Context: an optimization exercise on an open-source flow, tuned for small area. The choices shown serve that exercise and are no tape-out recipe.
The RTL was checked by simulation tests, not by an equivalence proof against the original design.
No activity file was given, so power comes from the tool's default toggle rates.

**config.mk**
```make
export PLATFORM = sky130hd
export DESIGN_NAME = collide_top
export DESIGN_NICKNAME = collide_top
export VERILOG_FILES = /design/flow/design.v
export SDC_FILE = /design/flow/constraint.sdc
export NUM_CORES = 4
export LEC_CHECK = 0
export CAP_MARGIN = 20
export CORE_MARGIN = 2
export CORE_UTILIZATION = 40
export SLEW_MARGIN = 20
```
**constraint.sdc**
```tcl
create_clock -name core_clock -period 10.0 [get_ports {clock}]
set_input_delay 2.0000 -clock core_clock [delete_from_list [all_inputs] [get_ports {clock}]]
set_output_delay 2.0000 -clock core_clock [all_outputs]
set_load 0.01 [all_outputs]
```
**design.v**
```verilog
module collide_top(  
  input         clock,  
  input         reset,  
  input  [15:0] io_Link_A_X1_In,  
  input  [15:0] io_Link_A_X0_In,  
  input  [15:0] io_Link_A_Y1_In,  
  input  [15:0] io_Link_A_Y0_In,  
  input  [15:0] io_Link_A_Z1_In,  
  input  [15:0] io_Link_A_Z0_In,  
  input  [15:0] io_Link_B_X1_In,  
  input  [15:0] io_Link_B_X0_In,  
  input  [15:0] io_Link_B_Y1_In,  
  input  [15:0] io_Link_B_Y0_In,  
  input  [15:0] io_Link_B_Z1_In,  
  input  [15:0] io_Link_B_Z0_In,  
  output [17:0] io_distance,  
  input  [7:0]  io_state  
);
  wire [8:0] _T_45;  
  wire [8:0] Link_A_X1;  
  wire [8:0] _T_47;  
  wire [8:0] Link_A_X0;  
  wire [8:0] _T_49;  
  wire [8:0] Link_A_Y1;  
  wire [8:0] _T_51;  
  wire [8:0] Link_A_Y0;  
  wire [8:0] _T_53;  
  wire [8:0] Link_A_Z1;  
  wire [8:0] _T_55;  
  wire [8:0] Link_A_Z0;  
  wire [8:0] _T_57;  
  wire [8:0] Link_B_X1;  
  wire [8:0] _T_59;  
  wire [8:0] Link_B_X0;  
  wire [8:0] _T_61;  
  wire [8:0] Link_B_Y1;  
  wire [8:0] _T_63;  
  wire [8:0] Link_B_Y0;  
  wire [8:0] _T_65;  
  wire [8:0] Link_B_Z1;  
  wire [8:0] _T_67;  
  wire [8:0] Link_B_Z0;  
  reg [8:0] ux;  
  reg [8:0] uy;  
  reg [8:0] uz;  
  reg [8:0] vx;  
  reg [8:0] vy;  
  reg [8:0] vz;  
  reg [8:0] wx;  
  reg [8:0] wy;  
  reg [8:0] wz;  
  reg [17:0] uxux;  
  reg [17:0] uyuy;  
  reg [17:0] uzuz;  
  reg [17:0] uxvx;  
  reg [17:0] uyvy;  
  reg [17:0] uzvz;  
  reg [17:0] vxvx;  
  reg [17:0] vyvy;  
  reg [17:0] vzvz;  
  reg [17:0] uxwx;  
  reg [17:0] uywy;  
  reg [17:0] uzwz;  
  reg [17:0] vxwx;  
  reg [17:0] vywy;  
  reg [17:0] vzwz;  
  reg [17:0] a;  
  reg [17:0] b;  
  reg [17:0] c;  
  reg [17:0] d;  
  reg [17:0] e;  
  reg [35:0] a_ex;  
  reg [35:0] b_ex;  
  reg [35:0] c_ex;  
  reg [35:0] d_ex;  
  reg [35:0] e_ex;  
  reg [35:0] ac;  
  reg [35:0] bb;  
  reg [35:0] be;  
  reg [35:0] cd;  
  reg [35:0] ae;  
  reg [35:0] bd;  
  reg [35:0] D_SUB_B;  
  reg [35:0] sn_temp;  
  reg [35:0] sd_temp;  
  reg [35:0] tn_temp;  
  reg [35:0] td;  
  reg [5:0] sc;  
  reg [5:0] tc;  
  reg [40:0] sn_calData;  
  reg [40:0] sd_calData;  
  reg [40:0] tn_calData;  
  reg [40:0] td_calData;  
  reg [14:0] scux;  
  reg [14:0] tcvx;  
  reg [14:0] scuy;  
  reg [14:0] tcvy;  
  reg [14:0] scuz;  
  reg [14:0] tcvz;  
  reg [8:0] dx;  
  reg [8:0] dy;  
  reg [8:0] dz;  
  reg [17:0] dxdx;  
  reg [17:0] dydy;  
  reg [17:0] dzdz;  
  wire [41:0] _GEN_955;  
  wire [41:0] _T_152;  
  wire [40:0] sn_calData_move1;  
  wire  SC_CMP_S1;  
  wire [41:0] _T_156;  
  wire [41:0] _T_157;  
  wire [40:0] _T_158;  
  wire [40:0] SN_CALDATA_COMPRESS;  
  wire [41:0] _GEN_956;  
  wire [41:0] _T_153;  
  wire [40:0] sn_calData_move2;  
  wire  SC_CMP_S2;  
  wire [41:0] _GEN_957;  
  wire [41:0] _T_154;  
  wire [40:0] tn_calData_move1;  
  wire  TC_CMP_S1;  
  wire [41:0] _T_165;  
  wire [41:0] _T_166;  
  wire [40:0] _T_167;  
  wire [40:0] TN_CALDATA_COMPRESS;  
  wire [41:0] _GEN_958;  
  wire [41:0] _T_155;  
  wire [40:0] tn_calData_move2;  
  wire  TC_CMP_S2;  
  wire [6:0] _GEN_959;  
  wire [6:0] _T_160;  
  wire [6:0] _T_163;  
  wire [6:0] _T_164;  
  wire [6:0] _GEN_961;  
  wire [6:0] _T_169;  
  wire [6:0] _T_172;  
  wire [6:0] _T_173;  
  wire [36:0] _T_213;  
  wire [35:0] _T_214;  
  wire [35:0] AC_SUB_BB;  
  wire  flag_parallel;  
  wire [36:0] _T_216;  
  wire [35:0] _T_217;  
  wire [35:0] BE_SUB_CD;  
  wire  Foot1OutofSta;  
  wire [36:0] _T_183;  
  wire [35:0] _T_184;  
  wire [35:0] BE_SUB_CD_SSUB_AC_SUB_BB;  
  wire  _T_186;  
  wire  Foot1OutofEnd;  
  wire  Foot2OutofSta;  
  wire [36:0] _T_195;  
  wire [35:0] _T_196;  
  wire [35:0] TN_TEMP_SUB_TD;  
  wire  _T_198;  
  wire  Foot2OutofEnd;  
  wire  _T_202;  
  wire  D_CMPB_0;  
  wire [18:0] _T_207;  
  wire [17:0] _T_208;  
  wire [17:0] D_ADD_A;  
  wire  D_CMPS_nA;  
  wire [36:0] _T_219;  
  wire [35:0] _T_220;  
  wire [35:0] AE_SUB_BD;  
  wire [36:0] _T_222;  
  wire [35:0] _T_223;  
  wire [35:0] E_ADD_B;  
  wire  _T_226;  
  wire  D_SUB_B_CMPB_0;  
  wire [36:0] _T_231;  
  wire [35:0] _T_232;  
  wire [35:0] D_SUB_B_ADD_A;  
  wire  D_SUB_B_CMPS_nA;  
  reg [17:0] distance_Reg;  
  wire  _T_304;  
  wire [9:0] _T_305;  
  wire [8:0] _T_306;  
  wire [8:0] _T_307;  
  wire [9:0] _T_308;  
  wire [8:0] _T_309;  
  wire [8:0] _T_310;  
  wire [9:0] _T_311;  
  wire [8:0] _T_312;  
  wire [8:0] _T_313;  
  wire [9:0] _T_314;  
  wire [8:0] _T_315;  
  wire [8:0] _T_316;  
  wire [9:0] _T_317;  
  wire [8:0] _T_318;  
  wire [8:0] _T_319;  
  wire [9:0] _T_320;  
  wire [8:0] _T_321;  
  wire [8:0] _T_322;  
  wire [9:0] _T_323;  
  wire [8:0] _T_324;  
  wire [8:0] _T_325;  
  wire [9:0] _T_326;  
  wire [8:0] _T_327;  
  wire [8:0] _T_328;  
  wire [9:0] _T_329;  
  wire [8:0] _T_330;  
  wire [8:0] _T_331;  
  wire  _T_333;  
  wire [17:0] _T_334;  
  wire [17:0] _T_335;  
  wire [17:0] _T_336;  
  wire [17:0] _T_337;  
  wire [17:0] _T_338;  
  wire [17:0] _T_339;  
  wire [17:0] _T_340;  
  wire [17:0] _T_341;  
  wire [17:0] _T_342;  
  wire [17:0] _T_343;  
  wire [17:0] _T_344;  
  wire [17:0] _T_345;  
  wire [17:0] _T_346;  
  wire [17:0] _T_347;  
  wire [17:0] _T_348;  
  wire  _T_350;  
  wire [18:0] _T_351;  
  wire [17:0] _T_352;  
  wire [17:0] _T_353;  
  wire [18:0] _T_354;  
  wire [17:0] _T_355;  
  wire [17:0] _T_356;  
  wire [18:0] _T_357;  
  wire [17:0] _T_358;  
  wire [17:0] _T_359;  
  wire [18:0] _T_360;  
  wire [17:0] _T_361;  
  wire [17:0] _T_362;  
  wire [18:0] _T_363;  
  wire [17:0] _T_364;  
  wire [17:0] _T_365;  
  wire [18:0] _T_366;  
  wire [17:0] _T_367;  
  wire [17:0] _T_368;  
  wire [18:0] _T_369;  
  wire [17:0] _T_370;  
  wire [17:0] _T_371;  
  wire [18:0] _T_372;  
  wire [17:0] _T_373;  
  wire [17:0] _T_374;  
  wire [18:0] _T_375;  
  wire [17:0] _T_376;  
  wire [17:0] _T_377;  
  wire [18:0] _T_378;  
  wire [17:0] _T_379;  
  wire [17:0] _T_380;  
  wire  _T_382;  
  wire [35:0] _T_383;  
  wire [35:0] _T_384;  
  wire [35:0] _T_385;  
  wire [35:0] _T_386;  
  wire [35:0] _T_387;  
  wire [35:0] _T_388;  
  wire  _T_389;  
  wire [17:0] _T_393;  
  wire [17:0] _T_394;  
  wire [35:0] _T_395;  
  wire [35:0] _T_396;  
  wire  _T_397;  
  wire [17:0] _T_401;  
  wire [17:0] _T_402;  
  wire [35:0] _T_403;  
  wire [35:0] _T_404;  
  wire  _T_405;  
  wire [17:0] _T_409;  
  wire [17:0] _T_410;  
  wire [35:0] _T_411;  
  wire [35:0] _T_412;  
  wire [17:0] _T_417;  
  wire [17:0] _T_418;  
  wire [35:0] _T_419;  
  wire [35:0] _T_420;  
  wire  _T_421;  
  wire [17:0] _T_425;  
  wire [17:0] _T_426;  
  wire [35:0] _T_427;  
  wire [35:0] _T_428;  
  wire  _T_430;  
  wire [36:0] _T_431;  
  wire [35:0] _T_432;  
  wire [35:0] _T_433;  
  wire [36:0] _T_437;  
  wire [35:0] _T_438;  
  wire [35:0] _T_439;  
  wire [35:0] _T_440;  
  wire [35:0] _T_441;  
  wire [35:0] _T_442;  
  wire [35:0] _T_444;  
  wire [35:0] _T_445;  
  wire [35:0] _T_446;  
  wire [35:0] _T_447;  
  wire [35:0] _T_448;  
  wire [35:0] _T_449;  
  wire [35:0] _T_450;  
  wire  _T_452;  
  wire [36:0] _T_456;  
  wire [35:0] _T_457;  
  wire [35:0] _T_458;  
  wire [35:0] _T_459;  
  wire [35:0] _T_460;  
  wire [35:0] _T_461;  
  wire [36:0] _T_465;  
  wire [35:0] _T_466;  
  wire [35:0] _T_467;  
  wire [35:0] _T_468;  
  wire [35:0] _T_469;  
  wire [35:0] _T_470;  
  wire [35:0] _T_471;  
  wire [35:0] _T_472;  
  wire [35:0] _T_473;  
  wire [35:0] _T_474;  
  wire [35:0] _T_476;  
  wire [35:0] _T_477;  
  wire [35:0] _T_478;  
  wire [35:0] _T_482;  
  wire [35:0] _T_483;  
  wire [35:0] _T_485;  
  wire [35:0] _T_486;  
  wire [36:0] _T_489;  
  wire [35:0] _T_490;  
  wire [35:0] _T_491;  
  wire [35:0] _T_492;  
  wire [35:0] _T_493;  
  wire [35:0] _T_494;  
  wire [35:0] _T_495;  
  wire [35:0] _T_496;  
  wire  _T_500;  
  wire [41:0] _T_501;  
  wire [41:0] _T_502;  
  wire [40:0] _T_503;  
  wire [40:0] _T_504;  
  wire [5:0] SC_COMPRESS;  
  wire [6:0] _GEN_963;  
  wire [6:0] _T_505;  
  wire [7:0] _T_508;  
  wire [6:0] _T_509;  
  wire [6:0] _T_510;  
  wire [41:0] _T_511;  
  wire [41:0] _T_512;  
  wire [40:0] _T_513;  
  wire [40:0] _T_514;  
  wire [5:0] TC_COMPRESS;  
  wire [6:0] _GEN_965;  
  wire [6:0] _T_515;  
  wire [7:0] _T_518;  
  wire [6:0] _T_519;  
  wire [6:0] _T_520;  
  wire  _T_522;  
  wire  _T_544;  
  wire  _T_566;  
  wire [6:0] _T_567;  
  wire [8:0] _GEN_975;  
  wire [15:0] _T_568;  
  wire [14:0] _T_569;  
  wire [14:0] _T_570;  
  wire [6:0] _T_571;  
  wire [8:0] _GEN_976;  
  wire [15:0] _T_572;  
  wire [14:0] _T_573;  
  wire [14:0] _T_574;  
  wire [15:0] _T_576;  
  wire [14:0] _T_577;  
  wire [14:0] _T_578;  
  wire [15:0] _T_580;  
  wire [14:0] _T_581;  
  wire [14:0] _T_582;  
  wire [15:0] _T_584;  
  wire [14:0] _T_585;  
  wire [14:0] _T_586;  
  wire [15:0] _T_588;  
  wire [14:0] _T_589;  
  wire [14:0] _T_590;  
  wire  _T_592;  
  wire [8:0] _T_593;  
  wire [8:0] _T_594;  
  wire [9:0] _T_595;  
  wire [8:0] _T_596;  
  wire [8:0] _T_597;  
  wire [8:0] _T_598;  
  wire [8:0] _T_599;  
  wire [9:0] _T_600;  
  wire [8:0] _T_601;  
  wire [8:0] _T_602;  
  wire [8:0] _T_603;  
  wire [8:0] _T_604;  
  wire [9:0] _T_605;  
  wire [8:0] _T_606;  
  wire [8:0] _T_607;  
  wire [8:0] _T_608;  
  wire [8:0] _T_609;  
  wire [9:0] _T_610;  
  wire [8:0] _T_611;  
  wire [8:0] _T_612;  
  wire [8:0] _T_613;  
  wire [8:0] _T_614;  
  wire [9:0] _T_615;  
  wire [8:0] _T_616;  
  wire [8:0] _T_617;  
  wire [8:0] _T_618;  
  wire [8:0] _T_619;  
  wire [9:0] _T_620;  
  wire [8:0] _T_621;  
  wire [8:0] _T_622;  
  wire  _T_624;  
  wire [17:0] _T_625;  
  wire [17:0] _T_626;  
  wire [17:0] _T_627;  
  wire  _T_629;  
  wire [18:0] _T_630;  
  wire [17:0] _T_631;  
  wire [17:0] _T_632;  
  wire [18:0] _T_633;  
  wire [17:0] _T_634;  
  wire [17:0] _T_635;  
  wire  _T_637;  
  wire [17:0] _GEN_0;  
  wire [8:0] _GEN_1;  
  wire [8:0] _GEN_2;  
  wire [8:0] _GEN_3;  
  wire [8:0] _GEN_4;  
  wire [8:0] _GEN_5;  
  wire [8:0] _GEN_6;  
  wire [8:0] _GEN_7;  
  wire [8:0] _GEN_8;  
  wire [8:0] _GEN_9;  
  wire [17:0] _GEN_10;  
  wire [17:0] _GEN_11;  
  wire [17:0] _GEN_12;  
  wire [17:0] _GEN_13;  
  wire [17:0] _GEN_14;  
  wire [17:0] _GEN_15;  
  wire [17:0] _GEN_16;  
  wire [17:0] _GEN_17;  
  wire [17:0] _GEN_18;  
  wire [17:0] _GEN_19;  
  wire [17:0] _GEN_20;  
  wire [17:0] _GEN_21;  
  wire [17:0] _GEN_22;  
  wire [17:0] _GEN_23;  
  wire [17:0] _GEN_24;  
  wire [17:0] _GEN_25;  
  wire [17:0] _GEN_26;  
  wire [17:0] _GEN_27;  
  wire [17:0] _GEN_28;  
  wire [17:0] _GEN_29;  
  wire [35:0] _GEN_30;  
  wire [35:0] _GEN_31;  
  wire [35:0] _GEN_32;  
  wire [35:0] _GEN_33;  
  wire [35:0] _GEN_34;  
  wire [35:0] _GEN_35;  
  wire [35:0] _GEN_36;  
  wire [35:0] _GEN_37;  
  wire [35:0] _GEN_38;  
  wire [35:0] _GEN_39;  
  wire [35:0] _GEN_40;  
  wire [35:0] _GEN_41;  
  wire [35:0] _GEN_42;  
  wire [35:0] _GEN_43;  
  wire [35:0] _GEN_44;  
  wire [35:0] _GEN_45;  
  wire [5:0] _GEN_46;  
  wire [5:0] _GEN_47;  
  wire [40:0] _GEN_48;  
  wire [40:0] _GEN_49;  
  wire [40:0] _GEN_50;  
  wire [14:0] _GEN_51;  
  wire [14:0] _GEN_52;  
  wire [14:0] _GEN_53;  
  wire [14:0] _GEN_54;  
  wire [14:0] _GEN_55;  
  wire [14:0] _GEN_56;  
  wire [8:0] _GEN_57;  
  wire [8:0] _GEN_58;  
  wire [8:0] _GEN_59;  
  wire [17:0] _GEN_60;  
  wire [17:0] _GEN_61;  
  wire [17:0] _GEN_62;  
  wire [17:0] _GEN_63;  
  wire [8:0] _GEN_64;  
  wire [8:0] _GEN_65;  
  wire [8:0] _GEN_66;  
  wire [8:0] _GEN_67;  
  wire [8:0] _GEN_68;  
  wire [8:0] _GEN_69;  
  wire [8:0] _GEN_70;  
  wire [8:0] _GEN_71;  
  wire [8:0] _GEN_72;  
  wire [17:0] _GEN_73;  
  wire [17:0] _GEN_74;  
  wire [17:0] _GEN_75;  
  wire [17:0] _GEN_76;  
  wire [17:0] _GEN_77;  
  wire [17:0] _GEN_78;  
  wire [17:0] _GEN_79;  
  wire [17:0] _GEN_80;  
  wire [17:0] _GEN_81;  
  wire [17:0] _GEN_82;  
  wire [17:0] _GEN_83;  
  wire [17:0] _GEN_84;  
  wire [17:0] _GEN_85;  
  wire [17:0] _GEN_86;  
  wire [17:0] _GEN_87;  
  wire [17:0] _GEN_88;  
  wire [17:0] _GEN_89;  
  wire [17:0] _GEN_90;  
  wire [17:0] _GEN_91;  
  wire [17:0] _GEN_92;  
  wire [35:0] _GEN_93;  
  wire [35:0] _GEN_94;  
  wire [35:0] _GEN_95;  
  wire [35:0] _GEN_96;  
  wire [35:0] _GEN_97;  
  wire [35:0] _GEN_98;  
  wire [35:0] _GEN_99;  
  wire [35:0] _GEN_100;  
  wire [35:0] _GEN_101;  
  wire [35:0] _GEN_102;  
  wire [35:0] _GEN_103;  
  wire [35:0] _GEN_104;  
  wire [35:0] _GEN_105;  
  wire [35:0] _GEN_106;  
  wire [35:0] _GEN_107;  
  wire [35:0] _GEN_108;  
  wire [5:0] _GEN_109;  
  wire [5:0] _GEN_110;  
  wire [40:0] _GEN_111;  
  wire [40:0] _GEN_112;  
  wire [40:0] _GEN_113;  
  wire [14:0] _GEN_114;  
  wire [14:0] _GEN_115;  
  wire [14:0] _GEN_116;  
  wire [14:0] _GEN_117;  
  wire [14:0] _GEN_118;  
  wire [14:0] _GEN_119;  
  wire [8:0] _GEN_120;  
  wire [8:0] _GEN_121;  
  wire [8:0] _GEN_122;  
  wire [17:0] _GEN_123;  
  wire [17:0] _GEN_124;  
  wire [17:0] _GEN_125;  
  wire [17:0] _GEN_126;  
  wire [17:0] _GEN_127;  
  wire [17:0] _GEN_128;  
  wire [17:0] _GEN_129;  
  wire [8:0] _GEN_130;  
  wire [8:0] _GEN_131;  
  wire [8:0] _GEN_132;  
  wire [8:0] _GEN_133;  
  wire [8:0] _GEN_134;  
  wire [8:0] _GEN_135;  
  wire [8:0] _GEN_136;  
  wire [8:0] _GEN_137;  
  wire [8:0] _GEN_138;  
  wire [17:0] _GEN_139;  
  wire [17:0] _GEN_140;  
  wire [17:0] _GEN_141;  
  wire [17:0] _GEN_142;  
  wire [17:0] _GEN_143;  
  wire [17:0] _GEN_144;  
  wire [17:0] _GEN_145;  
  wire [17:0] _GEN_146;  
  wire [17:0] _GEN_147;  
  wire [17:0] _GEN_148;  
  wire [17:0] _GEN_149;  
  wire [17:0] _GEN_150;  
  wire [17:0] _GEN_151;  
  wire [17:0] _GEN_152;  
  wire [17:0] _GEN_153;  
  wire [17:0] _GEN_154;  
  wire [17:0] _GEN_155;  
  wire [17:0] _GEN_156;  
  wire [17:0] _GEN_157;  
  wire [17:0] _GEN_158;  
  wire [35:0] _GEN_159;  
  wire [35:0] _GEN_160;  
  wire [35:0] _GEN_161;  
  wire [35:0] _GEN_162;  
  wire [35:0] _GEN_163;  
  wire [35:0] _GEN_164;  
  wire [35:0] _GEN_165;  
  wire [35:0] _GEN_166;  
  wire [35:0] _GEN_167;  
  wire [35:0] _GEN_168;  
  wire [35:0] _GEN_169;  
  wire [35:0] _GEN_170;  
  wire [35:0] _GEN_171;  
  wire [35:0] _GEN_172;  
  wire [35:0] _GEN_173;  
  wire [35:0] _GEN_174;  
  wire [5:0] _GEN_175;  
  wire [5:0] _GEN_176;  
  wire [40:0] _GEN_177;  
  wire [40:0] _GEN_178;  
  wire [40:0] _GEN_179;  
  wire [14:0] _GEN_180;  
  wire [14:0] _GEN_181;  
  wire [14:0] _GEN_182;  
  wire [14:0] _GEN_183;  
  wire [14:0] _GEN_184;  
  wire [14:0] _GEN_185;  
  wire [8:0] _GEN_186;  
  wire [8:0] _GEN_187;  
  wire [8:0] _GEN_188;  
  wire [8:0] _GEN_189;  
  wire [8:0] _GEN_190;  
  wire [8:0] _GEN_191;  
  wire [17:0] _GEN_192;  
  wire [17:0] _GEN_193;  
  wire [17:0] _GEN_194;  
  wire [17:0] _GEN_195;  
  wire [8:0] _GEN_196;  
  wire [8:0] _GEN_197;  
  wire [8:0] _GEN_198;  
  wire [8:0] _GEN_199;  
  wire [8:0] _GEN_200;  
  wire [8:0] _GEN_201;  
  wire [8:0] _GEN_202;  
  wire [8:0] _GEN_203;  
  wire [8:0] _GEN_204;  
  wire [17:0] _GEN_205;  
  wire [17:0] _GEN_206;  
  wire [17:0] _GEN_207;  
  wire [17:0] _GEN_208;  
  wire [17:0] _GEN_209;  
  wire [17:0] _GEN_210;  
  wire [17:0] _GEN_211;  
  wire [17:0] _GEN_212;  
  wire [17:0] _GEN_213;  
  wire [17:0] _GEN_214;  
  wire [17:0] _GEN_215;  
  wire [17:0] _GEN_216;  
  wire [17:0] _GEN_217;  
  wire [17:0] _GEN_218;  
  wire [17:0] _GEN_219;  
  wire [17:0] _GEN_220;  
  wire [17:0] _GEN_221;  
  wire [17:0] _GEN_222;  
  wire [17:0] _GEN_223;  
  wire [17:0] _GEN_224;  
  wire [35:0] _GEN_225;  
  wire [35:0] _GEN_226;  
  wire [35:0] _GEN_227;  
  wire [35:0] _GEN_228;  
  wire [35:0] _GEN_229;  
  wire [35:0] _GEN_230;  
  wire [35:0] _GEN_231;  
  wire [35:0] _GEN_232;  
  wire [35:0] _GEN_233;  
  wire [35:0] _GEN_234;  
  wire [35:0] _GEN_235;  
  wire [35:0] _GEN_236;  
  wire [35:0] _GEN_237;  
  wire [35:0] _GEN_238;  
  wire [35:0] _GEN_239;  
  wire [35:0] _GEN_240;  
  wire [5:0] _GEN_241;  
  wire [5:0] _GEN_242;  
  wire [40:0] _GEN_243;  
  wire [40:0] _GEN_244;  
  wire [40:0] _GEN_245;  
  wire [14:0] _GEN_246;  
  wire [14:0] _GEN_247;  
  wire [14:0] _GEN_248;  
  wire [14:0] _GEN_249;  
  wire [14:0] _GEN_250;  
  wire [14:0] _GEN_251;  
  wire [14:0] _GEN_252;  
  wire [14:0] _GEN_253;  
  wire [14:0] _GEN_254;  
  wire [14:0] _GEN_255;  
  wire [14:0] _GEN_256;  
  wire [14:0] _GEN_257;  
  wire [8:0] _GEN_258;  
  wire [8:0] _GEN_259;  
  wire [8:0] _GEN_260;  
  wire [17:0] _GEN_261;  
  wire [17:0] _GEN_262;  
  wire [17:0] _GEN_263;  
  wire [17:0] _GEN_264;  
  wire [8:0] _GEN_265;  
  wire [8:0] _GEN_266;  
  wire [8:0] _GEN_267;  
  wire [8:0] _GEN_268;  
  wire [8:0] _GEN_269;  
  wire [8:0] _GEN_270;  
  wire [8:0] _GEN_271;  
  wire [8:0] _GEN_272;  
  wire [8:0] _GEN_273;  
  wire [17:0] _GEN_274;  
  wire [17:0] _GEN_275;  
  wire [17:0] _GEN_276;  
  wire [17:0] _GEN_277;  
  wire [17:0] _GEN_278;  
  wire [17:0] _GEN_279;  
  wire [17:0] _GEN_280;  
  wire [17:0] _GEN_281;  
  wire [17:0] _GEN_282;  
  wire [17:0] _GEN_283;  
  wire [17:0] _GEN_284;  
  wire [17:0] _GEN_285;  
  wire [17:0] _GEN_286;  
  wire [17:0] _GEN_287;  
  wire [17:0] _GEN_288;  
  wire [17:0] _GEN_289;  
  wire [17:0] _GEN_290;  
  wire [17:0] _GEN_291;  
  wire [17:0] _GEN_292;  
  wire [17:0] _GEN_293;  
  wire [35:0] _GEN_294;  
  wire [35:0] _GEN_295;  
  wire [35:0] _GEN_296;  
  wire [35:0] _GEN_297;  
  wire [35:0] _GEN_298;  
  wire [35:0] _GEN_299;  
  wire [35:0] _GEN_300;  
  wire [35:0] _GEN_301;  
  wire [35:0] _GEN_302;  
  wire [35:0] _GEN_303;  
  wire [35:0] _GEN_304;  
  wire [35:0] _GEN_305;  
  wire [35:0] _GEN_306;  
  wire [35:0] _GEN_307;  
  wire [35:0] _GEN_308;  
  wire [35:0] _GEN_309;  
  wire [5:0] _GEN_310;  
  wire [5:0] _GEN_311;  
  wire [40:0] _GEN_312;  
  wire [40:0] _GEN_313;  
  wire [40:0] _GEN_314;  
  wire [40:0] _GEN_315;  
  wire [6:0] _GEN_316;  
  wire [40:0] _GEN_317;  
  wire [6:0] _GEN_318;  
  wire [14:0] _GEN_319;  
  wire [14:0] _GEN_320;  
  wire [14:0] _GEN_321;  
  wire [14:0] _GEN_322;  
  wire [14:0] _GEN_323;  
  wire [14:0] _GEN_324;  
  wire [8:0] _GEN_325;  
  wire [8:0] _GEN_326;  
  wire [8:0] _GEN_327;  
  wire [17:0] _GEN_328;  
  wire [17:0] _GEN_329;  
  wire [17:0] _GEN_330;  
  wire [17:0] _GEN_331;  
  wire [8:0] _GEN_332;  
  wire [8:0] _GEN_333;  
  wire [8:0] _GEN_334;  
  wire [8:0] _GEN_335;  
  wire [8:0] _GEN_336;  
  wire [8:0] _GEN_337;  
  wire [8:0] _GEN_338;  
  wire [8:0] _GEN_339;  
  wire [8:0] _GEN_340;  
  wire [17:0] _GEN_341;  
  wire [17:0] _GEN_342;  
  wire [17:0] _GEN_343;  
  wire [17:0] _GEN_344;  
  wire [17:0] _GEN_345;  
  wire [17:0] _GEN_346;  
  wire [17:0] _GEN_347;  
  wire [17:0] _GEN_348;  
  wire [17:0] _GEN_349;  
  wire [17:0] _GEN_350;  
  wire [17:0] _GEN_351;  
  wire [17:0] _GEN_352;  
  wire [17:0] _GEN_353;  
  wire [17:0] _GEN_354;  
  wire [17:0] _GEN_355;  
  wire [17:0] _GEN_356;  
  wire [17:0] _GEN_357;  
  wire [17:0] _GEN_358;  
  wire [17:0] _GEN_359;  
  wire [17:0] _GEN_360;  
  wire [35:0] _GEN_361;  
  wire [35:0] _GEN_362;  
  wire [35:0] _GEN_363;  
  wire [35:0] _GEN_364;  
  wire [35:0] _GEN_365;  
  wire [35:0] _GEN_366;  
  wire [35:0] _GEN_367;  
  wire [35:0] _GEN_368;  
  wire [35:0] _GEN_369;  
  wire [35:0] _GEN_370;  
  wire [35:0] _GEN_371;  
  wire [35:0] _GEN_372;  
  wire [35:0] _GEN_373;  
  wire [35:0] _GEN_374;  
  wire [35:0] _GEN_375;  
  wire [35:0] _GEN_376;  
  wire [40:0] _GEN_377;  
  wire [40:0] _GEN_378;  
  wire [40:0] _GEN_379;  
  wire [6:0] _GEN_380;  
  wire [40:0] _GEN_381;  
  wire [6:0] _GEN_382;  
  wire [14:0] _GEN_383;  
  wire [14:0] _GEN_384;  
  wire [14:0] _GEN_385;  
  wire [14:0] _GEN_386;  
  wire [14:0] _GEN_387;  
  wire [14:0] _GEN_388;  
  wire [8:0] _GEN_389;  
  wire [8:0] _GEN_390;  
  wire [8:0] _GEN_391;  
  wire [17:0] _GEN_392;  
  wire [17:0] _GEN_393;  
  wire [17:0] _GEN_394;  
  wire [17:0] _GEN_395;  
  wire [8:0] _GEN_396;  
  wire [8:0] _GEN_397;  
  wire [8:0] _GEN_398;  
  wire [8:0] _GEN_399;  
  wire [8:0] _GEN_400;  
  wire [8:0] _GEN_401;  
  wire [8:0] _GEN_402;  
  wire [8:0] _GEN_403;  
  wire [8:0] _GEN_404;  
  wire [17:0] _GEN_405;  
  wire [17:0] _GEN_406;  
  wire [17:0] _GEN_407;  
  wire [17:0] _GEN_408;  
  wire [17:0] _GEN_409;  
  wire [17:0] _GEN_410;  
  wire [17:0] _GEN_411;  
  wire [17:0] _GEN_412;  
  wire [17:0] _GEN_413;  
  wire [17:0] _GEN_414;  
  wire [17:0] _GEN_415;  
  wire [17:0] _GEN_416;  
  wire [17:0] _GEN_417;  
  wire [17:0] _GEN_418;  
  wire [17:0] _GEN_419;  
  wire [17:0] _GEN_420;  
  wire [17:0] _GEN_421;  
  wire [17:0] _GEN_422;  
  wire [17:0] _GEN_423;  
  wire [17:0] _GEN_424;  
  wire [35:0] _GEN_425;  
  wire [35:0] _GEN_426;  
  wire [35:0] _GEN_427;  
  wire [35:0] _GEN_428;  
  wire [35:0] _GEN_429;  
  wire [35:0] _GEN_430;  
  wire [35:0] _GEN_431;  
  wire [35:0] _GEN_432;  
  wire [35:0] _GEN_433;  
  wire [35:0] _GEN_434;  
  wire [35:0] _GEN_435;  
  wire [35:0] _GEN_436;  
  wire [35:0] _GEN_437;  
  wire [35:0] _GEN_438;  
  wire [35:0] _GEN_439;  
  wire [35:0] _GEN_440;  
  wire [40:0] _GEN_441;  
  wire [40:0] _GEN_442;  
  wire [40:0] _GEN_443;  
  wire [6:0] _GEN_444;  
  wire [40:0] _GEN_445;  
  wire [6:0] _GEN_446;  
  wire [14:0] _GEN_447;  
  wire [14:0] _GEN_448;  
  wire [14:0] _GEN_449;  
  wire [14:0] _GEN_450;  
  wire [14:0] _GEN_451;  
  wire [14:0] _GEN_452;  
  wire [8:0] _GEN_453;  
  wire [8:0] _GEN_454;  
  wire [8:0] _GEN_455;  
  wire [17:0] _GEN_456;  
  wire [17:0] _GEN_457;  
  wire [17:0] _GEN_458;  
  wire [17:0] _GEN_459;  
  wire [8:0] _GEN_460;  
  wire [8:0] _GEN_461;  
  wire [8:0] _GEN_462;  
  wire [8:0] _GEN_463;  
  wire [8:0] _GEN_464;  
  wire [8:0] _GEN_465;  
  wire [8:0] _GEN_466;  
  wire [8:0] _GEN_467;  
  wire [8:0] _GEN_468;  
  wire [17:0] _GEN_469;  
  wire [17:0] _GEN_470;  
  wire [17:0] _GEN_471;  
  wire [17:0] _GEN_472;  
  wire [17:0] _GEN_473;  
  wire [17:0] _GEN_474;  
  wire [17:0] _GEN_475;  
  wire [17:0] _GEN_476;  
  wire [17:0] _GEN_477;  
  wire [17:0] _GEN_478;  
  wire [17:0] _GEN_479;  
  wire [17:0] _GEN_480;  
  wire [17:0] _GEN_481;  
  wire [17:0] _GEN_482;  
  wire [17:0] _GEN_483;  
  wire [17:0] _GEN_484;  
  wire [17:0] _GEN_485;  
  wire [17:0] _GEN_486;  
  wire [17:0] _GEN_487;  
  wire [17:0] _GEN_488;  
  wire [35:0] _GEN_489;  
  wire [35:0] _GEN_490;  
  wire [35:0] _GEN_491;  
  wire [35:0] _GEN_492;  
  wire [35:0] _GEN_493;  
  wire [35:0] _GEN_494;  
  wire [35:0] _GEN_495;  
  wire [35:0] _GEN_496;  
  wire [35:0] _GEN_497;  
  wire [35:0] _GEN_498;  
  wire [35:0] _GEN_499;  
  wire [35:0] _GEN_500;  
  wire [35:0] _GEN_501;  
  wire [35:0] _GEN_502;  
  wire [35:0] _GEN_503;  
  wire [35:0] _GEN_504;  
  wire [40:0] _GEN_505;  
  wire [40:0] _GEN_506;  
  wire [40:0] _GEN_507;  
  wire [40:0] _GEN_508;  
  wire [40:0] _GEN_509;  
  wire [40:0] _GEN_510;  
  wire [6:0] _GEN_511;  
  wire [6:0] _GEN_512;  
  wire [14:0] _GEN_513;  
  wire [14:0] _GEN_514;  
  wire [14:0] _GEN_515;  
  wire [14:0] _GEN_516;  
  wire [14:0] _GEN_517;  
  wire [14:0] _GEN_518;  
  wire [8:0] _GEN_519;  
  wire [8:0] _GEN_520;  
  wire [8:0] _GEN_521;  
  wire [17:0] _GEN_522;  
  wire [17:0] _GEN_523;  
  wire [17:0] _GEN_524;  
  wire [17:0] _GEN_525;  
  wire [8:0] _GEN_526;  
  wire [8:0] _GEN_527;  
  wire [8:0] _GEN_528;  
  wire [8:0] _GEN_529;  
  wire [8:0] _GEN_530;  
  wire [8:0] _GEN_531;  
  wire [8:0] _GEN_532;  
  wire [8:0] _GEN_533;  
  wire [8:0] _GEN_534;  
  wire [17:0] _GEN_535;  
  wire [17:0] _GEN_536;  
  wire [17:0] _GEN_537;  
  wire [17:0] _GEN_538;  
  wire [17:0] _GEN_539;  
  wire [17:0] _GEN_540;  
  wire [17:0] _GEN_541;  
  wire [17:0] _GEN_542;  
  wire [17:0] _GEN_543;  
  wire [17:0] _GEN_544;  
  wire [17:0] _GEN_545;  
  wire [17:0] _GEN_546;  
  wire [17:0] _GEN_547;  
  wire [17:0] _GEN_548;  
  wire [17:0] _GEN_549;  
  wire [17:0] _GEN_550;  
  wire [17:0] _GEN_551;  
  wire [17:0] _GEN_552;  
  wire [17:0] _GEN_553;  
  wire [17:0] _GEN_554;  
  wire [35:0] _GEN_555;  
  wire [35:0] _GEN_556;  
  wire [35:0] _GEN_557;  
  wire [35:0] _GEN_558;  
  wire [35:0] _GEN_559;  
  wire [35:0] _GEN_560;  
  wire [35:0] _GEN_561;  
  wire [35:0] _GEN_562;  
  wire [35:0] _GEN_563;  
  wire [35:0] _GEN_564;  
  wire [35:0] _GEN_565;  
  wire [35:0] _GEN_566;  
  wire [35:0] _GEN_567;  
  wire [35:0] _GEN_568;  
  wire [35:0] _GEN_569;  
  wire [35:0] _GEN_570;  
  wire [35:0] _GEN_571;  
  wire [35:0] _GEN_572;  
  wire [35:0] _GEN_573;  
  wire [35:0] _GEN_574;  
  wire [35:0] _GEN_575;  
  wire [40:0] _GEN_576;  
  wire [40:0] _GEN_577;  
  wire [40:0] _GEN_578;  
  wire [40:0] _GEN_579;  
  wire [6:0] _GEN_580;  
  wire [6:0] _GEN_581;  
  wire [14:0] _GEN_582;  
  wire [14:0] _GEN_583;  
  wire [14:0] _GEN_584;  
  wire [14:0] _GEN_585;  
  wire [14:0] _GEN_586;  
  wire [14:0] _GEN_587;  
  wire [8:0] _GEN_588;  
  wire [8:0] _GEN_589;  
  wire [8:0] _GEN_590;  
  wire [17:0] _GEN_591;  
  wire [17:0] _GEN_592;  
  wire [17:0] _GEN_593;  
  wire [17:0] _GEN_594;  
  wire [8:0] _GEN_595;  
  wire [8:0] _GEN_596;  
  wire [8:0] _GEN_597;  
  wire [8:0] _GEN_598;  
  wire [8:0] _GEN_599;  
  wire [8:0] _GEN_600;  
  wire [8:0] _GEN_601;  
  wire [8:0] _GEN_602;  
  wire [8:0] _GEN_603;  
  wire [17:0] _GEN_604;  
  wire [17:0] _GEN_605;  
  wire [17:0] _GEN_606;  
  wire [17:0] _GEN_607;  
  wire [17:0] _GEN_608;  
  wire [17:0] _GEN_609;  
  wire [17:0] _GEN_610;  
  wire [17:0] _GEN_611;  
  wire [17:0] _GEN_612;  
  wire [17:0] _GEN_613;  
  wire [17:0] _GEN_614;  
  wire [17:0] _GEN_615;  
  wire [17:0] _GEN_616;  
  wire [17:0] _GEN_617;  
  wire [17:0] _GEN_618;  
  wire [17:0] _GEN_619;  
  wire [17:0] _GEN_620;  
  wire [17:0] _GEN_621;  
  wire [17:0] _GEN_622;  
  wire [17:0] _GEN_623;  
  wire [35:0] _GEN_624;  
  wire [35:0] _GEN_625;  
  wire [35:0] _GEN_626;  
  wire [35:0] _GEN_627;  
  wire [35:0] _GEN_628;  
  wire [35:0] _GEN_629;  
  wire [35:0] _GEN_630;  
  wire [35:0] _GEN_631;  
  wire [35:0] _GEN_632;  
  wire [35:0] _GEN_633;  
  wire [35:0] _GEN_634;  
  wire [35:0] _GEN_635;  
  wire [35:0] _GEN_636;  
  wire [35:0] _GEN_637;  
  wire [35:0] _GEN_638;  
  wire [35:0] _GEN_639;  
  wire [35:0] _GEN_640;  
  wire [35:0] _GEN_641;  
  wire [35:0] _GEN_642;  
  wire [35:0] _GEN_643;  
  wire [35:0] _GEN_644;  
  wire [35:0] _GEN_645;  
  wire [35:0] _GEN_646;  
  wire [35:0] _GEN_647;  
  wire [35:0] _GEN_648;  
  wire [35:0] _GEN_649;  
  wire [35:0] _GEN_650;  
  wire [40:0] _GEN_651;  
  wire [40:0] _GEN_652;  
  wire [40:0] _GEN_653;  
  wire [40:0] _GEN_654;  
  wire [6:0] _GEN_655;  
  wire [6:0] _GEN_656;  
  wire [14:0] _GEN_657;  
  wire [14:0] _GEN_658;  
  wire [14:0] _GEN_659;  
  wire [14:0] _GEN_660;  
  wire [14:0] _GEN_661;  
  wire [14:0] _GEN_662;  
  wire [8:0] _GEN_663;  
  wire [8:0] _GEN_664;  
  wire [8:0] _GEN_665;  
  wire [17:0] _GEN_666;  
  wire [17:0] _GEN_667;  
  wire [17:0] _GEN_668;  
  wire [17:0] _GEN_669;  
  wire [8:0] _GEN_670;  
  wire [8:0] _GEN_671;  
  wire [8:0] _GEN_672;  
  wire [8:0] _GEN_673;  
  wire [8:0] _GEN_674;  
  wire [8:0] _GEN_675;  
  wire [8:0] _GEN_676;  
  wire [8:0] _GEN_677;  
  wire [8:0] _GEN_678;  
  wire [17:0] _GEN_679;  
  wire [17:0] _GEN_680;  
  wire [17:0] _GEN_681;  
  wire [17:0] _GEN_682;  
  wire [17:0] _GEN_683;  
  wire [17:0] _GEN_684;  
  wire [17:0] _GEN_685;  
  wire [17:0] _GEN_686;  
  wire [17:0] _GEN_687;  
  wire [17:0] _GEN_688;  
  wire [17:0] _GEN_689;  
  wire [17:0] _GEN_690;  
  wire [17:0] _GEN_691;  
  wire [17:0] _GEN_692;  
  wire [17:0] _GEN_693;  
  wire [17:0] _GEN_694;  
  wire [17:0] _GEN_695;  
  wire [17:0] _GEN_696;  
  wire [17:0] _GEN_697;  
  wire [17:0] _GEN_698;  
  wire [17:0] _GEN_699;  
  wire [17:0] _GEN_700;  
  wire [17:0] _GEN_701;  
  wire [17:0] _GEN_702;  
  wire [17:0] _GEN_703;  
  wire [35:0] _GEN_704;  
  wire [35:0] _GEN_705;  
  wire [35:0] _GEN_706;  
  wire [35:0] _GEN_707;  
  wire [35:0] _GEN_708;  
  wire [35:0] _GEN_709;  
  wire [35:0] _GEN_710;  
  wire [35:0] _GEN_711;  
  wire [35:0] _GEN_712;  
  wire [35:0] _GEN_713;  
  wire [35:0] _GEN_714;  
  wire [35:0] _GEN_715;  
  wire [35:0] _GEN_716;  
  wire [35:0] _GEN_717;  
  wire [35:0] _GEN_718;  
  wire [35:0] _GEN_719;  
  wire [40:0] _GEN_720;  
  wire [40:0] _GEN_721;  
  wire [40:0] _GEN_722;  
  wire [40:0] _GEN_723;  
  wire [6:0] _GEN_724;  
  wire [6:0] _GEN_725;  
  wire [14:0] _GEN_726;  
  wire [14:0] _GEN_727;  
  wire [14:0] _GEN_728;  
  wire [14:0] _GEN_729;  
  wire [14:0] _GEN_730;  
  wire [14:0] _GEN_731;  
  wire [8:0] _GEN_732;  
  wire [8:0] _GEN_733;  
  wire [8:0] _GEN_734;  
  wire [17:0] _GEN_735;  
  wire [17:0] _GEN_736;  
  wire [17:0] _GEN_737;  
  wire [17:0] _GEN_738;  
  wire [8:0] _GEN_739;  
  wire [8:0] _GEN_740;  
  wire [8:0] _GEN_741;  
  wire [8:0] _GEN_742;  
  wire [8:0] _GEN_743;  
  wire [8:0] _GEN_744;  
  wire [8:0] _GEN_745;  
  wire [8:0] _GEN_746;  
  wire [8:0] _GEN_747;  
  wire [17:0] _GEN_748;  
  wire [17:0] _GEN_749;  
  wire [17:0] _GEN_750;  
  wire [17:0] _GEN_751;  
  wire [17:0] _GEN_752;  
  wire [17:0] _GEN_753;  
  wire [17:0] _GEN_754;  
  wire [17:0] _GEN_755;  
  wire [17:0] _GEN_756;  
  wire [17:0] _GEN_757;  
  wire [17:0] _GEN_758;  
  wire [17:0] _GEN_759;  
  wire [17:0] _GEN_760;  
  wire [17:0] _GEN_761;  
  wire [17:0] _GEN_762;  
  wire [17:0] _GEN_763;  
  wire [17:0] _GEN_764;  
  wire [17:0] _GEN_765;  
  wire [17:0] _GEN_766;  
  wire [17:0] _GEN_767;  
  wire [17:0] _GEN_768;  
  wire [17:0] _GEN_769;  
  wire [17:0] _GEN_770;  
  wire [17:0] _GEN_771;  
  wire [17:0] _GEN_772;  
  wire [17:0] _GEN_773;  
  wire [17:0] _GEN_774;  
  wire [17:0] _GEN_775;  
  wire [17:0] _GEN_776;  
  wire [17:0] _GEN_777;  
  wire [17:0] _GEN_778;  
  wire [17:0] _GEN_779;  
  wire [17:0] _GEN_780;  
  wire [17:0] _GEN_781;  
  wire [17:0] _GEN_782;  
  wire [35:0] _GEN_783;  
  wire [35:0] _GEN_784;  
  wire [35:0] _GEN_785;  
  wire [35:0] _GEN_786;  
  wire [35:0] _GEN_787;  
  wire [35:0] _GEN_788;  
  wire [35:0] _GEN_789;  
  wire [35:0] _GEN_790;  
  wire [35:0] _GEN_791;  
  wire [35:0] _GEN_792;  
  wire [35:0] _GEN_793;  
  wire [35:0] _GEN_794;  
  wire [35:0] _GEN_795;  
  wire [35:0] _GEN_796;  
  wire [35:0] _GEN_797;  
  wire [35:0] _GEN_798;  
  wire [40:0] _GEN_799;  
  wire [40:0] _GEN_800;  
  wire [40:0] _GEN_801;  
  wire [40:0] _GEN_802;  
  wire [6:0] _GEN_803;  
  wire [6:0] _GEN_804;  
  wire [14:0] _GEN_805;  
  wire [14:0] _GEN_806;  
  wire [14:0] _GEN_807;  
  wire [14:0] _GEN_808;  
  wire [14:0] _GEN_809;  
  wire [14:0] _GEN_810;  
  wire [8:0] _GEN_811;  
  wire [8:0] _GEN_812;  
  wire [8:0] _GEN_813;  
  wire [17:0] _GEN_814;  
  wire [17:0] _GEN_815;  
  wire [17:0] _GEN_816;  
  wire [17:0] _GEN_817;  
  wire [8:0] _GEN_818;  
  wire [8:0] _GEN_819;  
  wire [8:0] _GEN_820;  
  wire [8:0] _GEN_821;  
  wire [8:0] _GEN_822;  
  wire [8:0] _GEN_823;  
  wire [8:0] _GEN_824;  
  wire [8:0] _GEN_825;  
  wire [8:0] _GEN_826;  
  wire [8:0] _GEN_827;  
  wire [8:0] _GEN_828;  
  wire [8:0] _GEN_829;  
  wire [8:0] _GEN_830;  
  wire [8:0] _GEN_831;  
  wire [8:0] _GEN_832;  
  wire [8:0] _GEN_833;  
  wire [8:0] _GEN_834;  
  wire [8:0] _GEN_835;  
  wire [17:0] _GEN_836;  
  wire [17:0] _GEN_837;  
  wire [17:0] _GEN_838;  
  wire [17:0] _GEN_839;  
  wire [17:0] _GEN_840;  
  wire [17:0] _GEN_841;  
  wire [17:0] _GEN_842;  
  wire [17:0] _GEN_843;  
  wire [17:0] _GEN_844;  
  wire [17:0] _GEN_845;  
  wire [17:0] _GEN_846;  
  wire [17:0] _GEN_847;  
  wire [17:0] _GEN_848;  
  wire [17:0] _GEN_849;  
  wire [17:0] _GEN_850;  
  wire [17:0] _GEN_851;  
  wire [17:0] _GEN_852;  
  wire [17:0] _GEN_853;  
  wire [17:0] _GEN_854;  
  wire [17:0] _GEN_855;  
  wire [35:0] _GEN_856;  
  wire [35:0] _GEN_857;  
  wire [35:0] _GEN_858;  
  wire [35:0] _GEN_859;  
  wire [35:0] _GEN_860;  
  wire [35:0] _GEN_861;  
  wire [35:0] _GEN_862;  
  wire [35:0] _GEN_863;  
  wire [35:0] _GEN_864;  
  wire [35:0] _GEN_865;  
  wire [35:0] _GEN_866;  
  wire [35:0] _GEN_867;  
  wire [35:0] _GEN_868;  
  wire [35:0] _GEN_869;  
  wire [35:0] _GEN_870;  
  wire [35:0] _GEN_871;  
  wire [40:0] _GEN_872;  
  wire [40:0] _GEN_873;  
  wire [40:0] _GEN_874;  
  wire [40:0] _GEN_875;  
  wire [6:0] _GEN_876;  
  wire [6:0] _GEN_877;  
  wire [14:0] _GEN_878;  
  wire [14:0] _GEN_879;  
  wire [14:0] _GEN_880;  
  wire [14:0] _GEN_881;  
  wire [14:0] _GEN_882;  
  wire [14:0] _GEN_883;  
  wire [8:0] _GEN_884;  
  wire [8:0] _GEN_885;  
  wire [8:0] _GEN_886;  
  wire [17:0] _GEN_887;  
  wire [17:0] _GEN_888;  
  wire [17:0] _GEN_889;  
  wire [17:0] _GEN_890;  
  wire [6:0] _GEN_936;  
  wire [6:0] _GEN_937;  
  assign _T_45 = io_Link_A_X1_In[13:5];  
  assign Link_A_X1 = $signed(_T_45);  
  assign _T_47 = io_Link_A_X0_In[13:5];  
  assign Link_A_X0 = $signed(_T_47);  
  assign _T_49 = io_Link_A_Y1_In[13:5];  
  assign Link_A_Y1 = $signed(_T_49);  
  assign _T_51 = io_Link_A_Y0_In[13:5];  
  assign Link_A_Y0 = $signed(_T_51);  
  assign _T_53 = io_Link_A_Z1_In[13:5];  
  assign Link_A_Z1 = $signed(_T_53);  
  assign _T_55 = io_Link_A_Z0_In[13:5];  
  assign Link_A_Z0 = $signed(_T_55);  
  assign _T_57 = io_Link_B_X1_In[13:5];  
  assign Link_B_X1 = $signed(_T_57);  
  assign _T_59 = io_Link_B_X0_In[13:5];  
  assign Link_B_X0 = $signed(_T_59);  
  assign _T_61 = io_Link_B_Y1_In[13:5];  
  assign Link_B_Y1 = $signed(_T_61);  
  assign _T_63 = io_Link_B_Y0_In[13:5];  
  assign Link_B_Y0 = $signed(_T_63);  
  assign _T_65 = io_Link_B_Z1_In[13:5];  
  assign Link_B_Z1 = $signed(_T_65);  
  assign _T_67 = io_Link_B_Z0_In[13:5];  
  assign Link_B_Z0 = $signed(_T_67);  
  assign _GEN_955 = {{1'd0}, sn_calData};  
  assign _T_152 = _GEN_955 << 1;  
  assign sn_calData_move1 = _T_152[40:0];  
  assign SC_CMP_S1 = sn_calData_move1 < sd_calData;  
  assign _T_156 = sn_calData_move1 - sd_calData;  
  assign _T_157 = $unsigned(_T_156);  
  assign _T_158 = _T_157[40:0];  
  assign SN_CALDATA_COMPRESS = SC_CMP_S1 ? sn_calData_move1 : _T_158;  
  assign _GEN_956 = {{1'd0}, SN_CALDATA_COMPRESS};  
  assign _T_153 = _GEN_956 << 1;  
  assign sn_calData_move2 = _T_153[40:0];  
  assign SC_CMP_S2 = sn_calData_move2 < sd_calData;  
  assign _GEN_957 = {{1'd0}, tn_calData};  
  assign _T_154 = _GEN_957 << 1;  
  assign tn_calData_move1 = _T_154[40:0];  
  assign TC_CMP_S1 = tn_calData_move1 < td_calData;  
  assign _T_165 = tn_calData_move1 - td_calData;  
  assign _T_166 = $unsigned(_T_165);  
  assign _T_167 = _T_166[40:0];  
  assign TN_CALDATA_COMPRESS = TC_CMP_S1 ? tn_calData_move1 : _T_167;  
  assign _GEN_958 = {{1'd0}, TN_CALDATA_COMPRESS};  
  assign _T_155 = _GEN_958 << 1;  
  assign tn_calData_move2 = _T_155[40:0];  
  assign TC_CMP_S2 = tn_calData_move2 < td_calData;  
  assign _GEN_959 = {{1'd0}, sc};  
  assign _T_160 = _GEN_959 << 1;  
  assign _T_163 = _T_160 | 7'h1;  
  assign _T_164 = SC_CMP_S1 ? _T_160 : _T_163;  
  assign _GEN_961 = {{1'd0}, tc};  
  assign _T_169 = _GEN_961 << 1;  
  assign _T_172 = _T_169 | 7'h1;  
  assign _T_173 = TC_CMP_S1 ? _T_169 : _T_172;  
  assign _T_213 = $signed(ac) - $signed(bb);  
  assign _T_214 = $signed(ac) - $signed(bb);  
  assign AC_SUB_BB = $signed(_T_214);  
  assign flag_parallel = $signed(AC_SUB_BB) == $signed(36'sh0);  
  assign _T_216 = $signed(be) - $signed(cd);  
  assign _T_217 = $signed(be) - $signed(cd);  
  assign BE_SUB_CD = $signed(_T_217);  
  assign Foot1OutofSta = BE_SUB_CD[35];  
  assign _T_183 = $signed(BE_SUB_CD) - $signed(AC_SUB_BB);  
  assign _T_184 = $signed(BE_SUB_CD) - $signed(AC_SUB_BB);  
  assign BE_SUB_CD_SSUB_AC_SUB_BB = $signed(_T_184);  
  assign _T_186 = BE_SUB_CD_SSUB_AC_SUB_BB[35];  
  assign Foot1OutofEnd = _T_186 == 1'h0;  
  assign Foot2OutofSta = tn_temp[35];  
  assign _T_195 = $signed(tn_temp) - $signed(td);  
  assign _T_196 = $signed(tn_temp) - $signed(td);  
  assign TN_TEMP_SUB_TD = $signed(_T_196);  
  assign _T_198 = TN_TEMP_SUB_TD[35];  
  assign Foot2OutofEnd = _T_198 == 1'h0;  
  assign _T_202 = d[17];  
  assign D_CMPB_0 = _T_202 == 1'h0;  
  assign _T_207 = $signed(d) + $signed(a);  
  assign _T_208 = $signed(d) + $signed(a);  
  assign D_ADD_A = $signed(_T_208);  
  assign D_CMPS_nA = D_ADD_A[17];  
  assign _T_219 = $signed(ae) - $signed(bd);  
  assign _T_220 = $signed(ae) - $signed(bd);  
  assign AE_SUB_BD = $signed(_T_220);  
  assign _T_222 = $signed(e_ex) + $signed(b_ex);  
  assign _T_223 = $signed(e_ex) + $signed(b_ex);  
  assign E_ADD_B = $signed(_T_223);  
  assign _T_226 = D_SUB_B[35];  
  assign D_SUB_B_CMPB_0 = _T_226 == 1'h0;  
  assign _T_231 = $signed(D_SUB_B) + $signed(a_ex);  
  assign _T_232 = $signed(D_SUB_B) + $signed(a_ex);  
  assign D_SUB_B_ADD_A = $signed(_T_232);  
  assign D_SUB_B_CMPS_nA = D_SUB_B_ADD_A[35];  
  assign _T_304 = io_state == 8'hb;  
  assign _T_305 = $signed(Link_A_X1) - $signed(Link_A_X0);  
  assign _T_306 = $signed(Link_A_X1) - $signed(Link_A_X0);  
  assign _T_307 = $signed(_T_306);  
  assign _T_308 = $signed(Link_A_Y1) - $signed(Link_A_Y0);  
  assign _T_309 = $signed(Link_A_Y1) - $signed(Link_A_Y0);  
  assign _T_310 = $signed(_T_309);  
  assign _T_311 = $signed(Link_A_Z1) - $signed(Link_A_Z0);  
  assign _T_312 = $signed(Link_A_Z1) - $signed(Link_A_Z0);  
  assign _T_313 = $signed(_T_312);  
  assign _T_314 = $signed(Link_B_X1) - $signed(Link_B_X0);  
  assign _T_315 = $signed(Link_B_X1) - $signed(Link_B_X0);  
  assign _T_316 = $signed(_T_315);  
  assign _T_317 = $signed(Link_B_Y1) - $signed(Link_B_Y0);  
  assign _T_318 = $signed(Link_B_Y1) - $signed(Link_B_Y0);  
  assign _T_319 = $signed(_T_318);  
  assign _T_320 = $signed(Link_B_Z1) - $signed(Link_B_Z0);  
  assign _T_321 = $signed(Link_B_Z1) - $signed(Link_B_Z0);  
  assign _T_322 = $signed(_T_321);  
  assign _T_323 = $signed(Link_A_X0) - $signed(Link_B_X0);  
  assign _T_324 = $signed(Link_A_X0) - $signed(Link_B_X0);  
  assign _T_325 = $signed(_T_324);  
  assign _T_326 = $signed(Link_A_Y0) - $signed(Link_B_Y0);  
  assign _T_327 = $signed(Link_A_Y0) - $signed(Link_B_Y0);  
  assign _T_328 = $signed(_T_327);  
  assign _T_329 = $signed(Link_A_Z0) - $signed(Link_B_Z0);  
  assign _T_330 = $signed(Link_A_Z0) - $signed(Link_B_Z0);  
  assign _T_331 = $signed(_T_330);  
  assign _T_333 = io_state == 8'hc;  
  assign _T_334 = $signed(ux) * $signed(ux);  
  assign _T_335 = $signed(uy) * $signed(uy);  
  assign _T_336 = $signed(uz) * $signed(uz);  
  assign _T_337 = $signed(ux) * $signed(vx);  
  assign _T_338 = $signed(uy) * $signed(vy);  
  assign _T_339 = $signed(uz) * $signed(vz);  
  assign _T_340 = $signed(vx) * $signed(vx);  
  assign _T_341 = $signed(vy) * $signed(vy);  
  assign _T_342 = $signed(vz) * $signed(vz);  
  assign _T_343 = $signed(ux) * $signed(wx);  
  assign _T_344 = $signed(uy) * $signed(wy);  
  assign _T_345 = $signed(uz) * $signed(wz);  
  assign _T_346 = $signed(vx) * $signed(wx);  
  assign _T_347 = $signed(vy) * $signed(wy);  
  assign _T_348 = $signed(vz) * $signed(wz);  
  assign _T_350 = io_state == 8'hd;  
  assign _T_351 = $signed(uxux) + $signed(uyuy);  
  assign _T_352 = $signed(uxux) + $signed(uyuy);  
  assign _T_353 = $signed(_T_352);  
  assign _T_354 = $signed(_T_353) + $signed(uzuz);  
  assign _T_355 = $signed(_T_353) + $signed(uzuz);  
  assign _T_356 = $signed(_T_355);  
  assign _T_357 = $signed(uxvx) + $signed(uyvy);  
  assign _T_358 = $signed(uxvx) + $signed(uyvy);  
  assign _T_359 = $signed(_T_358);  
  assign _T_360 = $signed(_T_359) + $signed(uzvz);  
  assign _T_361 = $signed(_T_359) + $signed(uzvz);  
  assign _T_362 = $signed(_T_361);  
  assign _T_363 = $signed(vxvx) + $signed(vyvy);  
  assign _T_364 = $signed(vxvx) + $signed(vyvy);  
  assign _T_365 = $signed(_T_364);  
  assign _T_366 = $signed(_T_365) + $signed(vzvz);  
  assign _T_367 = $signed(_T_365) + $signed(vzvz);  
  assign _T_368 = $signed(_T_367);  
  assign _T_369 = $signed(uxwx) + $signed(uywy);  
  assign _T_370 = $signed(uxwx) + $signed(uywy);  
  assign _T_371 = $signed(_T_370);  
  assign _T_372 = $signed(_T_371) + $signed(uzwz);  
  assign _T_373 = $signed(_T_371) + $signed(uzwz);  
  assign _T_374 = $signed(_T_373);  
  assign _T_375 = $signed(vxwx) + $signed(vywy);  
  assign _T_376 = $signed(vxwx) + $signed(vywy);  
  assign _T_377 = $signed(_T_376);  
  assign _T_378 = $signed(_T_377) + $signed(vzwz);  
  assign _T_379 = $signed(_T_377) + $signed(vzwz);  
  assign _T_380 = $signed(_T_379);  
  assign _T_382 = io_state == 8'he;  
  assign _T_383 = $signed(a) * $signed(c);  
  assign _T_384 = $signed(b) * $signed(b);  
  assign _T_385 = $signed(b) * $signed(e);  
  assign _T_386 = $signed(c) * $signed(d);  
  assign _T_387 = $signed(a) * $signed(e);  
  assign _T_388 = $signed(b) * $signed(d);  
  assign _T_389 = a[17];  
  assign _T_393 = _T_389 ? 18'h3ffff : 18'h0;  
  assign _T_394 = $unsigned(a);  
  assign _T_395 = {_T_393,_T_394};  
  assign _T_396 = $signed(_T_395);  
  assign _T_397 = b[17];  
  assign _T_401 = _T_397 ? 18'h3ffff : 18'h0;  
  assign _T_402 = $unsigned(b);  
  assign _T_403 = {_T_401,_T_402};  
  assign _T_404 = $signed(_T_403);  
  assign _T_405 = c[17];  
  assign _T_409 = _T_405 ? 18'h3ffff : 18'h0;  
  assign _T_410 = $unsigned(c);  
  assign _T_411 = {_T_409,_T_410};  
  assign _T_412 = $signed(_T_411);  
  assign _T_417 = _T_202 ? 18'h3ffff : 18'h0;  
  assign _T_418 = $unsigned(d);  
  assign _T_419 = {_T_417,_T_418};  
  assign _T_420 = $signed(_T_419);  
  assign _T_421 = e[17];  
  assign _T_425 = _T_421 ? 18'h3ffff : 18'h0;  
  assign _T_426 = $unsigned(e);  
  assign _T_427 = {_T_425,_T_426};  
  assign _T_428 = $signed(_T_427);  
  assign _T_430 = io_state == 8'hf;  
  assign _T_431 = $signed(d_ex) - $signed(b_ex);  
  assign _T_432 = $signed(d_ex) - $signed(b_ex);  
  assign _T_433 = $signed(_T_432);  
  assign _T_437 = $signed(AC_SUB_BB) - $signed(36'sh1);  
  assign _T_438 = $signed(AC_SUB_BB) - $signed(36'sh1);  
  assign _T_439 = $signed(_T_438);  
  assign _T_440 = Foot1OutofEnd ? $signed(_T_439) : $signed(BE_SUB_CD);  
  assign _T_441 = Foot1OutofSta ? $signed(36'sh0) : $signed(_T_440);  
  assign _T_442 = flag_parallel ? $signed(36'sh0) : $signed(_T_441);  
  assign _T_444 = flag_parallel ? $signed(36'sh64) : $signed(AC_SUB_BB);  
  assign _T_445 = Foot1OutofEnd ? $signed(E_ADD_B) : $signed(AE_SUB_BD);  
  assign _T_446 = Foot1OutofSta ? $signed(e_ex) : $signed(_T_445);  
  assign _T_447 = flag_parallel ? $signed(e_ex) : $signed(_T_446);  
  assign _T_448 = Foot1OutofEnd ? $signed(c_ex) : $signed(AC_SUB_BB);  
  assign _T_449 = Foot1OutofSta ? $signed(c_ex) : $signed(_T_448);  
  assign _T_450 = flag_parallel ? $signed(c_ex) : $signed(_T_449);  
  assign _T_452 = io_state == 8'h10;  
  assign _T_456 = $signed(36'sh0) - $signed(d_ex);  
  assign _T_457 = $signed(36'sh0) - $signed(d_ex);  
  assign _T_458 = $signed(_T_457);  
  assign _T_459 = $unsigned(_T_458);  
  assign _T_460 = D_CMPS_nA ? 36'h63 : _T_459;  
  assign _T_461 = D_CMPB_0 ? 36'h0 : _T_460;  
  assign _T_465 = $signed(36'sh0) - $signed(D_SUB_B);  
  assign _T_466 = $signed(36'sh0) - $signed(D_SUB_B);  
  assign _T_467 = $signed(_T_466);  
  assign _T_468 = $unsigned(_T_467);  
  assign _T_469 = D_SUB_B_CMPS_nA ? 36'h63 : _T_468;  
  assign _T_470 = D_SUB_B_CMPB_0 ? 36'h0 : _T_469;  
  assign _T_471 = $unsigned(sn_temp);  
  assign _T_472 = Foot2OutofEnd ? _T_470 : _T_471;  
  assign _T_473 = Foot2OutofSta ? _T_461 : _T_472;  
  assign _T_474 = $unsigned(sd_temp);  
  assign _T_476 = $unsigned(a_ex);  
  assign _T_477 = D_CMPS_nA ? 36'h64 : _T_476;  
  assign _T_478 = D_CMPB_0 ? _T_474 : _T_477;  
  assign _T_482 = D_SUB_B_CMPS_nA ? 36'h64 : _T_476;  
  assign _T_483 = D_SUB_B_CMPB_0 ? _T_474 : _T_482;  
  assign _T_485 = Foot2OutofEnd ? _T_483 : _T_474;  
  assign _T_486 = Foot2OutofSta ? _T_478 : _T_485;  
  assign _T_489 = $signed(td) - $signed(36'sh1);  
  assign _T_490 = $signed(td) - $signed(36'sh1);  
  assign _T_491 = $signed(_T_490);  
  assign _T_492 = $unsigned(_T_491);  
  assign _T_493 = $unsigned(tn_temp);  
  assign _T_494 = Foot2OutofEnd ? _T_492 : _T_493;  
  assign _T_495 = Foot2OutofSta ? 36'h0 : _T_494;  
  assign _T_496 = $unsigned(td);  
  assign _T_500 = io_state == 8'h11;  
  assign _T_501 = sn_calData_move2 - sd_calData;  
  assign _T_502 = $unsigned(_T_501);  
  assign _T_503 = _T_502[40:0];  
  assign _T_504 = SC_CMP_S2 ? sn_calData_move2 : _T_503;  
  assign SC_COMPRESS = _T_164[5:0];  
  assign _GEN_963 = {{1'd0}, SC_COMPRESS};  
  assign _T_505 = _GEN_963 << 1;  
  assign _T_508 = _T_505 + 7'h1;  
  assign _T_509 = _T_505 + 7'h1;  
  assign _T_510 = SC_CMP_S2 ? _T_505 : _T_509;  
  assign _T_511 = tn_calData_move2 - td_calData;  
  assign _T_512 = $unsigned(_T_511);  
  assign _T_513 = _T_512[40:0];  
  assign _T_514 = TC_CMP_S2 ? tn_calData_move2 : _T_513;  
  assign TC_COMPRESS = _T_173[5:0];  
  assign _GEN_965 = {{1'd0}, TC_COMPRESS};  
  assign _T_515 = _GEN_965 << 1;  
  assign _T_518 = _T_515 + 7'h1;  
  assign _T_519 = _T_515 + 7'h1;  
  assign _T_520 = TC_CMP_S2 ? _T_515 : _T_519;  
  assign _T_522 = io_state == 8'h12;  
  assign _T_544 = io_state == 8'h13;  
  assign _T_566 = io_state == 8'h14;  
  assign _T_567 = {1'b0,$signed(sc)};  
  assign _GEN_975 = {{2{_T_567[6]}},_T_567};  
  assign _T_568 = $signed(ux) * $signed(_GEN_975);  
  assign _T_569 = _T_568[14:0];  
  assign _T_570 = $signed(_T_569);  
  assign _T_571 = {1'b0,$signed(tc)};  
  assign _GEN_976 = {{2{_T_571[6]}},_T_571};  
  assign _T_572 = $signed(vx) * $signed(_GEN_976);  
  assign _T_573 = _T_572[14:0];  
  assign _T_574 = $signed(_T_573);  
  assign _T_576 = $signed(uy) * $signed(_GEN_975);  
  assign _T_577 = _T_576[14:0];  
  assign _T_578 = $signed(_T_577);  
  assign _T_580 = $signed(vy) * $signed(_GEN_976);  
  assign _T_581 = _T_580[14:0];  
  assign _T_582 = $signed(_T_581);  
  assign _T_584 = $signed(uz) * $signed(_GEN_975);  
  assign _T_585 = _T_584[14:0];  
  assign _T_586 = $signed(_T_585);  
  assign _T_588 = $signed(vz) * $signed(_GEN_976);  
  assign _T_589 = _T_588[14:0];  
  assign _T_590 = $signed(_T_589);  
  assign _T_592 = io_state == 8'h15;  
  assign _T_593 = scux[14:6];  
  assign _T_594 = $signed(_T_593);  
  assign _T_595 = $signed(wx) + $signed(_T_594);  
  assign _T_596 = $signed(wx) + $signed(_T_594);  
  assign _T_597 = $signed(_T_596);  
  assign _T_598 = tcvx[14:6];  
  assign _T_599 = $signed(_T_598);  
  assign _T_600 = $signed(_T_597) - $signed(_T_599);  
  assign _T_601 = $signed(_T_597) - $signed(_T_599);  
  assign _T_602 = $signed(_T_601);  
  assign _T_603 = scuy[14:6];  
  assign _T_604 = $signed(_T_603);  
  assign _T_605 = $signed(wy) + $signed(_T_604);  
  assign _T_606 = $signed(wy) + $signed(_T_604);  
  assign _T_607 = $signed(_T_606);  
  assign _T_608 = tcvy[14:6];  
  assign _T_609 = $signed(_T_608);  
  assign _T_610 = $signed(_T_607) - $signed(_T_609);  
  assign _T_611 = $signed(_T_607) - $signed(_T_609);  
  assign _T_612 = $signed(_T_611);  
  assign _T_613 = scuz[14:6];  
  assign _T_614 = $signed(_T_613);  
  assign _T_615 = $signed(wz) + $signed(_T_614);  
  assign _T_616 = $signed(wz) + $signed(_T_614);  
  assign _T_617 = $signed(_T_616);  
  assign _T_618 = tcvz[14:6];  
  assign _T_619 = $signed(_T_618);  
  assign _T_620 = $signed(_T_617) - $signed(_T_619);  
  assign _T_621 = $signed(_T_617) - $signed(_T_619);  
  assign _T_622 = $signed(_T_621);  
  assign _T_624 = io_state == 8'h16;  
  assign _T_625 = $signed(dx) * $signed(dx);  
  assign _T_626 = $signed(dy) * $signed(dy);  
  assign _T_627 = $signed(dz) * $signed(dz);  
  assign _T_629 = io_state == 8'h17;  
  assign _T_630 = $signed(dxdx) + $signed(dydy);  
  assign _T_631 = $signed(dxdx) + $signed(dydy);  
  assign _T_632 = $signed(_T_631);  
  assign _T_633 = $signed(_T_632) + $signed(dzdz);  
  assign _T_634 = $signed(_T_632) + $signed(dzdz);  
  assign _T_635 = $signed(_T_634);  
  assign _T_637 = io_state == 8'h18;  
  assign _GEN_0 = _T_637 ? $signed(_T_635) : $signed(18'sh0);  
  assign _GEN_1 = _T_637 ? $signed(ux) : $signed(9'sh0);  
  assign _GEN_2 = _T_637 ? $signed(uy) : $signed(9'sh0);  
  assign _GEN_3 = _T_637 ? $signed(uz) : $signed(9'sh0);  
  assign _GEN_4 = _T_637 ? $signed(vx) : $signed(9'sh0);  
  assign _GEN_5 = _T_637 ? $signed(vy) : $signed(9'sh0);  
  assign _GEN_6 = _T_637 ? $signed(vz) : $signed(9'sh0);  
  assign _GEN_7 = _T_637 ? $signed(wx) : $signed(9'sh0);  
  assign _GEN_8 = _T_637 ? $signed(wy) : $signed(9'sh0);  
  assign _GEN_9 = _T_637 ? $signed(wz) : $signed(9'sh0);  
  assign _GEN_10 = _T_637 ? $signed(uxux) : $signed(18'sh0);  
  assign _GEN_11 = _T_637 ? $signed(uyuy) : $signed(18'sh0);  
  assign _GEN_12 = _T_637 ? $signed(uzuz) : $signed(18'sh0);  
  assign _GEN_13 = _T_637 ? $signed(uxvx) : $signed(18'sh0);  
  assign _GEN_14 = _T_637 ? $signed(uyvy) : $signed(18'sh0);  
  assign _GEN_15 = _T_637 ? $signed(uzvz) : $signed(18'sh0);  
  assign _GEN_16 = _T_637 ? $signed(vxvx) : $signed(18'sh0);  
  assign _GEN_17 = _T_637 ? $signed(vyvy) : $signed(18'sh0);  
  assign _GEN_18 = _T_637 ? $signed(vzvz) : $signed(18'sh0);  
  assign _GEN_19 = _T_637 ? $signed(uxwx) : $signed(18'sh0);  
  assign _GEN_20 = _T_637 ? $signed(uywy) : $signed(18'sh0);  
  assign _GEN_21 = _T_637 ? $signed(uzwz) : $signed(18'sh0);  
  assign _GEN_22 = _T_637 ? $signed(vxwx) : $signed(18'sh0);  
  assign _GEN_23 = _T_637 ? $signed(vywy) : $signed(18'sh0);  
  assign _GEN_24 = _T_637 ? $signed(vzwz) : $signed(18'sh0);  
  assign _GEN_25 = _T_637 ? $signed(a) : $signed(18'sh0);  
  assign _GEN_26 = _T_637 ? $signed(b) : $signed(18'sh0);  
  assign _GEN_27 = _T_637 ? $signed(c) : $signed(18'sh0);  
  assign _GEN_28 = _T_637 ? $signed(d) : $signed(18'sh0);  
  assign _GEN_29 = _T_637 ? $signed(e) : $signed(18'sh0);  
  assign _GEN_30 = _T_637 ? $signed(a_ex) : $signed(36'sh0);  
  assign _GEN_31 = _T_637 ? $signed(b_ex) : $signed(36'sh0);  
  assign _GEN_32 = _T_637 ? $signed(c_ex) : $signed(36'sh0);  
  assign _GEN_33 = _T_637 ? $signed(d_ex) : $signed(36'sh0);  
  assign _GEN_34 = _T_637 ? $signed(e_ex) : $signed(36'sh0);  
  assign _GEN_35 = _T_637 ? $signed(ac) : $signed(36'sh0);  
  assign _GEN_36 = _T_637 ? $signed(bb) : $signed(36'sh0);  
  assign _GEN_37 = _T_637 ? $signed(be) : $signed(36'sh0);  
  assign _GEN_38 = _T_637 ? $signed(cd) : $signed(36'sh0);  
  assign _GEN_39 = _T_637 ? $signed(ae) : $signed(36'sh0);  
  assign _GEN_40 = _T_637 ? $signed(bd) : $signed(36'sh0);  
  assign _GEN_41 = _T_637 ? $signed(D_SUB_B) : $signed(36'sh0);  
  assign _GEN_42 = _T_637 ? $signed(sn_temp) : $signed(36'sh0);  
  assign _GEN_43 = _T_637 ? $signed(sd_temp) : $signed(36'sh0);  
  assign _GEN_44 = _T_637 ? $signed(tn_temp) : $signed(36'sh0);  
  assign _GEN_45 = _T_637 ? $signed(td) : $signed(36'sh0);  
  assign _GEN_46 = _T_637 ? sc : 6'h0;  
  assign _GEN_47 = _T_637 ? tc : 6'h0;  
  assign _GEN_48 = _T_637 ? sn_calData : 41'h0;  
  assign _GEN_49 = _T_637 ? sd_calData : 41'h0;  
  assign _GEN_50 = _T_637 ? td_calData : 41'h0;  
  assign _GEN_51 = _T_637 ? $signed(scux) : $signed(15'sh0);  
  assign _GEN_52 = _T_637 ? $signed(tcvx) : $signed(15'sh0);  
  assign _GEN_53 = _T_637 ? $signed(scuy) : $signed(15'sh0);  
  assign _GEN_54 = _T_637 ? $signed(tcvy) : $signed(15'sh0);  
  assign _GEN_55 = _T_637 ? $signed(scuz) : $signed(15'sh0);  
  assign _GEN_56 = _T_637 ? $signed(tcvz) : $signed(15'sh0);  
  assign _GEN_57 = _T_637 ? $signed(dx) : $signed(9'sh0);  
  assign _GEN_58 = _T_637 ? $signed(dy) : $signed(9'sh0);  
  assign _GEN_59 = _T_637 ? $signed(dz) : $signed(9'sh0);  
  assign _GEN_60 = _T_637 ? $signed(dxdx) : $signed(18'sh0);  
  assign _GEN_61 = _T_637 ? $signed(dydy) : $signed(18'sh0);  
  assign _GEN_62 = _T_637 ? $signed(dzdz) : $signed(18'sh0);  
  assign _GEN_63 = _T_629 ? $signed(_T_635) : $signed(_GEN_0);  
  assign _GEN_64 = _T_629 ? $signed(ux) : $signed(_GEN_1);  
  assign _GEN_65 = _T_629 ? $signed(uy) : $signed(_GEN_2);  
  assign _GEN_66 = _T_629 ? $signed(uz) : $signed(_GEN_3);  
  assign _GEN_67 = _T_629 ? $signed(vx) : $signed(_GEN_4);  
  assign _GEN_68 = _T_629 ? $signed(vy) : $signed(_GEN_5);  
  assign _GEN_69 = _T_629 ? $signed(vz) : $signed(_GEN_6);  
  assign _GEN_70 = _T_629 ? $signed(wx) : $signed(_GEN_7);  
  assign _GEN_71 = _T_629 ? $signed(wy) : $signed(_GEN_8);  
  assign _GEN_72 = _T_629 ? $signed(wz) : $signed(_GEN_9);  
  assign _GEN_73 = _T_629 ? $signed(uxux) : $signed(_GEN_10);  
  assign _GEN_74 = _T_629 ? $signed(uyuy) : $signed(_GEN_11);  
  assign _GEN_75 = _T_629 ? $signed(uzuz) : $signed(_GEN_12);  
  assign _GEN_76 = _T_629 ? $signed(uxvx) : $signed(_GEN_13);  
  assign _GEN_77 = _T_629 ? $signed(uyvy) : $signed(_GEN_14);  
  assign _GEN_78 = _T_629 ? $signed(uzvz) : $signed(_GEN_15);  
  assign _GEN_79 = _T_629 ? $signed(vxvx) : $signed(_GEN_16);  
  assign _GEN_80 = _T_629 ? $signed(vyvy) : $signed(_GEN_17);  
  assign _GEN_81 = _T_629 ? $signed(vzvz) : $signed(_GEN_18);  
  assign _GEN_82 = _T_629 ? $signed(uxwx) : $signed(_GEN_19);  
  assign _GEN_83 = _T_629 ? $signed(uywy) : $signed(_GEN_20);  
  assign _GEN_84 = _T_629 ? $signed(uzwz) : $signed(_GEN_21);  
  assign _GEN_85 = _T_629 ? $signed(vxwx) : $signed(_GEN_22);  
  assign _GEN_86 = _T_629 ? $signed(vywy) : $signed(_GEN_23);  
  assign _GEN_87 = _T_629 ? $signed(vzwz) : $signed(_GEN_24);  
  assign _GEN_88 = _T_629 ? $signed(a) : $signed(_GEN_25);  
  assign _GEN_89 = _T_629 ? $signed(b) : $signed(_GEN_26);  
  assign _GEN_90 = _T_629 ? $signed(c) : $signed(_GEN_27);  
  assign _GEN_91 = _T_629 ? $signed(d) : $signed(_GEN_28);  
  assign _GEN_92 = _T_629 ? $signed(e) : $signed(_GEN_29);  
  assign _GEN_93 = _T_629 ? $signed(a_ex) : $signed(_GEN_30);  
  assign _GEN_94 = _T_629 ? $signed(b_ex) : $signed(_GEN_31);  
  assign _GEN_95 = _T_629 ? $signed(c_ex) : $signed(_GEN_32);  
  assign _GEN_96 = _T_629 ? $signed(d_ex) : $signed(_GEN_33);  
  assign _GEN_97 = _T_629 ? $signed(e_ex) : $signed(_GEN_34);  
  assign _GEN_98 = _T_629 ? $signed(ac) : $signed(_GEN_35);  
  assign _GEN_99 = _T_629 ? $signed(bb) : $signed(_GEN_36);  
  assign _GEN_100 = _T_629 ? $signed(be) : $signed(_GEN_37);  
  assign _GEN_101 = _T_629 ? $signed(cd) : $signed(_GEN_38);  
  assign _GEN_102 = _T_629 ? $signed(ae) : $signed(_GEN_39);  
  assign _GEN_103 = _T_629 ? $signed(bd) : $signed(_GEN_40);  
  assign _GEN_104 = _T_629 ? $signed(D_SUB_B) : $signed(_GEN_41);  
  assign _GEN_105 = _T_629 ? $signed(sn_temp) : $signed(_GEN_42);  
  assign _GEN_106 = _T_629 ? $signed(sd_temp) : $signed(_GEN_43);  
  assign _GEN_107 = _T_629 ? $signed(tn_temp) : $signed(_GEN_44);  
  assign _GEN_108 = _T_629 ? $signed(td) : $signed(_GEN_45);  
  assign _GEN_109 = _T_629 ? sc : _GEN_46;  
  assign _GEN_110 = _T_629 ? tc : _GEN_47;  
  assign _GEN_111 = _T_629 ? sn_calData : _GEN_48;  
  assign _GEN_112 = _T_629 ? sd_calData : _GEN_49;  
  assign _GEN_113 = _T_629 ? td_calData : _GEN_50;  
  assign _GEN_114 = _T_629 ? $signed(scux) : $signed(_GEN_51);  
  assign _GEN_115 = _T_629 ? $signed(tcvx) : $signed(_GEN_52);  
  assign _GEN_116 = _T_629 ? $signed(scuy) : $signed(_GEN_53);  
  assign _GEN_117 = _T_629 ? $signed(tcvy) : $signed(_GEN_54);  
  assign _GEN_118 = _T_629 ? $signed(scuz) : $signed(_GEN_55);  
  assign _GEN_119 = _T_629 ? $signed(tcvz) : $signed(_GEN_56);  
  assign _GEN_120 = _T_629 ? $signed(dx) : $signed(_GEN_57);  
  assign _GEN_121 = _T_629 ? $signed(dy) : $signed(_GEN_58);  
  assign _GEN_122 = _T_629 ? $signed(dz) : $signed(_GEN_59);  
  assign _GEN_123 = _T_629 ? $signed(dxdx) : $signed(_GEN_60);  
  assign _GEN_124 = _T_629 ? $signed(dydy) : $signed(_GEN_61);  
  assign _GEN_125 = _T_629 ? $signed(dzdz) : $signed(_GEN_62);  
  assign _GEN_126 = _T_624 ? $signed(_T_625) : $signed(_GEN_123);  
  assign _GEN_127 = _T_624 ? $signed(_T_626) : $signed(_GEN_124);  
  assign _GEN_128 = _T_624 ? $signed(_T_627) : $signed(_GEN_125);  
  assign _GEN_129 = _T_624 ? $signed(distance_Reg) : $signed(_GEN_63);  
  assign _GEN_130 = _T_624 ? $signed(ux) : $signed(_GEN_64);  
  assign _GEN_131 = _T_624 ? $signed(uy) : $signed(_GEN_65);  
  assign _GEN_132 = _T_624 ? $signed(uz) : $signed(_GEN_66);  
  assign _GEN_133 = _T_624 ? $signed(vx) : $signed(_GEN_67);  
  assign _GEN_134 = _T_624 ? $signed(vy) : $signed(_GEN_68);  
  assign _GEN_135 = _T_624 ? $signed(vz) : $signed(_GEN_69);  
  assign _GEN_136 = _T_624 ? $signed(wx) : $signed(_GEN_70);  
  assign _GEN_137 = _T_624 ? $signed(wy) : $signed(_GEN_71);  
  assign _GEN_138 = _T_624 ? $signed(wz) : $signed(_GEN_72);  
  assign _GEN_139 = _T_624 ? $signed(uxux) : $signed(_GEN_73);  
  assign _GEN_140 = _T_624 ? $signed(uyuy) : $signed(_GEN_74);  
  assign _GEN_141 = _T_624 ? $signed(uzuz) : $signed(_GEN_75);  
  assign _GEN_142 = _T_624 ? $signed(uxvx) : $signed(_GEN_76);  
  assign _GEN_143 = _T_624 ? $signed(uyvy) : $signed(_GEN_77);  
  assign _GEN_144 = _T_624 ? $signed(uzvz) : $signed(_GEN_78);  
  assign _GEN_145 = _T_624 ? $signed(vxvx) : $signed(_GEN_79);  
  assign _GEN_146 = _T_624 ? $signed(vyvy) : $signed(_GEN_80);  
  assign _GEN_147 = _T_624 ? $signed(vzvz) : $signed(_GEN_81);  
  assign _GEN_148 = _T_624 ? $signed(uxwx) : $signed(_GEN_82);  
  assign _GEN_149 = _T_624 ? $signed(uywy) : $signed(_GEN_83);  
  assign _GEN_150 = _T_624 ? $signed(uzwz) : $signed(_GEN_84);  
  assign _GEN_151 = _T_624 ? $signed(vxwx) : $signed(_GEN_85);  
  assign _GEN_152 = _T_624 ? $signed(vywy) : $signed(_GEN_86);  
  assign _GEN_153 = _T_624 ? $signed(vzwz) : $signed(_GEN_87);  
  assign _GEN_154 = _T_624 ? $signed(a) : $signed(_GEN_88);  
  assign _GEN_155 = _T_624 ? $signed(b) : $signed(_GEN_89);  
  assign _GEN_156 = _T_624 ? $signed(c) : $signed(_GEN_90);  
  assign _GEN_157 = _T_624 ? $signed(d) : $signed(_GEN_91);  
  assign _GEN_158 = _T_624 ? $signed(e) : $signed(_GEN_92);  
  assign _GEN_159 = _T_624 ? $signed(a_ex) : $signed(_GEN_93);  
  assign _GEN_160 = _T_624 ? $signed(b_ex) : $signed(_GEN_94);  
  assign _GEN_161 = _T_624 ? $signed(c_ex) : $signed(_GEN_95);  
  assign _GEN_162 = _T_624 ? $signed(d_ex) : $signed(_GEN_96);  
  assign _GEN_163 = _T_624 ? $signed(e_ex) : $signed(_GEN_97);  
  assign _GEN_164 = _T_624 ? $signed(ac) : $signed(_GEN_98);  
  assign _GEN_165 = _T_624 ? $signed(bb) : $signed(_GEN_99);  
  assign _GEN_166 = _T_624 ? $signed(be) : $signed(_GEN_100);  
  assign _GEN_167 = _T_624 ? $signed(cd) : $signed(_GEN_101);  
  assign _GEN_168 = _T_624 ? $signed(ae) : $signed(_GEN_102);  
  assign _GEN_169 = _T_624 ? $signed(bd) : $signed(_GEN_103);  
  assign _GEN_170 = _T_624 ? $signed(D_SUB_B) : $signed(_GEN_104);  
  assign _GEN_171 = _T_624 ? $signed(sn_temp) : $signed(_GEN_105);  
  assign _GEN_172 = _T_624 ? $signed(sd_temp) : $signed(_GEN_106);  
  assign _GEN_173 = _T_624 ? $signed(tn_temp) : $signed(_GEN_107);  
  assign _GEN_174 = _T_624 ? $signed(td) : $signed(_GEN_108);  
  assign _GEN_175 = _T_624 ? sc : _GEN_109;  
  assign _GEN_176 = _T_624 ? tc : _GEN_110;  
  assign _GEN_177 = _T_624 ? sn_calData : _GEN_111;  
  assign _GEN_178 = _T_624 ? sd_calData : _GEN_112;  
  assign _GEN_179 = _T_624 ? td_calData : _GEN_113;  
  assign _GEN_180 = _T_624 ? $signed(scux) : $signed(_GEN_114);  
  assign _GEN_181 = _T_624 ? $signed(tcvx) : $signed(_GEN_115);  
  assign _GEN_182 = _T_624 ? $signed(scuy) : $signed(_GEN_116);  
  assign _GEN_183 = _T_624 ? $signed(tcvy) : $signed(_GEN_117);  
  assign _GEN_184 = _T_624 ? $signed(scuz) : $signed(_GEN_118);  
  assign _GEN_185 = _T_624 ? $signed(tcvz) : $signed(_GEN_119);  
  assign _GEN_186 = _T_624 ? $signed(dx) : $signed(_GEN_120);  
  assign _GEN_187 = _T_624 ? $signed(dy) : $signed(_GEN_121);  
  assign _GEN_188 = _T_624 ? $signed(dz) : $signed(_GEN_122);  
  assign _GEN_189 = _T_592 ? $signed(_T_602) : $signed(_GEN_186);  
  assign _GEN_190 = _T_592 ? $signed(_T_612) : $signed(_GEN_187);  
  assign _GEN_191 = _T_592 ? $signed(_T_622) : $signed(_GEN_188);  
  assign _GEN_192 = _T_592 ? $signed(dxdx) : $signed(_GEN_126);  
  assign _GEN_193 = _T_592 ? $signed(dydy) : $signed(_GEN_127);  
  assign _GEN_194 = _T_592 ? $signed(dzdz) : $signed(_GEN_128);  
  assign _GEN_195 = _T_592 ? $signed(distance_Reg) : $signed(_GEN_129);  
  assign _GEN_196 = _T_592 ? $signed(ux) : $signed(_GEN_130);  
  assign _GEN_197 = _T_592 ? $signed(uy) : $signed(_GEN_131);  
  assign _GEN_198 = _T_592 ? $signed(uz) : $signed(_GEN_132);  
  assign _GEN_199 = _T_592 ? $signed(vx) : $signed(_GEN_133);  
  assign _GEN_200 = _T_592 ? $signed(vy) : $signed(_GEN_134);  
  assign _GEN_201 = _T_592 ? $signed(vz) : $signed(_GEN_135);  
  assign _GEN_202 = _T_592 ? $signed(wx) : $signed(_GEN_136);  
  assign _GEN_203 = _T_592 ? $signed(wy) : $signed(_GEN_137);  
  assign _GEN_204 = _T_592 ? $signed(wz) : $signed(_GEN_138);  
  assign _GEN_205 = _T_592 ? $signed(uxux) : $signed(_GEN_139);  
  assign _GEN_206 = _T_592 ? $signed(uyuy) : $signed(_GEN_140);  
  assign _GEN_207 = _T_592 ? $signed(uzuz) : $signed(_GEN_141);  
  assign _GEN_208 = _T_592 ? $signed(uxvx) : $signed(_GEN_142);  
  assign _GEN_209 = _T_592 ? $signed(uyvy) : $signed(_GEN_143);  
  assign _GEN_210 = _T_592 ? $signed(uzvz) : $signed(_GEN_144);  
  assign _GEN_211 = _T_592 ? $signed(vxvx) : $signed(_GEN_145);  
  assign _GEN_212 = _T_592 ? $signed(vyvy) : $signed(_GEN_146);  
  assign _GEN_213 = _T_592 ? $signed(vzvz) : $signed(_GEN_147);  
  assign _GEN_214 = _T_592 ? $signed(uxwx) : $signed(_GEN_148);  
  assign _GEN_215 = _T_592 ? $signed(uywy) : $signed(_GEN_149);  
  assign _GEN_216 = _T_592 ? $signed(uzwz) : $signed(_GEN_150);  
  assign _GEN_217 = _T_592 ? $signed(vxwx) : $signed(_GEN_151);  
  assign _GEN_218 = _T_592 ? $signed(vywy) : $signed(_GEN_152);  
  assign _GEN_219 = _T_592 ? $signed(vzwz) : $signed(_GEN_153);  
  assign _GEN_220 = _T_592 ? $signed(a) : $signed(_GEN_154);  
  assign _GEN_221 = _T_592 ? $signed(b) : $signed(_GEN_155);  
  assign _GEN_222 = _T_592 ? $signed(c) : $signed(_GEN_156);  
  assign _GEN_223 = _T_592 ? $signed(d) : $signed(_GEN_157);  
  assign _GEN_224 = _T_592 ? $signed(e) : $signed(_GEN_158);  
  assign _GEN_225 = _T_592 ? $signed(a_ex) : $signed(_GEN_159);  
  assign _GEN_226 = _T_592 ? $signed(b_ex) : $signed(_GEN_160);  
  assign _GEN_227 = _T_592 ? $signed(c_ex) : $signed(_GEN_161);  
  assign _GEN_228 = _T_592 ? $signed(d_ex) : $signed(_GEN_162);  
  assign _GEN_229 = _T_592 ? $signed(e_ex) : $signed(_GEN_163);  
  assign _GEN_230 = _T_592 ? $signed(ac) : $signed(_GEN_164);  
  assign _GEN_231 = _T_592 ? $signed(bb) : $signed(_GEN_165);  
  assign _GEN_232 = _T_592 ? $signed(be) : $signed(_GEN_166);  
  assign _GEN_233 = _T_592 ? $signed(cd) : $signed(_GEN_167);  
  assign _GEN_234 = _T_592 ? $signed(ae) : $signed(_GEN_168);  
  assign _GEN_235 = _T_592 ? $signed(bd) : $signed(_GEN_169);  
  assign _GEN_236 = _T_592 ? $signed(D_SUB_B) : $signed(_GEN_170);  
  assign _GEN_237 = _T_592 ? $signed(sn_temp) : $signed(_GEN_171);  
  assign _GEN_238 = _T_592 ? $signed(sd_temp) : $signed(_GEN_172);  
  assign _GEN_239 = _T_592 ? $signed(tn_temp) : $signed(_GEN_173);  
  assign _GEN_240 = _T_592 ? $signed(td) : $signed(_GEN_174);  
  assign _GEN_241 = _T_592 ? sc : _GEN_175;  
  assign _GEN_242 = _T_592 ? tc : _GEN_176;  
  assign _GEN_243 = _T_592 ? sn_calData : _GEN_177;  
  assign _GEN_244 = _T_592 ? sd_calData : _GEN_178;  
  assign _GEN_245 = _T_592 ? td_calData : _GEN_179;  
  assign _GEN_246 = _T_592 ? $signed(scux) : $signed(_GEN_180);  
  assign _GEN_247 = _T_592 ? $signed(tcvx) : $signed(_GEN_181);  
  assign _GEN_248 = _T_592 ? $signed(scuy) : $signed(_GEN_182);  
  assign _GEN_249 = _T_592 ? $signed(tcvy) : $signed(_GEN_183);  
  assign _GEN_250 = _T_592 ? $signed(scuz) : $signed(_GEN_184);  
  assign _GEN_251 = _T_592 ? $signed(tcvz) : $signed(_GEN_185);  
  assign _GEN_252 = _T_566 ? $signed(_T_570) : $signed(_GEN_246);  
  assign _GEN_253 = _T_566 ? $signed(_T_574) : $signed(_GEN_247);  
  assign _GEN_254 = _T_566 ? $signed(_T_578) : $signed(_GEN_248);  
  assign _GEN_255 = _T_566 ? $signed(_T_582) : $signed(_GEN_249);  
  assign _GEN_256 = _T_566 ? $signed(_T_586) : $signed(_GEN_250);  
  assign _GEN_257 = _T_566 ? $signed(_T_590) : $signed(_GEN_251);  
  assign _GEN_258 = _T_566 ? $signed(dx) : $signed(_GEN_189);  
  assign _GEN_259 = _T_566 ? $signed(dy) : $signed(_GEN_190);  
  assign _GEN_260 = _T_566 ? $signed(dz) : $signed(_GEN_191);  
  assign _GEN_261 = _T_566 ? $signed(dxdx) : $signed(_GEN_192);  
  assign _GEN_262 = _T_566 ? $signed(dydy) : $signed(_GEN_193);  
  assign _GEN_263 = _T_566 ? $signed(dzdz) : $signed(_GEN_194);  
  assign _GEN_264 = _T_566 ? $signed(distance_Reg) : $signed(_GEN_195);  
  assign _GEN_265 = _T_566 ? $signed(ux) : $signed(_GEN_196);  
  assign _GEN_266 = _T_566 ? $signed(uy) : $signed(_GEN_197);  
  assign _GEN_267 = _T_566 ? $signed(uz) : $signed(_GEN_198);  
  assign _GEN_268 = _T_566 ? $signed(vx) : $signed(_GEN_199);  
  assign _GEN_269 = _T_566 ? $signed(vy) : $signed(_GEN_200);  
  assign _GEN_270 = _T_566 ? $signed(vz) : $signed(_GEN_201);  
  assign _GEN_271 = _T_566 ? $signed(wx) : $signed(_GEN_202);  
  assign _GEN_272 = _T_566 ? $signed(wy) : $signed(_GEN_203);  
  assign _GEN_273 = _T_566 ? $signed(wz) : $signed(_GEN_204);  
  assign _GEN_274 = _T_566 ? $signed(uxux) : $signed(_GEN_205);  
  assign _GEN_275 = _T_566 ? $signed(uyuy) : $signed(_GEN_206);  
  assign _GEN_276 = _T_566 ? $signed(uzuz) : $signed(_GEN_207);  
  assign _GEN_277 = _T_566 ? $signed(uxvx) : $signed(_GEN_208);  
  assign _GEN_278 = _T_566 ? $signed(uyvy) : $signed(_GEN_209);  
  assign _GEN_279 = _T_566 ? $signed(uzvz) : $signed(_GEN_210);  
  assign _GEN_280 = _T_566 ? $signed(vxvx) : $signed(_GEN_211);  
  assign _GEN_281 = _T_566 ? $signed(vyvy) : $signed(_GEN_212);  
  assign _GEN_282 = _T_566 ? $signed(vzvz) : $signed(_GEN_213);  
  assign _GEN_283 = _T_566 ? $signed(uxwx) : $signed(_GEN_214);  
  assign _GEN_284 = _T_566 ? $signed(uywy) : $signed(_GEN_215);  
  assign _GEN_285 = _T_566 ? $signed(uzwz) : $signed(_GEN_216);  
  assign _GEN_286 = _T_566 ? $signed(vxwx) : $signed(_GEN_217);  
  assign _GEN_287 = _T_566 ? $signed(vywy) : $signed(_GEN_218);  
  assign _GEN_288 = _T_566 ? $signed(vzwz) : $signed(_GEN_219);  
  assign _GEN_289 = _T_566 ? $signed(a) : $signed(_GEN_220);  
  assign _GEN_290 = _T_566 ? $signed(b) : $signed(_GEN_221);  
  assign _GEN_291 = _T_566 ? $signed(c) : $signed(_GEN_222);  
  assign _GEN_292 = _T_566 ? $signed(d) : $signed(_GEN_223);  
  assign _GEN_293 = _T_566 ? $signed(e) : $signed(_GEN_224);  
  assign _GEN_294 = _T_566 ? $signed(a_ex) : $signed(_GEN_225);  
  assign _GEN_295 = _T_566 ? $signed(b_ex) : $signed(_GEN_226);  
  assign _GEN_296 = _T_566 ? $signed(c_ex) : $signed(_GEN_227);  
  assign _GEN_297 = _T_566 ? $signed(d_ex) : $signed(_GEN_228);  
  assign _GEN_298 = _T_566 ? $signed(e_ex) : $signed(_GEN_229);  
  assign _GEN_299 = _T_566 ? $signed(ac) : $signed(_GEN_230);  
  assign _GEN_300 = _T_566 ? $signed(bb) : $signed(_GEN_231);  
  assign _GEN_301 = _T_566 ? $signed(be) : $signed(_GEN_232);  
  assign _GEN_302 = _T_566 ? $signed(cd) : $signed(_GEN_233);  
  assign _GEN_303 = _T_566 ? $signed(ae) : $signed(_GEN_234);  
  assign _GEN_304 = _T_566 ? $signed(bd) : $signed(_GEN_235);  
  assign _GEN_305 = _T_566 ? $signed(D_SUB_B) : $signed(_GEN_236);  
  assign _GEN_306 = _T_566 ? $signed(sn_temp) : $signed(_GEN_237);  
  assign _GEN_307 = _T_566 ? $signed(sd_temp) : $signed(_GEN_238);  
  assign _GEN_308 = _T_566 ? $signed(tn_temp) : $signed(_GEN_239);  
  assign _GEN_309 = _T_566 ? $signed(td) : $signed(_GEN_240);  
  assign _GEN_310 = _T_566 ? sc : _GEN_241;  
  assign _GEN_311 = _T_566 ? tc : _GEN_242;  
  assign _GEN_312 = _T_566 ? sn_calData : _GEN_243;  
  assign _GEN_313 = _T_566 ? sd_calData : _GEN_244;  
  assign _GEN_314 = _T_566 ? td_calData : _GEN_245;  
  assign _GEN_315 = _T_544 ? _T_504 : _GEN_312;  
  assign _GEN_316 = _T_544 ? _T_510 : {{1'd0}, _GEN_310};  
  assign _GEN_317 = _T_544 ? _T_514 : tn_calData;  
  assign _GEN_318 = _T_544 ? _T_520 : {{1'd0}, _GEN_311};  
  assign _GEN_319 = _T_544 ? $signed(scux) : $signed(_GEN_252);  
  assign _GEN_320 = _T_544 ? $signed(tcvx) : $signed(_GEN_253);  
  assign _GEN_321 = _T_544 ? $signed(scuy) : $signed(_GEN_254);  
  assign _GEN_322 = _T_544 ? $signed(tcvy) : $signed(_GEN_255);  
  assign _GEN_323 = _T_544 ? $signed(scuz) : $signed(_GEN_256);  
  assign _GEN_324 = _T_544 ? $signed(tcvz) : $signed(_GEN_257);  
  assign _GEN_325 = _T_544 ? $signed(dx) : $signed(_GEN_258);  
  assign _GEN_326 = _T_544 ? $signed(dy) : $signed(_GEN_259);  
  assign _GEN_327 = _T_544 ? $signed(dz) : $signed(_GEN_260);  
  assign _GEN_328 = _T_544 ? $signed(dxdx) : $signed(_GEN_261);  
  assign _GEN_329 = _T_544 ? $signed(dydy) : $signed(_GEN_262);  
  assign _GEN_330 = _T_544 ? $signed(dzdz) : $signed(_GEN_263);  
  assign _GEN_331 = _T_544 ? $signed(distance_Reg) : $signed(_GEN_264);  
  assign _GEN_332 = _T_544 ? $signed(ux) : $signed(_GEN_265);  
  assign _GEN_333 = _T_544 ? $signed(uy) : $signed(_GEN_266);  
  assign _GEN_334 = _T_544 ? $signed(uz) : $signed(_GEN_267);  
  assign _GEN_335 = _T_544 ? $signed(vx) : $signed(_GEN_268);  
  assign _GEN_336 = _T_544 ? $signed(vy) : $signed(_GEN_269);  
  assign _GEN_337 = _T_544 ? $signed(vz) : $signed(_GEN_270);  
  assign _GEN_338 = _T_544 ? $signed(wx) : $signed(_GEN_271);  
  assign _GEN_339 = _T_544 ? $signed(wy) : $signed(_GEN_272);  
  assign _GEN_340 = _T_544 ? $signed(wz) : $signed(_GEN_273);  
  assign _GEN_341 = _T_544 ? $signed(uxux) : $signed(_GEN_274);  
  assign _GEN_342 = _T_544 ? $signed(uyuy) : $signed(_GEN_275);  
  assign _GEN_343 = _T_544 ? $signed(uzuz) : $signed(_GEN_276);  
  assign _GEN_344 = _T_544 ? $signed(uxvx) : $signed(_GEN_277);  
  assign _GEN_345 = _T_544 ? $signed(uyvy) : $signed(_GEN_278);  
  assign _GEN_346 = _T_544 ? $signed(uzvz) : $signed(_GEN_279);  
  assign _GEN_347 = _T_544 ? $signed(vxvx) : $signed(_GEN_280);  
  assign _GEN_348 = _T_544 ? $signed(vyvy) : $signed(_GEN_281);  
  assign _GEN_349 = _T_544 ? $signed(vzvz) : $signed(_GEN_282);  
  assign _GEN_350 = _T_544 ? $signed(uxwx) : $signed(_GEN_283);  
  assign _GEN_351 = _T_544 ? $signed(uywy) : $signed(_GEN_284);  
  assign _GEN_352 = _T_544 ? $signed(uzwz) : $signed(_GEN_285);  
  assign _GEN_353 = _T_544 ? $signed(vxwx) : $signed(_GEN_286);  
  assign _GEN_354 = _T_544 ? $signed(vywy) : $signed(_GEN_287);  
  assign _GEN_355 = _T_544 ? $signed(vzwz) : $signed(_GEN_288);  
  assign _GEN_356 = _T_544 ? $signed(a) : $signed(_GEN_289);  
  assign _GEN_357 = _T_544 ? $signed(b) : $signed(_GEN_290);  
  assign _GEN_358 = _T_544 ? $signed(c) : $signed(_GEN_291);  
  assign _GEN_359 = _T_544 ? $signed(d) : $signed(_GEN_292);  
  assign _GEN_360 = _T_544 ? $signed(e) : $signed(_GEN_293);  
  assign _GEN_361 = _T_544 ? $signed(a_ex) : $signed(_GEN_294);  
  assign _GEN_362 = _T_544 ? $signed(b_ex) : $signed(_GEN_295);  
  assign _GEN_363 = _T_544 ? $signed(c_ex) : $signed(_GEN_296);  
  assign _GEN_364 = _T_544 ? $signed(d_ex) : $signed(_GEN_297);  
  assign _GEN_365 = _T_544 ? $signed(e_ex) : $signed(_GEN_298);  
  assign _GEN_366 = _T_544 ? $signed(ac) : $signed(_GEN_299);  
  assign _GEN_367 = _T_544 ? $signed(bb) : $signed(_GEN_300);  
  assign _GEN_368 = _T_544 ? $signed(be) : $signed(_GEN_301);  
  assign _GEN_369 = _T_544 ? $signed(cd) : $signed(_GEN_302);  
  assign _GEN_370 = _T_544 ? $signed(ae) : $signed(_GEN_303);  
  assign _GEN_371 = _T_544 ? $signed(bd) : $signed(_GEN_304);  
  assign _GEN_372 = _T_544 ? $signed(D_SUB_B) : $signed(_GEN_305);  
  assign _GEN_373 = _T_544 ? $signed(sn_temp) : $signed(_GEN_306);  
  assign _GEN_374 = _T_544 ? $signed(sd_temp) : $signed(_GEN_307);  
  assign _GEN_375 = _T_544 ? $signed(tn_temp) : $signed(_GEN_308);  
  assign _GEN_376 = _T_544 ? $signed(td) : $signed(_GEN_309);  
  assign _GEN_377 = _T_544 ? sd_calData : _GEN_313;  
  assign _GEN_378 = _T_544 ? td_calData : _GEN_314;  
  assign _GEN_379 = _T_522 ? _T_504 : _GEN_315;  
  assign _GEN_380 = _T_522 ? _T_510 : _GEN_316;  
  assign _GEN_381 = _T_522 ? _T_514 : _GEN_317;  
  assign _GEN_382 = _T_522 ? _T_520 : _GEN_318;  
  assign _GEN_383 = _T_522 ? $signed(scux) : $signed(_GEN_319);  
  assign _GEN_384 = _T_522 ? $signed(tcvx) : $signed(_GEN_320);  
  assign _GEN_385 = _T_522 ? $signed(scuy) : $signed(_GEN_321);  
  assign _GEN_386 = _T_522 ? $signed(tcvy) : $signed(_GEN_322);  
  assign _GEN_387 = _T_522 ? $signed(scuz) : $signed(_GEN_323);  
  assign _GEN_388 = _T_522 ? $signed(tcvz) : $signed(_GEN_324);  
  assign _GEN_389 = _T_522 ? $signed(dx) : $signed(_GEN_325);  
  assign _GEN_390 = _T_522 ? $signed(dy) : $signed(_GEN_326);  
  assign _GEN_391 = _T_522 ? $signed(dz) : $signed(_GEN_327);  
  assign _GEN_392 = _T_522 ? $signed(dxdx) : $signed(_GEN_328);  
  assign _GEN_393 = _T_522 ? $signed(dydy) : $signed(_GEN_329);  
  assign _GEN_394 = _T_522 ? $signed(dzdz) : $signed(_GEN_330);  
  assign _GEN_395 = _T_522 ? $signed(distance_Reg) : $signed(_GEN_331);  
  assign _GEN_396 = _T_522 ? $signed(ux) : $signed(_GEN_332);  
  assign _GEN_397 = _T_522 ? $signed(uy) : $signed(_GEN_333);  
  assign _GEN_398 = _T_522 ? $signed(uz) : $signed(_GEN_334);  
  assign _GEN_399 = _T_522 ? $signed(vx) : $signed(_GEN_335);  
  assign _GEN_400 = _T_522 ? $signed(vy) : $signed(_GEN_336);  
  assign _GEN_401 = _T_522 ? $signed(vz) : $signed(_GEN_337);  
  assign _GEN_402 = _T_522 ? $signed(wx) : $signed(_GEN_338);  
  assign _GEN_403 = _T_522 ? $signed(wy) : $signed(_GEN_339);  
  assign _GEN_404 = _T_522 ? $signed(wz) : $signed(_GEN_340);  
  assign _GEN_405 = _T_522 ? $signed(uxux) : $signed(_GEN_341);  
  assign _GEN_406 = _T_522 ? $signed(uyuy) : $signed(_GEN_342);  
  assign _GEN_407 = _T_522 ? $signed(uzuz) : $signed(_GEN_343);  
  assign _GEN_408 = _T_522 ? $signed(uxvx) : $signed(_GEN_344);  
  assign _GEN_409 = _T_522 ? $signed(uyvy) : $signed(_GEN_345);  
  assign _GEN_410 = _T_522 ? $signed(uzvz) : $signed(_GEN_346);  
  assign _GEN_411 = _T_522 ? $signed(vxvx) : $signed(_GEN_347);  
  assign _GEN_412 = _T_522 ? $signed(vyvy) : $signed(_GEN_348);  
  assign _GEN_413 = _T_522 ? $signed(vzvz) : $signed(_GEN_349);  
  assign _GEN_414 = _T_522 ? $signed(uxwx) : $signed(_GEN_350);  
  assign _GEN_415 = _T_522 ? $signed(uywy) : $signed(_GEN_351);  
  assign _GEN_416 = _T_522 ? $signed(uzwz) : $signed(_GEN_352);  
  assign _GEN_417 = _T_522 ? $signed(vxwx) : $signed(_GEN_353);  
  assign _GEN_418 = _T_522 ? $signed(vywy) : $signed(_GEN_354);  
  assign _GEN_419 = _T_522 ? $signed(vzwz) : $signed(_GEN_355);  
  assign _GEN_420 = _T_522 ? $signed(a) : $signed(_GEN_356);  
  assign _GEN_421 = _T_522 ? $signed(b) : $signed(_GEN_357);  
  assign _GEN_422 = _T_522 ? $signed(c) : $signed(_GEN_358);  
  assign _GEN_423 = _T_522 ? $signed(d) : $signed(_GEN_359);  
  assign _GEN_424 = _T_522 ? $signed(e) : $signed(_GEN_360);  
  assign _GEN_425 = _T_522 ? $signed(a_ex) : $signed(_GEN_361);  
  assign _GEN_426 = _T_522 ? $signed(b_ex) : $signed(_GEN_362);  
  assign _GEN_427 = _T_522 ? $signed(c_ex) : $signed(_GEN_363);  
  assign _GEN_428 = _T_522 ? $signed(d_ex) : $signed(_GEN_364);  
  assign _GEN_429 = _T_522 ? $signed(e_ex) : $signed(_GEN_365);  
  assign _GEN_430 = _T_522 ? $signed(ac) : $signed(_GEN_366);  
  assign _GEN_431 = _T_522 ? $signed(bb) : $signed(_GEN_367);  
  assign _GEN_432 = _T_522 ? $signed(be) : $signed(_GEN_368);  
  assign _GEN_433 = _T_522 ? $signed(cd) : $signed(_GEN_369);  
  assign _GEN_434 = _T_522 ? $signed(ae) : $signed(_GEN_370);  
  assign _GEN_435 = _T_522 ? $signed(bd) : $signed(_GEN_371);  
  assign _GEN_436 = _T_522 ? $signed(D_SUB_B) : $signed(_GEN_372);  
  assign _GEN_437 = _T_522 ? $signed(sn_temp) : $signed(_GEN_373);  
  assign _GEN_438 = _T_522 ? $signed(sd_temp) : $signed(_GEN_374);  
  assign _GEN_439 = _T_522 ? $signed(tn_temp) : $signed(_GEN_375);  
  assign _GEN_440 = _T_522 ? $signed(td) : $signed(_GEN_376);  
  assign _GEN_441 = _T_522 ? sd_calData : _GEN_377;  
  assign _GEN_442 = _T_522 ? td_calData : _GEN_378;  
  assign _GEN_443 = _T_500 ? _T_504 : _GEN_379;  
  assign _GEN_444 = _T_500 ? _T_510 : _GEN_380;  
  assign _GEN_445 = _T_500 ? _T_514 : _GEN_381;  
  assign _GEN_446 = _T_500 ? _T_520 : _GEN_382;  
  assign _GEN_447 = _T_500 ? $signed(scux) : $signed(_GEN_383);  
  assign _GEN_448 = _T_500 ? $signed(tcvx) : $signed(_GEN_384);  
  assign _GEN_449 = _T_500 ? $signed(scuy) : $signed(_GEN_385);  
  assign _GEN_450 = _T_500 ? $signed(tcvy) : $signed(_GEN_386);  
  assign _GEN_451 = _T_500 ? $signed(scuz) : $signed(_GEN_387);  
  assign _GEN_452 = _T_500 ? $signed(tcvz) : $signed(_GEN_388);  
  assign _GEN_453 = _T_500 ? $signed(dx) : $signed(_GEN_389);  
  assign _GEN_454 = _T_500 ? $signed(dy) : $signed(_GEN_390);  
  assign _GEN_455 = _T_500 ? $signed(dz) : $signed(_GEN_391);  
  assign _GEN_456 = _T_500 ? $signed(dxdx) : $signed(_GEN_392);  
  assign _GEN_457 = _T_500 ? $signed(dydy) : $signed(_GEN_393);  
  assign _GEN_458 = _T_500 ? $signed(dzdz) : $signed(_GEN_394);  
  assign _GEN_459 = _T_500 ? $signed(distance_Reg) : $signed(_GEN_395);  
  assign _GEN_460 = _T_500 ? $signed(ux) : $signed(_GEN_396);  
  assign _GEN_461 = _T_500 ? $signed(uy) : $signed(_GEN_397);  
  assign _GEN_462 = _T_500 ? $signed(uz) : $signed(_GEN_398);  
  assign _GEN_463 = _T_500 ? $signed(vx) : $signed(_GEN_399);  
  assign _GEN_464 = _T_500 ? $signed(vy) : $signed(_GEN_400);  
  assign _GEN_465 = _T_500 ? $signed(vz) : $signed(_GEN_401);  
  assign _GEN_466 = _T_500 ? $signed(wx) : $signed(_GEN_402);  
  assign _GEN_467 = _T_500 ? $signed(wy) : $signed(_GEN_403);  
  assign _GEN_468 = _T_500 ? $signed(wz) : $signed(_GEN_404);  
  assign _GEN_469 = _T_500 ? $signed(uxux) : $signed(_GEN_405);  
  assign _GEN_470 = _T_500 ? $signed(uyuy) : $signed(_GEN_406);  
  assign _GEN_471 = _T_500 ? $signed(uzuz) : $signed(_GEN_407);  
  assign _GEN_472 = _T_500 ? $signed(uxvx) : $signed(_GEN_408);  
  assign _GEN_473 = _T_500 ? $signed(uyvy) : $signed(_GEN_409);  
  assign _GEN_474 = _T_500 ? $signed(uzvz) : $signed(_GEN_410);  
  assign _GEN_475 = _T_500 ? $signed(vxvx) : $signed(_GEN_411);  
  assign _GEN_476 = _T_500 ? $signed(vyvy) : $signed(_GEN_412);  
  assign _GEN_477 = _T_500 ? $signed(vzvz) : $signed(_GEN_413);  
  assign _GEN_478 = _T_500 ? $signed(uxwx) : $signed(_GEN_414);  
  assign _GEN_479 = _T_500 ? $signed(uywy) : $signed(_GEN_415);  
  assign _GEN_480 = _T_500 ? $signed(uzwz) : $signed(_GEN_416);  
  assign _GEN_481 = _T_500 ? $signed(vxwx) : $signed(_GEN_417);  
  assign _GEN_482 = _T_500 ? $signed(vywy) : $signed(_GEN_418);  
  assign _GEN_483 = _T_500 ? $signed(vzwz) : $signed(_GEN_419);  
  assign _GEN_484 = _T_500 ? $signed(a) : $signed(_GEN_420);  
  assign _GEN_485 = _T_500 ? $signed(b) : $signed(_GEN_421);  
  assign _GEN_486 = _T_500 ? $signed(c) : $signed(_GEN_422);  
  assign _GEN_487 = _T_500 ? $signed(d) : $signed(_GEN_423);  
  assign _GEN_488 = _T_500 ? $signed(e) : $signed(_GEN_424);  
  assign _GEN_489 = _T_500 ? $signed(a_ex) : $signed(_GEN_425);  
  assign _GEN_490 = _T_500 ? $signed(b_ex) : $signed(_GEN_426);  
  assign _GEN_491 = _T_500 ? $signed(c_ex) : $signed(_GEN_427);  
  assign _GEN_492 = _T_500 ? $signed(d_ex) : $signed(_GEN_428);  
  assign _GEN_493 = _T_500 ? $signed(e_ex) : $signed(_GEN_429);  
  assign _GEN_494 = _T_500 ? $signed(ac) : $signed(_GEN_430);  
  assign _GEN_495 = _T_500 ? $signed(bb) : $signed(_GEN_431);  
  assign _GEN_496 = _T_500 ? $signed(be) : $signed(_GEN_432);  
  assign _GEN_497 = _T_500 ? $signed(cd) : $signed(_GEN_433);  
  assign _GEN_498 = _T_500 ? $signed(ae) : $signed(_GEN_434);  
  assign _GEN_499 = _T_500 ? $signed(bd) : $signed(_GEN_435);  
  assign _GEN_500 = _T_500 ? $signed(D_SUB_B) : $signed(_GEN_436);  
  assign _GEN_501 = _T_500 ? $signed(sn_temp) : $signed(_GEN_437);  
  assign _GEN_502 = _T_500 ? $signed(sd_temp) : $signed(_GEN_438);  
  assign _GEN_503 = _T_500 ? $signed(tn_temp) : $signed(_GEN_439);  
  assign _GEN_504 = _T_500 ? $signed(td) : $signed(_GEN_440);  
  assign _GEN_505 = _T_500 ? sd_calData : _GEN_441;  
  assign _GEN_506 = _T_500 ? td_calData : _GEN_442;  
  assign _GEN_507 = _T_452 ? {{5'd0}, _T_473} : _GEN_443;  
  assign _GEN_508 = _T_452 ? {{5'd0}, _T_486} : _GEN_505;  
  assign _GEN_509 = _T_452 ? {{5'd0}, _T_495} : _GEN_445;  
  assign _GEN_510 = _T_452 ? {{5'd0}, _T_496} : _GEN_506;  
  assign _GEN_511 = _T_452 ? 7'h0 : _GEN_444;  
  assign _GEN_512 = _T_452 ? 7'h0 : _GEN_446;  
  assign _GEN_513 = _T_452 ? $signed(scux) : $signed(_GEN_447);  
  assign _GEN_514 = _T_452 ? $signed(tcvx) : $signed(_GEN_448);  
  assign _GEN_515 = _T_452 ? $signed(scuy) : $signed(_GEN_449);  
  assign _GEN_516 = _T_452 ? $signed(tcvy) : $signed(_GEN_450);  
  assign _GEN_517 = _T_452 ? $signed(scuz) : $signed(_GEN_451);  
  assign _GEN_518 = _T_452 ? $signed(tcvz) : $signed(_GEN_452);  
  assign _GEN_519 = _T_452 ? $signed(dx) : $signed(_GEN_453);  
  assign _GEN_520 = _T_452 ? $signed(dy) : $signed(_GEN_454);  
  assign _GEN_521 = _T_452 ? $signed(dz) : $signed(_GEN_455);  
  assign _GEN_522 = _T_452 ? $signed(dxdx) : $signed(_GEN_456);  
  assign _GEN_523 = _T_452 ? $signed(dydy) : $signed(_GEN_457);  
  assign _GEN_524 = _T_452 ? $signed(dzdz) : $signed(_GEN_458);  
  assign _GEN_525 = _T_452 ? $signed(distance_Reg) : $signed(_GEN_459);  
  assign _GEN_526 = _T_452 ? $signed(ux) : $signed(_GEN_460);  
  assign _GEN_527 = _T_452 ? $signed(uy) : $signed(_GEN_461);  
  assign _GEN_528 = _T_452 ? $signed(uz) : $signed(_GEN_462);  
  assign _GEN_529 = _T_452 ? $signed(vx) : $signed(_GEN_463);  
  assign _GEN_530 = _T_452 ? $signed(vy) : $signed(_GEN_464);  
  assign _GEN_531 = _T_452 ? $signed(vz) : $signed(_GEN_465);  
  assign _GEN_532 = _T_452 ? $signed(wx) : $signed(_GEN_466);  
  assign _GEN_533 = _T_452 ? $signed(wy) : $signed(_GEN_467);  
  assign _GEN_534 = _T_452 ? $signed(wz) : $signed(_GEN_468);  
  assign _GEN_535 = _T_452 ? $signed(uxux) : $signed(_GEN_469);  
  assign _GEN_536 = _T_452 ? $signed(uyuy) : $signed(_GEN_470);  
  assign _GEN_537 = _T_452 ? $signed(uzuz) : $signed(_GEN_471);  
  assign _GEN_538 = _T_452 ? $signed(uxvx) : $signed(_GEN_472);  
  assign _GEN_539 = _T_452 ? $signed(uyvy) : $signed(_GEN_473);  
  assign _GEN_540 = _T_452 ? $signed(uzvz) : $signed(_GEN_474);  
  assign _GEN_541 = _T_452 ? $signed(vxvx) : $signed(_GEN_475);  
  assign _GEN_542 = _T_452 ? $signed(vyvy) : $signed(_GEN_476);  
  assign _GEN_543 = _T_452 ? $signed(vzvz) : $signed(_GEN_477);  
  assign _GEN_544 = _T_452 ? $signed(uxwx) : $signed(_GEN_478);  
  assign _GEN_545 = _T_452 ? $signed(uywy) : $signed(_GEN_479);  
  assign _GEN_546 = _T_452 ? $signed(uzwz) : $signed(_GEN_480);  
  assign _GEN_547 = _T_452 ? $signed(vxwx) : $signed(_GEN_481);  
  assign _GEN_548 = _T_452 ? $signed(vywy) : $signed(_GEN_482);  
  assign _GEN_549 = _T_452 ? $signed(vzwz) : $signed(_GEN_483);  
  assign _GEN_550 = _T_452 ? $signed(a) : $signed(_GEN_484);  
  assign _GEN_551 = _T_452 ? $signed(b) : $signed(_GEN_485);  
  assign _GEN_552 = _T_452 ? $signed(c) : $signed(_GEN_486);  
  assign _GEN_553 = _T_452 ? $signed(d) : $signed(_GEN_487);  
  assign _GEN_554 = _T_452 ? $signed(e) : $signed(_GEN_488);  
  assign _GEN_555 = _T_452 ? $signed(a_ex) : $signed(_GEN_489);  
  assign _GEN_556 = _T_452 ? $signed(b_ex) : $signed(_GEN_490);  
  assign _GEN_557 = _T_452 ? $signed(c_ex) : $signed(_GEN_491);  
  assign _GEN_558 = _T_452 ? $signed(d_ex) : $signed(_GEN_492);  
  assign _GEN_559 = _T_452 ? $signed(e_ex) : $signed(_GEN_493);  
  assign _GEN_560 = _T_452 ? $signed(ac) : $signed(_GEN_494);  
  assign _GEN_561 = _T_452 ? $signed(bb) : $signed(_GEN_495);  
  assign _GEN_562 = _T_452 ? $signed(be) : $signed(_GEN_496);  
  assign _GEN_563 = _T_452 ? $signed(cd) : $signed(_GEN_497);  
  assign _GEN_564 = _T_452 ? $signed(ae) : $signed(_GEN_498);  
  assign _GEN_565 = _T_452 ? $signed(bd) : $signed(_GEN_499);  
  assign _GEN_566 = _T_452 ? $signed(D_SUB_B) : $signed(_GEN_500);  
  assign _GEN_567 = _T_452 ? $signed(sn_temp) : $signed(_GEN_501);  
  assign _GEN_568 = _T_452 ? $signed(sd_temp) : $signed(_GEN_502);  
  assign _GEN_569 = _T_452 ? $signed(tn_temp) : $signed(_GEN_503);  
  assign _GEN_570 = _T_452 ? $signed(td) : $signed(_GEN_504);  
  assign _GEN_571 = _T_430 ? $signed(_T_433) : $signed(_GEN_566);  
  assign _GEN_572 = _T_430 ? $signed(_T_442) : $signed(_GEN_567);  
  assign _GEN_573 = _T_430 ? $signed(_T_444) : $signed(_GEN_568);  
  assign _GEN_574 = _T_430 ? $signed(_T_447) : $signed(_GEN_569);  
  assign _GEN_575 = _T_430 ? $signed(_T_450) : $signed(_GEN_570);  
  assign _GEN_576 = _T_430 ? sn_calData : _GEN_507;  
  assign _GEN_577 = _T_430 ? sd_calData : _GEN_508;  
  assign _GEN_578 = _T_430 ? tn_calData : _GEN_509;  
  assign _GEN_579 = _T_430 ? td_calData : _GEN_510;  
  assign _GEN_580 = _T_430 ? {{1'd0}, sc} : _GEN_511;  
  assign _GEN_581 = _T_430 ? {{1'd0}, tc} : _GEN_512;  
  assign _GEN_582 = _T_430 ? $signed(scux) : $signed(_GEN_513);  
  assign _GEN_583 = _T_430 ? $signed(tcvx) : $signed(_GEN_514);  
  assign _GEN_584 = _T_430 ? $signed(scuy) : $signed(_GEN_515);  
  assign _GEN_585 = _T_430 ? $signed(tcvy) : $signed(_GEN_516);  
  assign _GEN_586 = _T_430 ? $signed(scuz) : $signed(_GEN_517);  
  assign _GEN_587 = _T_430 ? $signed(tcvz) : $signed(_GEN_518);  
  assign _GEN_588 = _T_430 ? $signed(dx) : $signed(_GEN_519);  
  assign _GEN_589 = _T_430 ? $signed(dy) : $signed(_GEN_520);  
  assign _GEN_590 = _T_430 ? $signed(dz) : $signed(_GEN_521);  
  assign _GEN_591 = _T_430 ? $signed(dxdx) : $signed(_GEN_522);  
  assign _GEN_592 = _T_430 ? $signed(dydy) : $signed(_GEN_523);  
  assign _GEN_593 = _T_430 ? $signed(dzdz) : $signed(_GEN_524);  
  assign _GEN_594 = _T_430 ? $signed(distance_Reg) : $signed(_GEN_525);  
  assign _GEN_595 = _T_430 ? $signed(ux) : $signed(_GEN_526);  
  assign _GEN_596 = _T_430 ? $signed(uy) : $signed(_GEN_527);  
  assign _GEN_597 = _T_430 ? $signed(uz) : $signed(_GEN_528);  
  assign _GEN_598 = _T_430 ? $signed(vx) : $signed(_GEN_529);  
  assign _GEN_599 = _T_430 ? $signed(vy) : $signed(_GEN_530);  
  assign _GEN_600 = _T_430 ? $signed(vz) : $signed(_GEN_531);  
  assign _GEN_601 = _T_430 ? $signed(wx) : $signed(_GEN_532);  
  assign _GEN_602 = _T_430 ? $signed(wy) : $signed(_GEN_533);  
  assign _GEN_603 = _T_430 ? $signed(wz) : $signed(_GEN_534);  
  assign _GEN_604 = _T_430 ? $signed(uxux) : $signed(_GEN_535);  
  assign _GEN_605 = _T_430 ? $signed(uyuy) : $signed(_GEN_536);  
  assign _GEN_606 = _T_430 ? $signed(uzuz) : $signed(_GEN_537);  
  assign _GEN_607 = _T_430 ? $signed(uxvx) : $signed(_GEN_538);  
  assign _GEN_608 = _T_430 ? $signed(uyvy) : $signed(_GEN_539);  
  assign _GEN_609 = _T_430 ? $signed(uzvz) : $signed(_GEN_540);  
  assign _GEN_610 = _T_430 ? $signed(vxvx) : $signed(_GEN_541);  
  assign _GEN_611 = _T_430 ? $signed(vyvy) : $signed(_GEN_542);  
  assign _GEN_612 = _T_430 ? $signed(vzvz) : $signed(_GEN_543);  
  assign _GEN_613 = _T_430 ? $signed(uxwx) : $signed(_GEN_544);  
  assign _GEN_614 = _T_430 ? $signed(uywy) : $signed(_GEN_545);  
  assign _GEN_615 = _T_430 ? $signed(uzwz) : $signed(_GEN_546);  
  assign _GEN_616 = _T_430 ? $signed(vxwx) : $signed(_GEN_547);  
  assign _GEN_617 = _T_430 ? $signed(vywy) : $signed(_GEN_548);  
  assign _GEN_618 = _T_430 ? $signed(vzwz) : $signed(_GEN_549);  
  assign _GEN_619 = _T_430 ? $signed(a) : $signed(_GEN_550);  
  assign _GEN_620 = _T_430 ? $signed(b) : $signed(_GEN_551);  
  assign _GEN_621 = _T_430 ? $signed(c) : $signed(_GEN_552);  
  assign _GEN_622 = _T_430 ? $signed(d) : $signed(_GEN_553);  
  assign _GEN_623 = _T_430 ? $signed(e) : $signed(_GEN_554);  
  assign _GEN_624 = _T_430 ? $signed(a_ex) : $signed(_GEN_555);  
  assign _GEN_625 = _T_430 ? $signed(b_ex) : $signed(_GEN_556);  
  assign _GEN_626 = _T_430 ? $signed(c_ex) : $signed(_GEN_557);  
  assign _GEN_627 = _T_430 ? $signed(d_ex) : $signed(_GEN_558);  
  assign _GEN_628 = _T_430 ? $signed(e_ex) : $signed(_GEN_559);  
  assign _GEN_629 = _T_430 ? $signed(ac) : $signed(_GEN_560);  
  assign _GEN_630 = _T_430 ? $signed(bb) : $signed(_GEN_561);  
  assign _GEN_631 = _T_430 ? $signed(be) : $signed(_GEN_562);  
  assign _GEN_632 = _T_430 ? $signed(cd) : $signed(_GEN_563);  
  assign _GEN_633 = _T_430 ? $signed(ae) : $signed(_GEN_564);  
  assign _GEN_634 = _T_430 ? $signed(bd) : $signed(_GEN_565);  
  assign _GEN_635 = _T_382 ? $signed(_T_383) : $signed(_GEN_629);  
  assign _GEN_636 = _T_382 ? $signed(_T_384) : $signed(_GEN_630);  
  assign _GEN_637 = _T_382 ? $signed(_T_385) : $signed(_GEN_631);  
  assign _GEN_638 = _T_382 ? $signed(_T_386) : $signed(_GEN_632);  
  assign _GEN_639 = _T_382 ? $signed(_T_387) : $signed(_GEN_633);  
  assign _GEN_640 = _T_382 ? $signed(_T_388) : $signed(_GEN_634);  
  assign _GEN_641 = _T_382 ? $signed(_T_396) : $signed(_GEN_624);  
  assign _GEN_642 = _T_382 ? $signed(_T_404) : $signed(_GEN_625);  
  assign _GEN_643 = _T_382 ? $signed(_T_412) : $signed(_GEN_626);  
  assign _GEN_644 = _T_382 ? $signed(_T_420) : $signed(_GEN_627);  
  assign _GEN_645 = _T_382 ? $signed(_T_428) : $signed(_GEN_628);  
  assign _GEN_646 = _T_382 ? $signed(D_SUB_B) : $signed(_GEN_571);  
  assign _GEN_647 = _T_382 ? $signed(sn_temp) : $signed(_GEN_572);  
  assign _GEN_648 = _T_382 ? $signed(sd_temp) : $signed(_GEN_573);  
  assign _GEN_649 = _T_382 ? $signed(tn_temp) : $signed(_GEN_574);  
  assign _GEN_650 = _T_382 ? $signed(td) : $signed(_GEN_575);  
  assign _GEN_651 = _T_382 ? sn_calData : _GEN_576;  
  assign _GEN_652 = _T_382 ? sd_calData : _GEN_577;  
  assign _GEN_653 = _T_382 ? tn_calData : _GEN_578;  
  assign _GEN_654 = _T_382 ? td_calData : _GEN_579;  
  assign _GEN_655 = _T_382 ? {{1'd0}, sc} : _GEN_580;  
  assign _GEN_656 = _T_382 ? {{1'd0}, tc} : _GEN_581;  
  assign _GEN_657 = _T_382 ? $signed(scux) : $signed(_GEN_582);  
  assign _GEN_658 = _T_382 ? $signed(tcvx) : $signed(_GEN_583);  
  assign _GEN_659 = _T_382 ? $signed(scuy) : $signed(_GEN_584);  
  assign _GEN_660 = _T_382 ? $signed(tcvy) : $signed(_GEN_585);  
  assign _GEN_661 = _T_382 ? $signed(scuz) : $signed(_GEN_586);  
  assign _GEN_662 = _T_382 ? $signed(tcvz) : $signed(_GEN_587);  
  assign _GEN_663 = _T_382 ? $signed(dx) : $signed(_GEN_588);  
  assign _GEN_664 = _T_382 ? $signed(dy) : $signed(_GEN_589);  
  assign _GEN_665 = _T_382 ? $signed(dz) : $signed(_GEN_590);  
  assign _GEN_666 = _T_382 ? $signed(dxdx) : $signed(_GEN_591);  
  assign _GEN_667 = _T_382 ? $signed(dydy) : $signed(_GEN_592);  
  assign _GEN_668 = _T_382 ? $signed(dzdz) : $signed(_GEN_593);  
  assign _GEN_669 = _T_382 ? $signed(distance_Reg) : $signed(_GEN_594);  
  assign _GEN_670 = _T_382 ? $signed(ux) : $signed(_GEN_595);  
  assign _GEN_671 = _T_382 ? $signed(uy) : $signed(_GEN_596);  
  assign _GEN_672 = _T_382 ? $signed(uz) : $signed(_GEN_597);  
  assign _GEN_673 = _T_382 ? $signed(vx) : $signed(_GEN_598);  
  assign _GEN_674 = _T_382 ? $signed(vy) : $signed(_GEN_599);  
  assign _GEN_675 = _T_382 ? $signed(vz) : $signed(_GEN_600);  
  assign _GEN_676 = _T_382 ? $signed(wx) : $signed(_GEN_601);  
  assign _GEN_677 = _T_382 ? $signed(wy) : $signed(_GEN_602);  
  assign _GEN_678 = _T_382 ? $signed(wz) : $signed(_GEN_603);  
  assign _GEN_679 = _T_382 ? $signed(uxux) : $signed(_GEN_604);  
  assign _GEN_680 = _T_382 ? $signed(uyuy) : $signed(_GEN_605);  
  assign _GEN_681 = _T_382 ? $signed(uzuz) : $signed(_GEN_606);  
  assign _GEN_682 = _T_382 ? $signed(uxvx) : $signed(_GEN_607);  
  assign _GEN_683 = _T_382 ? $signed(uyvy) : $signed(_GEN_608);  
  assign _GEN_684 = _T_382 ? $signed(uzvz) : $signed(_GEN_609);  
  assign _GEN_685 = _T_382 ? $signed(vxvx) : $signed(_GEN_610);  
  assign _GEN_686 = _T_382 ? $signed(vyvy) : $signed(_GEN_611);  
  assign _GEN_687 = _T_382 ? $signed(vzvz) : $signed(_GEN_612);  
  assign _GEN_688 = _T_382 ? $signed(uxwx) : $signed(_GEN_613);  
  assign _GEN_689 = _T_382 ? $signed(uywy) : $signed(_GEN_614);  
  assign _GEN_690 = _T_382 ? $signed(uzwz) : $signed(_GEN_615);  
  assign _GEN_691 = _T_382 ? $signed(vxwx) : $signed(_GEN_616);  
  assign _GEN_692 = _T_382 ? $signed(vywy) : $signed(_GEN_617);  
  assign _GEN_693 = _T_382 ? $signed(vzwz) : $signed(_GEN_618);  
  assign _GEN_694 = _T_382 ? $signed(a) : $signed(_GEN_619);  
  assign _GEN_695 = _T_382 ? $signed(b) : $signed(_GEN_620);  
  assign _GEN_696 = _T_382 ? $signed(c) : $signed(_GEN_621);  
  assign _GEN_697 = _T_382 ? $signed(d) : $signed(_GEN_622);  
  assign _GEN_698 = _T_382 ? $signed(e) : $signed(_GEN_623);  
  assign _GEN_699 = _T_350 ? $signed(_T_356) : $signed(_GEN_694);  
  assign _GEN_700 = _T_350 ? $signed(_T_362) : $signed(_GEN_695);  
  assign _GEN_701 = _T_350 ? $signed(_T_368) : $signed(_GEN_696);  
  assign _GEN_702 = _T_350 ? $signed(_T_374) : $signed(_GEN_697);  
  assign _GEN_703 = _T_350 ? $signed(_T_380) : $signed(_GEN_698);  
  assign _GEN_704 = _T_350 ? $signed(ac) : $signed(_GEN_635);  
  assign _GEN_705 = _T_350 ? $signed(bb) : $signed(_GEN_636);  
  assign _GEN_706 = _T_350 ? $signed(be) : $signed(_GEN_637);  
  assign _GEN_707 = _T_350 ? $signed(cd) : $signed(_GEN_638);  
  assign _GEN_708 = _T_350 ? $signed(ae) : $signed(_GEN_639);  
  assign _GEN_709 = _T_350 ? $signed(bd) : $signed(_GEN_640);  
  assign _GEN_710 = _T_350 ? $signed(a_ex) : $signed(_GEN_641);  
  assign _GEN_711 = _T_350 ? $signed(b_ex) : $signed(_GEN_642);  
  assign _GEN_712 = _T_350 ? $signed(c_ex) : $signed(_GEN_643);  
  assign _GEN_713 = _T_350 ? $signed(d_ex) : $signed(_GEN_644);  
  assign _GEN_714 = _T_350 ? $signed(e_ex) : $signed(_GEN_645);  
  assign _GEN_715 = _T_350 ? $signed(D_SUB_B) : $signed(_GEN_646);  
  assign _GEN_716 = _T_350 ? $signed(sn_temp) : $signed(_GEN_647);  
  assign _GEN_717 = _T_350 ? $signed(sd_temp) : $signed(_GEN_648);  
  assign _GEN_718 = _T_350 ? $signed(tn_temp) : $signed(_GEN_649);  
  assign _GEN_719 = _T_350 ? $signed(td) : $signed(_GEN_650);  
  assign _GEN_720 = _T_350 ? sn_calData : _GEN_651;  
  assign _GEN_721 = _T_350 ? sd_calData : _GEN_652;  
  assign _GEN_722 = _T_350 ? tn_calData : _GEN_653;  
  assign _GEN_723 = _T_350 ? td_calData : _GEN_654;  
  assign _GEN_724 = _T_350 ? {{1'd0}, sc} : _GEN_655;  
  assign _GEN_725 = _T_350 ? {{1'd0}, tc} : _GEN_656;  
  assign _GEN_726 = _T_350 ? $signed(scux) : $signed(_GEN_657);  
  assign _GEN_727 = _T_350 ? $signed(tcvx) : $signed(_GEN_658);  
  assign _GEN_728 = _T_350 ? $signed(scuy) : $signed(_GEN_659);  
  assign _GEN_729 = _T_350 ? $signed(tcvy) : $signed(_GEN_660);  
  assign _GEN_730 = _T_350 ? $signed(scuz) : $signed(_GEN_661);  
  assign _GEN_731 = _T_350 ? $signed(tcvz) : $signed(_GEN_662);  
  assign _GEN_732 = _T_350 ? $signed(dx) : $signed(_GEN_663);  
  assign _GEN_733 = _T_350 ? $signed(dy) : $signed(_GEN_664);  
  assign _GEN_734 = _T_350 ? $signed(dz) : $signed(_GEN_665);  
  assign _GEN_735 = _T_350 ? $signed(dxdx) : $signed(_GEN_666);  
  assign _GEN_736 = _T_350 ? $signed(dydy) : $signed(_GEN_667);  
  assign _GEN_737 = _T_350 ? $signed(dzdz) : $signed(_GEN_668);  
  assign _GEN_738 = _T_350 ? $signed(distance_Reg) : $signed(_GEN_669);  
  assign _GEN_739 = _T_350 ? $signed(ux) : $signed(_GEN_670);  
  assign _GEN_740 = _T_350 ? $signed(uy) : $signed(_GEN_671);  
  assign _GEN_741 = _T_350 ? $signed(uz) : $signed(_GEN_672);  
  assign _GEN_742 = _T_350 ? $signed(vx) : $signed(_GEN_673);  
  assign _GEN_743 = _T_350 ? $signed(vy) : $signed(_GEN_674);  
  assign _GEN_744 = _T_350 ? $signed(vz) : $signed(_GEN_675);  
  assign _GEN_745 = _T_350 ? $signed(wx) : $signed(_GEN_676);  
  assign _GEN_746 = _T_350 ? $signed(wy) : $signed(_GEN_677);  
  assign _GEN_747 = _T_350 ? $signed(wz) : $signed(_GEN_678);  
  assign _GEN_748 = _T_350 ? $signed(uxux) : $signed(_GEN_679);  
  assign _GEN_749 = _T_350 ? $signed(uyuy) : $signed(_GEN_680);  
  assign _GEN_750 = _T_350 ? $signed(uzuz) : $signed(_GEN_681);  
  assign _GEN_751 = _T_350 ? $signed(uxvx) : $signed(_GEN_682);  
  assign _GEN_752 = _T_350 ? $signed(uyvy) : $signed(_GEN_683);  
  assign _GEN_753 = _T_350 ? $signed(uzvz) : $signed(_GEN_684);  
  assign _GEN_754 = _T_350 ? $signed(vxvx) : $signed(_GEN_685);  
  assign _GEN_755 = _T_350 ? $signed(vyvy) : $signed(_GEN_686);  
  assign _GEN_756 = _T_350 ? $signed(vzvz) : $signed(_GEN_687);  
  assign _GEN_757 = _T_350 ? $signed(uxwx) : $signed(_GEN_688);  
  assign _GEN_758 = _T_350 ? $signed(uywy) : $signed(_GEN_689);  
  assign _GEN_759 = _T_350 ? $signed(uzwz) : $signed(_GEN_690);  
  assign _GEN_760 = _T_350 ? $signed(vxwx) : $signed(_GEN_691);  
  assign _GEN_761 = _T_350 ? $signed(vywy) : $signed(_GEN_692);  
  assign _GEN_762 = _T_350 ? $signed(vzwz) : $signed(_GEN_693);  
  assign _GEN_763 = _T_333 ? $signed(_T_334) : $signed(_GEN_748);  
  assign _GEN_764 = _T_333 ? $signed(_T_335) : $signed(_GEN_749);  
  assign _GEN_765 = _T_333 ? $signed(_T_336) : $signed(_GEN_750);  
  assign _GEN_766 = _T_333 ? $signed(_T_337) : $signed(_GEN_751);  
  assign _GEN_767 = _T_333 ? $signed(_T_338) : $signed(_GEN_752);  
  assign _GEN_768 = _T_333 ? $signed(_T_339) : $signed(_GEN_753);  
  assign _GEN_769 = _T_333 ? $signed(_T_340) : $signed(_GEN_754);  
  assign _GEN_770 = _T_333 ? $signed(_T_341) : $signed(_GEN_755);  
  assign _GEN_771 = _T_333 ? $signed(_T_342) : $signed(_GEN_756);  
  assign _GEN_772 = _T_333 ? $signed(_T_343) : $signed(_GEN_757);  
  assign _GEN_773 = _T_333 ? $signed(_T_344) : $signed(_GEN_758);  
  assign _GEN_774 = _T_333 ? $signed(_T_345) : $signed(_GEN_759);  
  assign _GEN_775 = _T_333 ? $signed(_T_346) : $signed(_GEN_760);  
  assign _GEN_776 = _T_333 ? $signed(_T_347) : $signed(_GEN_761);  
  assign _GEN_777 = _T_333 ? $signed(_T_348) : $signed(_GEN_762);  
  assign _GEN_778 = _T_333 ? $signed(a) : $signed(_GEN_699);  
  assign _GEN_779 = _T_333 ? $signed(b) : $signed(_GEN_700);  
  assign _GEN_780 = _T_333 ? $signed(c) : $signed(_GEN_701);  
  assign _GEN_781 = _T_333 ? $signed(d) : $signed(_GEN_702);  
  assign _GEN_782 = _T_333 ? $signed(e) : $signed(_GEN_703);  
  assign _GEN_783 = _T_333 ? $signed(ac) : $signed(_GEN_704);  
  assign _GEN_784 = _T_333 ? $signed(bb) : $signed(_GEN_705);  
  assign _GEN_785 = _T_333 ? $signed(be) : $signed(_GEN_706);  
  assign _GEN_786 = _T_333 ? $signed(cd) : $signed(_GEN_707);  
  assign _GEN_787 = _T_333 ? $signed(ae) : $signed(_GEN_708);  
  assign _GEN_788 = _T_333 ? $signed(bd) : $signed(_GEN_709);  
  assign _GEN_789 = _T_333 ? $signed(a_ex) : $signed(_GEN_710);  
  assign _GEN_790 = _T_333 ? $signed(b_ex) : $signed(_GEN_711);  
  assign _GEN_791 = _T_333 ? $signed(c_ex) : $signed(_GEN_712);  
  assign _GEN_792 = _T_333 ? $signed(d_ex) : $signed(_GEN_713);  
  assign _GEN_793 = _T_333 ? $signed(e_ex) : $signed(_GEN_714);  
  assign _GEN_794 = _T_333 ? $signed(D_SUB_B) : $signed(_GEN_715);  
  assign _GEN_795 = _T_333 ? $signed(sn_temp) : $signed(_GEN_716);  
  assign _GEN_796 = _T_333 ? $signed(sd_temp) : $signed(_GEN_717);  
  assign _GEN_797 = _T_333 ? $signed(tn_temp) : $signed(_GEN_718);  
  assign _GEN_798 = _T_333 ? $signed(td) : $signed(_GEN_719);  
  assign _GEN_799 = _T_333 ? sn_calData : _GEN_720;  
  assign _GEN_800 = _T_333 ? sd_calData : _GEN_721;  
  assign _GEN_801 = _T_333 ? tn_calData : _GEN_722;  
  assign _GEN_802 = _T_333 ? td_calData : _GEN_723;  
  assign _GEN_803 = _T_333 ? {{1'd0}, sc} : _GEN_724;  
  assign _GEN_804 = _T_333 ? {{1'd0}, tc} : _GEN_725;  
  assign _GEN_805 = _T_333 ? $signed(scux) : $signed(_GEN_726);  
  assign _GEN_806 = _T_333 ? $signed(tcvx) : $signed(_GEN_727);  
  assign _GEN_807 = _T_333 ? $signed(scuy) : $signed(_GEN_728);  
  assign _GEN_808 = _T_333 ? $signed(tcvy) : $signed(_GEN_729);  
  assign _GEN_809 = _T_333 ? $signed(scuz) : $signed(_GEN_730);  
  assign _GEN_810 = _T_333 ? $signed(tcvz) : $signed(_GEN_731);  
  assign _GEN_811 = _T_333 ? $signed(dx) : $signed(_GEN_732);  
  assign _GEN_812 = _T_333 ? $signed(dy) : $signed(_GEN_733);  
  assign _GEN_813 = _T_333 ? $signed(dz) : $signed(_GEN_734);  
  assign _GEN_814 = _T_333 ? $signed(dxdx) : $signed(_GEN_735);  
  assign _GEN_815 = _T_333 ? $signed(dydy) : $signed(_GEN_736);  
  assign _GEN_816 = _T_333 ? $signed(dzdz) : $signed(_GEN_737);  
  assign _GEN_817 = _T_333 ? $signed(distance_Reg) : $signed(_GEN_738);  
  assign _GEN_818 = _T_333 ? $signed(ux) : $signed(_GEN_739);  
  assign _GEN_819 = _T_333 ? $signed(uy) : $signed(_GEN_740);  
  assign _GEN_820 = _T_333 ? $signed(uz) : $signed(_GEN_741);  
  assign _GEN_821 = _T_333 ? $signed(vx) : $signed(_GEN_742);  
  assign _GEN_822 = _T_333 ? $signed(vy) : $signed(_GEN_743);  
  assign _GEN_823 = _T_333 ? $signed(vz) : $signed(_GEN_744);  
  assign _GEN_824 = _T_333 ? $signed(wx) : $signed(_GEN_745);  
  assign _GEN_825 = _T_333 ? $signed(wy) : $signed(_GEN_746);  
  assign _GEN_826 = _T_333 ? $signed(wz) : $signed(_GEN_747);  
  assign _GEN_827 = _T_304 ? $signed(_T_307) : $signed(_GEN_818);  
  assign _GEN_828 = _T_304 ? $signed(_T_310) : $signed(_GEN_819);  
  assign _GEN_829 = _T_304 ? $signed(_T_313) : $signed(_GEN_820);  
  assign _GEN_830 = _T_304 ? $signed(_T_316) : $signed(_GEN_821);  
  assign _GEN_831 = _T_304 ? $signed(_T_319) : $signed(_GEN_822);  
  assign _GEN_832 = _T_304 ? $signed(_T_322) : $signed(_GEN_823);  
  assign _GEN_833 = _T_304 ? $signed(_T_325) : $signed(_GEN_824);  
  assign _GEN_834 = _T_304 ? $signed(_T_328) : $signed(_GEN_825);  
  assign _GEN_835 = _T_304 ? $signed(_T_331) : $signed(_GEN_826);  
  assign _GEN_836 = _T_304 ? $signed(uxux) : $signed(_GEN_763);  
  assign _GEN_837 = _T_304 ? $signed(uyuy) : $signed(_GEN_764);  
  assign _GEN_838 = _T_304 ? $signed(uzuz) : $signed(_GEN_765);  
  assign _GEN_839 = _T_304 ? $signed(uxvx) : $signed(_GEN_766);  
  assign _GEN_840 = _T_304 ? $signed(uyvy) : $signed(_GEN_767);  
  assign _GEN_841 = _T_304 ? $signed(uzvz) : $signed(_GEN_768);  
  assign _GEN_842 = _T_304 ? $signed(vxvx) : $signed(_GEN_769);  
  assign _GEN_843 = _T_304 ? $signed(vyvy) : $signed(_GEN_770);  
  assign _GEN_844 = _T_304 ? $signed(vzvz) : $signed(_GEN_771);  
  assign _GEN_845 = _T_304 ? $signed(uxwx) : $signed(_GEN_772);  
  assign _GEN_846 = _T_304 ? $signed(uywy) : $signed(_GEN_773);  
  assign _GEN_847 = _T_304 ? $signed(uzwz) : $signed(_GEN_774);  
  assign _GEN_848 = _T_304 ? $signed(vxwx) : $signed(_GEN_775);  
  assign _GEN_849 = _T_304 ? $signed(vywy) : $signed(_GEN_776);  
  assign _GEN_850 = _T_304 ? $signed(vzwz) : $signed(_GEN_777);  
  assign _GEN_851 = _T_304 ? $signed(a) : $signed(_GEN_778);  
  assign _GEN_852 = _T_304 ? $signed(b) : $signed(_GEN_779);  
  assign _GEN_853 = _T_304 ? $signed(c) : $signed(_GEN_780);  
  assign _GEN_854 = _T_304 ? $signed(d) : $signed(_GEN_781);  
  assign _GEN_855 = _T_304 ? $signed(e) : $signed(_GEN_782);  
  assign _GEN_856 = _T_304 ? $signed(ac) : $signed(_GEN_783);  
  assign _GEN_857 = _T_304 ? $signed(bb) : $signed(_GEN_784);  
  assign _GEN_858 = _T_304 ? $signed(be) : $signed(_GEN_785);  
  assign _GEN_859 = _T_304 ? $signed(cd) : $signed(_GEN_786);  
  assign _GEN_860 = _T_304 ? $signed(ae) : $signed(_GEN_787);  
  assign _GEN_861 = _T_304 ? $signed(bd) : $signed(_GEN_788);  
  assign _GEN_862 = _T_304 ? $signed(a_ex) : $signed(_GEN_789);  
  assign _GEN_863 = _T_304 ? $signed(b_ex) : $signed(_GEN_790);  
  assign _GEN_864 = _T_304 ? $signed(c_ex) : $signed(_GEN_791);  
  assign _GEN_865 = _T_304 ? $signed(d_ex) : $signed(_GEN_792);  
  assign _GEN_866 = _T_304 ? $signed(e_ex) : $signed(_GEN_793);  
  assign _GEN_867 = _T_304 ? $signed(D_SUB_B) : $signed(_GEN_794);  
  assign _GEN_868 = _T_304 ? $signed(sn_temp) : $signed(_GEN_795);  
  assign _GEN_869 = _T_304 ? $signed(sd_temp) : $signed(_GEN_796);  
  assign _GEN_870 = _T_304 ? $signed(tn_temp) : $signed(_GEN_797);  
  assign _GEN_871 = _T_304 ? $signed(td) : $signed(_GEN_798);  
  assign _GEN_872 = _T_304 ? sn_calData : _GEN_799;  
  assign _GEN_873 = _T_304 ? sd_calData : _GEN_800;  
  assign _GEN_874 = _T_304 ? tn_calData : _GEN_801;  
  assign _GEN_875 = _T_304 ? td_calData : _GEN_802;  
  assign _GEN_876 = _T_304 ? {{1'd0}, sc} : _GEN_803;  
  assign _GEN_877 = _T_304 ? {{1'd0}, tc} : _GEN_804;  
  assign _GEN_878 = _T_304 ? $signed(scux) : $signed(_GEN_805);  
  assign _GEN_879 = _T_304 ? $signed(tcvx) : $signed(_GEN_806);  
  assign _GEN_880 = _T_304 ? $signed(scuy) : $signed(_GEN_807);  
  assign _GEN_881 = _T_304 ? $signed(tcvy) : $signed(_GEN_808);  
  assign _GEN_882 = _T_304 ? $signed(scuz) : $signed(_GEN_809);  
  assign _GEN_883 = _T_304 ? $signed(tcvz) : $signed(_GEN_810);  
  assign _GEN_884 = _T_304 ? $signed(dx) : $signed(_GEN_811);  
  assign _GEN_885 = _T_304 ? $signed(dy) : $signed(_GEN_812);  
  assign _GEN_886 = _T_304 ? $signed(dz) : $signed(_GEN_813);  
  assign _GEN_887 = _T_304 ? $signed(dxdx) : $signed(_GEN_814);  
  assign _GEN_888 = _T_304 ? $signed(dydy) : $signed(_GEN_815);  
  assign _GEN_889 = _T_304 ? $signed(dzdz) : $signed(_GEN_816);  
  assign _GEN_890 = _T_304 ? $signed(distance_Reg) : $signed(_GEN_817);  
  assign _GEN_936 = reset ? 7'h0 : _GEN_876;  
  assign _GEN_937 = reset ? 7'h0 : _GEN_877;  
  assign io_distance = distance_Reg;  
  always @(posedge clock) begin
    if (reset) begin
      ux <= 9'sh0;
    end else begin
      if (_T_304) begin
        ux <= _T_307;
      end else begin
        if (!(_T_333)) begin
          if (!(_T_350)) begin
            if (!(_T_382)) begin
              if (!(_T_430)) begin
                if (!(_T_452)) begin
                  if (!(_T_500)) begin
                    if (!(_T_522)) begin
                      if (!(_T_544)) begin
                        if (!(_T_566)) begin
                          if (!(_T_592)) begin
                            if (!(_T_624)) begin
                              if (!(_T_629)) begin
                                if (!(_T_637)) begin
                                  ux <= 9'sh0;
                                end
                              end
                            end
                          end
                        end
                      end
                    end
                  end
                end
              end
            end
          end
        end
      end
    end
    if (reset) begin
      uy <= 9'sh0;
    end else begin
      if (_T_304) begin
        uy <= _T_310;
      end else begin
        if (!(_T_333)) begin
          if (!(_T_350)) begin
            if (!(_T_382)) begin
              if (!(_T_430)) begin
                if (!(_T_452)) begin
                  if (!(_T_500)) begin
                    if (!(_T_522)) begin
                      if (!(_T_544)) begin
                        if (!(_T_566)) begin
                          if (!(_T_592)) begin
                            if (!(_T_624)) begin
                              if (!(_T_629)) begin
                                if (!(_T_637)) begin
                                  uy <= 9'sh0;
                                end
                              end
                            end
                          end
                        end
                      end
                    end
                  end
                end
              end
            end
          end
        end
      end
    end
    if (reset) begin
      uz <= 9'sh0;
    end else begin
      if (_T_304) begin
        uz <= _T_313;
      end else begin
        if (!(_T_333)) begin
          if (!(_T_350)) begin
            if (!(_T_382)) begin
              if (!(_T_430)) begin
                if (!(_T_452)) begin
                  if (!(_T_500)) begin
                    if (!(_T_522)) begin
                      if (!(_T_544)) begin
                        if (!(_T_566)) begin
                          if (!(_T_592)) begin
                            if (!(_T_624)) begin
                              if (!(_T_629)) begin
                                if (!(_T_637)) begin
                                  uz <= 9'sh0;
                                end
                              end
                            end
                          end
                        end
                      end
                    end
                  end
                end
              end
            end
          end
        end
      end
    end
    if (reset) begin
      vx <= 9'sh0;
    end else begin
      if (_T_304) begin
        vx <= _T_316;
      end else begin
        if (!(_T_333)) begin
          if (!(_T_350)) begin
            if (!(_T_382)) begin
              if (!(_T_430)) begin
                if (!(_T_452)) begin
                  if (!(_T_500)) begin
                    if (!(_T_522)) begin
                      if (!(_T_544)) begin
                        if (!(_T_566)) begin
                          if (!(_T_592)) begin
                            if (!(_T_624)) begin
                              if (!(_T_629)) begin
                                if (!(_T_637)) begin
                                  vx <= 9'sh0;
                                end
                              end
                            end
                          end
                        end
                      end
                    end
                  end
                end
              end
            end
          end
        end
      end
    end
    if (reset) begin
      vy <= 9'sh0;
    end else begin
      if (_T_304) begin
        vy <= _T_319;
      end else begin
        if (!(_T_333)) begin
          if (!(_T_350)) begin
            if (!(_T_382)) begin
              if (!(_T_430)) begin
                if (!(_T_452)) begin
                  if (!(_T_500)) begin
                    if (!(_T_522)) begin
                      if (!(_T_544)) begin
                        if (!(_T_566)) begin
                          if (!(_T_592)) begin
                            if (!(_T_624)) begin
                              if (!(_T_629)) begin
                                if (!(_T_637)) begin
                                  vy <= 9'sh0;
                                end
                              end
                            end
                          end
                        end
                      end
                    end
                  end
                end
              end
            end
          end
        end
      end
    end
    if (reset) begin
      vz <= 9'sh0;
    end else begin
      if (_T_304) begin
        vz <= _T_322;
      end else begin
        if (!(_T_333)) begin
          if (!(_T_350)) begin
            if (!(_T_382)) begin
              if (!(_T_430)) begin
                if (!(_T_452)) begin
                  if (!(_T_500)) begin
                    if (!(_T_522)) begin
                      if (!(_T_544)) begin
                        if (!(_T_566)) begin
                          if (!(_T_592)) begin
                            if (!(_T_624)) begin
                              if (!(_T_629)) begin
                                if (!(_T_637)) begin
                                  vz <= 9'sh0;
                                end
                              end
                            end
                          end
                        end
                      end
                    end
                  end
                end
              end
            end
          end
        end
      end
    end
    if (reset) begin
      wx <= 9'sh0;
    end else begin
      if (_T_304) begin
        wx <= _T_325;
      end else begin
        if (!(_T_333)) begin
          if (!(_T_350)) begin
            if (!(_T_382)) begin
              if (!(_T_430)) begin
                if (!(_T_452)) begin
                  if (!(_T_500)) begin
                    if (!(_T_522)) begin
                      if (!(_T_544)) begin
                        if (!(_T_566)) begin
                          if (!(_T_592)) begin
                            if (!(_T_624)) begin
                              if (!(_T_629)) begin
                                if (!(_T_637)) begin
                                  wx <= 9'sh0;
                                end
                              end
                            end
                          end
                        end
                      end
                    end
                  end
                end
              end
            end
          end
        end
      end
    end
    if (reset) begin
      wy <= 9'sh0;
    end else begin
      if (_T_304) begin
        wy <= _T_328;
      end else begin
        if (!(_T_333)) begin
          if (!(_T_350)) begin
            if (!(_T_382)) begin
              if (!(_T_430)) begin
                if (!(_T_452)) begin
                  if (!(_T_500)) begin
                    if (!(_T_522)) begin
                      if (!(_T_544)) begin
                        if (!(_T_566)) begin
                          if (!(_T_592)) begin
                            if (!(_T_624)) begin
                              if (!(_T_629)) begin
                                if (!(_T_637)) begin
                                  wy <= 9'sh0;
                                end
                              end
                            end
                          end
                        end
                      end
                    end
                  end
                end
              end
            end
          end
        end
      end
    end
    if (reset) begin
      wz <= 9'sh0;
    end else begin
      if (_T_304) begin
        wz <= _T_331;
      end else begin
        if (!(_T_333)) begin
          if (!(_T_350)) begin
            if (!(_T_382)) begin
              if (!(_T_430)) begin
                if (!(_T_452)) begin
                  if (!(_T_500)) begin
                    if (!(_T_522)) begin
                      if (!(_T_544)) begin
                        if (!(_T_566)) begin
                          if (!(_T_592)) begin
                            if (!(_T_624)) begin
                              if (!(_T_629)) begin
                                if (!(_T_637)) begin
                                  wz <= 9'sh0;
                                end
                              end
                            end
                          end
                        end
                      end
                    end
                  end
                end
              end
            end
          end
        end
      end
    end
    if (reset) begin
      uxux <= 18'sh0;
    end else begin
      if (!(_T_304)) begin
        if (_T_333) begin
          uxux <= _T_334;
        end else begin
          if (!(_T_350)) begin
            if (!(_T_382)) begin
              if (!(_T_430)) begin
                if (!(_T_452)) begin
                  if (!(_T_500)) begin
                    if (!(_T_522)) begin
                      if (!(_T_544)) begin
                        if (!(_T_566)) begin
                          if (!(_T_592)) begin
                            if (!(_T_624)) begin
                              if (!(_T_629)) begin
                                if (!(_T_637)) begin
                                  uxux <= 18'sh0;
                                end
                              end
                            end
                          end
                        end
                      end
                    end
                  end
                end
              end
            end
          end
        end
      end
    end
    if (reset) begin
      uyuy <= 18'sh0;
    end else begin
      if (!(_T_304)) begin
        if (_T_333) begin
          uyuy <= _T_335;
        end else begin
          if (!(_T_350)) begin
            if (!(_T_382)) begin
              if (!(_T_430)) begin
                if (!(_T_452)) begin
                  if (!(_T_500)) begin
                    if (!(_T_522)) begin
                      if (!(_T_544)) begin
                        if (!(_T_566)) begin
                          if (!(_T_592)) begin
                            if (!(_T_624)) begin
                              if (!(_T_629)) begin
                                if (!(_T_637)) begin
                                  uyuy <= 18'sh0;
                                end
                              end
                            end
                          end
                        end
                      end
                    end
                  end
                end
              end
            end
          end
        end
      end
    end
    if (reset) begin
      uzuz <= 18'sh0;
    end else begin
      if (!(_T_304)) begin
        if (_T_333) begin
          uzuz <= _T_336;
        end else begin
          if (!(_T_350)) begin
            if (!(_T_382)) begin
              if (!(_T_430)) begin
                if (!(_T_452)) begin
                  if (!(_T_500)) begin
                    if (!(_T_522)) begin
                      if (!(_T_544)) begin
                        if (!(_T_566)) begin
                          if (!(_T_592)) begin
                            if (!(_T_624)) begin
                              if (!(_T_629)) begin
                                if (!(_T_637)) begin
                                  uzuz <= 18'sh0;
                                end
                              end
                            end
                          end
                        end
                      end
                    end
                  end
                end
              end
            end
          end
        end
      end
    end
    if (reset) begin
      uxvx <= 18'sh0;
    end else begin
      if (!(_T_304)) begin
        if (_T_333) begin
          uxvx <= _T_337;
        end else begin
          if (!(_T_350)) begin
            if (!(_T_382)) begin
              if (!(_T_430)) begin
                if (!(_T_452)) begin
                  if (!(_T_500)) begin
                    if (!(_T_522)) begin
                      if (!(_T_544)) begin
                        if (!(_T_566)) begin
                          if (!(_T_592)) begin
                            if (!(_T_624)) begin
                              if (!(_T_629)) begin
                                if (!(_T_637)) begin
                                  uxvx <= 18'sh0;
                                end
                              end
                            end
                          end
                        end
                      end
                    end
                  end
                end
              end
            end
          end
        end
      end
    end
    if (reset) begin
      uyvy <= 18'sh0;
    end else begin
      if (!(_T_304)) begin
        if (_T_333) begin
          uyvy <= _T_338;
        end else begin
          if (!(_T_350)) begin
            if (!(_T_382)) begin
              if (!(_T_430)) begin
                if (!(_T_452)) begin
                  if (!(_T_500)) begin
                    if (!(_T_522)) begin
                      if (!(_T_544)) begin
                        if (!(_T_566)) begin
                          if (!(_T_592)) begin
                            if (!(_T_624)) begin
                              if (!(_T_629)) begin
                                if (!(_T_637)) begin
                                  uyvy <= 18'sh0;
                                end
                              end
                            end
                          end
                        end
                      end
                    end
                  end
                end
              end
            end
          end
        end
      end
    end
    if (reset) begin
      uzvz <= 18'sh0;
    end else begin
      if (!(_T_304)) begin
        if (_T_333) begin
          uzvz <= _T_339;
        end else begin
          if (!(_T_350)) begin
            if (!(_T_382)) begin
              if (!(_T_430)) begin
                if (!(_T_452)) begin
                  if (!(_T_500)) begin
                    if (!(_T_522)) begin
                      if (!(_T_544)) begin
                        if (!(_T_566)) begin
                          if (!(_T_592)) begin
                            if (!(_T_624)) begin
                              if (!(_T_629)) begin
                                if (!(_T_637)) begin
                                  uzvz <= 18'sh0;
                                end
                              end
                            end
                          end
                        end
                      end
                    end
                  end
                end
              end
            end
          end
        end
      end
    end
    if (reset) begin
      vxvx <= 18'sh0;
    end else begin
      if (!(_T_304)) begin
        if (_T_333) begin
          vxvx <= _T_340;
        end else begin
          if (!(_T_350)) begin
            if (!(_T_382)) begin
              if (!(_T_430)) begin
                if (!(_T_452)) begin
                  if (!(_T_500)) begin
                    if (!(_T_522)) begin
                      if (!(_T_544)) begin
                        if (!(_T_566)) begin
                          if (!(_T_592)) begin
                            if (!(_T_624)) begin
                              if (!(_T_629)) begin
                                if (!(_T_637)) begin
                                  vxvx <= 18'sh0;
                                end
                              end
                            end
                          end
                        end
                      end
                    end
                  end
                end
              end
            end
          end
        end
      end
    end
    if (reset) begin
      vyvy <= 18'sh0;
    end else begin
      if (!(_T_304)) begin
        if (_T_333) begin
          vyvy <= _T_341;
        end else begin
          if (!(_T_350)) begin
            if (!(_T_382)) begin
              if (!(_T_430)) begin
                if (!(_T_452)) begin
                  if (!(_T_500)) begin
                    if (!(_T_522)) begin
                      if (!(_T_544)) begin
                        if (!(_T_566)) begin
                          if (!(_T_592)) begin
                            if (!(_T_624)) begin
                              if (!(_T_629)) begin
                                if (!(_T_637)) begin
                                  vyvy <= 18'sh0;
                                end
                              end
                            end
                          end
                        end
                      end
                    end
                  end
                end
              end
            end
          end
        end
      end
    end
    if (reset) begin
      vzvz <= 18'sh0;
    end else begin
      if (!(_T_304)) begin
        if (_T_333) begin
          vzvz <= _T_342;
        end else begin
          if (!(_T_350)) begin
            if (!(_T_382)) begin
              if (!(_T_430)) begin
                if (!(_T_452)) begin
                  if (!(_T_500)) begin
                    if (!(_T_522)) begin
                      if (!(_T_544)) begin
                        if (!(_T_566)) begin
                          if (!(_T_592)) begin
                            if (!(_T_624)) begin
                              if (!(_T_629)) begin
                                if (!(_T_637)) begin
                                  vzvz <= 18'sh0;
                                end
                              end
                            end
                          end
                        end
                      end
                    end
                  end
                end
              end
            end
          end
        end
      end
    end
    if (reset) begin
      uxwx <= 18'sh0;
    end else begin
      if (!(_T_304)) begin
        if (_T_333) begin
          uxwx <= _T_343;
        end else begin
          if (!(_T_350)) begin
            if (!(_T_382)) begin
              if (!(_T_430)) begin
                if (!(_T_452)) begin
                  if (!(_T_500)) begin
                    if (!(_T_522)) begin
                      if (!(_T_544)) begin
                        if (!(_T_566)) begin
                          if (!(_T_592)) begin
                            if (!(_T_624)) begin
                              if (!(_T_629)) begin
                                if (!(_T_637)) begin
                                  uxwx <= 18'sh0;
                                end
                              end
                            end
                          end
                        end
                      end
                    end
                  end
                end
              end
            end
          end
        end
      end
    end
    if (reset) begin
      uywy <= 18'sh0;
    end else begin
      if (!(_T_304)) begin
        if (_T_333) begin
          uywy <= _T_344;
        end else begin
          if (!(_T_350)) begin
            if (!(_T_382)) begin
              if (!(_T_430)) begin
                if (!(_T_452)) begin
                  if (!(_T_500)) begin
                    if (!(_T_522)) begin
                      if (!(_T_544)) begin
                        if (!(_T_566)) begin
                          if (!(_T_592)) begin
                            if (!(_T_624)) begin
                              if (!(_T_629)) begin
                                if (!(_T_637)) begin
                                  uywy <= 18'sh0;
                                end
                              end
                            end
                          end
                        end
                      end
                    end
                  end
                end
              end
            end
          end
        end
      end
    end
    if (reset) begin
      uzwz <= 18'sh0;
    end else begin
      if (!(_T_304)) begin
        if (_T_333) begin
          uzwz <= _T_345;
        end else begin
          if (!(_T_350)) begin
            if (!(_T_382)) begin
              if (!(_T_430)) begin
                if (!(_T_452)) begin
                  if (!(_T_500)) begin
                    if (!(_T_522)) begin
                      if (!(_T_544)) begin
                        if (!(_T_566)) begin
                          if (!(_T_592)) begin
                            if (!(_T_624)) begin
                              if (!(_T_629)) begin
                                if (!(_T_637)) begin
                                  uzwz <= 18'sh0;
                                end
                              end
                            end
                          end
                        end
                      end
                    end
                  end
                end
              end
            end
          end
        end
      end
    end
    if (reset) begin
      vxwx <= 18'sh0;
    end else begin
      if (!(_T_304)) begin
        if (_T_333) begin
          vxwx <= _T_346;
        end else begin
          if (!(_T_350)) begin
            if (!(_T_382)) begin
              if (!(_T_430)) begin
                if (!(_T_452)) begin
                  if (!(_T_500)) begin
                    if (!(_T_522)) begin
                      if (!(_T_544)) begin
                        if (!(_T_566)) begin
                          if (!(_T_592)) begin
                            if (!(_T_624)) begin
                              if (!(_T_629)) begin
                                if (!(_T_637)) begin
                                  vxwx <= 18'sh0;
                                end
                              end
                            end
                          end
                        end
                      end
                    end
                  end
                end
              end
            end
          end
        end
      end
    end
    if (reset) begin
      vywy <= 18'sh0;
    end else begin
      if (!(_T_304)) begin
        if (_T_333) begin
          vywy <= _T_347;
        end else begin
          if (!(_T_350)) begin
            if (!(_T_382)) begin
              if (!(_T_430)) begin
                if (!(_T_452)) begin
                  if (!(_T_500)) begin
                    if (!(_T_522)) begin
                      if (!(_T_544)) begin
                        if (!(_T_566)) begin
                          if (!(_T_592)) begin
                            if (!(_T_624)) begin
                              if (!(_T_629)) begin
                                if (!(_T_637)) begin
                                  vywy <= 18'sh0;
                                end
                              end
                            end
                          end
                        end
                      end
                    end
                  end
                end
              end
            end
          end
        end
      end
    end
    if (reset) begin
      vzwz <= 18'sh0;
    end else begin
      if (!(_T_304)) begin
        if (_T_333) begin
          vzwz <= _T_348;
        end else begin
          if (!(_T_350)) begin
            if (!(_T_382)) begin
              if (!(_T_430)) begin
                if (!(_T_452)) begin
                  if (!(_T_500)) begin
                    if (!(_T_522)) begin
                      if (!(_T_544)) begin
                        if (!(_T_566)) begin
                          if (!(_T_592)) begin
                            if (!(_T_624)) begin
                              if (!(_T_629)) begin
                                if (!(_T_637)) begin
                                  vzwz <= 18'sh0;
                                end
                              end
                            end
                          end
                        end
                      end
                    end
                  end
                end
              end
            end
          end
        end
      end
    end
    if (reset) begin
      a <= 18'sh0;
    end else begin
      if (!(_T_304)) begin
        if (!(_T_333)) begin
          if (_T_350) begin
            a <= _T_356;
          end else begin
            if (!(_T_382)) begin
              if (!(_T_430)) begin
                if (!(_T_452)) begin
                  if (!(_T_500)) begin
                    if (!(_T_522)) begin
                      if (!(_T_544)) begin
                        if (!(_T_566)) begin
                          if (!(_T_592)) begin
                            if (!(_T_624)) begin
                              if (!(_T_629)) begin
                                if (!(_T_637)) begin
                                  a <= 18'sh0;
                                end
                              end
                            end
                          end
                        end
                      end
                    end
                  end
                end
              end
            end
          end
        end
      end
    end
    if (reset) begin
      b <= 18'sh0;
    end else begin
      if (!(_T_304)) begin
        if (!(_T_333)) begin
          if (_T_350) begin
            b <= _T_362;
          end else begin
            if (!(_T_382)) begin
              if (!(_T_430)) begin
                if (!(_T_452)) begin
                  if (!(_T_500)) begin
                    if (!(_T_522)) begin
                      if (!(_T_544)) begin
                        if (!(_T_566)) begin
                          if (!(_T_592)) begin
                            if (!(_T_624)) begin
                              if (!(_T_629)) begin
                                if (!(_T_637)) begin
                                  b <= 18'sh0;
                                end
                              end
                            end
                          end
                        end
                      end
                    end
                  end
                end
              end
            end
          end
        end
      end
    end
    if (reset) begin
      c <= 18'sh0;
    end else begin
      if (!(_T_304)) begin
        if (!(_T_333)) begin
          if (_T_350) begin
            c <= _T_368;
          end else begin
            if (!(_T_382)) begin
              if (!(_T_430)) begin
                if (!(_T_452)) begin
                  if (!(_T_500)) begin
                    if (!(_T_522)) begin
                      if (!(_T_544)) begin
                        if (!(_T_566)) begin
                          if (!(_T_592)) begin
                            if (!(_T_624)) begin
                              if (!(_T_629)) begin
                                if (!(_T_637)) begin
                                  c <= 18'sh0;
                                end
                              end
                            end
                          end
                        end
                      end
                    end
                  end
                end
              end
            end
          end
        end
      end
    end
    if (reset) begin
      d <= 18'sh0;
    end else begin
      if (!(_T_304)) begin
        if (!(_T_333)) begin
          if (_T_350) begin
            d <= _T_374;
          end else begin
            if (!(_T_382)) begin
              if (!(_T_430)) begin
                if (!(_T_452)) begin
                  if (!(_T_500)) begin
                    if (!(_T_522)) begin
                      if (!(_T_544)) begin
                        if (!(_T_566)) begin
                          if (!(_T_592)) begin
                            if (!(_T_624)) begin
                              if (!(_T_629)) begin
                                if (!(_T_637)) begin
                                  d <= 18'sh0;
                                end
                              end
                            end
                          end
                        end
                      end
                    end
                  end
                end
              end
            end
          end
        end
      end
    end
    if (reset) begin
      e <= 18'sh0;
    end else begin
      if (!(_T_304)) begin
        if (!(_T_333)) begin
          if (_T_350) begin
            e <= _T_380;
          end else begin
            if (!(_T_382)) begin
              if (!(_T_430)) begin
                if (!(_T_452)) begin
                  if (!(_T_500)) begin
                    if (!(_T_522)) begin
                      if (!(_T_544)) begin
                        if (!(_T_566)) begin
                          if (!(_T_592)) begin
                            if (!(_T_624)) begin
                              if (!(_T_629)) begin
                                if (!(_T_637)) begin
                                  e <= 18'sh0;
                                end
                              end
                            end
                          end
                        end
                      end
                    end
                  end
                end
              end
            end
          end
        end
      end
    end
    if (reset) begin
      a_ex <= 36'sh0;
    end else begin
      if (!(_T_304)) begin
        if (!(_T_333)) begin
          if (!(_T_350)) begin
            if (_T_382) begin
              a_ex <= _T_396;
            end else begin
              if (!(_T_430)) begin
                if (!(_T_452)) begin
                  if (!(_T_500)) begin
                    if (!(_T_522)) begin
                      if (!(_T_544)) begin
                        if (!(_T_566)) begin
                          if (!(_T_592)) begin
                            if (!(_T_624)) begin
                              if (!(_T_629)) begin
                                if (!(_T_637)) begin
                                  a_ex <= 36'sh0;
                                end
                              end
                            end
                          end
                        end
                      end
                    end
                  end
                end
              end
            end
          end
        end
      end
    end
    if (reset) begin
      b_ex <= 36'sh0;
    end else begin
      if (!(_T_304)) begin
        if (!(_T_333)) begin
          if (!(_T_350)) begin
            if (_T_382) begin
              b_ex <= _T_404;
            end else begin
              if (!(_T_430)) begin
                if (!(_T_452)) begin
                  if (!(_T_500)) begin
                    if (!(_T_522)) begin
                      if (!(_T_544)) begin
                        if (!(_T_566)) begin
                          if (!(_T_592)) begin
                            if (!(_T_624)) begin
                              if (!(_T_629)) begin
                                if (!(_T_637)) begin
                                  b_ex <= 36'sh0;
                                end
                              end
                            end
                          end
                        end
                      end
                    end
                  end
                end
              end
            end
          end
        end
      end
    end
    if (reset) begin
      c_ex <= 36'sh0;
    end else begin
      if (!(_T_304)) begin
        if (!(_T_333)) begin
          if (!(_T_350)) begin
            if (_T_382) begin
              c_ex <= _T_412;
            end else begin
              if (!(_T_430)) begin
                if (!(_T_452)) begin
                  if (!(_T_500)) begin
                    if (!(_T_522)) begin
                      if (!(_T_544)) begin
                        if (!(_T_566)) begin
                          if (!(_T_592)) begin
                            if (!(_T_624)) begin
                              if (!(_T_629)) begin
                                if (!(_T_637)) begin
                                  c_ex <= 36'sh0;
                                end
                              end
                            end
                          end
                        end
                      end
                    end
                  end
                end
              end
            end
          end
        end
      end
    end
    if (reset) begin
      d_ex <= 36'sh0;
    end else begin
      if (!(_T_304)) begin
        if (!(_T_333)) begin
          if (!(_T_350)) begin
            if (_T_382) begin
              d_ex <= _T_420;
            end else begin
              if (!(_T_430)) begin
                if (!(_T_452)) begin
                  if (!(_T_500)) begin
                    if (!(_T_522)) begin
                      if (!(_T_544)) begin
                        if (!(_T_566)) begin
                          if (!(_T_592)) begin
                            if (!(_T_624)) begin
                              if (!(_T_629)) begin
                                if (!(_T_637)) begin
                                  d_ex <= 36'sh0;
                                end
                              end
                            end
                          end
                        end
                      end
                    end
                  end
                end
              end
            end
          end
        end
      end
    end
    if (reset) begin
      e_ex <= 36'sh0;
    end else begin
      if (!(_T_304)) begin
        if (!(_T_333)) begin
          if (!(_T_350)) begin
            if (_T_382) begin
              e_ex <= _T_428;
            end else begin
              if (!(_T_430)) begin
                if (!(_T_452)) begin
                  if (!(_T_500)) begin
                    if (!(_T_522)) begin
                      if (!(_T_544)) begin
                        if (!(_T_566)) begin
                          if (!(_T_592)) begin
                            if (!(_T_624)) begin
                              if (!(_T_629)) begin
                                if (!(_T_637)) begin
                                  e_ex <= 36'sh0;
                                end
                              end
                            end
                          end
                        end
                      end
                    end
                  end
                end
              end
            end
          end
        end
      end
    end
    if (reset) begin
      ac <= 36'sh0;
    end else begin
      if (!(_T_304)) begin
        if (!(_T_333)) begin
          if (!(_T_350)) begin
            if (_T_382) begin
              ac <= _T_383;
            end else begin
              if (!(_T_430)) begin
                if (!(_T_452)) begin
                  if (!(_T_500)) begin
                    if (!(_T_522)) begin
                      if (!(_T_544)) begin
                        if (!(_T_566)) begin
                          if (!(_T_592)) begin
                            if (!(_T_624)) begin
                              if (!(_T_629)) begin
                                if (!(_T_637)) begin
                                  ac <= 36'sh0;
                                end
                              end
                            end
                          end
                        end
                      end
                    end
                  end
                end
              end
            end
          end
        end
      end
    end
    if (reset) begin
      bb <= 36'sh0;
    end else begin
      if (!(_T_304)) begin
        if (!(_T_333)) begin
          if (!(_T_350)) begin
            if (_T_382) begin
              bb <= _T_384;
            end else begin
              if (!(_T_430)) begin
                if (!(_T_452)) begin
                  if (!(_T_500)) begin
                    if (!(_T_522)) begin
                      if (!(_T_544)) begin
                        if (!(_T_566)) begin
                          if (!(_T_592)) begin
                            if (!(_T_624)) begin
                              if (!(_T_629)) begin
                                if (!(_T_637)) begin
                                  bb <= 36'sh0;
                                end
                              end
                            end
                          end
                        end
                      end
                    end
                  end
                end
              end
            end
          end
        end
      end
    end
    if (reset) begin
      be <= 36'sh0;
    end else begin
      if (!(_T_304)) begin
        if (!(_T_333)) begin
          if (!(_T_350)) begin
            if (_T_382) begin
              be <= _T_385;
            end else begin
              if (!(_T_430)) begin
                if (!(_T_452)) begin
                  if (!(_T_500)) begin
                    if (!(_T_522)) begin
                      if (!(_T_544)) begin
                        if (!(_T_566)) begin
                          if (!(_T_592)) begin
                            if (!(_T_624)) begin
                              if (!(_T_629)) begin
                                if (!(_T_637)) begin
                                  be <= 36'sh0;
                                end
                              end
                            end
                          end
                        end
                      end
                    end
                  end
                end
              end
            end
          end
        end
      end
    end
    if (reset) begin
      cd <= 36'sh0;
    end else begin
      if (!(_T_304)) begin
        if (!(_T_333)) begin
          if (!(_T_350)) begin
            if (_T_382) begin
              cd <= _T_386;
            end else begin
              if (!(_T_430)) begin
                if (!(_T_452)) begin
                  if (!(_T_500)) begin
                    if (!(_T_522)) begin
                      if (!(_T_544)) begin
                        if (!(_T_566)) begin
                          if (!(_T_592)) begin
                            if (!(_T_624)) begin
                              if (!(_T_629)) begin
                                if (!(_T_637)) begin
                                  cd <= 36'sh0;
                                end
                              end
                            end
                          end
                        end
                      end
                    end
                  end
                end
              end
            end
          end
        end
      end
    end
    if (reset) begin
      ae <= 36'sh0;
    end else begin
      if (!(_T_304)) begin
        if (!(_T_333)) begin
          if (!(_T_350)) begin
            if (_T_382) begin
              ae <= _T_387;
            end else begin
              if (!(_T_430)) begin
                if (!(_T_452)) begin
                  if (!(_T_500)) begin
                    if (!(_T_522)) begin
                      if (!(_T_544)) begin
                        if (!(_T_566)) begin
                          if (!(_T_592)) begin
                            if (!(_T_624)) begin
                              if (!(_T_629)) begin
                                if (!(_T_637)) begin
                                  ae <= 36'sh0;
                                end
                              end
                            end
                          end
                        end
                      end
                    end
                  end
                end
              end
            end
          end
        end
      end
    end
    if (reset) begin
      bd <= 36'sh0;
    end else begin
      if (!(_T_304)) begin
        if (!(_T_333)) begin
          if (!(_T_350)) begin
            if (_T_382) begin
              bd <= _T_388;
            end else begin
              if (!(_T_430)) begin
                if (!(_T_452)) begin
                  if (!(_T_500)) begin
                    if (!(_T_522)) begin
                      if (!(_T_544)) begin
                        if (!(_T_566)) begin
                          if (!(_T_592)) begin
                            if (!(_T_624)) begin
                              if (!(_T_629)) begin
                                if (!(_T_637)) begin
                                  bd <= 36'sh0;
                                end
                              end
                            end
                          end
                        end
                      end
                    end
                  end
                end
              end
            end
          end
        end
      end
    end
    if (reset) begin
      D_SUB_B <= 36'sh0;
    end else begin
      if (!(_T_304)) begin
        if (!(_T_333)) begin
          if (!(_T_350)) begin
            if (!(_T_382)) begin
              if (_T_430) begin
                D_SUB_B <= _T_433;
              end else begin
                if (!(_T_452)) begin
                  if (!(_T_500)) begin
                    if (!(_T_522)) begin
                      if (!(_T_544)) begin
                        if (!(_T_566)) begin
                          if (!(_T_592)) begin
                            if (!(_T_624)) begin
                              if (!(_T_629)) begin
                                if (!(_T_637)) begin
                                  D_SUB_B <= 36'sh0;
                                end
                              end
                            end
                          end
                        end
                      end
                    end
                  end
                end
              end
            end
          end
        end
      end
    end
    if (reset) begin
      sn_temp <= 36'sh0;
    end else begin
      if (!(_T_304)) begin
        if (!(_T_333)) begin
          if (!(_T_350)) begin
            if (!(_T_382)) begin
              if (_T_430) begin
                if (flag_parallel) begin
                  sn_temp <= 36'sh0;
                end else begin
                  if (Foot1OutofSta) begin
                    sn_temp <= 36'sh0;
                  end else begin
                    if (Foot1OutofEnd) begin
                      sn_temp <= _T_439;
                    end else begin
                      sn_temp <= BE_SUB_CD;
                    end
                  end
                end
              end else begin
                if (!(_T_452)) begin
                  if (!(_T_500)) begin
                    if (!(_T_522)) begin
                      if (!(_T_544)) begin
                        if (!(_T_566)) begin
                          if (!(_T_592)) begin
                            if (!(_T_624)) begin
                              if (!(_T_629)) begin
                                if (!(_T_637)) begin
                                  sn_temp <= 36'sh0;
                                end
                              end
                            end
                          end
                        end
                      end
                    end
                  end
                end
              end
            end
          end
        end
      end
    end
    if (reset) begin
      sd_temp <= 36'sh0;
    end else begin
      if (!(_T_304)) begin
        if (!(_T_333)) begin
          if (!(_T_350)) begin
            if (!(_T_382)) begin
              if (_T_430) begin
                if (flag_parallel) begin
                  sd_temp <= 36'sh64;
                end else begin
                  sd_temp <= AC_SUB_BB;
                end
              end else begin
                if (!(_T_452)) begin
                  if (!(_T_500)) begin
                    if (!(_T_522)) begin
                      if (!(_T_544)) begin
                        if (!(_T_566)) begin
                          if (!(_T_592)) begin
                            if (!(_T_624)) begin
                              if (!(_T_629)) begin
                                if (!(_T_637)) begin
                                  sd_temp <= 36'sh0;
                                end
                              end
                            end
                          end
                        end
                      end
                    end
                  end
                end
              end
            end
          end
        end
      end
    end
    if (reset) begin
      tn_temp <= 36'sh0;
    end else begin
      if (!(_T_304)) begin
        if (!(_T_333)) begin
          if (!(_T_350)) begin
            if (!(_T_382)) begin
              if (_T_430) begin
                if (flag_parallel) begin
                  tn_temp <= e_ex;
                end else begin
                  if (Foot1OutofSta) begin
                    tn_temp <= e_ex;
                  end else begin
                    if (Foot1OutofEnd) begin
                      tn_temp <= E_ADD_B;
                    end else begin
                      tn_temp <= AE_SUB_BD;
                    end
                  end
                end
              end else begin
                if (!(_T_452)) begin
                  if (!(_T_500)) begin
                    if (!(_T_522)) begin
                      if (!(_T_544)) begin
                        if (!(_T_566)) begin
                          if (!(_T_592)) begin
                            if (!(_T_624)) begin
                              if (!(_T_629)) begin
                                if (!(_T_637)) begin
                                  tn_temp <= 36'sh0;
                                end
                              end
                            end
                          end
                        end
                      end
                    end
                  end
                end
              end
            end
          end
        end
      end
    end
    if (reset) begin
      td <= 36'sh0;
    end else begin
      if (!(_T_304)) begin
        if (!(_T_333)) begin
          if (!(_T_350)) begin
            if (!(_T_382)) begin
              if (_T_430) begin
                if (flag_parallel) begin
                  td <= c_ex;
                end else begin
                  if (Foot1OutofSta) begin
                    td <= c_ex;
                  end else begin
                    if (Foot1OutofEnd) begin
                      td <= c_ex;
                    end else begin
                      td <= AC_SUB_BB;
                    end
                  end
                end
              end else begin
                if (!(_T_452)) begin
                  if (!(_T_500)) begin
                    if (!(_T_522)) begin
                      if (!(_T_544)) begin
                        if (!(_T_566)) begin
                          if (!(_T_592)) begin
                            if (!(_T_624)) begin
                              if (!(_T_629)) begin
                                if (!(_T_637)) begin
                                  td <= 36'sh0;
                                end
                              end
                            end
                          end
                        end
                      end
                    end
                  end
                end
              end
            end
          end
        end
      end
    end
    sc <= _GEN_936[5:0];
    tc <= _GEN_937[5:0];
    if (reset) begin
      sn_calData <= 41'h0;
    end else begin
      if (!(_T_304)) begin
        if (!(_T_333)) begin
          if (!(_T_350)) begin
            if (!(_T_382)) begin
              if (!(_T_430)) begin
                if (_T_452) begin
                  sn_calData <= {{5'd0}, _T_473};
                end else begin
                  if (_T_500) begin
                    if (SC_CMP_S2) begin
                      sn_calData <= sn_calData_move2;
                    end else begin
                      sn_calData <= _T_503;
                    end
                  end else begin
                    if (_T_522) begin
                      if (SC_CMP_S2) begin
                        sn_calData <= sn_calData_move2;
                      end else begin
                        sn_calData <= _T_503;
                      end
                    end else begin
                      if (_T_544) begin
                        if (SC_CMP_S2) begin
                          sn_calData <= sn_calData_move2;
                        end else begin
                          sn_calData <= _T_503;
                        end
                      end else begin
                        if (!(_T_566)) begin
                          if (!(_T_592)) begin
                            if (!(_T_624)) begin
                              if (!(_T_629)) begin
                                if (!(_T_637)) begin
                                  sn_calData <= 41'h0;
                                end
                              end
                            end
                          end
                        end
                      end
                    end
                  end
                end
              end
            end
          end
        end
      end
    end
    if (reset) begin
      sd_calData <= 41'h0;
    end else begin
      if (!(_T_304)) begin
        if (!(_T_333)) begin
          if (!(_T_350)) begin
            if (!(_T_382)) begin
              if (!(_T_430)) begin
                if (_T_452) begin
                  sd_calData <= {{5'd0}, _T_486};
                end else begin
                  if (!(_T_500)) begin
                    if (!(_T_522)) begin
                      if (!(_T_544)) begin
                        if (!(_T_566)) begin
                          if (!(_T_592)) begin
                            if (!(_T_624)) begin
                              if (!(_T_629)) begin
                                if (!(_T_637)) begin
                                  sd_calData <= 41'h0;
                                end
                              end
                            end
                          end
                        end
                      end
                    end
                  end
                end
              end
            end
          end
        end
      end
    end
    if (reset) begin
      tn_calData <= 41'h0;
    end else begin
      if (!(_T_304)) begin
        if (!(_T_333)) begin
          if (!(_T_350)) begin
            if (!(_T_382)) begin
              if (!(_T_430)) begin
                if (_T_452) begin
                  tn_calData <= {{5'd0}, _T_495};
                end else begin
                  if (_T_500) begin
                    if (TC_CMP_S2) begin
                      tn_calData <= tn_calData_move2;
                    end else begin
                      tn_calData <= _T_513;
                    end
                  end else begin
                    if (_T_522) begin
                      if (TC_CMP_S2) begin
                        tn_calData <= tn_calData_move2;
                      end else begin
                        tn_calData <= _T_513;
                      end
                    end else begin
                      if (_T_544) begin
                        if (TC_CMP_S2) begin
                          tn_calData <= tn_calData_move2;
                        end else begin
                          tn_calData <= _T_513;
                        end
                      end
                    end
                  end
                end
              end
            end
          end
        end
      end
    end
    if (reset) begin
      td_calData <= 41'h0;
    end else begin
      if (!(_T_304)) begin
        if (!(_T_333)) begin
          if (!(_T_350)) begin
            if (!(_T_382)) begin
              if (!(_T_430)) begin
                if (_T_452) begin
                  td_calData <= {{5'd0}, _T_496};
                end else begin
                  if (!(_T_500)) begin
                    if (!(_T_522)) begin
                      if (!(_T_544)) begin
                        if (!(_T_566)) begin
                          if (!(_T_592)) begin
                            if (!(_T_624)) begin
                              if (!(_T_629)) begin
                                if (!(_T_637)) begin
                                  td_calData <= 41'h0;
                                end
                              end
                            end
                          end
                        end
                      end
                    end
                  end
                end
              end
            end
          end
        end
      end
    end
    if (reset) begin
      scux <= 15'sh0;
    end else begin
      if (!(_T_304)) begin
        if (!(_T_333)) begin
          if (!(_T_350)) begin
            if (!(_T_382)) begin
              if (!(_T_430)) begin
                if (!(_T_452)) begin
                  if (!(_T_500)) begin
                    if (!(_T_522)) begin
                      if (!(_T_544)) begin
                        if (_T_566) begin
                          scux <= _T_570;
                        end else begin
                          if (!(_T_592)) begin
                            if (!(_T_624)) begin
                              if (!(_T_629)) begin
                                if (!(_T_637)) begin
                                  scux <= 15'sh0;
                                end
                              end
                            end
                          end
                        end
                      end
                    end
                  end
                end
              end
            end
          end
        end
      end
    end
    if (reset) begin
      tcvx <= 15'sh0;
    end else begin
      if (!(_T_304)) begin
        if (!(_T_333)) begin
          if (!(_T_350)) begin
            if (!(_T_382)) begin
              if (!(_T_430)) begin
                if (!(_T_452)) begin
                  if (!(_T_500)) begin
                    if (!(_T_522)) begin
                      if (!(_T_544)) begin
                        if (_T_566) begin
                          tcvx <= _T_574;
                        end else begin
                          if (!(_T_592)) begin
                            if (!(_T_624)) begin
                              if (!(_T_629)) begin
                                if (!(_T_637)) begin
                                  tcvx <= 15'sh0;
                                end
                              end
                            end
                          end
                        end
                      end
                    end
                  end
                end
              end
            end
          end
        end
      end
    end
    if (reset) begin
      scuy <= 15'sh0;
    end else begin
      if (!(_T_304)) begin
        if (!(_T_333)) begin
          if (!(_T_350)) begin
            if (!(_T_382)) begin
              if (!(_T_430)) begin
                if (!(_T_452)) begin
                  if (!(_T_500)) begin
                    if (!(_T_522)) begin
                      if (!(_T_544)) begin
                        if (_T_566) begin
                          scuy <= _T_578;
                        end else begin
                          if (!(_T_592)) begin
                            if (!(_T_624)) begin
                              if (!(_T_629)) begin
                                if (!(_T_637)) begin
                                  scuy <= 15'sh0;
                                end
                              end
                            end
                          end
                        end
                      end
                    end
                  end
                end
              end
            end
          end
        end
      end
    end
    if (reset) begin
      tcvy <= 15'sh0;
    end else begin
      if (!(_T_304)) begin
        if (!(_T_333)) begin
          if (!(_T_350)) begin
            if (!(_T_382)) begin
              if (!(_T_430)) begin
                if (!(_T_452)) begin
                  if (!(_T_500)) begin
                    if (!(_T_522)) begin
                      if (!(_T_544)) begin
                        if (_T_566) begin
                          tcvy <= _T_582;
                        end else begin
                          if (!(_T_592)) begin
                            if (!(_T_624)) begin
                              if (!(_T_629)) begin
                                if (!(_T_637)) begin
                                  tcvy <= 15'sh0;
                                end
                              end
                            end
                          end
                        end
                      end
                    end
                  end
                end
              end
            end
          end
        end
      end
    end
    if (reset) begin
      scuz <= 15'sh0;
    end else begin
      if (!(_T_304)) begin
        if (!(_T_333)) begin
          if (!(_T_350)) begin
            if (!(_T_382)) begin
              if (!(_T_430)) begin
                if (!(_T_452)) begin
                  if (!(_T_500)) begin
                    if (!(_T_522)) begin
                      if (!(_T_544)) begin
                        if (_T_566) begin
                          scuz <= _T_586;
                        end else begin
                          if (!(_T_592)) begin
                            if (!(_T_624)) begin
                              if (!(_T_629)) begin
                                if (!(_T_637)) begin
                                  scuz <= 15'sh0;
                                end
                              end
                            end
                          end
                        end
                      end
                    end
                  end
                end
              end
            end
          end
        end
      end
    end
    if (reset) begin
      tcvz <= 15'sh0;
    end else begin
      if (!(_T_304)) begin
        if (!(_T_333)) begin
          if (!(_T_350)) begin
            if (!(_T_382)) begin
              if (!(_T_430)) begin
                if (!(_T_452)) begin
                  if (!(_T_500)) begin
                    if (!(_T_522)) begin
                      if (!(_T_544)) begin
                        if (_T_566) begin
                          tcvz <= _T_590;
                        end else begin
                          if (!(_T_592)) begin
                            if (!(_T_624)) begin
                              if (!(_T_629)) begin
                                if (!(_T_637)) begin
                                  tcvz <= 15'sh0;
                                end
                              end
                            end
                          end
                        end
                      end
                    end
                  end
                end
              end
            end
          end
        end
      end
    end
    if (reset) begin
      dx <= 9'sh0;
    end else begin
      if (!(_T_304)) begin
        if (!(_T_333)) begin
          if (!(_T_350)) begin
            if (!(_T_382)) begin
              if (!(_T_430)) begin
                if (!(_T_452)) begin
                  if (!(_T_500)) begin
                    if (!(_T_522)) begin
                      if (!(_T_544)) begin
                        if (!(_T_566)) begin
                          if (_T_592) begin
                            dx <= _T_602;
                          end else begin
                            if (!(_T_624)) begin
                              if (!(_T_629)) begin
                                if (!(_T_637)) begin
                                  dx <= 9'sh0;
                                end
                              end
                            end
                          end
                        end
                      end
                    end
                  end
                end
              end
            end
          end
        end
      end
    end
    if (reset) begin
      dy <= 9'sh0;
    end else begin
      if (!(_T_304)) begin
        if (!(_T_333)) begin
          if (!(_T_350)) begin
            if (!(_T_382)) begin
              if (!(_T_430)) begin
                if (!(_T_452)) begin
                  if (!(_T_500)) begin
                    if (!(_T_522)) begin
                      if (!(_T_544)) begin
                        if (!(_T_566)) begin
                          if (_T_592) begin
                            dy <= _T_612;
                          end else begin
                            if (!(_T_624)) begin
                              if (!(_T_629)) begin
                                if (!(_T_637)) begin
                                  dy <= 9'sh0;
                                end
                              end
                            end
                          end
                        end
                      end
                    end
                  end
                end
              end
            end
          end
        end
      end
    end
    if (reset) begin
      dz <= 9'sh0;
    end else begin
      if (!(_T_304)) begin
        if (!(_T_333)) begin
          if (!(_T_350)) begin
            if (!(_T_382)) begin
              if (!(_T_430)) begin
                if (!(_T_452)) begin
                  if (!(_T_500)) begin
                    if (!(_T_522)) begin
                      if (!(_T_544)) begin
                        if (!(_T_566)) begin
                          if (_T_592) begin
                            dz <= _T_622;
                          end else begin
                            if (!(_T_624)) begin
                              if (!(_T_629)) begin
                                if (!(_T_637)) begin
                                  dz <= 9'sh0;
                                end
                              end
                            end
                          end
                        end
                      end
                    end
                  end
                end
              end
            end
          end
        end
      end
    end
    if (reset) begin
      dxdx <= 18'sh0;
    end else begin
      if (!(_T_304)) begin
        if (!(_T_333)) begin
          if (!(_T_350)) begin
            if (!(_T_382)) begin
              if (!(_T_430)) begin
                if (!(_T_452)) begin
                  if (!(_T_500)) begin
                    if (!(_T_522)) begin
                      if (!(_T_544)) begin
                        if (!(_T_566)) begin
                          if (!(_T_592)) begin
                            if (_T_624) begin
                              dxdx <= _T_625;
                            end else begin
                              if (!(_T_629)) begin
                                if (!(_T_637)) begin
                                  dxdx <= 18'sh0;
                                end
                              end
                            end
                          end
                        end
                      end
                    end
                  end
                end
              end
            end
          end
        end
      end
    end
    if (reset) begin
      dydy <= 18'sh0;
    end else begin
      if (!(_T_304)) begin
        if (!(_T_333)) begin
          if (!(_T_350)) begin
            if (!(_T_382)) begin
              if (!(_T_430)) begin
                if (!(_T_452)) begin
                  if (!(_T_500)) begin
                    if (!(_T_522)) begin
                      if (!(_T_544)) begin
                        if (!(_T_566)) begin
                          if (!(_T_592)) begin
                            if (_T_624) begin
                              dydy <= _T_626;
                            end else begin
                              if (!(_T_629)) begin
                                if (!(_T_637)) begin
                                  dydy <= 18'sh0;
                                end
                              end
                            end
                          end
                        end
                      end
                    end
                  end
                end
              end
            end
          end
        end
      end
    end
    if (reset) begin
      dzdz <= 18'sh0;
    end else begin
      if (!(_T_304)) begin
        if (!(_T_333)) begin
          if (!(_T_350)) begin
            if (!(_T_382)) begin
              if (!(_T_430)) begin
                if (!(_T_452)) begin
                  if (!(_T_500)) begin
                    if (!(_T_522)) begin
                      if (!(_T_544)) begin
                        if (!(_T_566)) begin
                          if (!(_T_592)) begin
                            if (_T_624) begin
                              dzdz <= _T_627;
                            end else begin
                              if (!(_T_629)) begin
                                if (!(_T_637)) begin
                                  dzdz <= 18'sh0;
                                end
                              end
                            end
                          end
                        end
                      end
                    end
                  end
                end
              end
            end
          end
        end
      end
    end
    if (reset) begin
      distance_Reg <= 18'sh0;
    end else begin
      if (!(_T_304)) begin
        if (!(_T_333)) begin
          if (!(_T_350)) begin
            if (!(_T_382)) begin
              if (!(_T_430)) begin
                if (!(_T_452)) begin
                  if (!(_T_500)) begin
                    if (!(_T_522)) begin
                      if (!(_T_544)) begin
                        if (!(_T_566)) begin
                          if (!(_T_592)) begin
                            if (!(_T_624)) begin
                              if (_T_629) begin
                                distance_Reg <= _T_635;
                              end else begin
                                if (_T_637) begin
                                  distance_Reg <= _T_635;
                                end else begin
                                  distance_Reg <= 18'sh0;
                                end
                              end
                            end
                          end
                        end
                      end
                    end
                  end
                end
              end
            end
          end
        end
      end
    end
  end
endmodule
```
**run.sh**
```bash
#!/bin/bash
# synth_recipe.tcl (not shown) runs the flow's synth.tcl, then flattens the netlist and writes it again
# the make line also repeats each setting of config.mk as NAME=value (left out here)
make -C /OpenROAD-flow-scripts/flow DESIGN_CONFIG=/design/flow/config.mk WORK_HOME=/design/flow/orfs CLKGATE_MAP_FILE= SYNTH_SCRIPT=/design/flow/synth_recipe.tcl finish
```
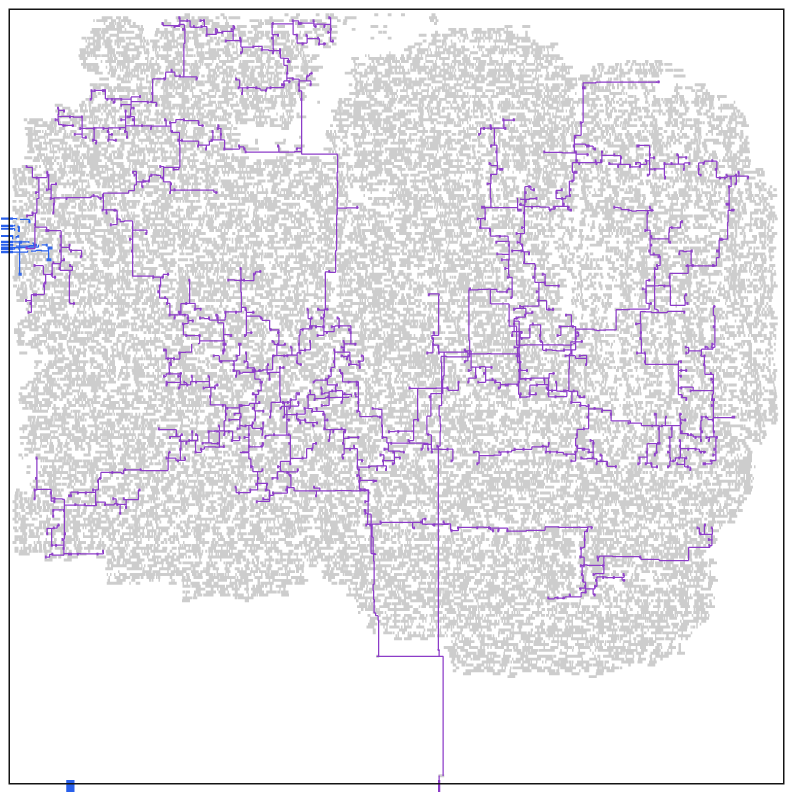
*I/O nets highlighted*
Key: purple = reset [bits 1, direction input, end cells 950, buffers 12, wire 12400 µm]; blue = io_Link_B_Y0_In [bits 16, direction input, end cells 11, buffers 9, wire 196 µm]
Port Buffers: 135
io pins: 220

==> impl_results.md <==
- Hold Crit Start: sd_calData[12]
- Seq/Total Area, Yosys: 0.120
- Antenna viol nets, final: 0
- Vias: ~160k
- # DRC: 0
- Routed met2 length: 289 mm
- # resized after CTS: 0
- Total of plain and repair buffers excluding clock buffers: 468
- Main combinational cell family by area after synthesis: adder cells
- Non-clock buffer share: 0.0183
- Critical register-to-register path startpoint: be[0]
- Layout cell share with drive strength beyond 1: 0.0359
- Leakage power: roughly 110 nW
- Sequential share of power: 0.334
- Routed wl met3: between 30 and 40 mm
- Clock Tree Buf Depth: 4
- Fin util: 0.428
- Initial antenna violation count: 22
- Commonest non-fill, non-tap cell in the layout: inv_1
- Critical Path Max Stage Delay: 0.76 ns
- Non-CTS inverters: 4581
- Crit Path Max Fanout: 18
- WS Path Type: reg2reg
- First-pass GRT wire length: roughly 980 mm
- Clk cell area share: 0.0248
- Async S/R FF share, synth: 0
- Crit end category: register
- Clock sink count: between 1000 and 1500
- Cell with the most instances after synthesis: inv_1
- Drt initial violations: between 10000 and 15000
- Commonest cells in the netlist: inv_1, fa_1, nand2_1
- CTS clock-pin slew for the worst setup and hold paths: about 0.06 ns
- HP Class: reg2reg
- Most frequent cells in the layout: inv_1, fa_1, nand2_1
- Area Growth Syn to Fin: 6.74%
- Via/cell ratio: 5.32
- Critical-path cell list: inv_1, ha_1, fa_1, nor2b_1, o2111ai_1, nand3_1, a32oi_1, a31oi_1, o221ai_1, o31ai_1, a21o_1, a21oi_1, xnor2_1, ha_1, a211oi_1, o21ai_0, or4_1, a21oi_1, xnor2_1, nand3_2, and3_1, a221o_1
- Largest cells by area after synthesis: fa_1, ha_1, dfxtp_1
- Fin area: 0.220 mm²
- Final setup fails: 0
- DP Wirelength: 506 mm
- Synth Area in Compound Gates: 0.122
- Worst reg2reg endpoint: td[33]
- Total grt overflow: 0
- Placement Rows: 263
- Startpoint Class: register
- Multi-In Gates: roughly 17000
- Sequential cell count: approximately 1200
- Simple-gate share of the synthesized area: 0.139
- Final #Nets: 28759
- Syn Area/Cell: about 8.7 µm²
- Synth Area in Adders: 0.459
- # clk buffers: 200
- # Taps: between 6000 and 7000
- Fraction of synthesized area in multiplexers: 0.00614
- Worst r2r path cells: 22
- FMAX: 0.121 GHz
- Post-synth EDFFs: 0
- Worst Setup SP: be[0]
- Initial Util: 0.401
- Post-synthesis xor/xnor area fraction: 0.0485
- Largest class: multi-input gates
- Int Pwr: between 9 and 10 mW
- Yosys reg bits: about 1200
- Fraction of area in registers: 0.113
- Worst slew pin tran: approximately 1.2 ns
- M1 wire length: about 270 mm
- Worst hold margin: around 0.45 ns
- Post-CTS Setup Bufs: 0
- Post-CTS Hold Fix Bufs: 0
- Fraction of area in multi-input gates: 0.727
- Post-synth cell types: ~110
- Reg-to-reg slack, setup: 1.72 ns
- Top layer in use: met5
- Switching power: roughly 4.8 mW
- Hold Path Stages: 2
- PD cells: roughly 67 mW/mm²
- Filler cells: about 51000
- WL final: approximately 640 mm
- Final Hold Viols: 0
- Drt pass-1 iters: 8
- Core area: about 0.5 mm²
- Largest net degree at the start of global routing: 190
- Synth top area share: 0.338
- Clock Latency Late Sink: around 0.93 ns
- Sw frac: 0.324
- Fin Clk Skew: between 0.09 and 0.1 ns
- TritonCTS clock tree: done
- Comb power frac: 0.244
- CTS H-tree lvls: 4
- Final worst-path cycle share: 0.828
- Highest-delay cell along the critical path: xnor2_1
- Status: complete, no violations
- TritonCTS buffer count: approximately 160
- Die ar.: between 0.5 and 0.6 mm²
- Cell area after synthesis: slightly above 0.2 mm²
- Post-synthesis instance total: around 24000
- Clock share of power: 0.423
- Max-Cap Viols: 0
- Setup WS post-layout: 1.72 ns
- WP data required: 10.78 ns
- RSZ-0062 raised after global routing: false
- Max-slew headroom: 0.215
- WHS Endpoint: sd_calData[12]
- Largest area contributor in the netlist: fa_1
- Clk root buf: clkbuf_16
- Sequential Area: around 0.025 mm²
- Vias in the first global route: 162809
- WL/cell: between 20 and 25 µm
- Max-slew violation count: 0
- Min Tclk post-route: around 8.3 ns
- Fin Setup TNS: 0 ns
- Total track usage: 0.245
- Post-place setup slack: approximately 1.9 ns
- Critical path arrival: 9.06 ns
- Worst Setup EP: td[33]
- # diodes: 10
- GP Congestion: between 0.9 and 1
- YS warnings: 1
- Primary FF master, synth: dfxtp_1
- Multi-input logic area: around 0.16 mm²
- Area after DPL: around 0.21 mm²
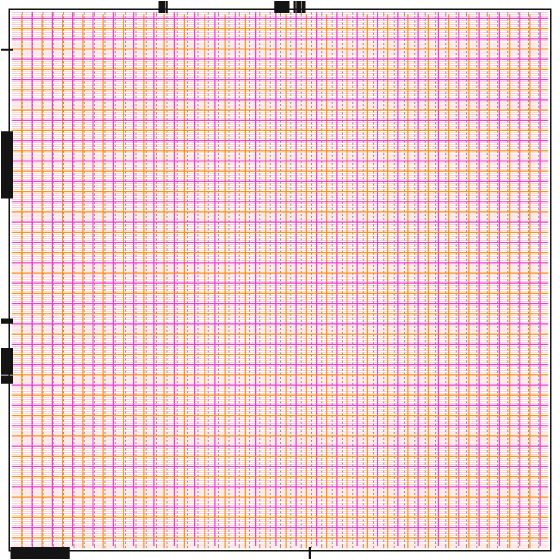
*Supply network*
Pins as bars on the die edge. Tap cells in gray.
Key: orange = VSS; magenta = VDD
52 straps on met5. 220 signal pins sit on the boundary. 6757 tap cells. 264 met1 rails follow the rows. The core has 263 rows.
Die X: 721 µm
Vert. Die Dim: 721 µm
VDD IR max: 0.128 mV

[critical path: cells and delay by family (launching register included)]
| kind | cells | cell delay, ns |
|---|---|---|
| xor gates and xnor gates | 2 | 1.15 |
| and+or+nand+nor | 5 | 2.39 |
| adders and majority gates | 3 | 1.05 |
| DFF | 1 | 0.34 |
| buffers and inverters | 1 | 0.07 |
| AOI/OAI and AO/OA | 11 | 3.15 |
[routing by layer]
| layer | vias to the layer above | global-route usage |
|---|---|---|
| met5 | - | 0 |
| met4 | 10 | 0.114 |
| met3 | 933 | 0.0314 |
| met2 | 4640 | 0.397 |
| met1 | 80540 | 0.326 |
| li1 | 73332 | - |
[per-stage QoR]
step | power, mW | cells
floorplan | 7.74 | 23629
global placement | 8.56 | 29691
detailed placement | 8.58 | 29691
CTS | 14.8 | 29971
global route | 15.4 | 29975
finish | 14.8 | 29982
[power groups by stage]
stage               sequential, mW  clock [mW]  combinational, mW
finish                        4.93        6.25               3.60
global route                  4.93        6.51               3.96
CTS                           4.93        6.33               3.57
detailed placement            5.04           0               3.55
global placement              5.04           0               3.53
floorplan                     5.03           0               2.71

-- static timing again, ports no longer ideal --
In the flow no input, the clock included, has a driving cell. The finished layout below was timed again as built, in two steps.
Step 1, drivers: a clkbuf_16 drives clock and a buf_2 each remaining input, both assumed.
Step 2 also shifts input and output timing later by t, the mid clock arrival at the registers, as if the neighbouring blocks saw the same clock.
Three values: ideal, step 1, step 2; two values: the first two.
shift t [ns]: 0.995
setup slack, ns: 1.717 / 1.717 / 1.717
cell pins on the clock port's net: 1
After both steps setup and hold are still met in this run. For this run, drivers alone change the setup slack by 0.000 ns; drivers and shift together by 0.000 ns.
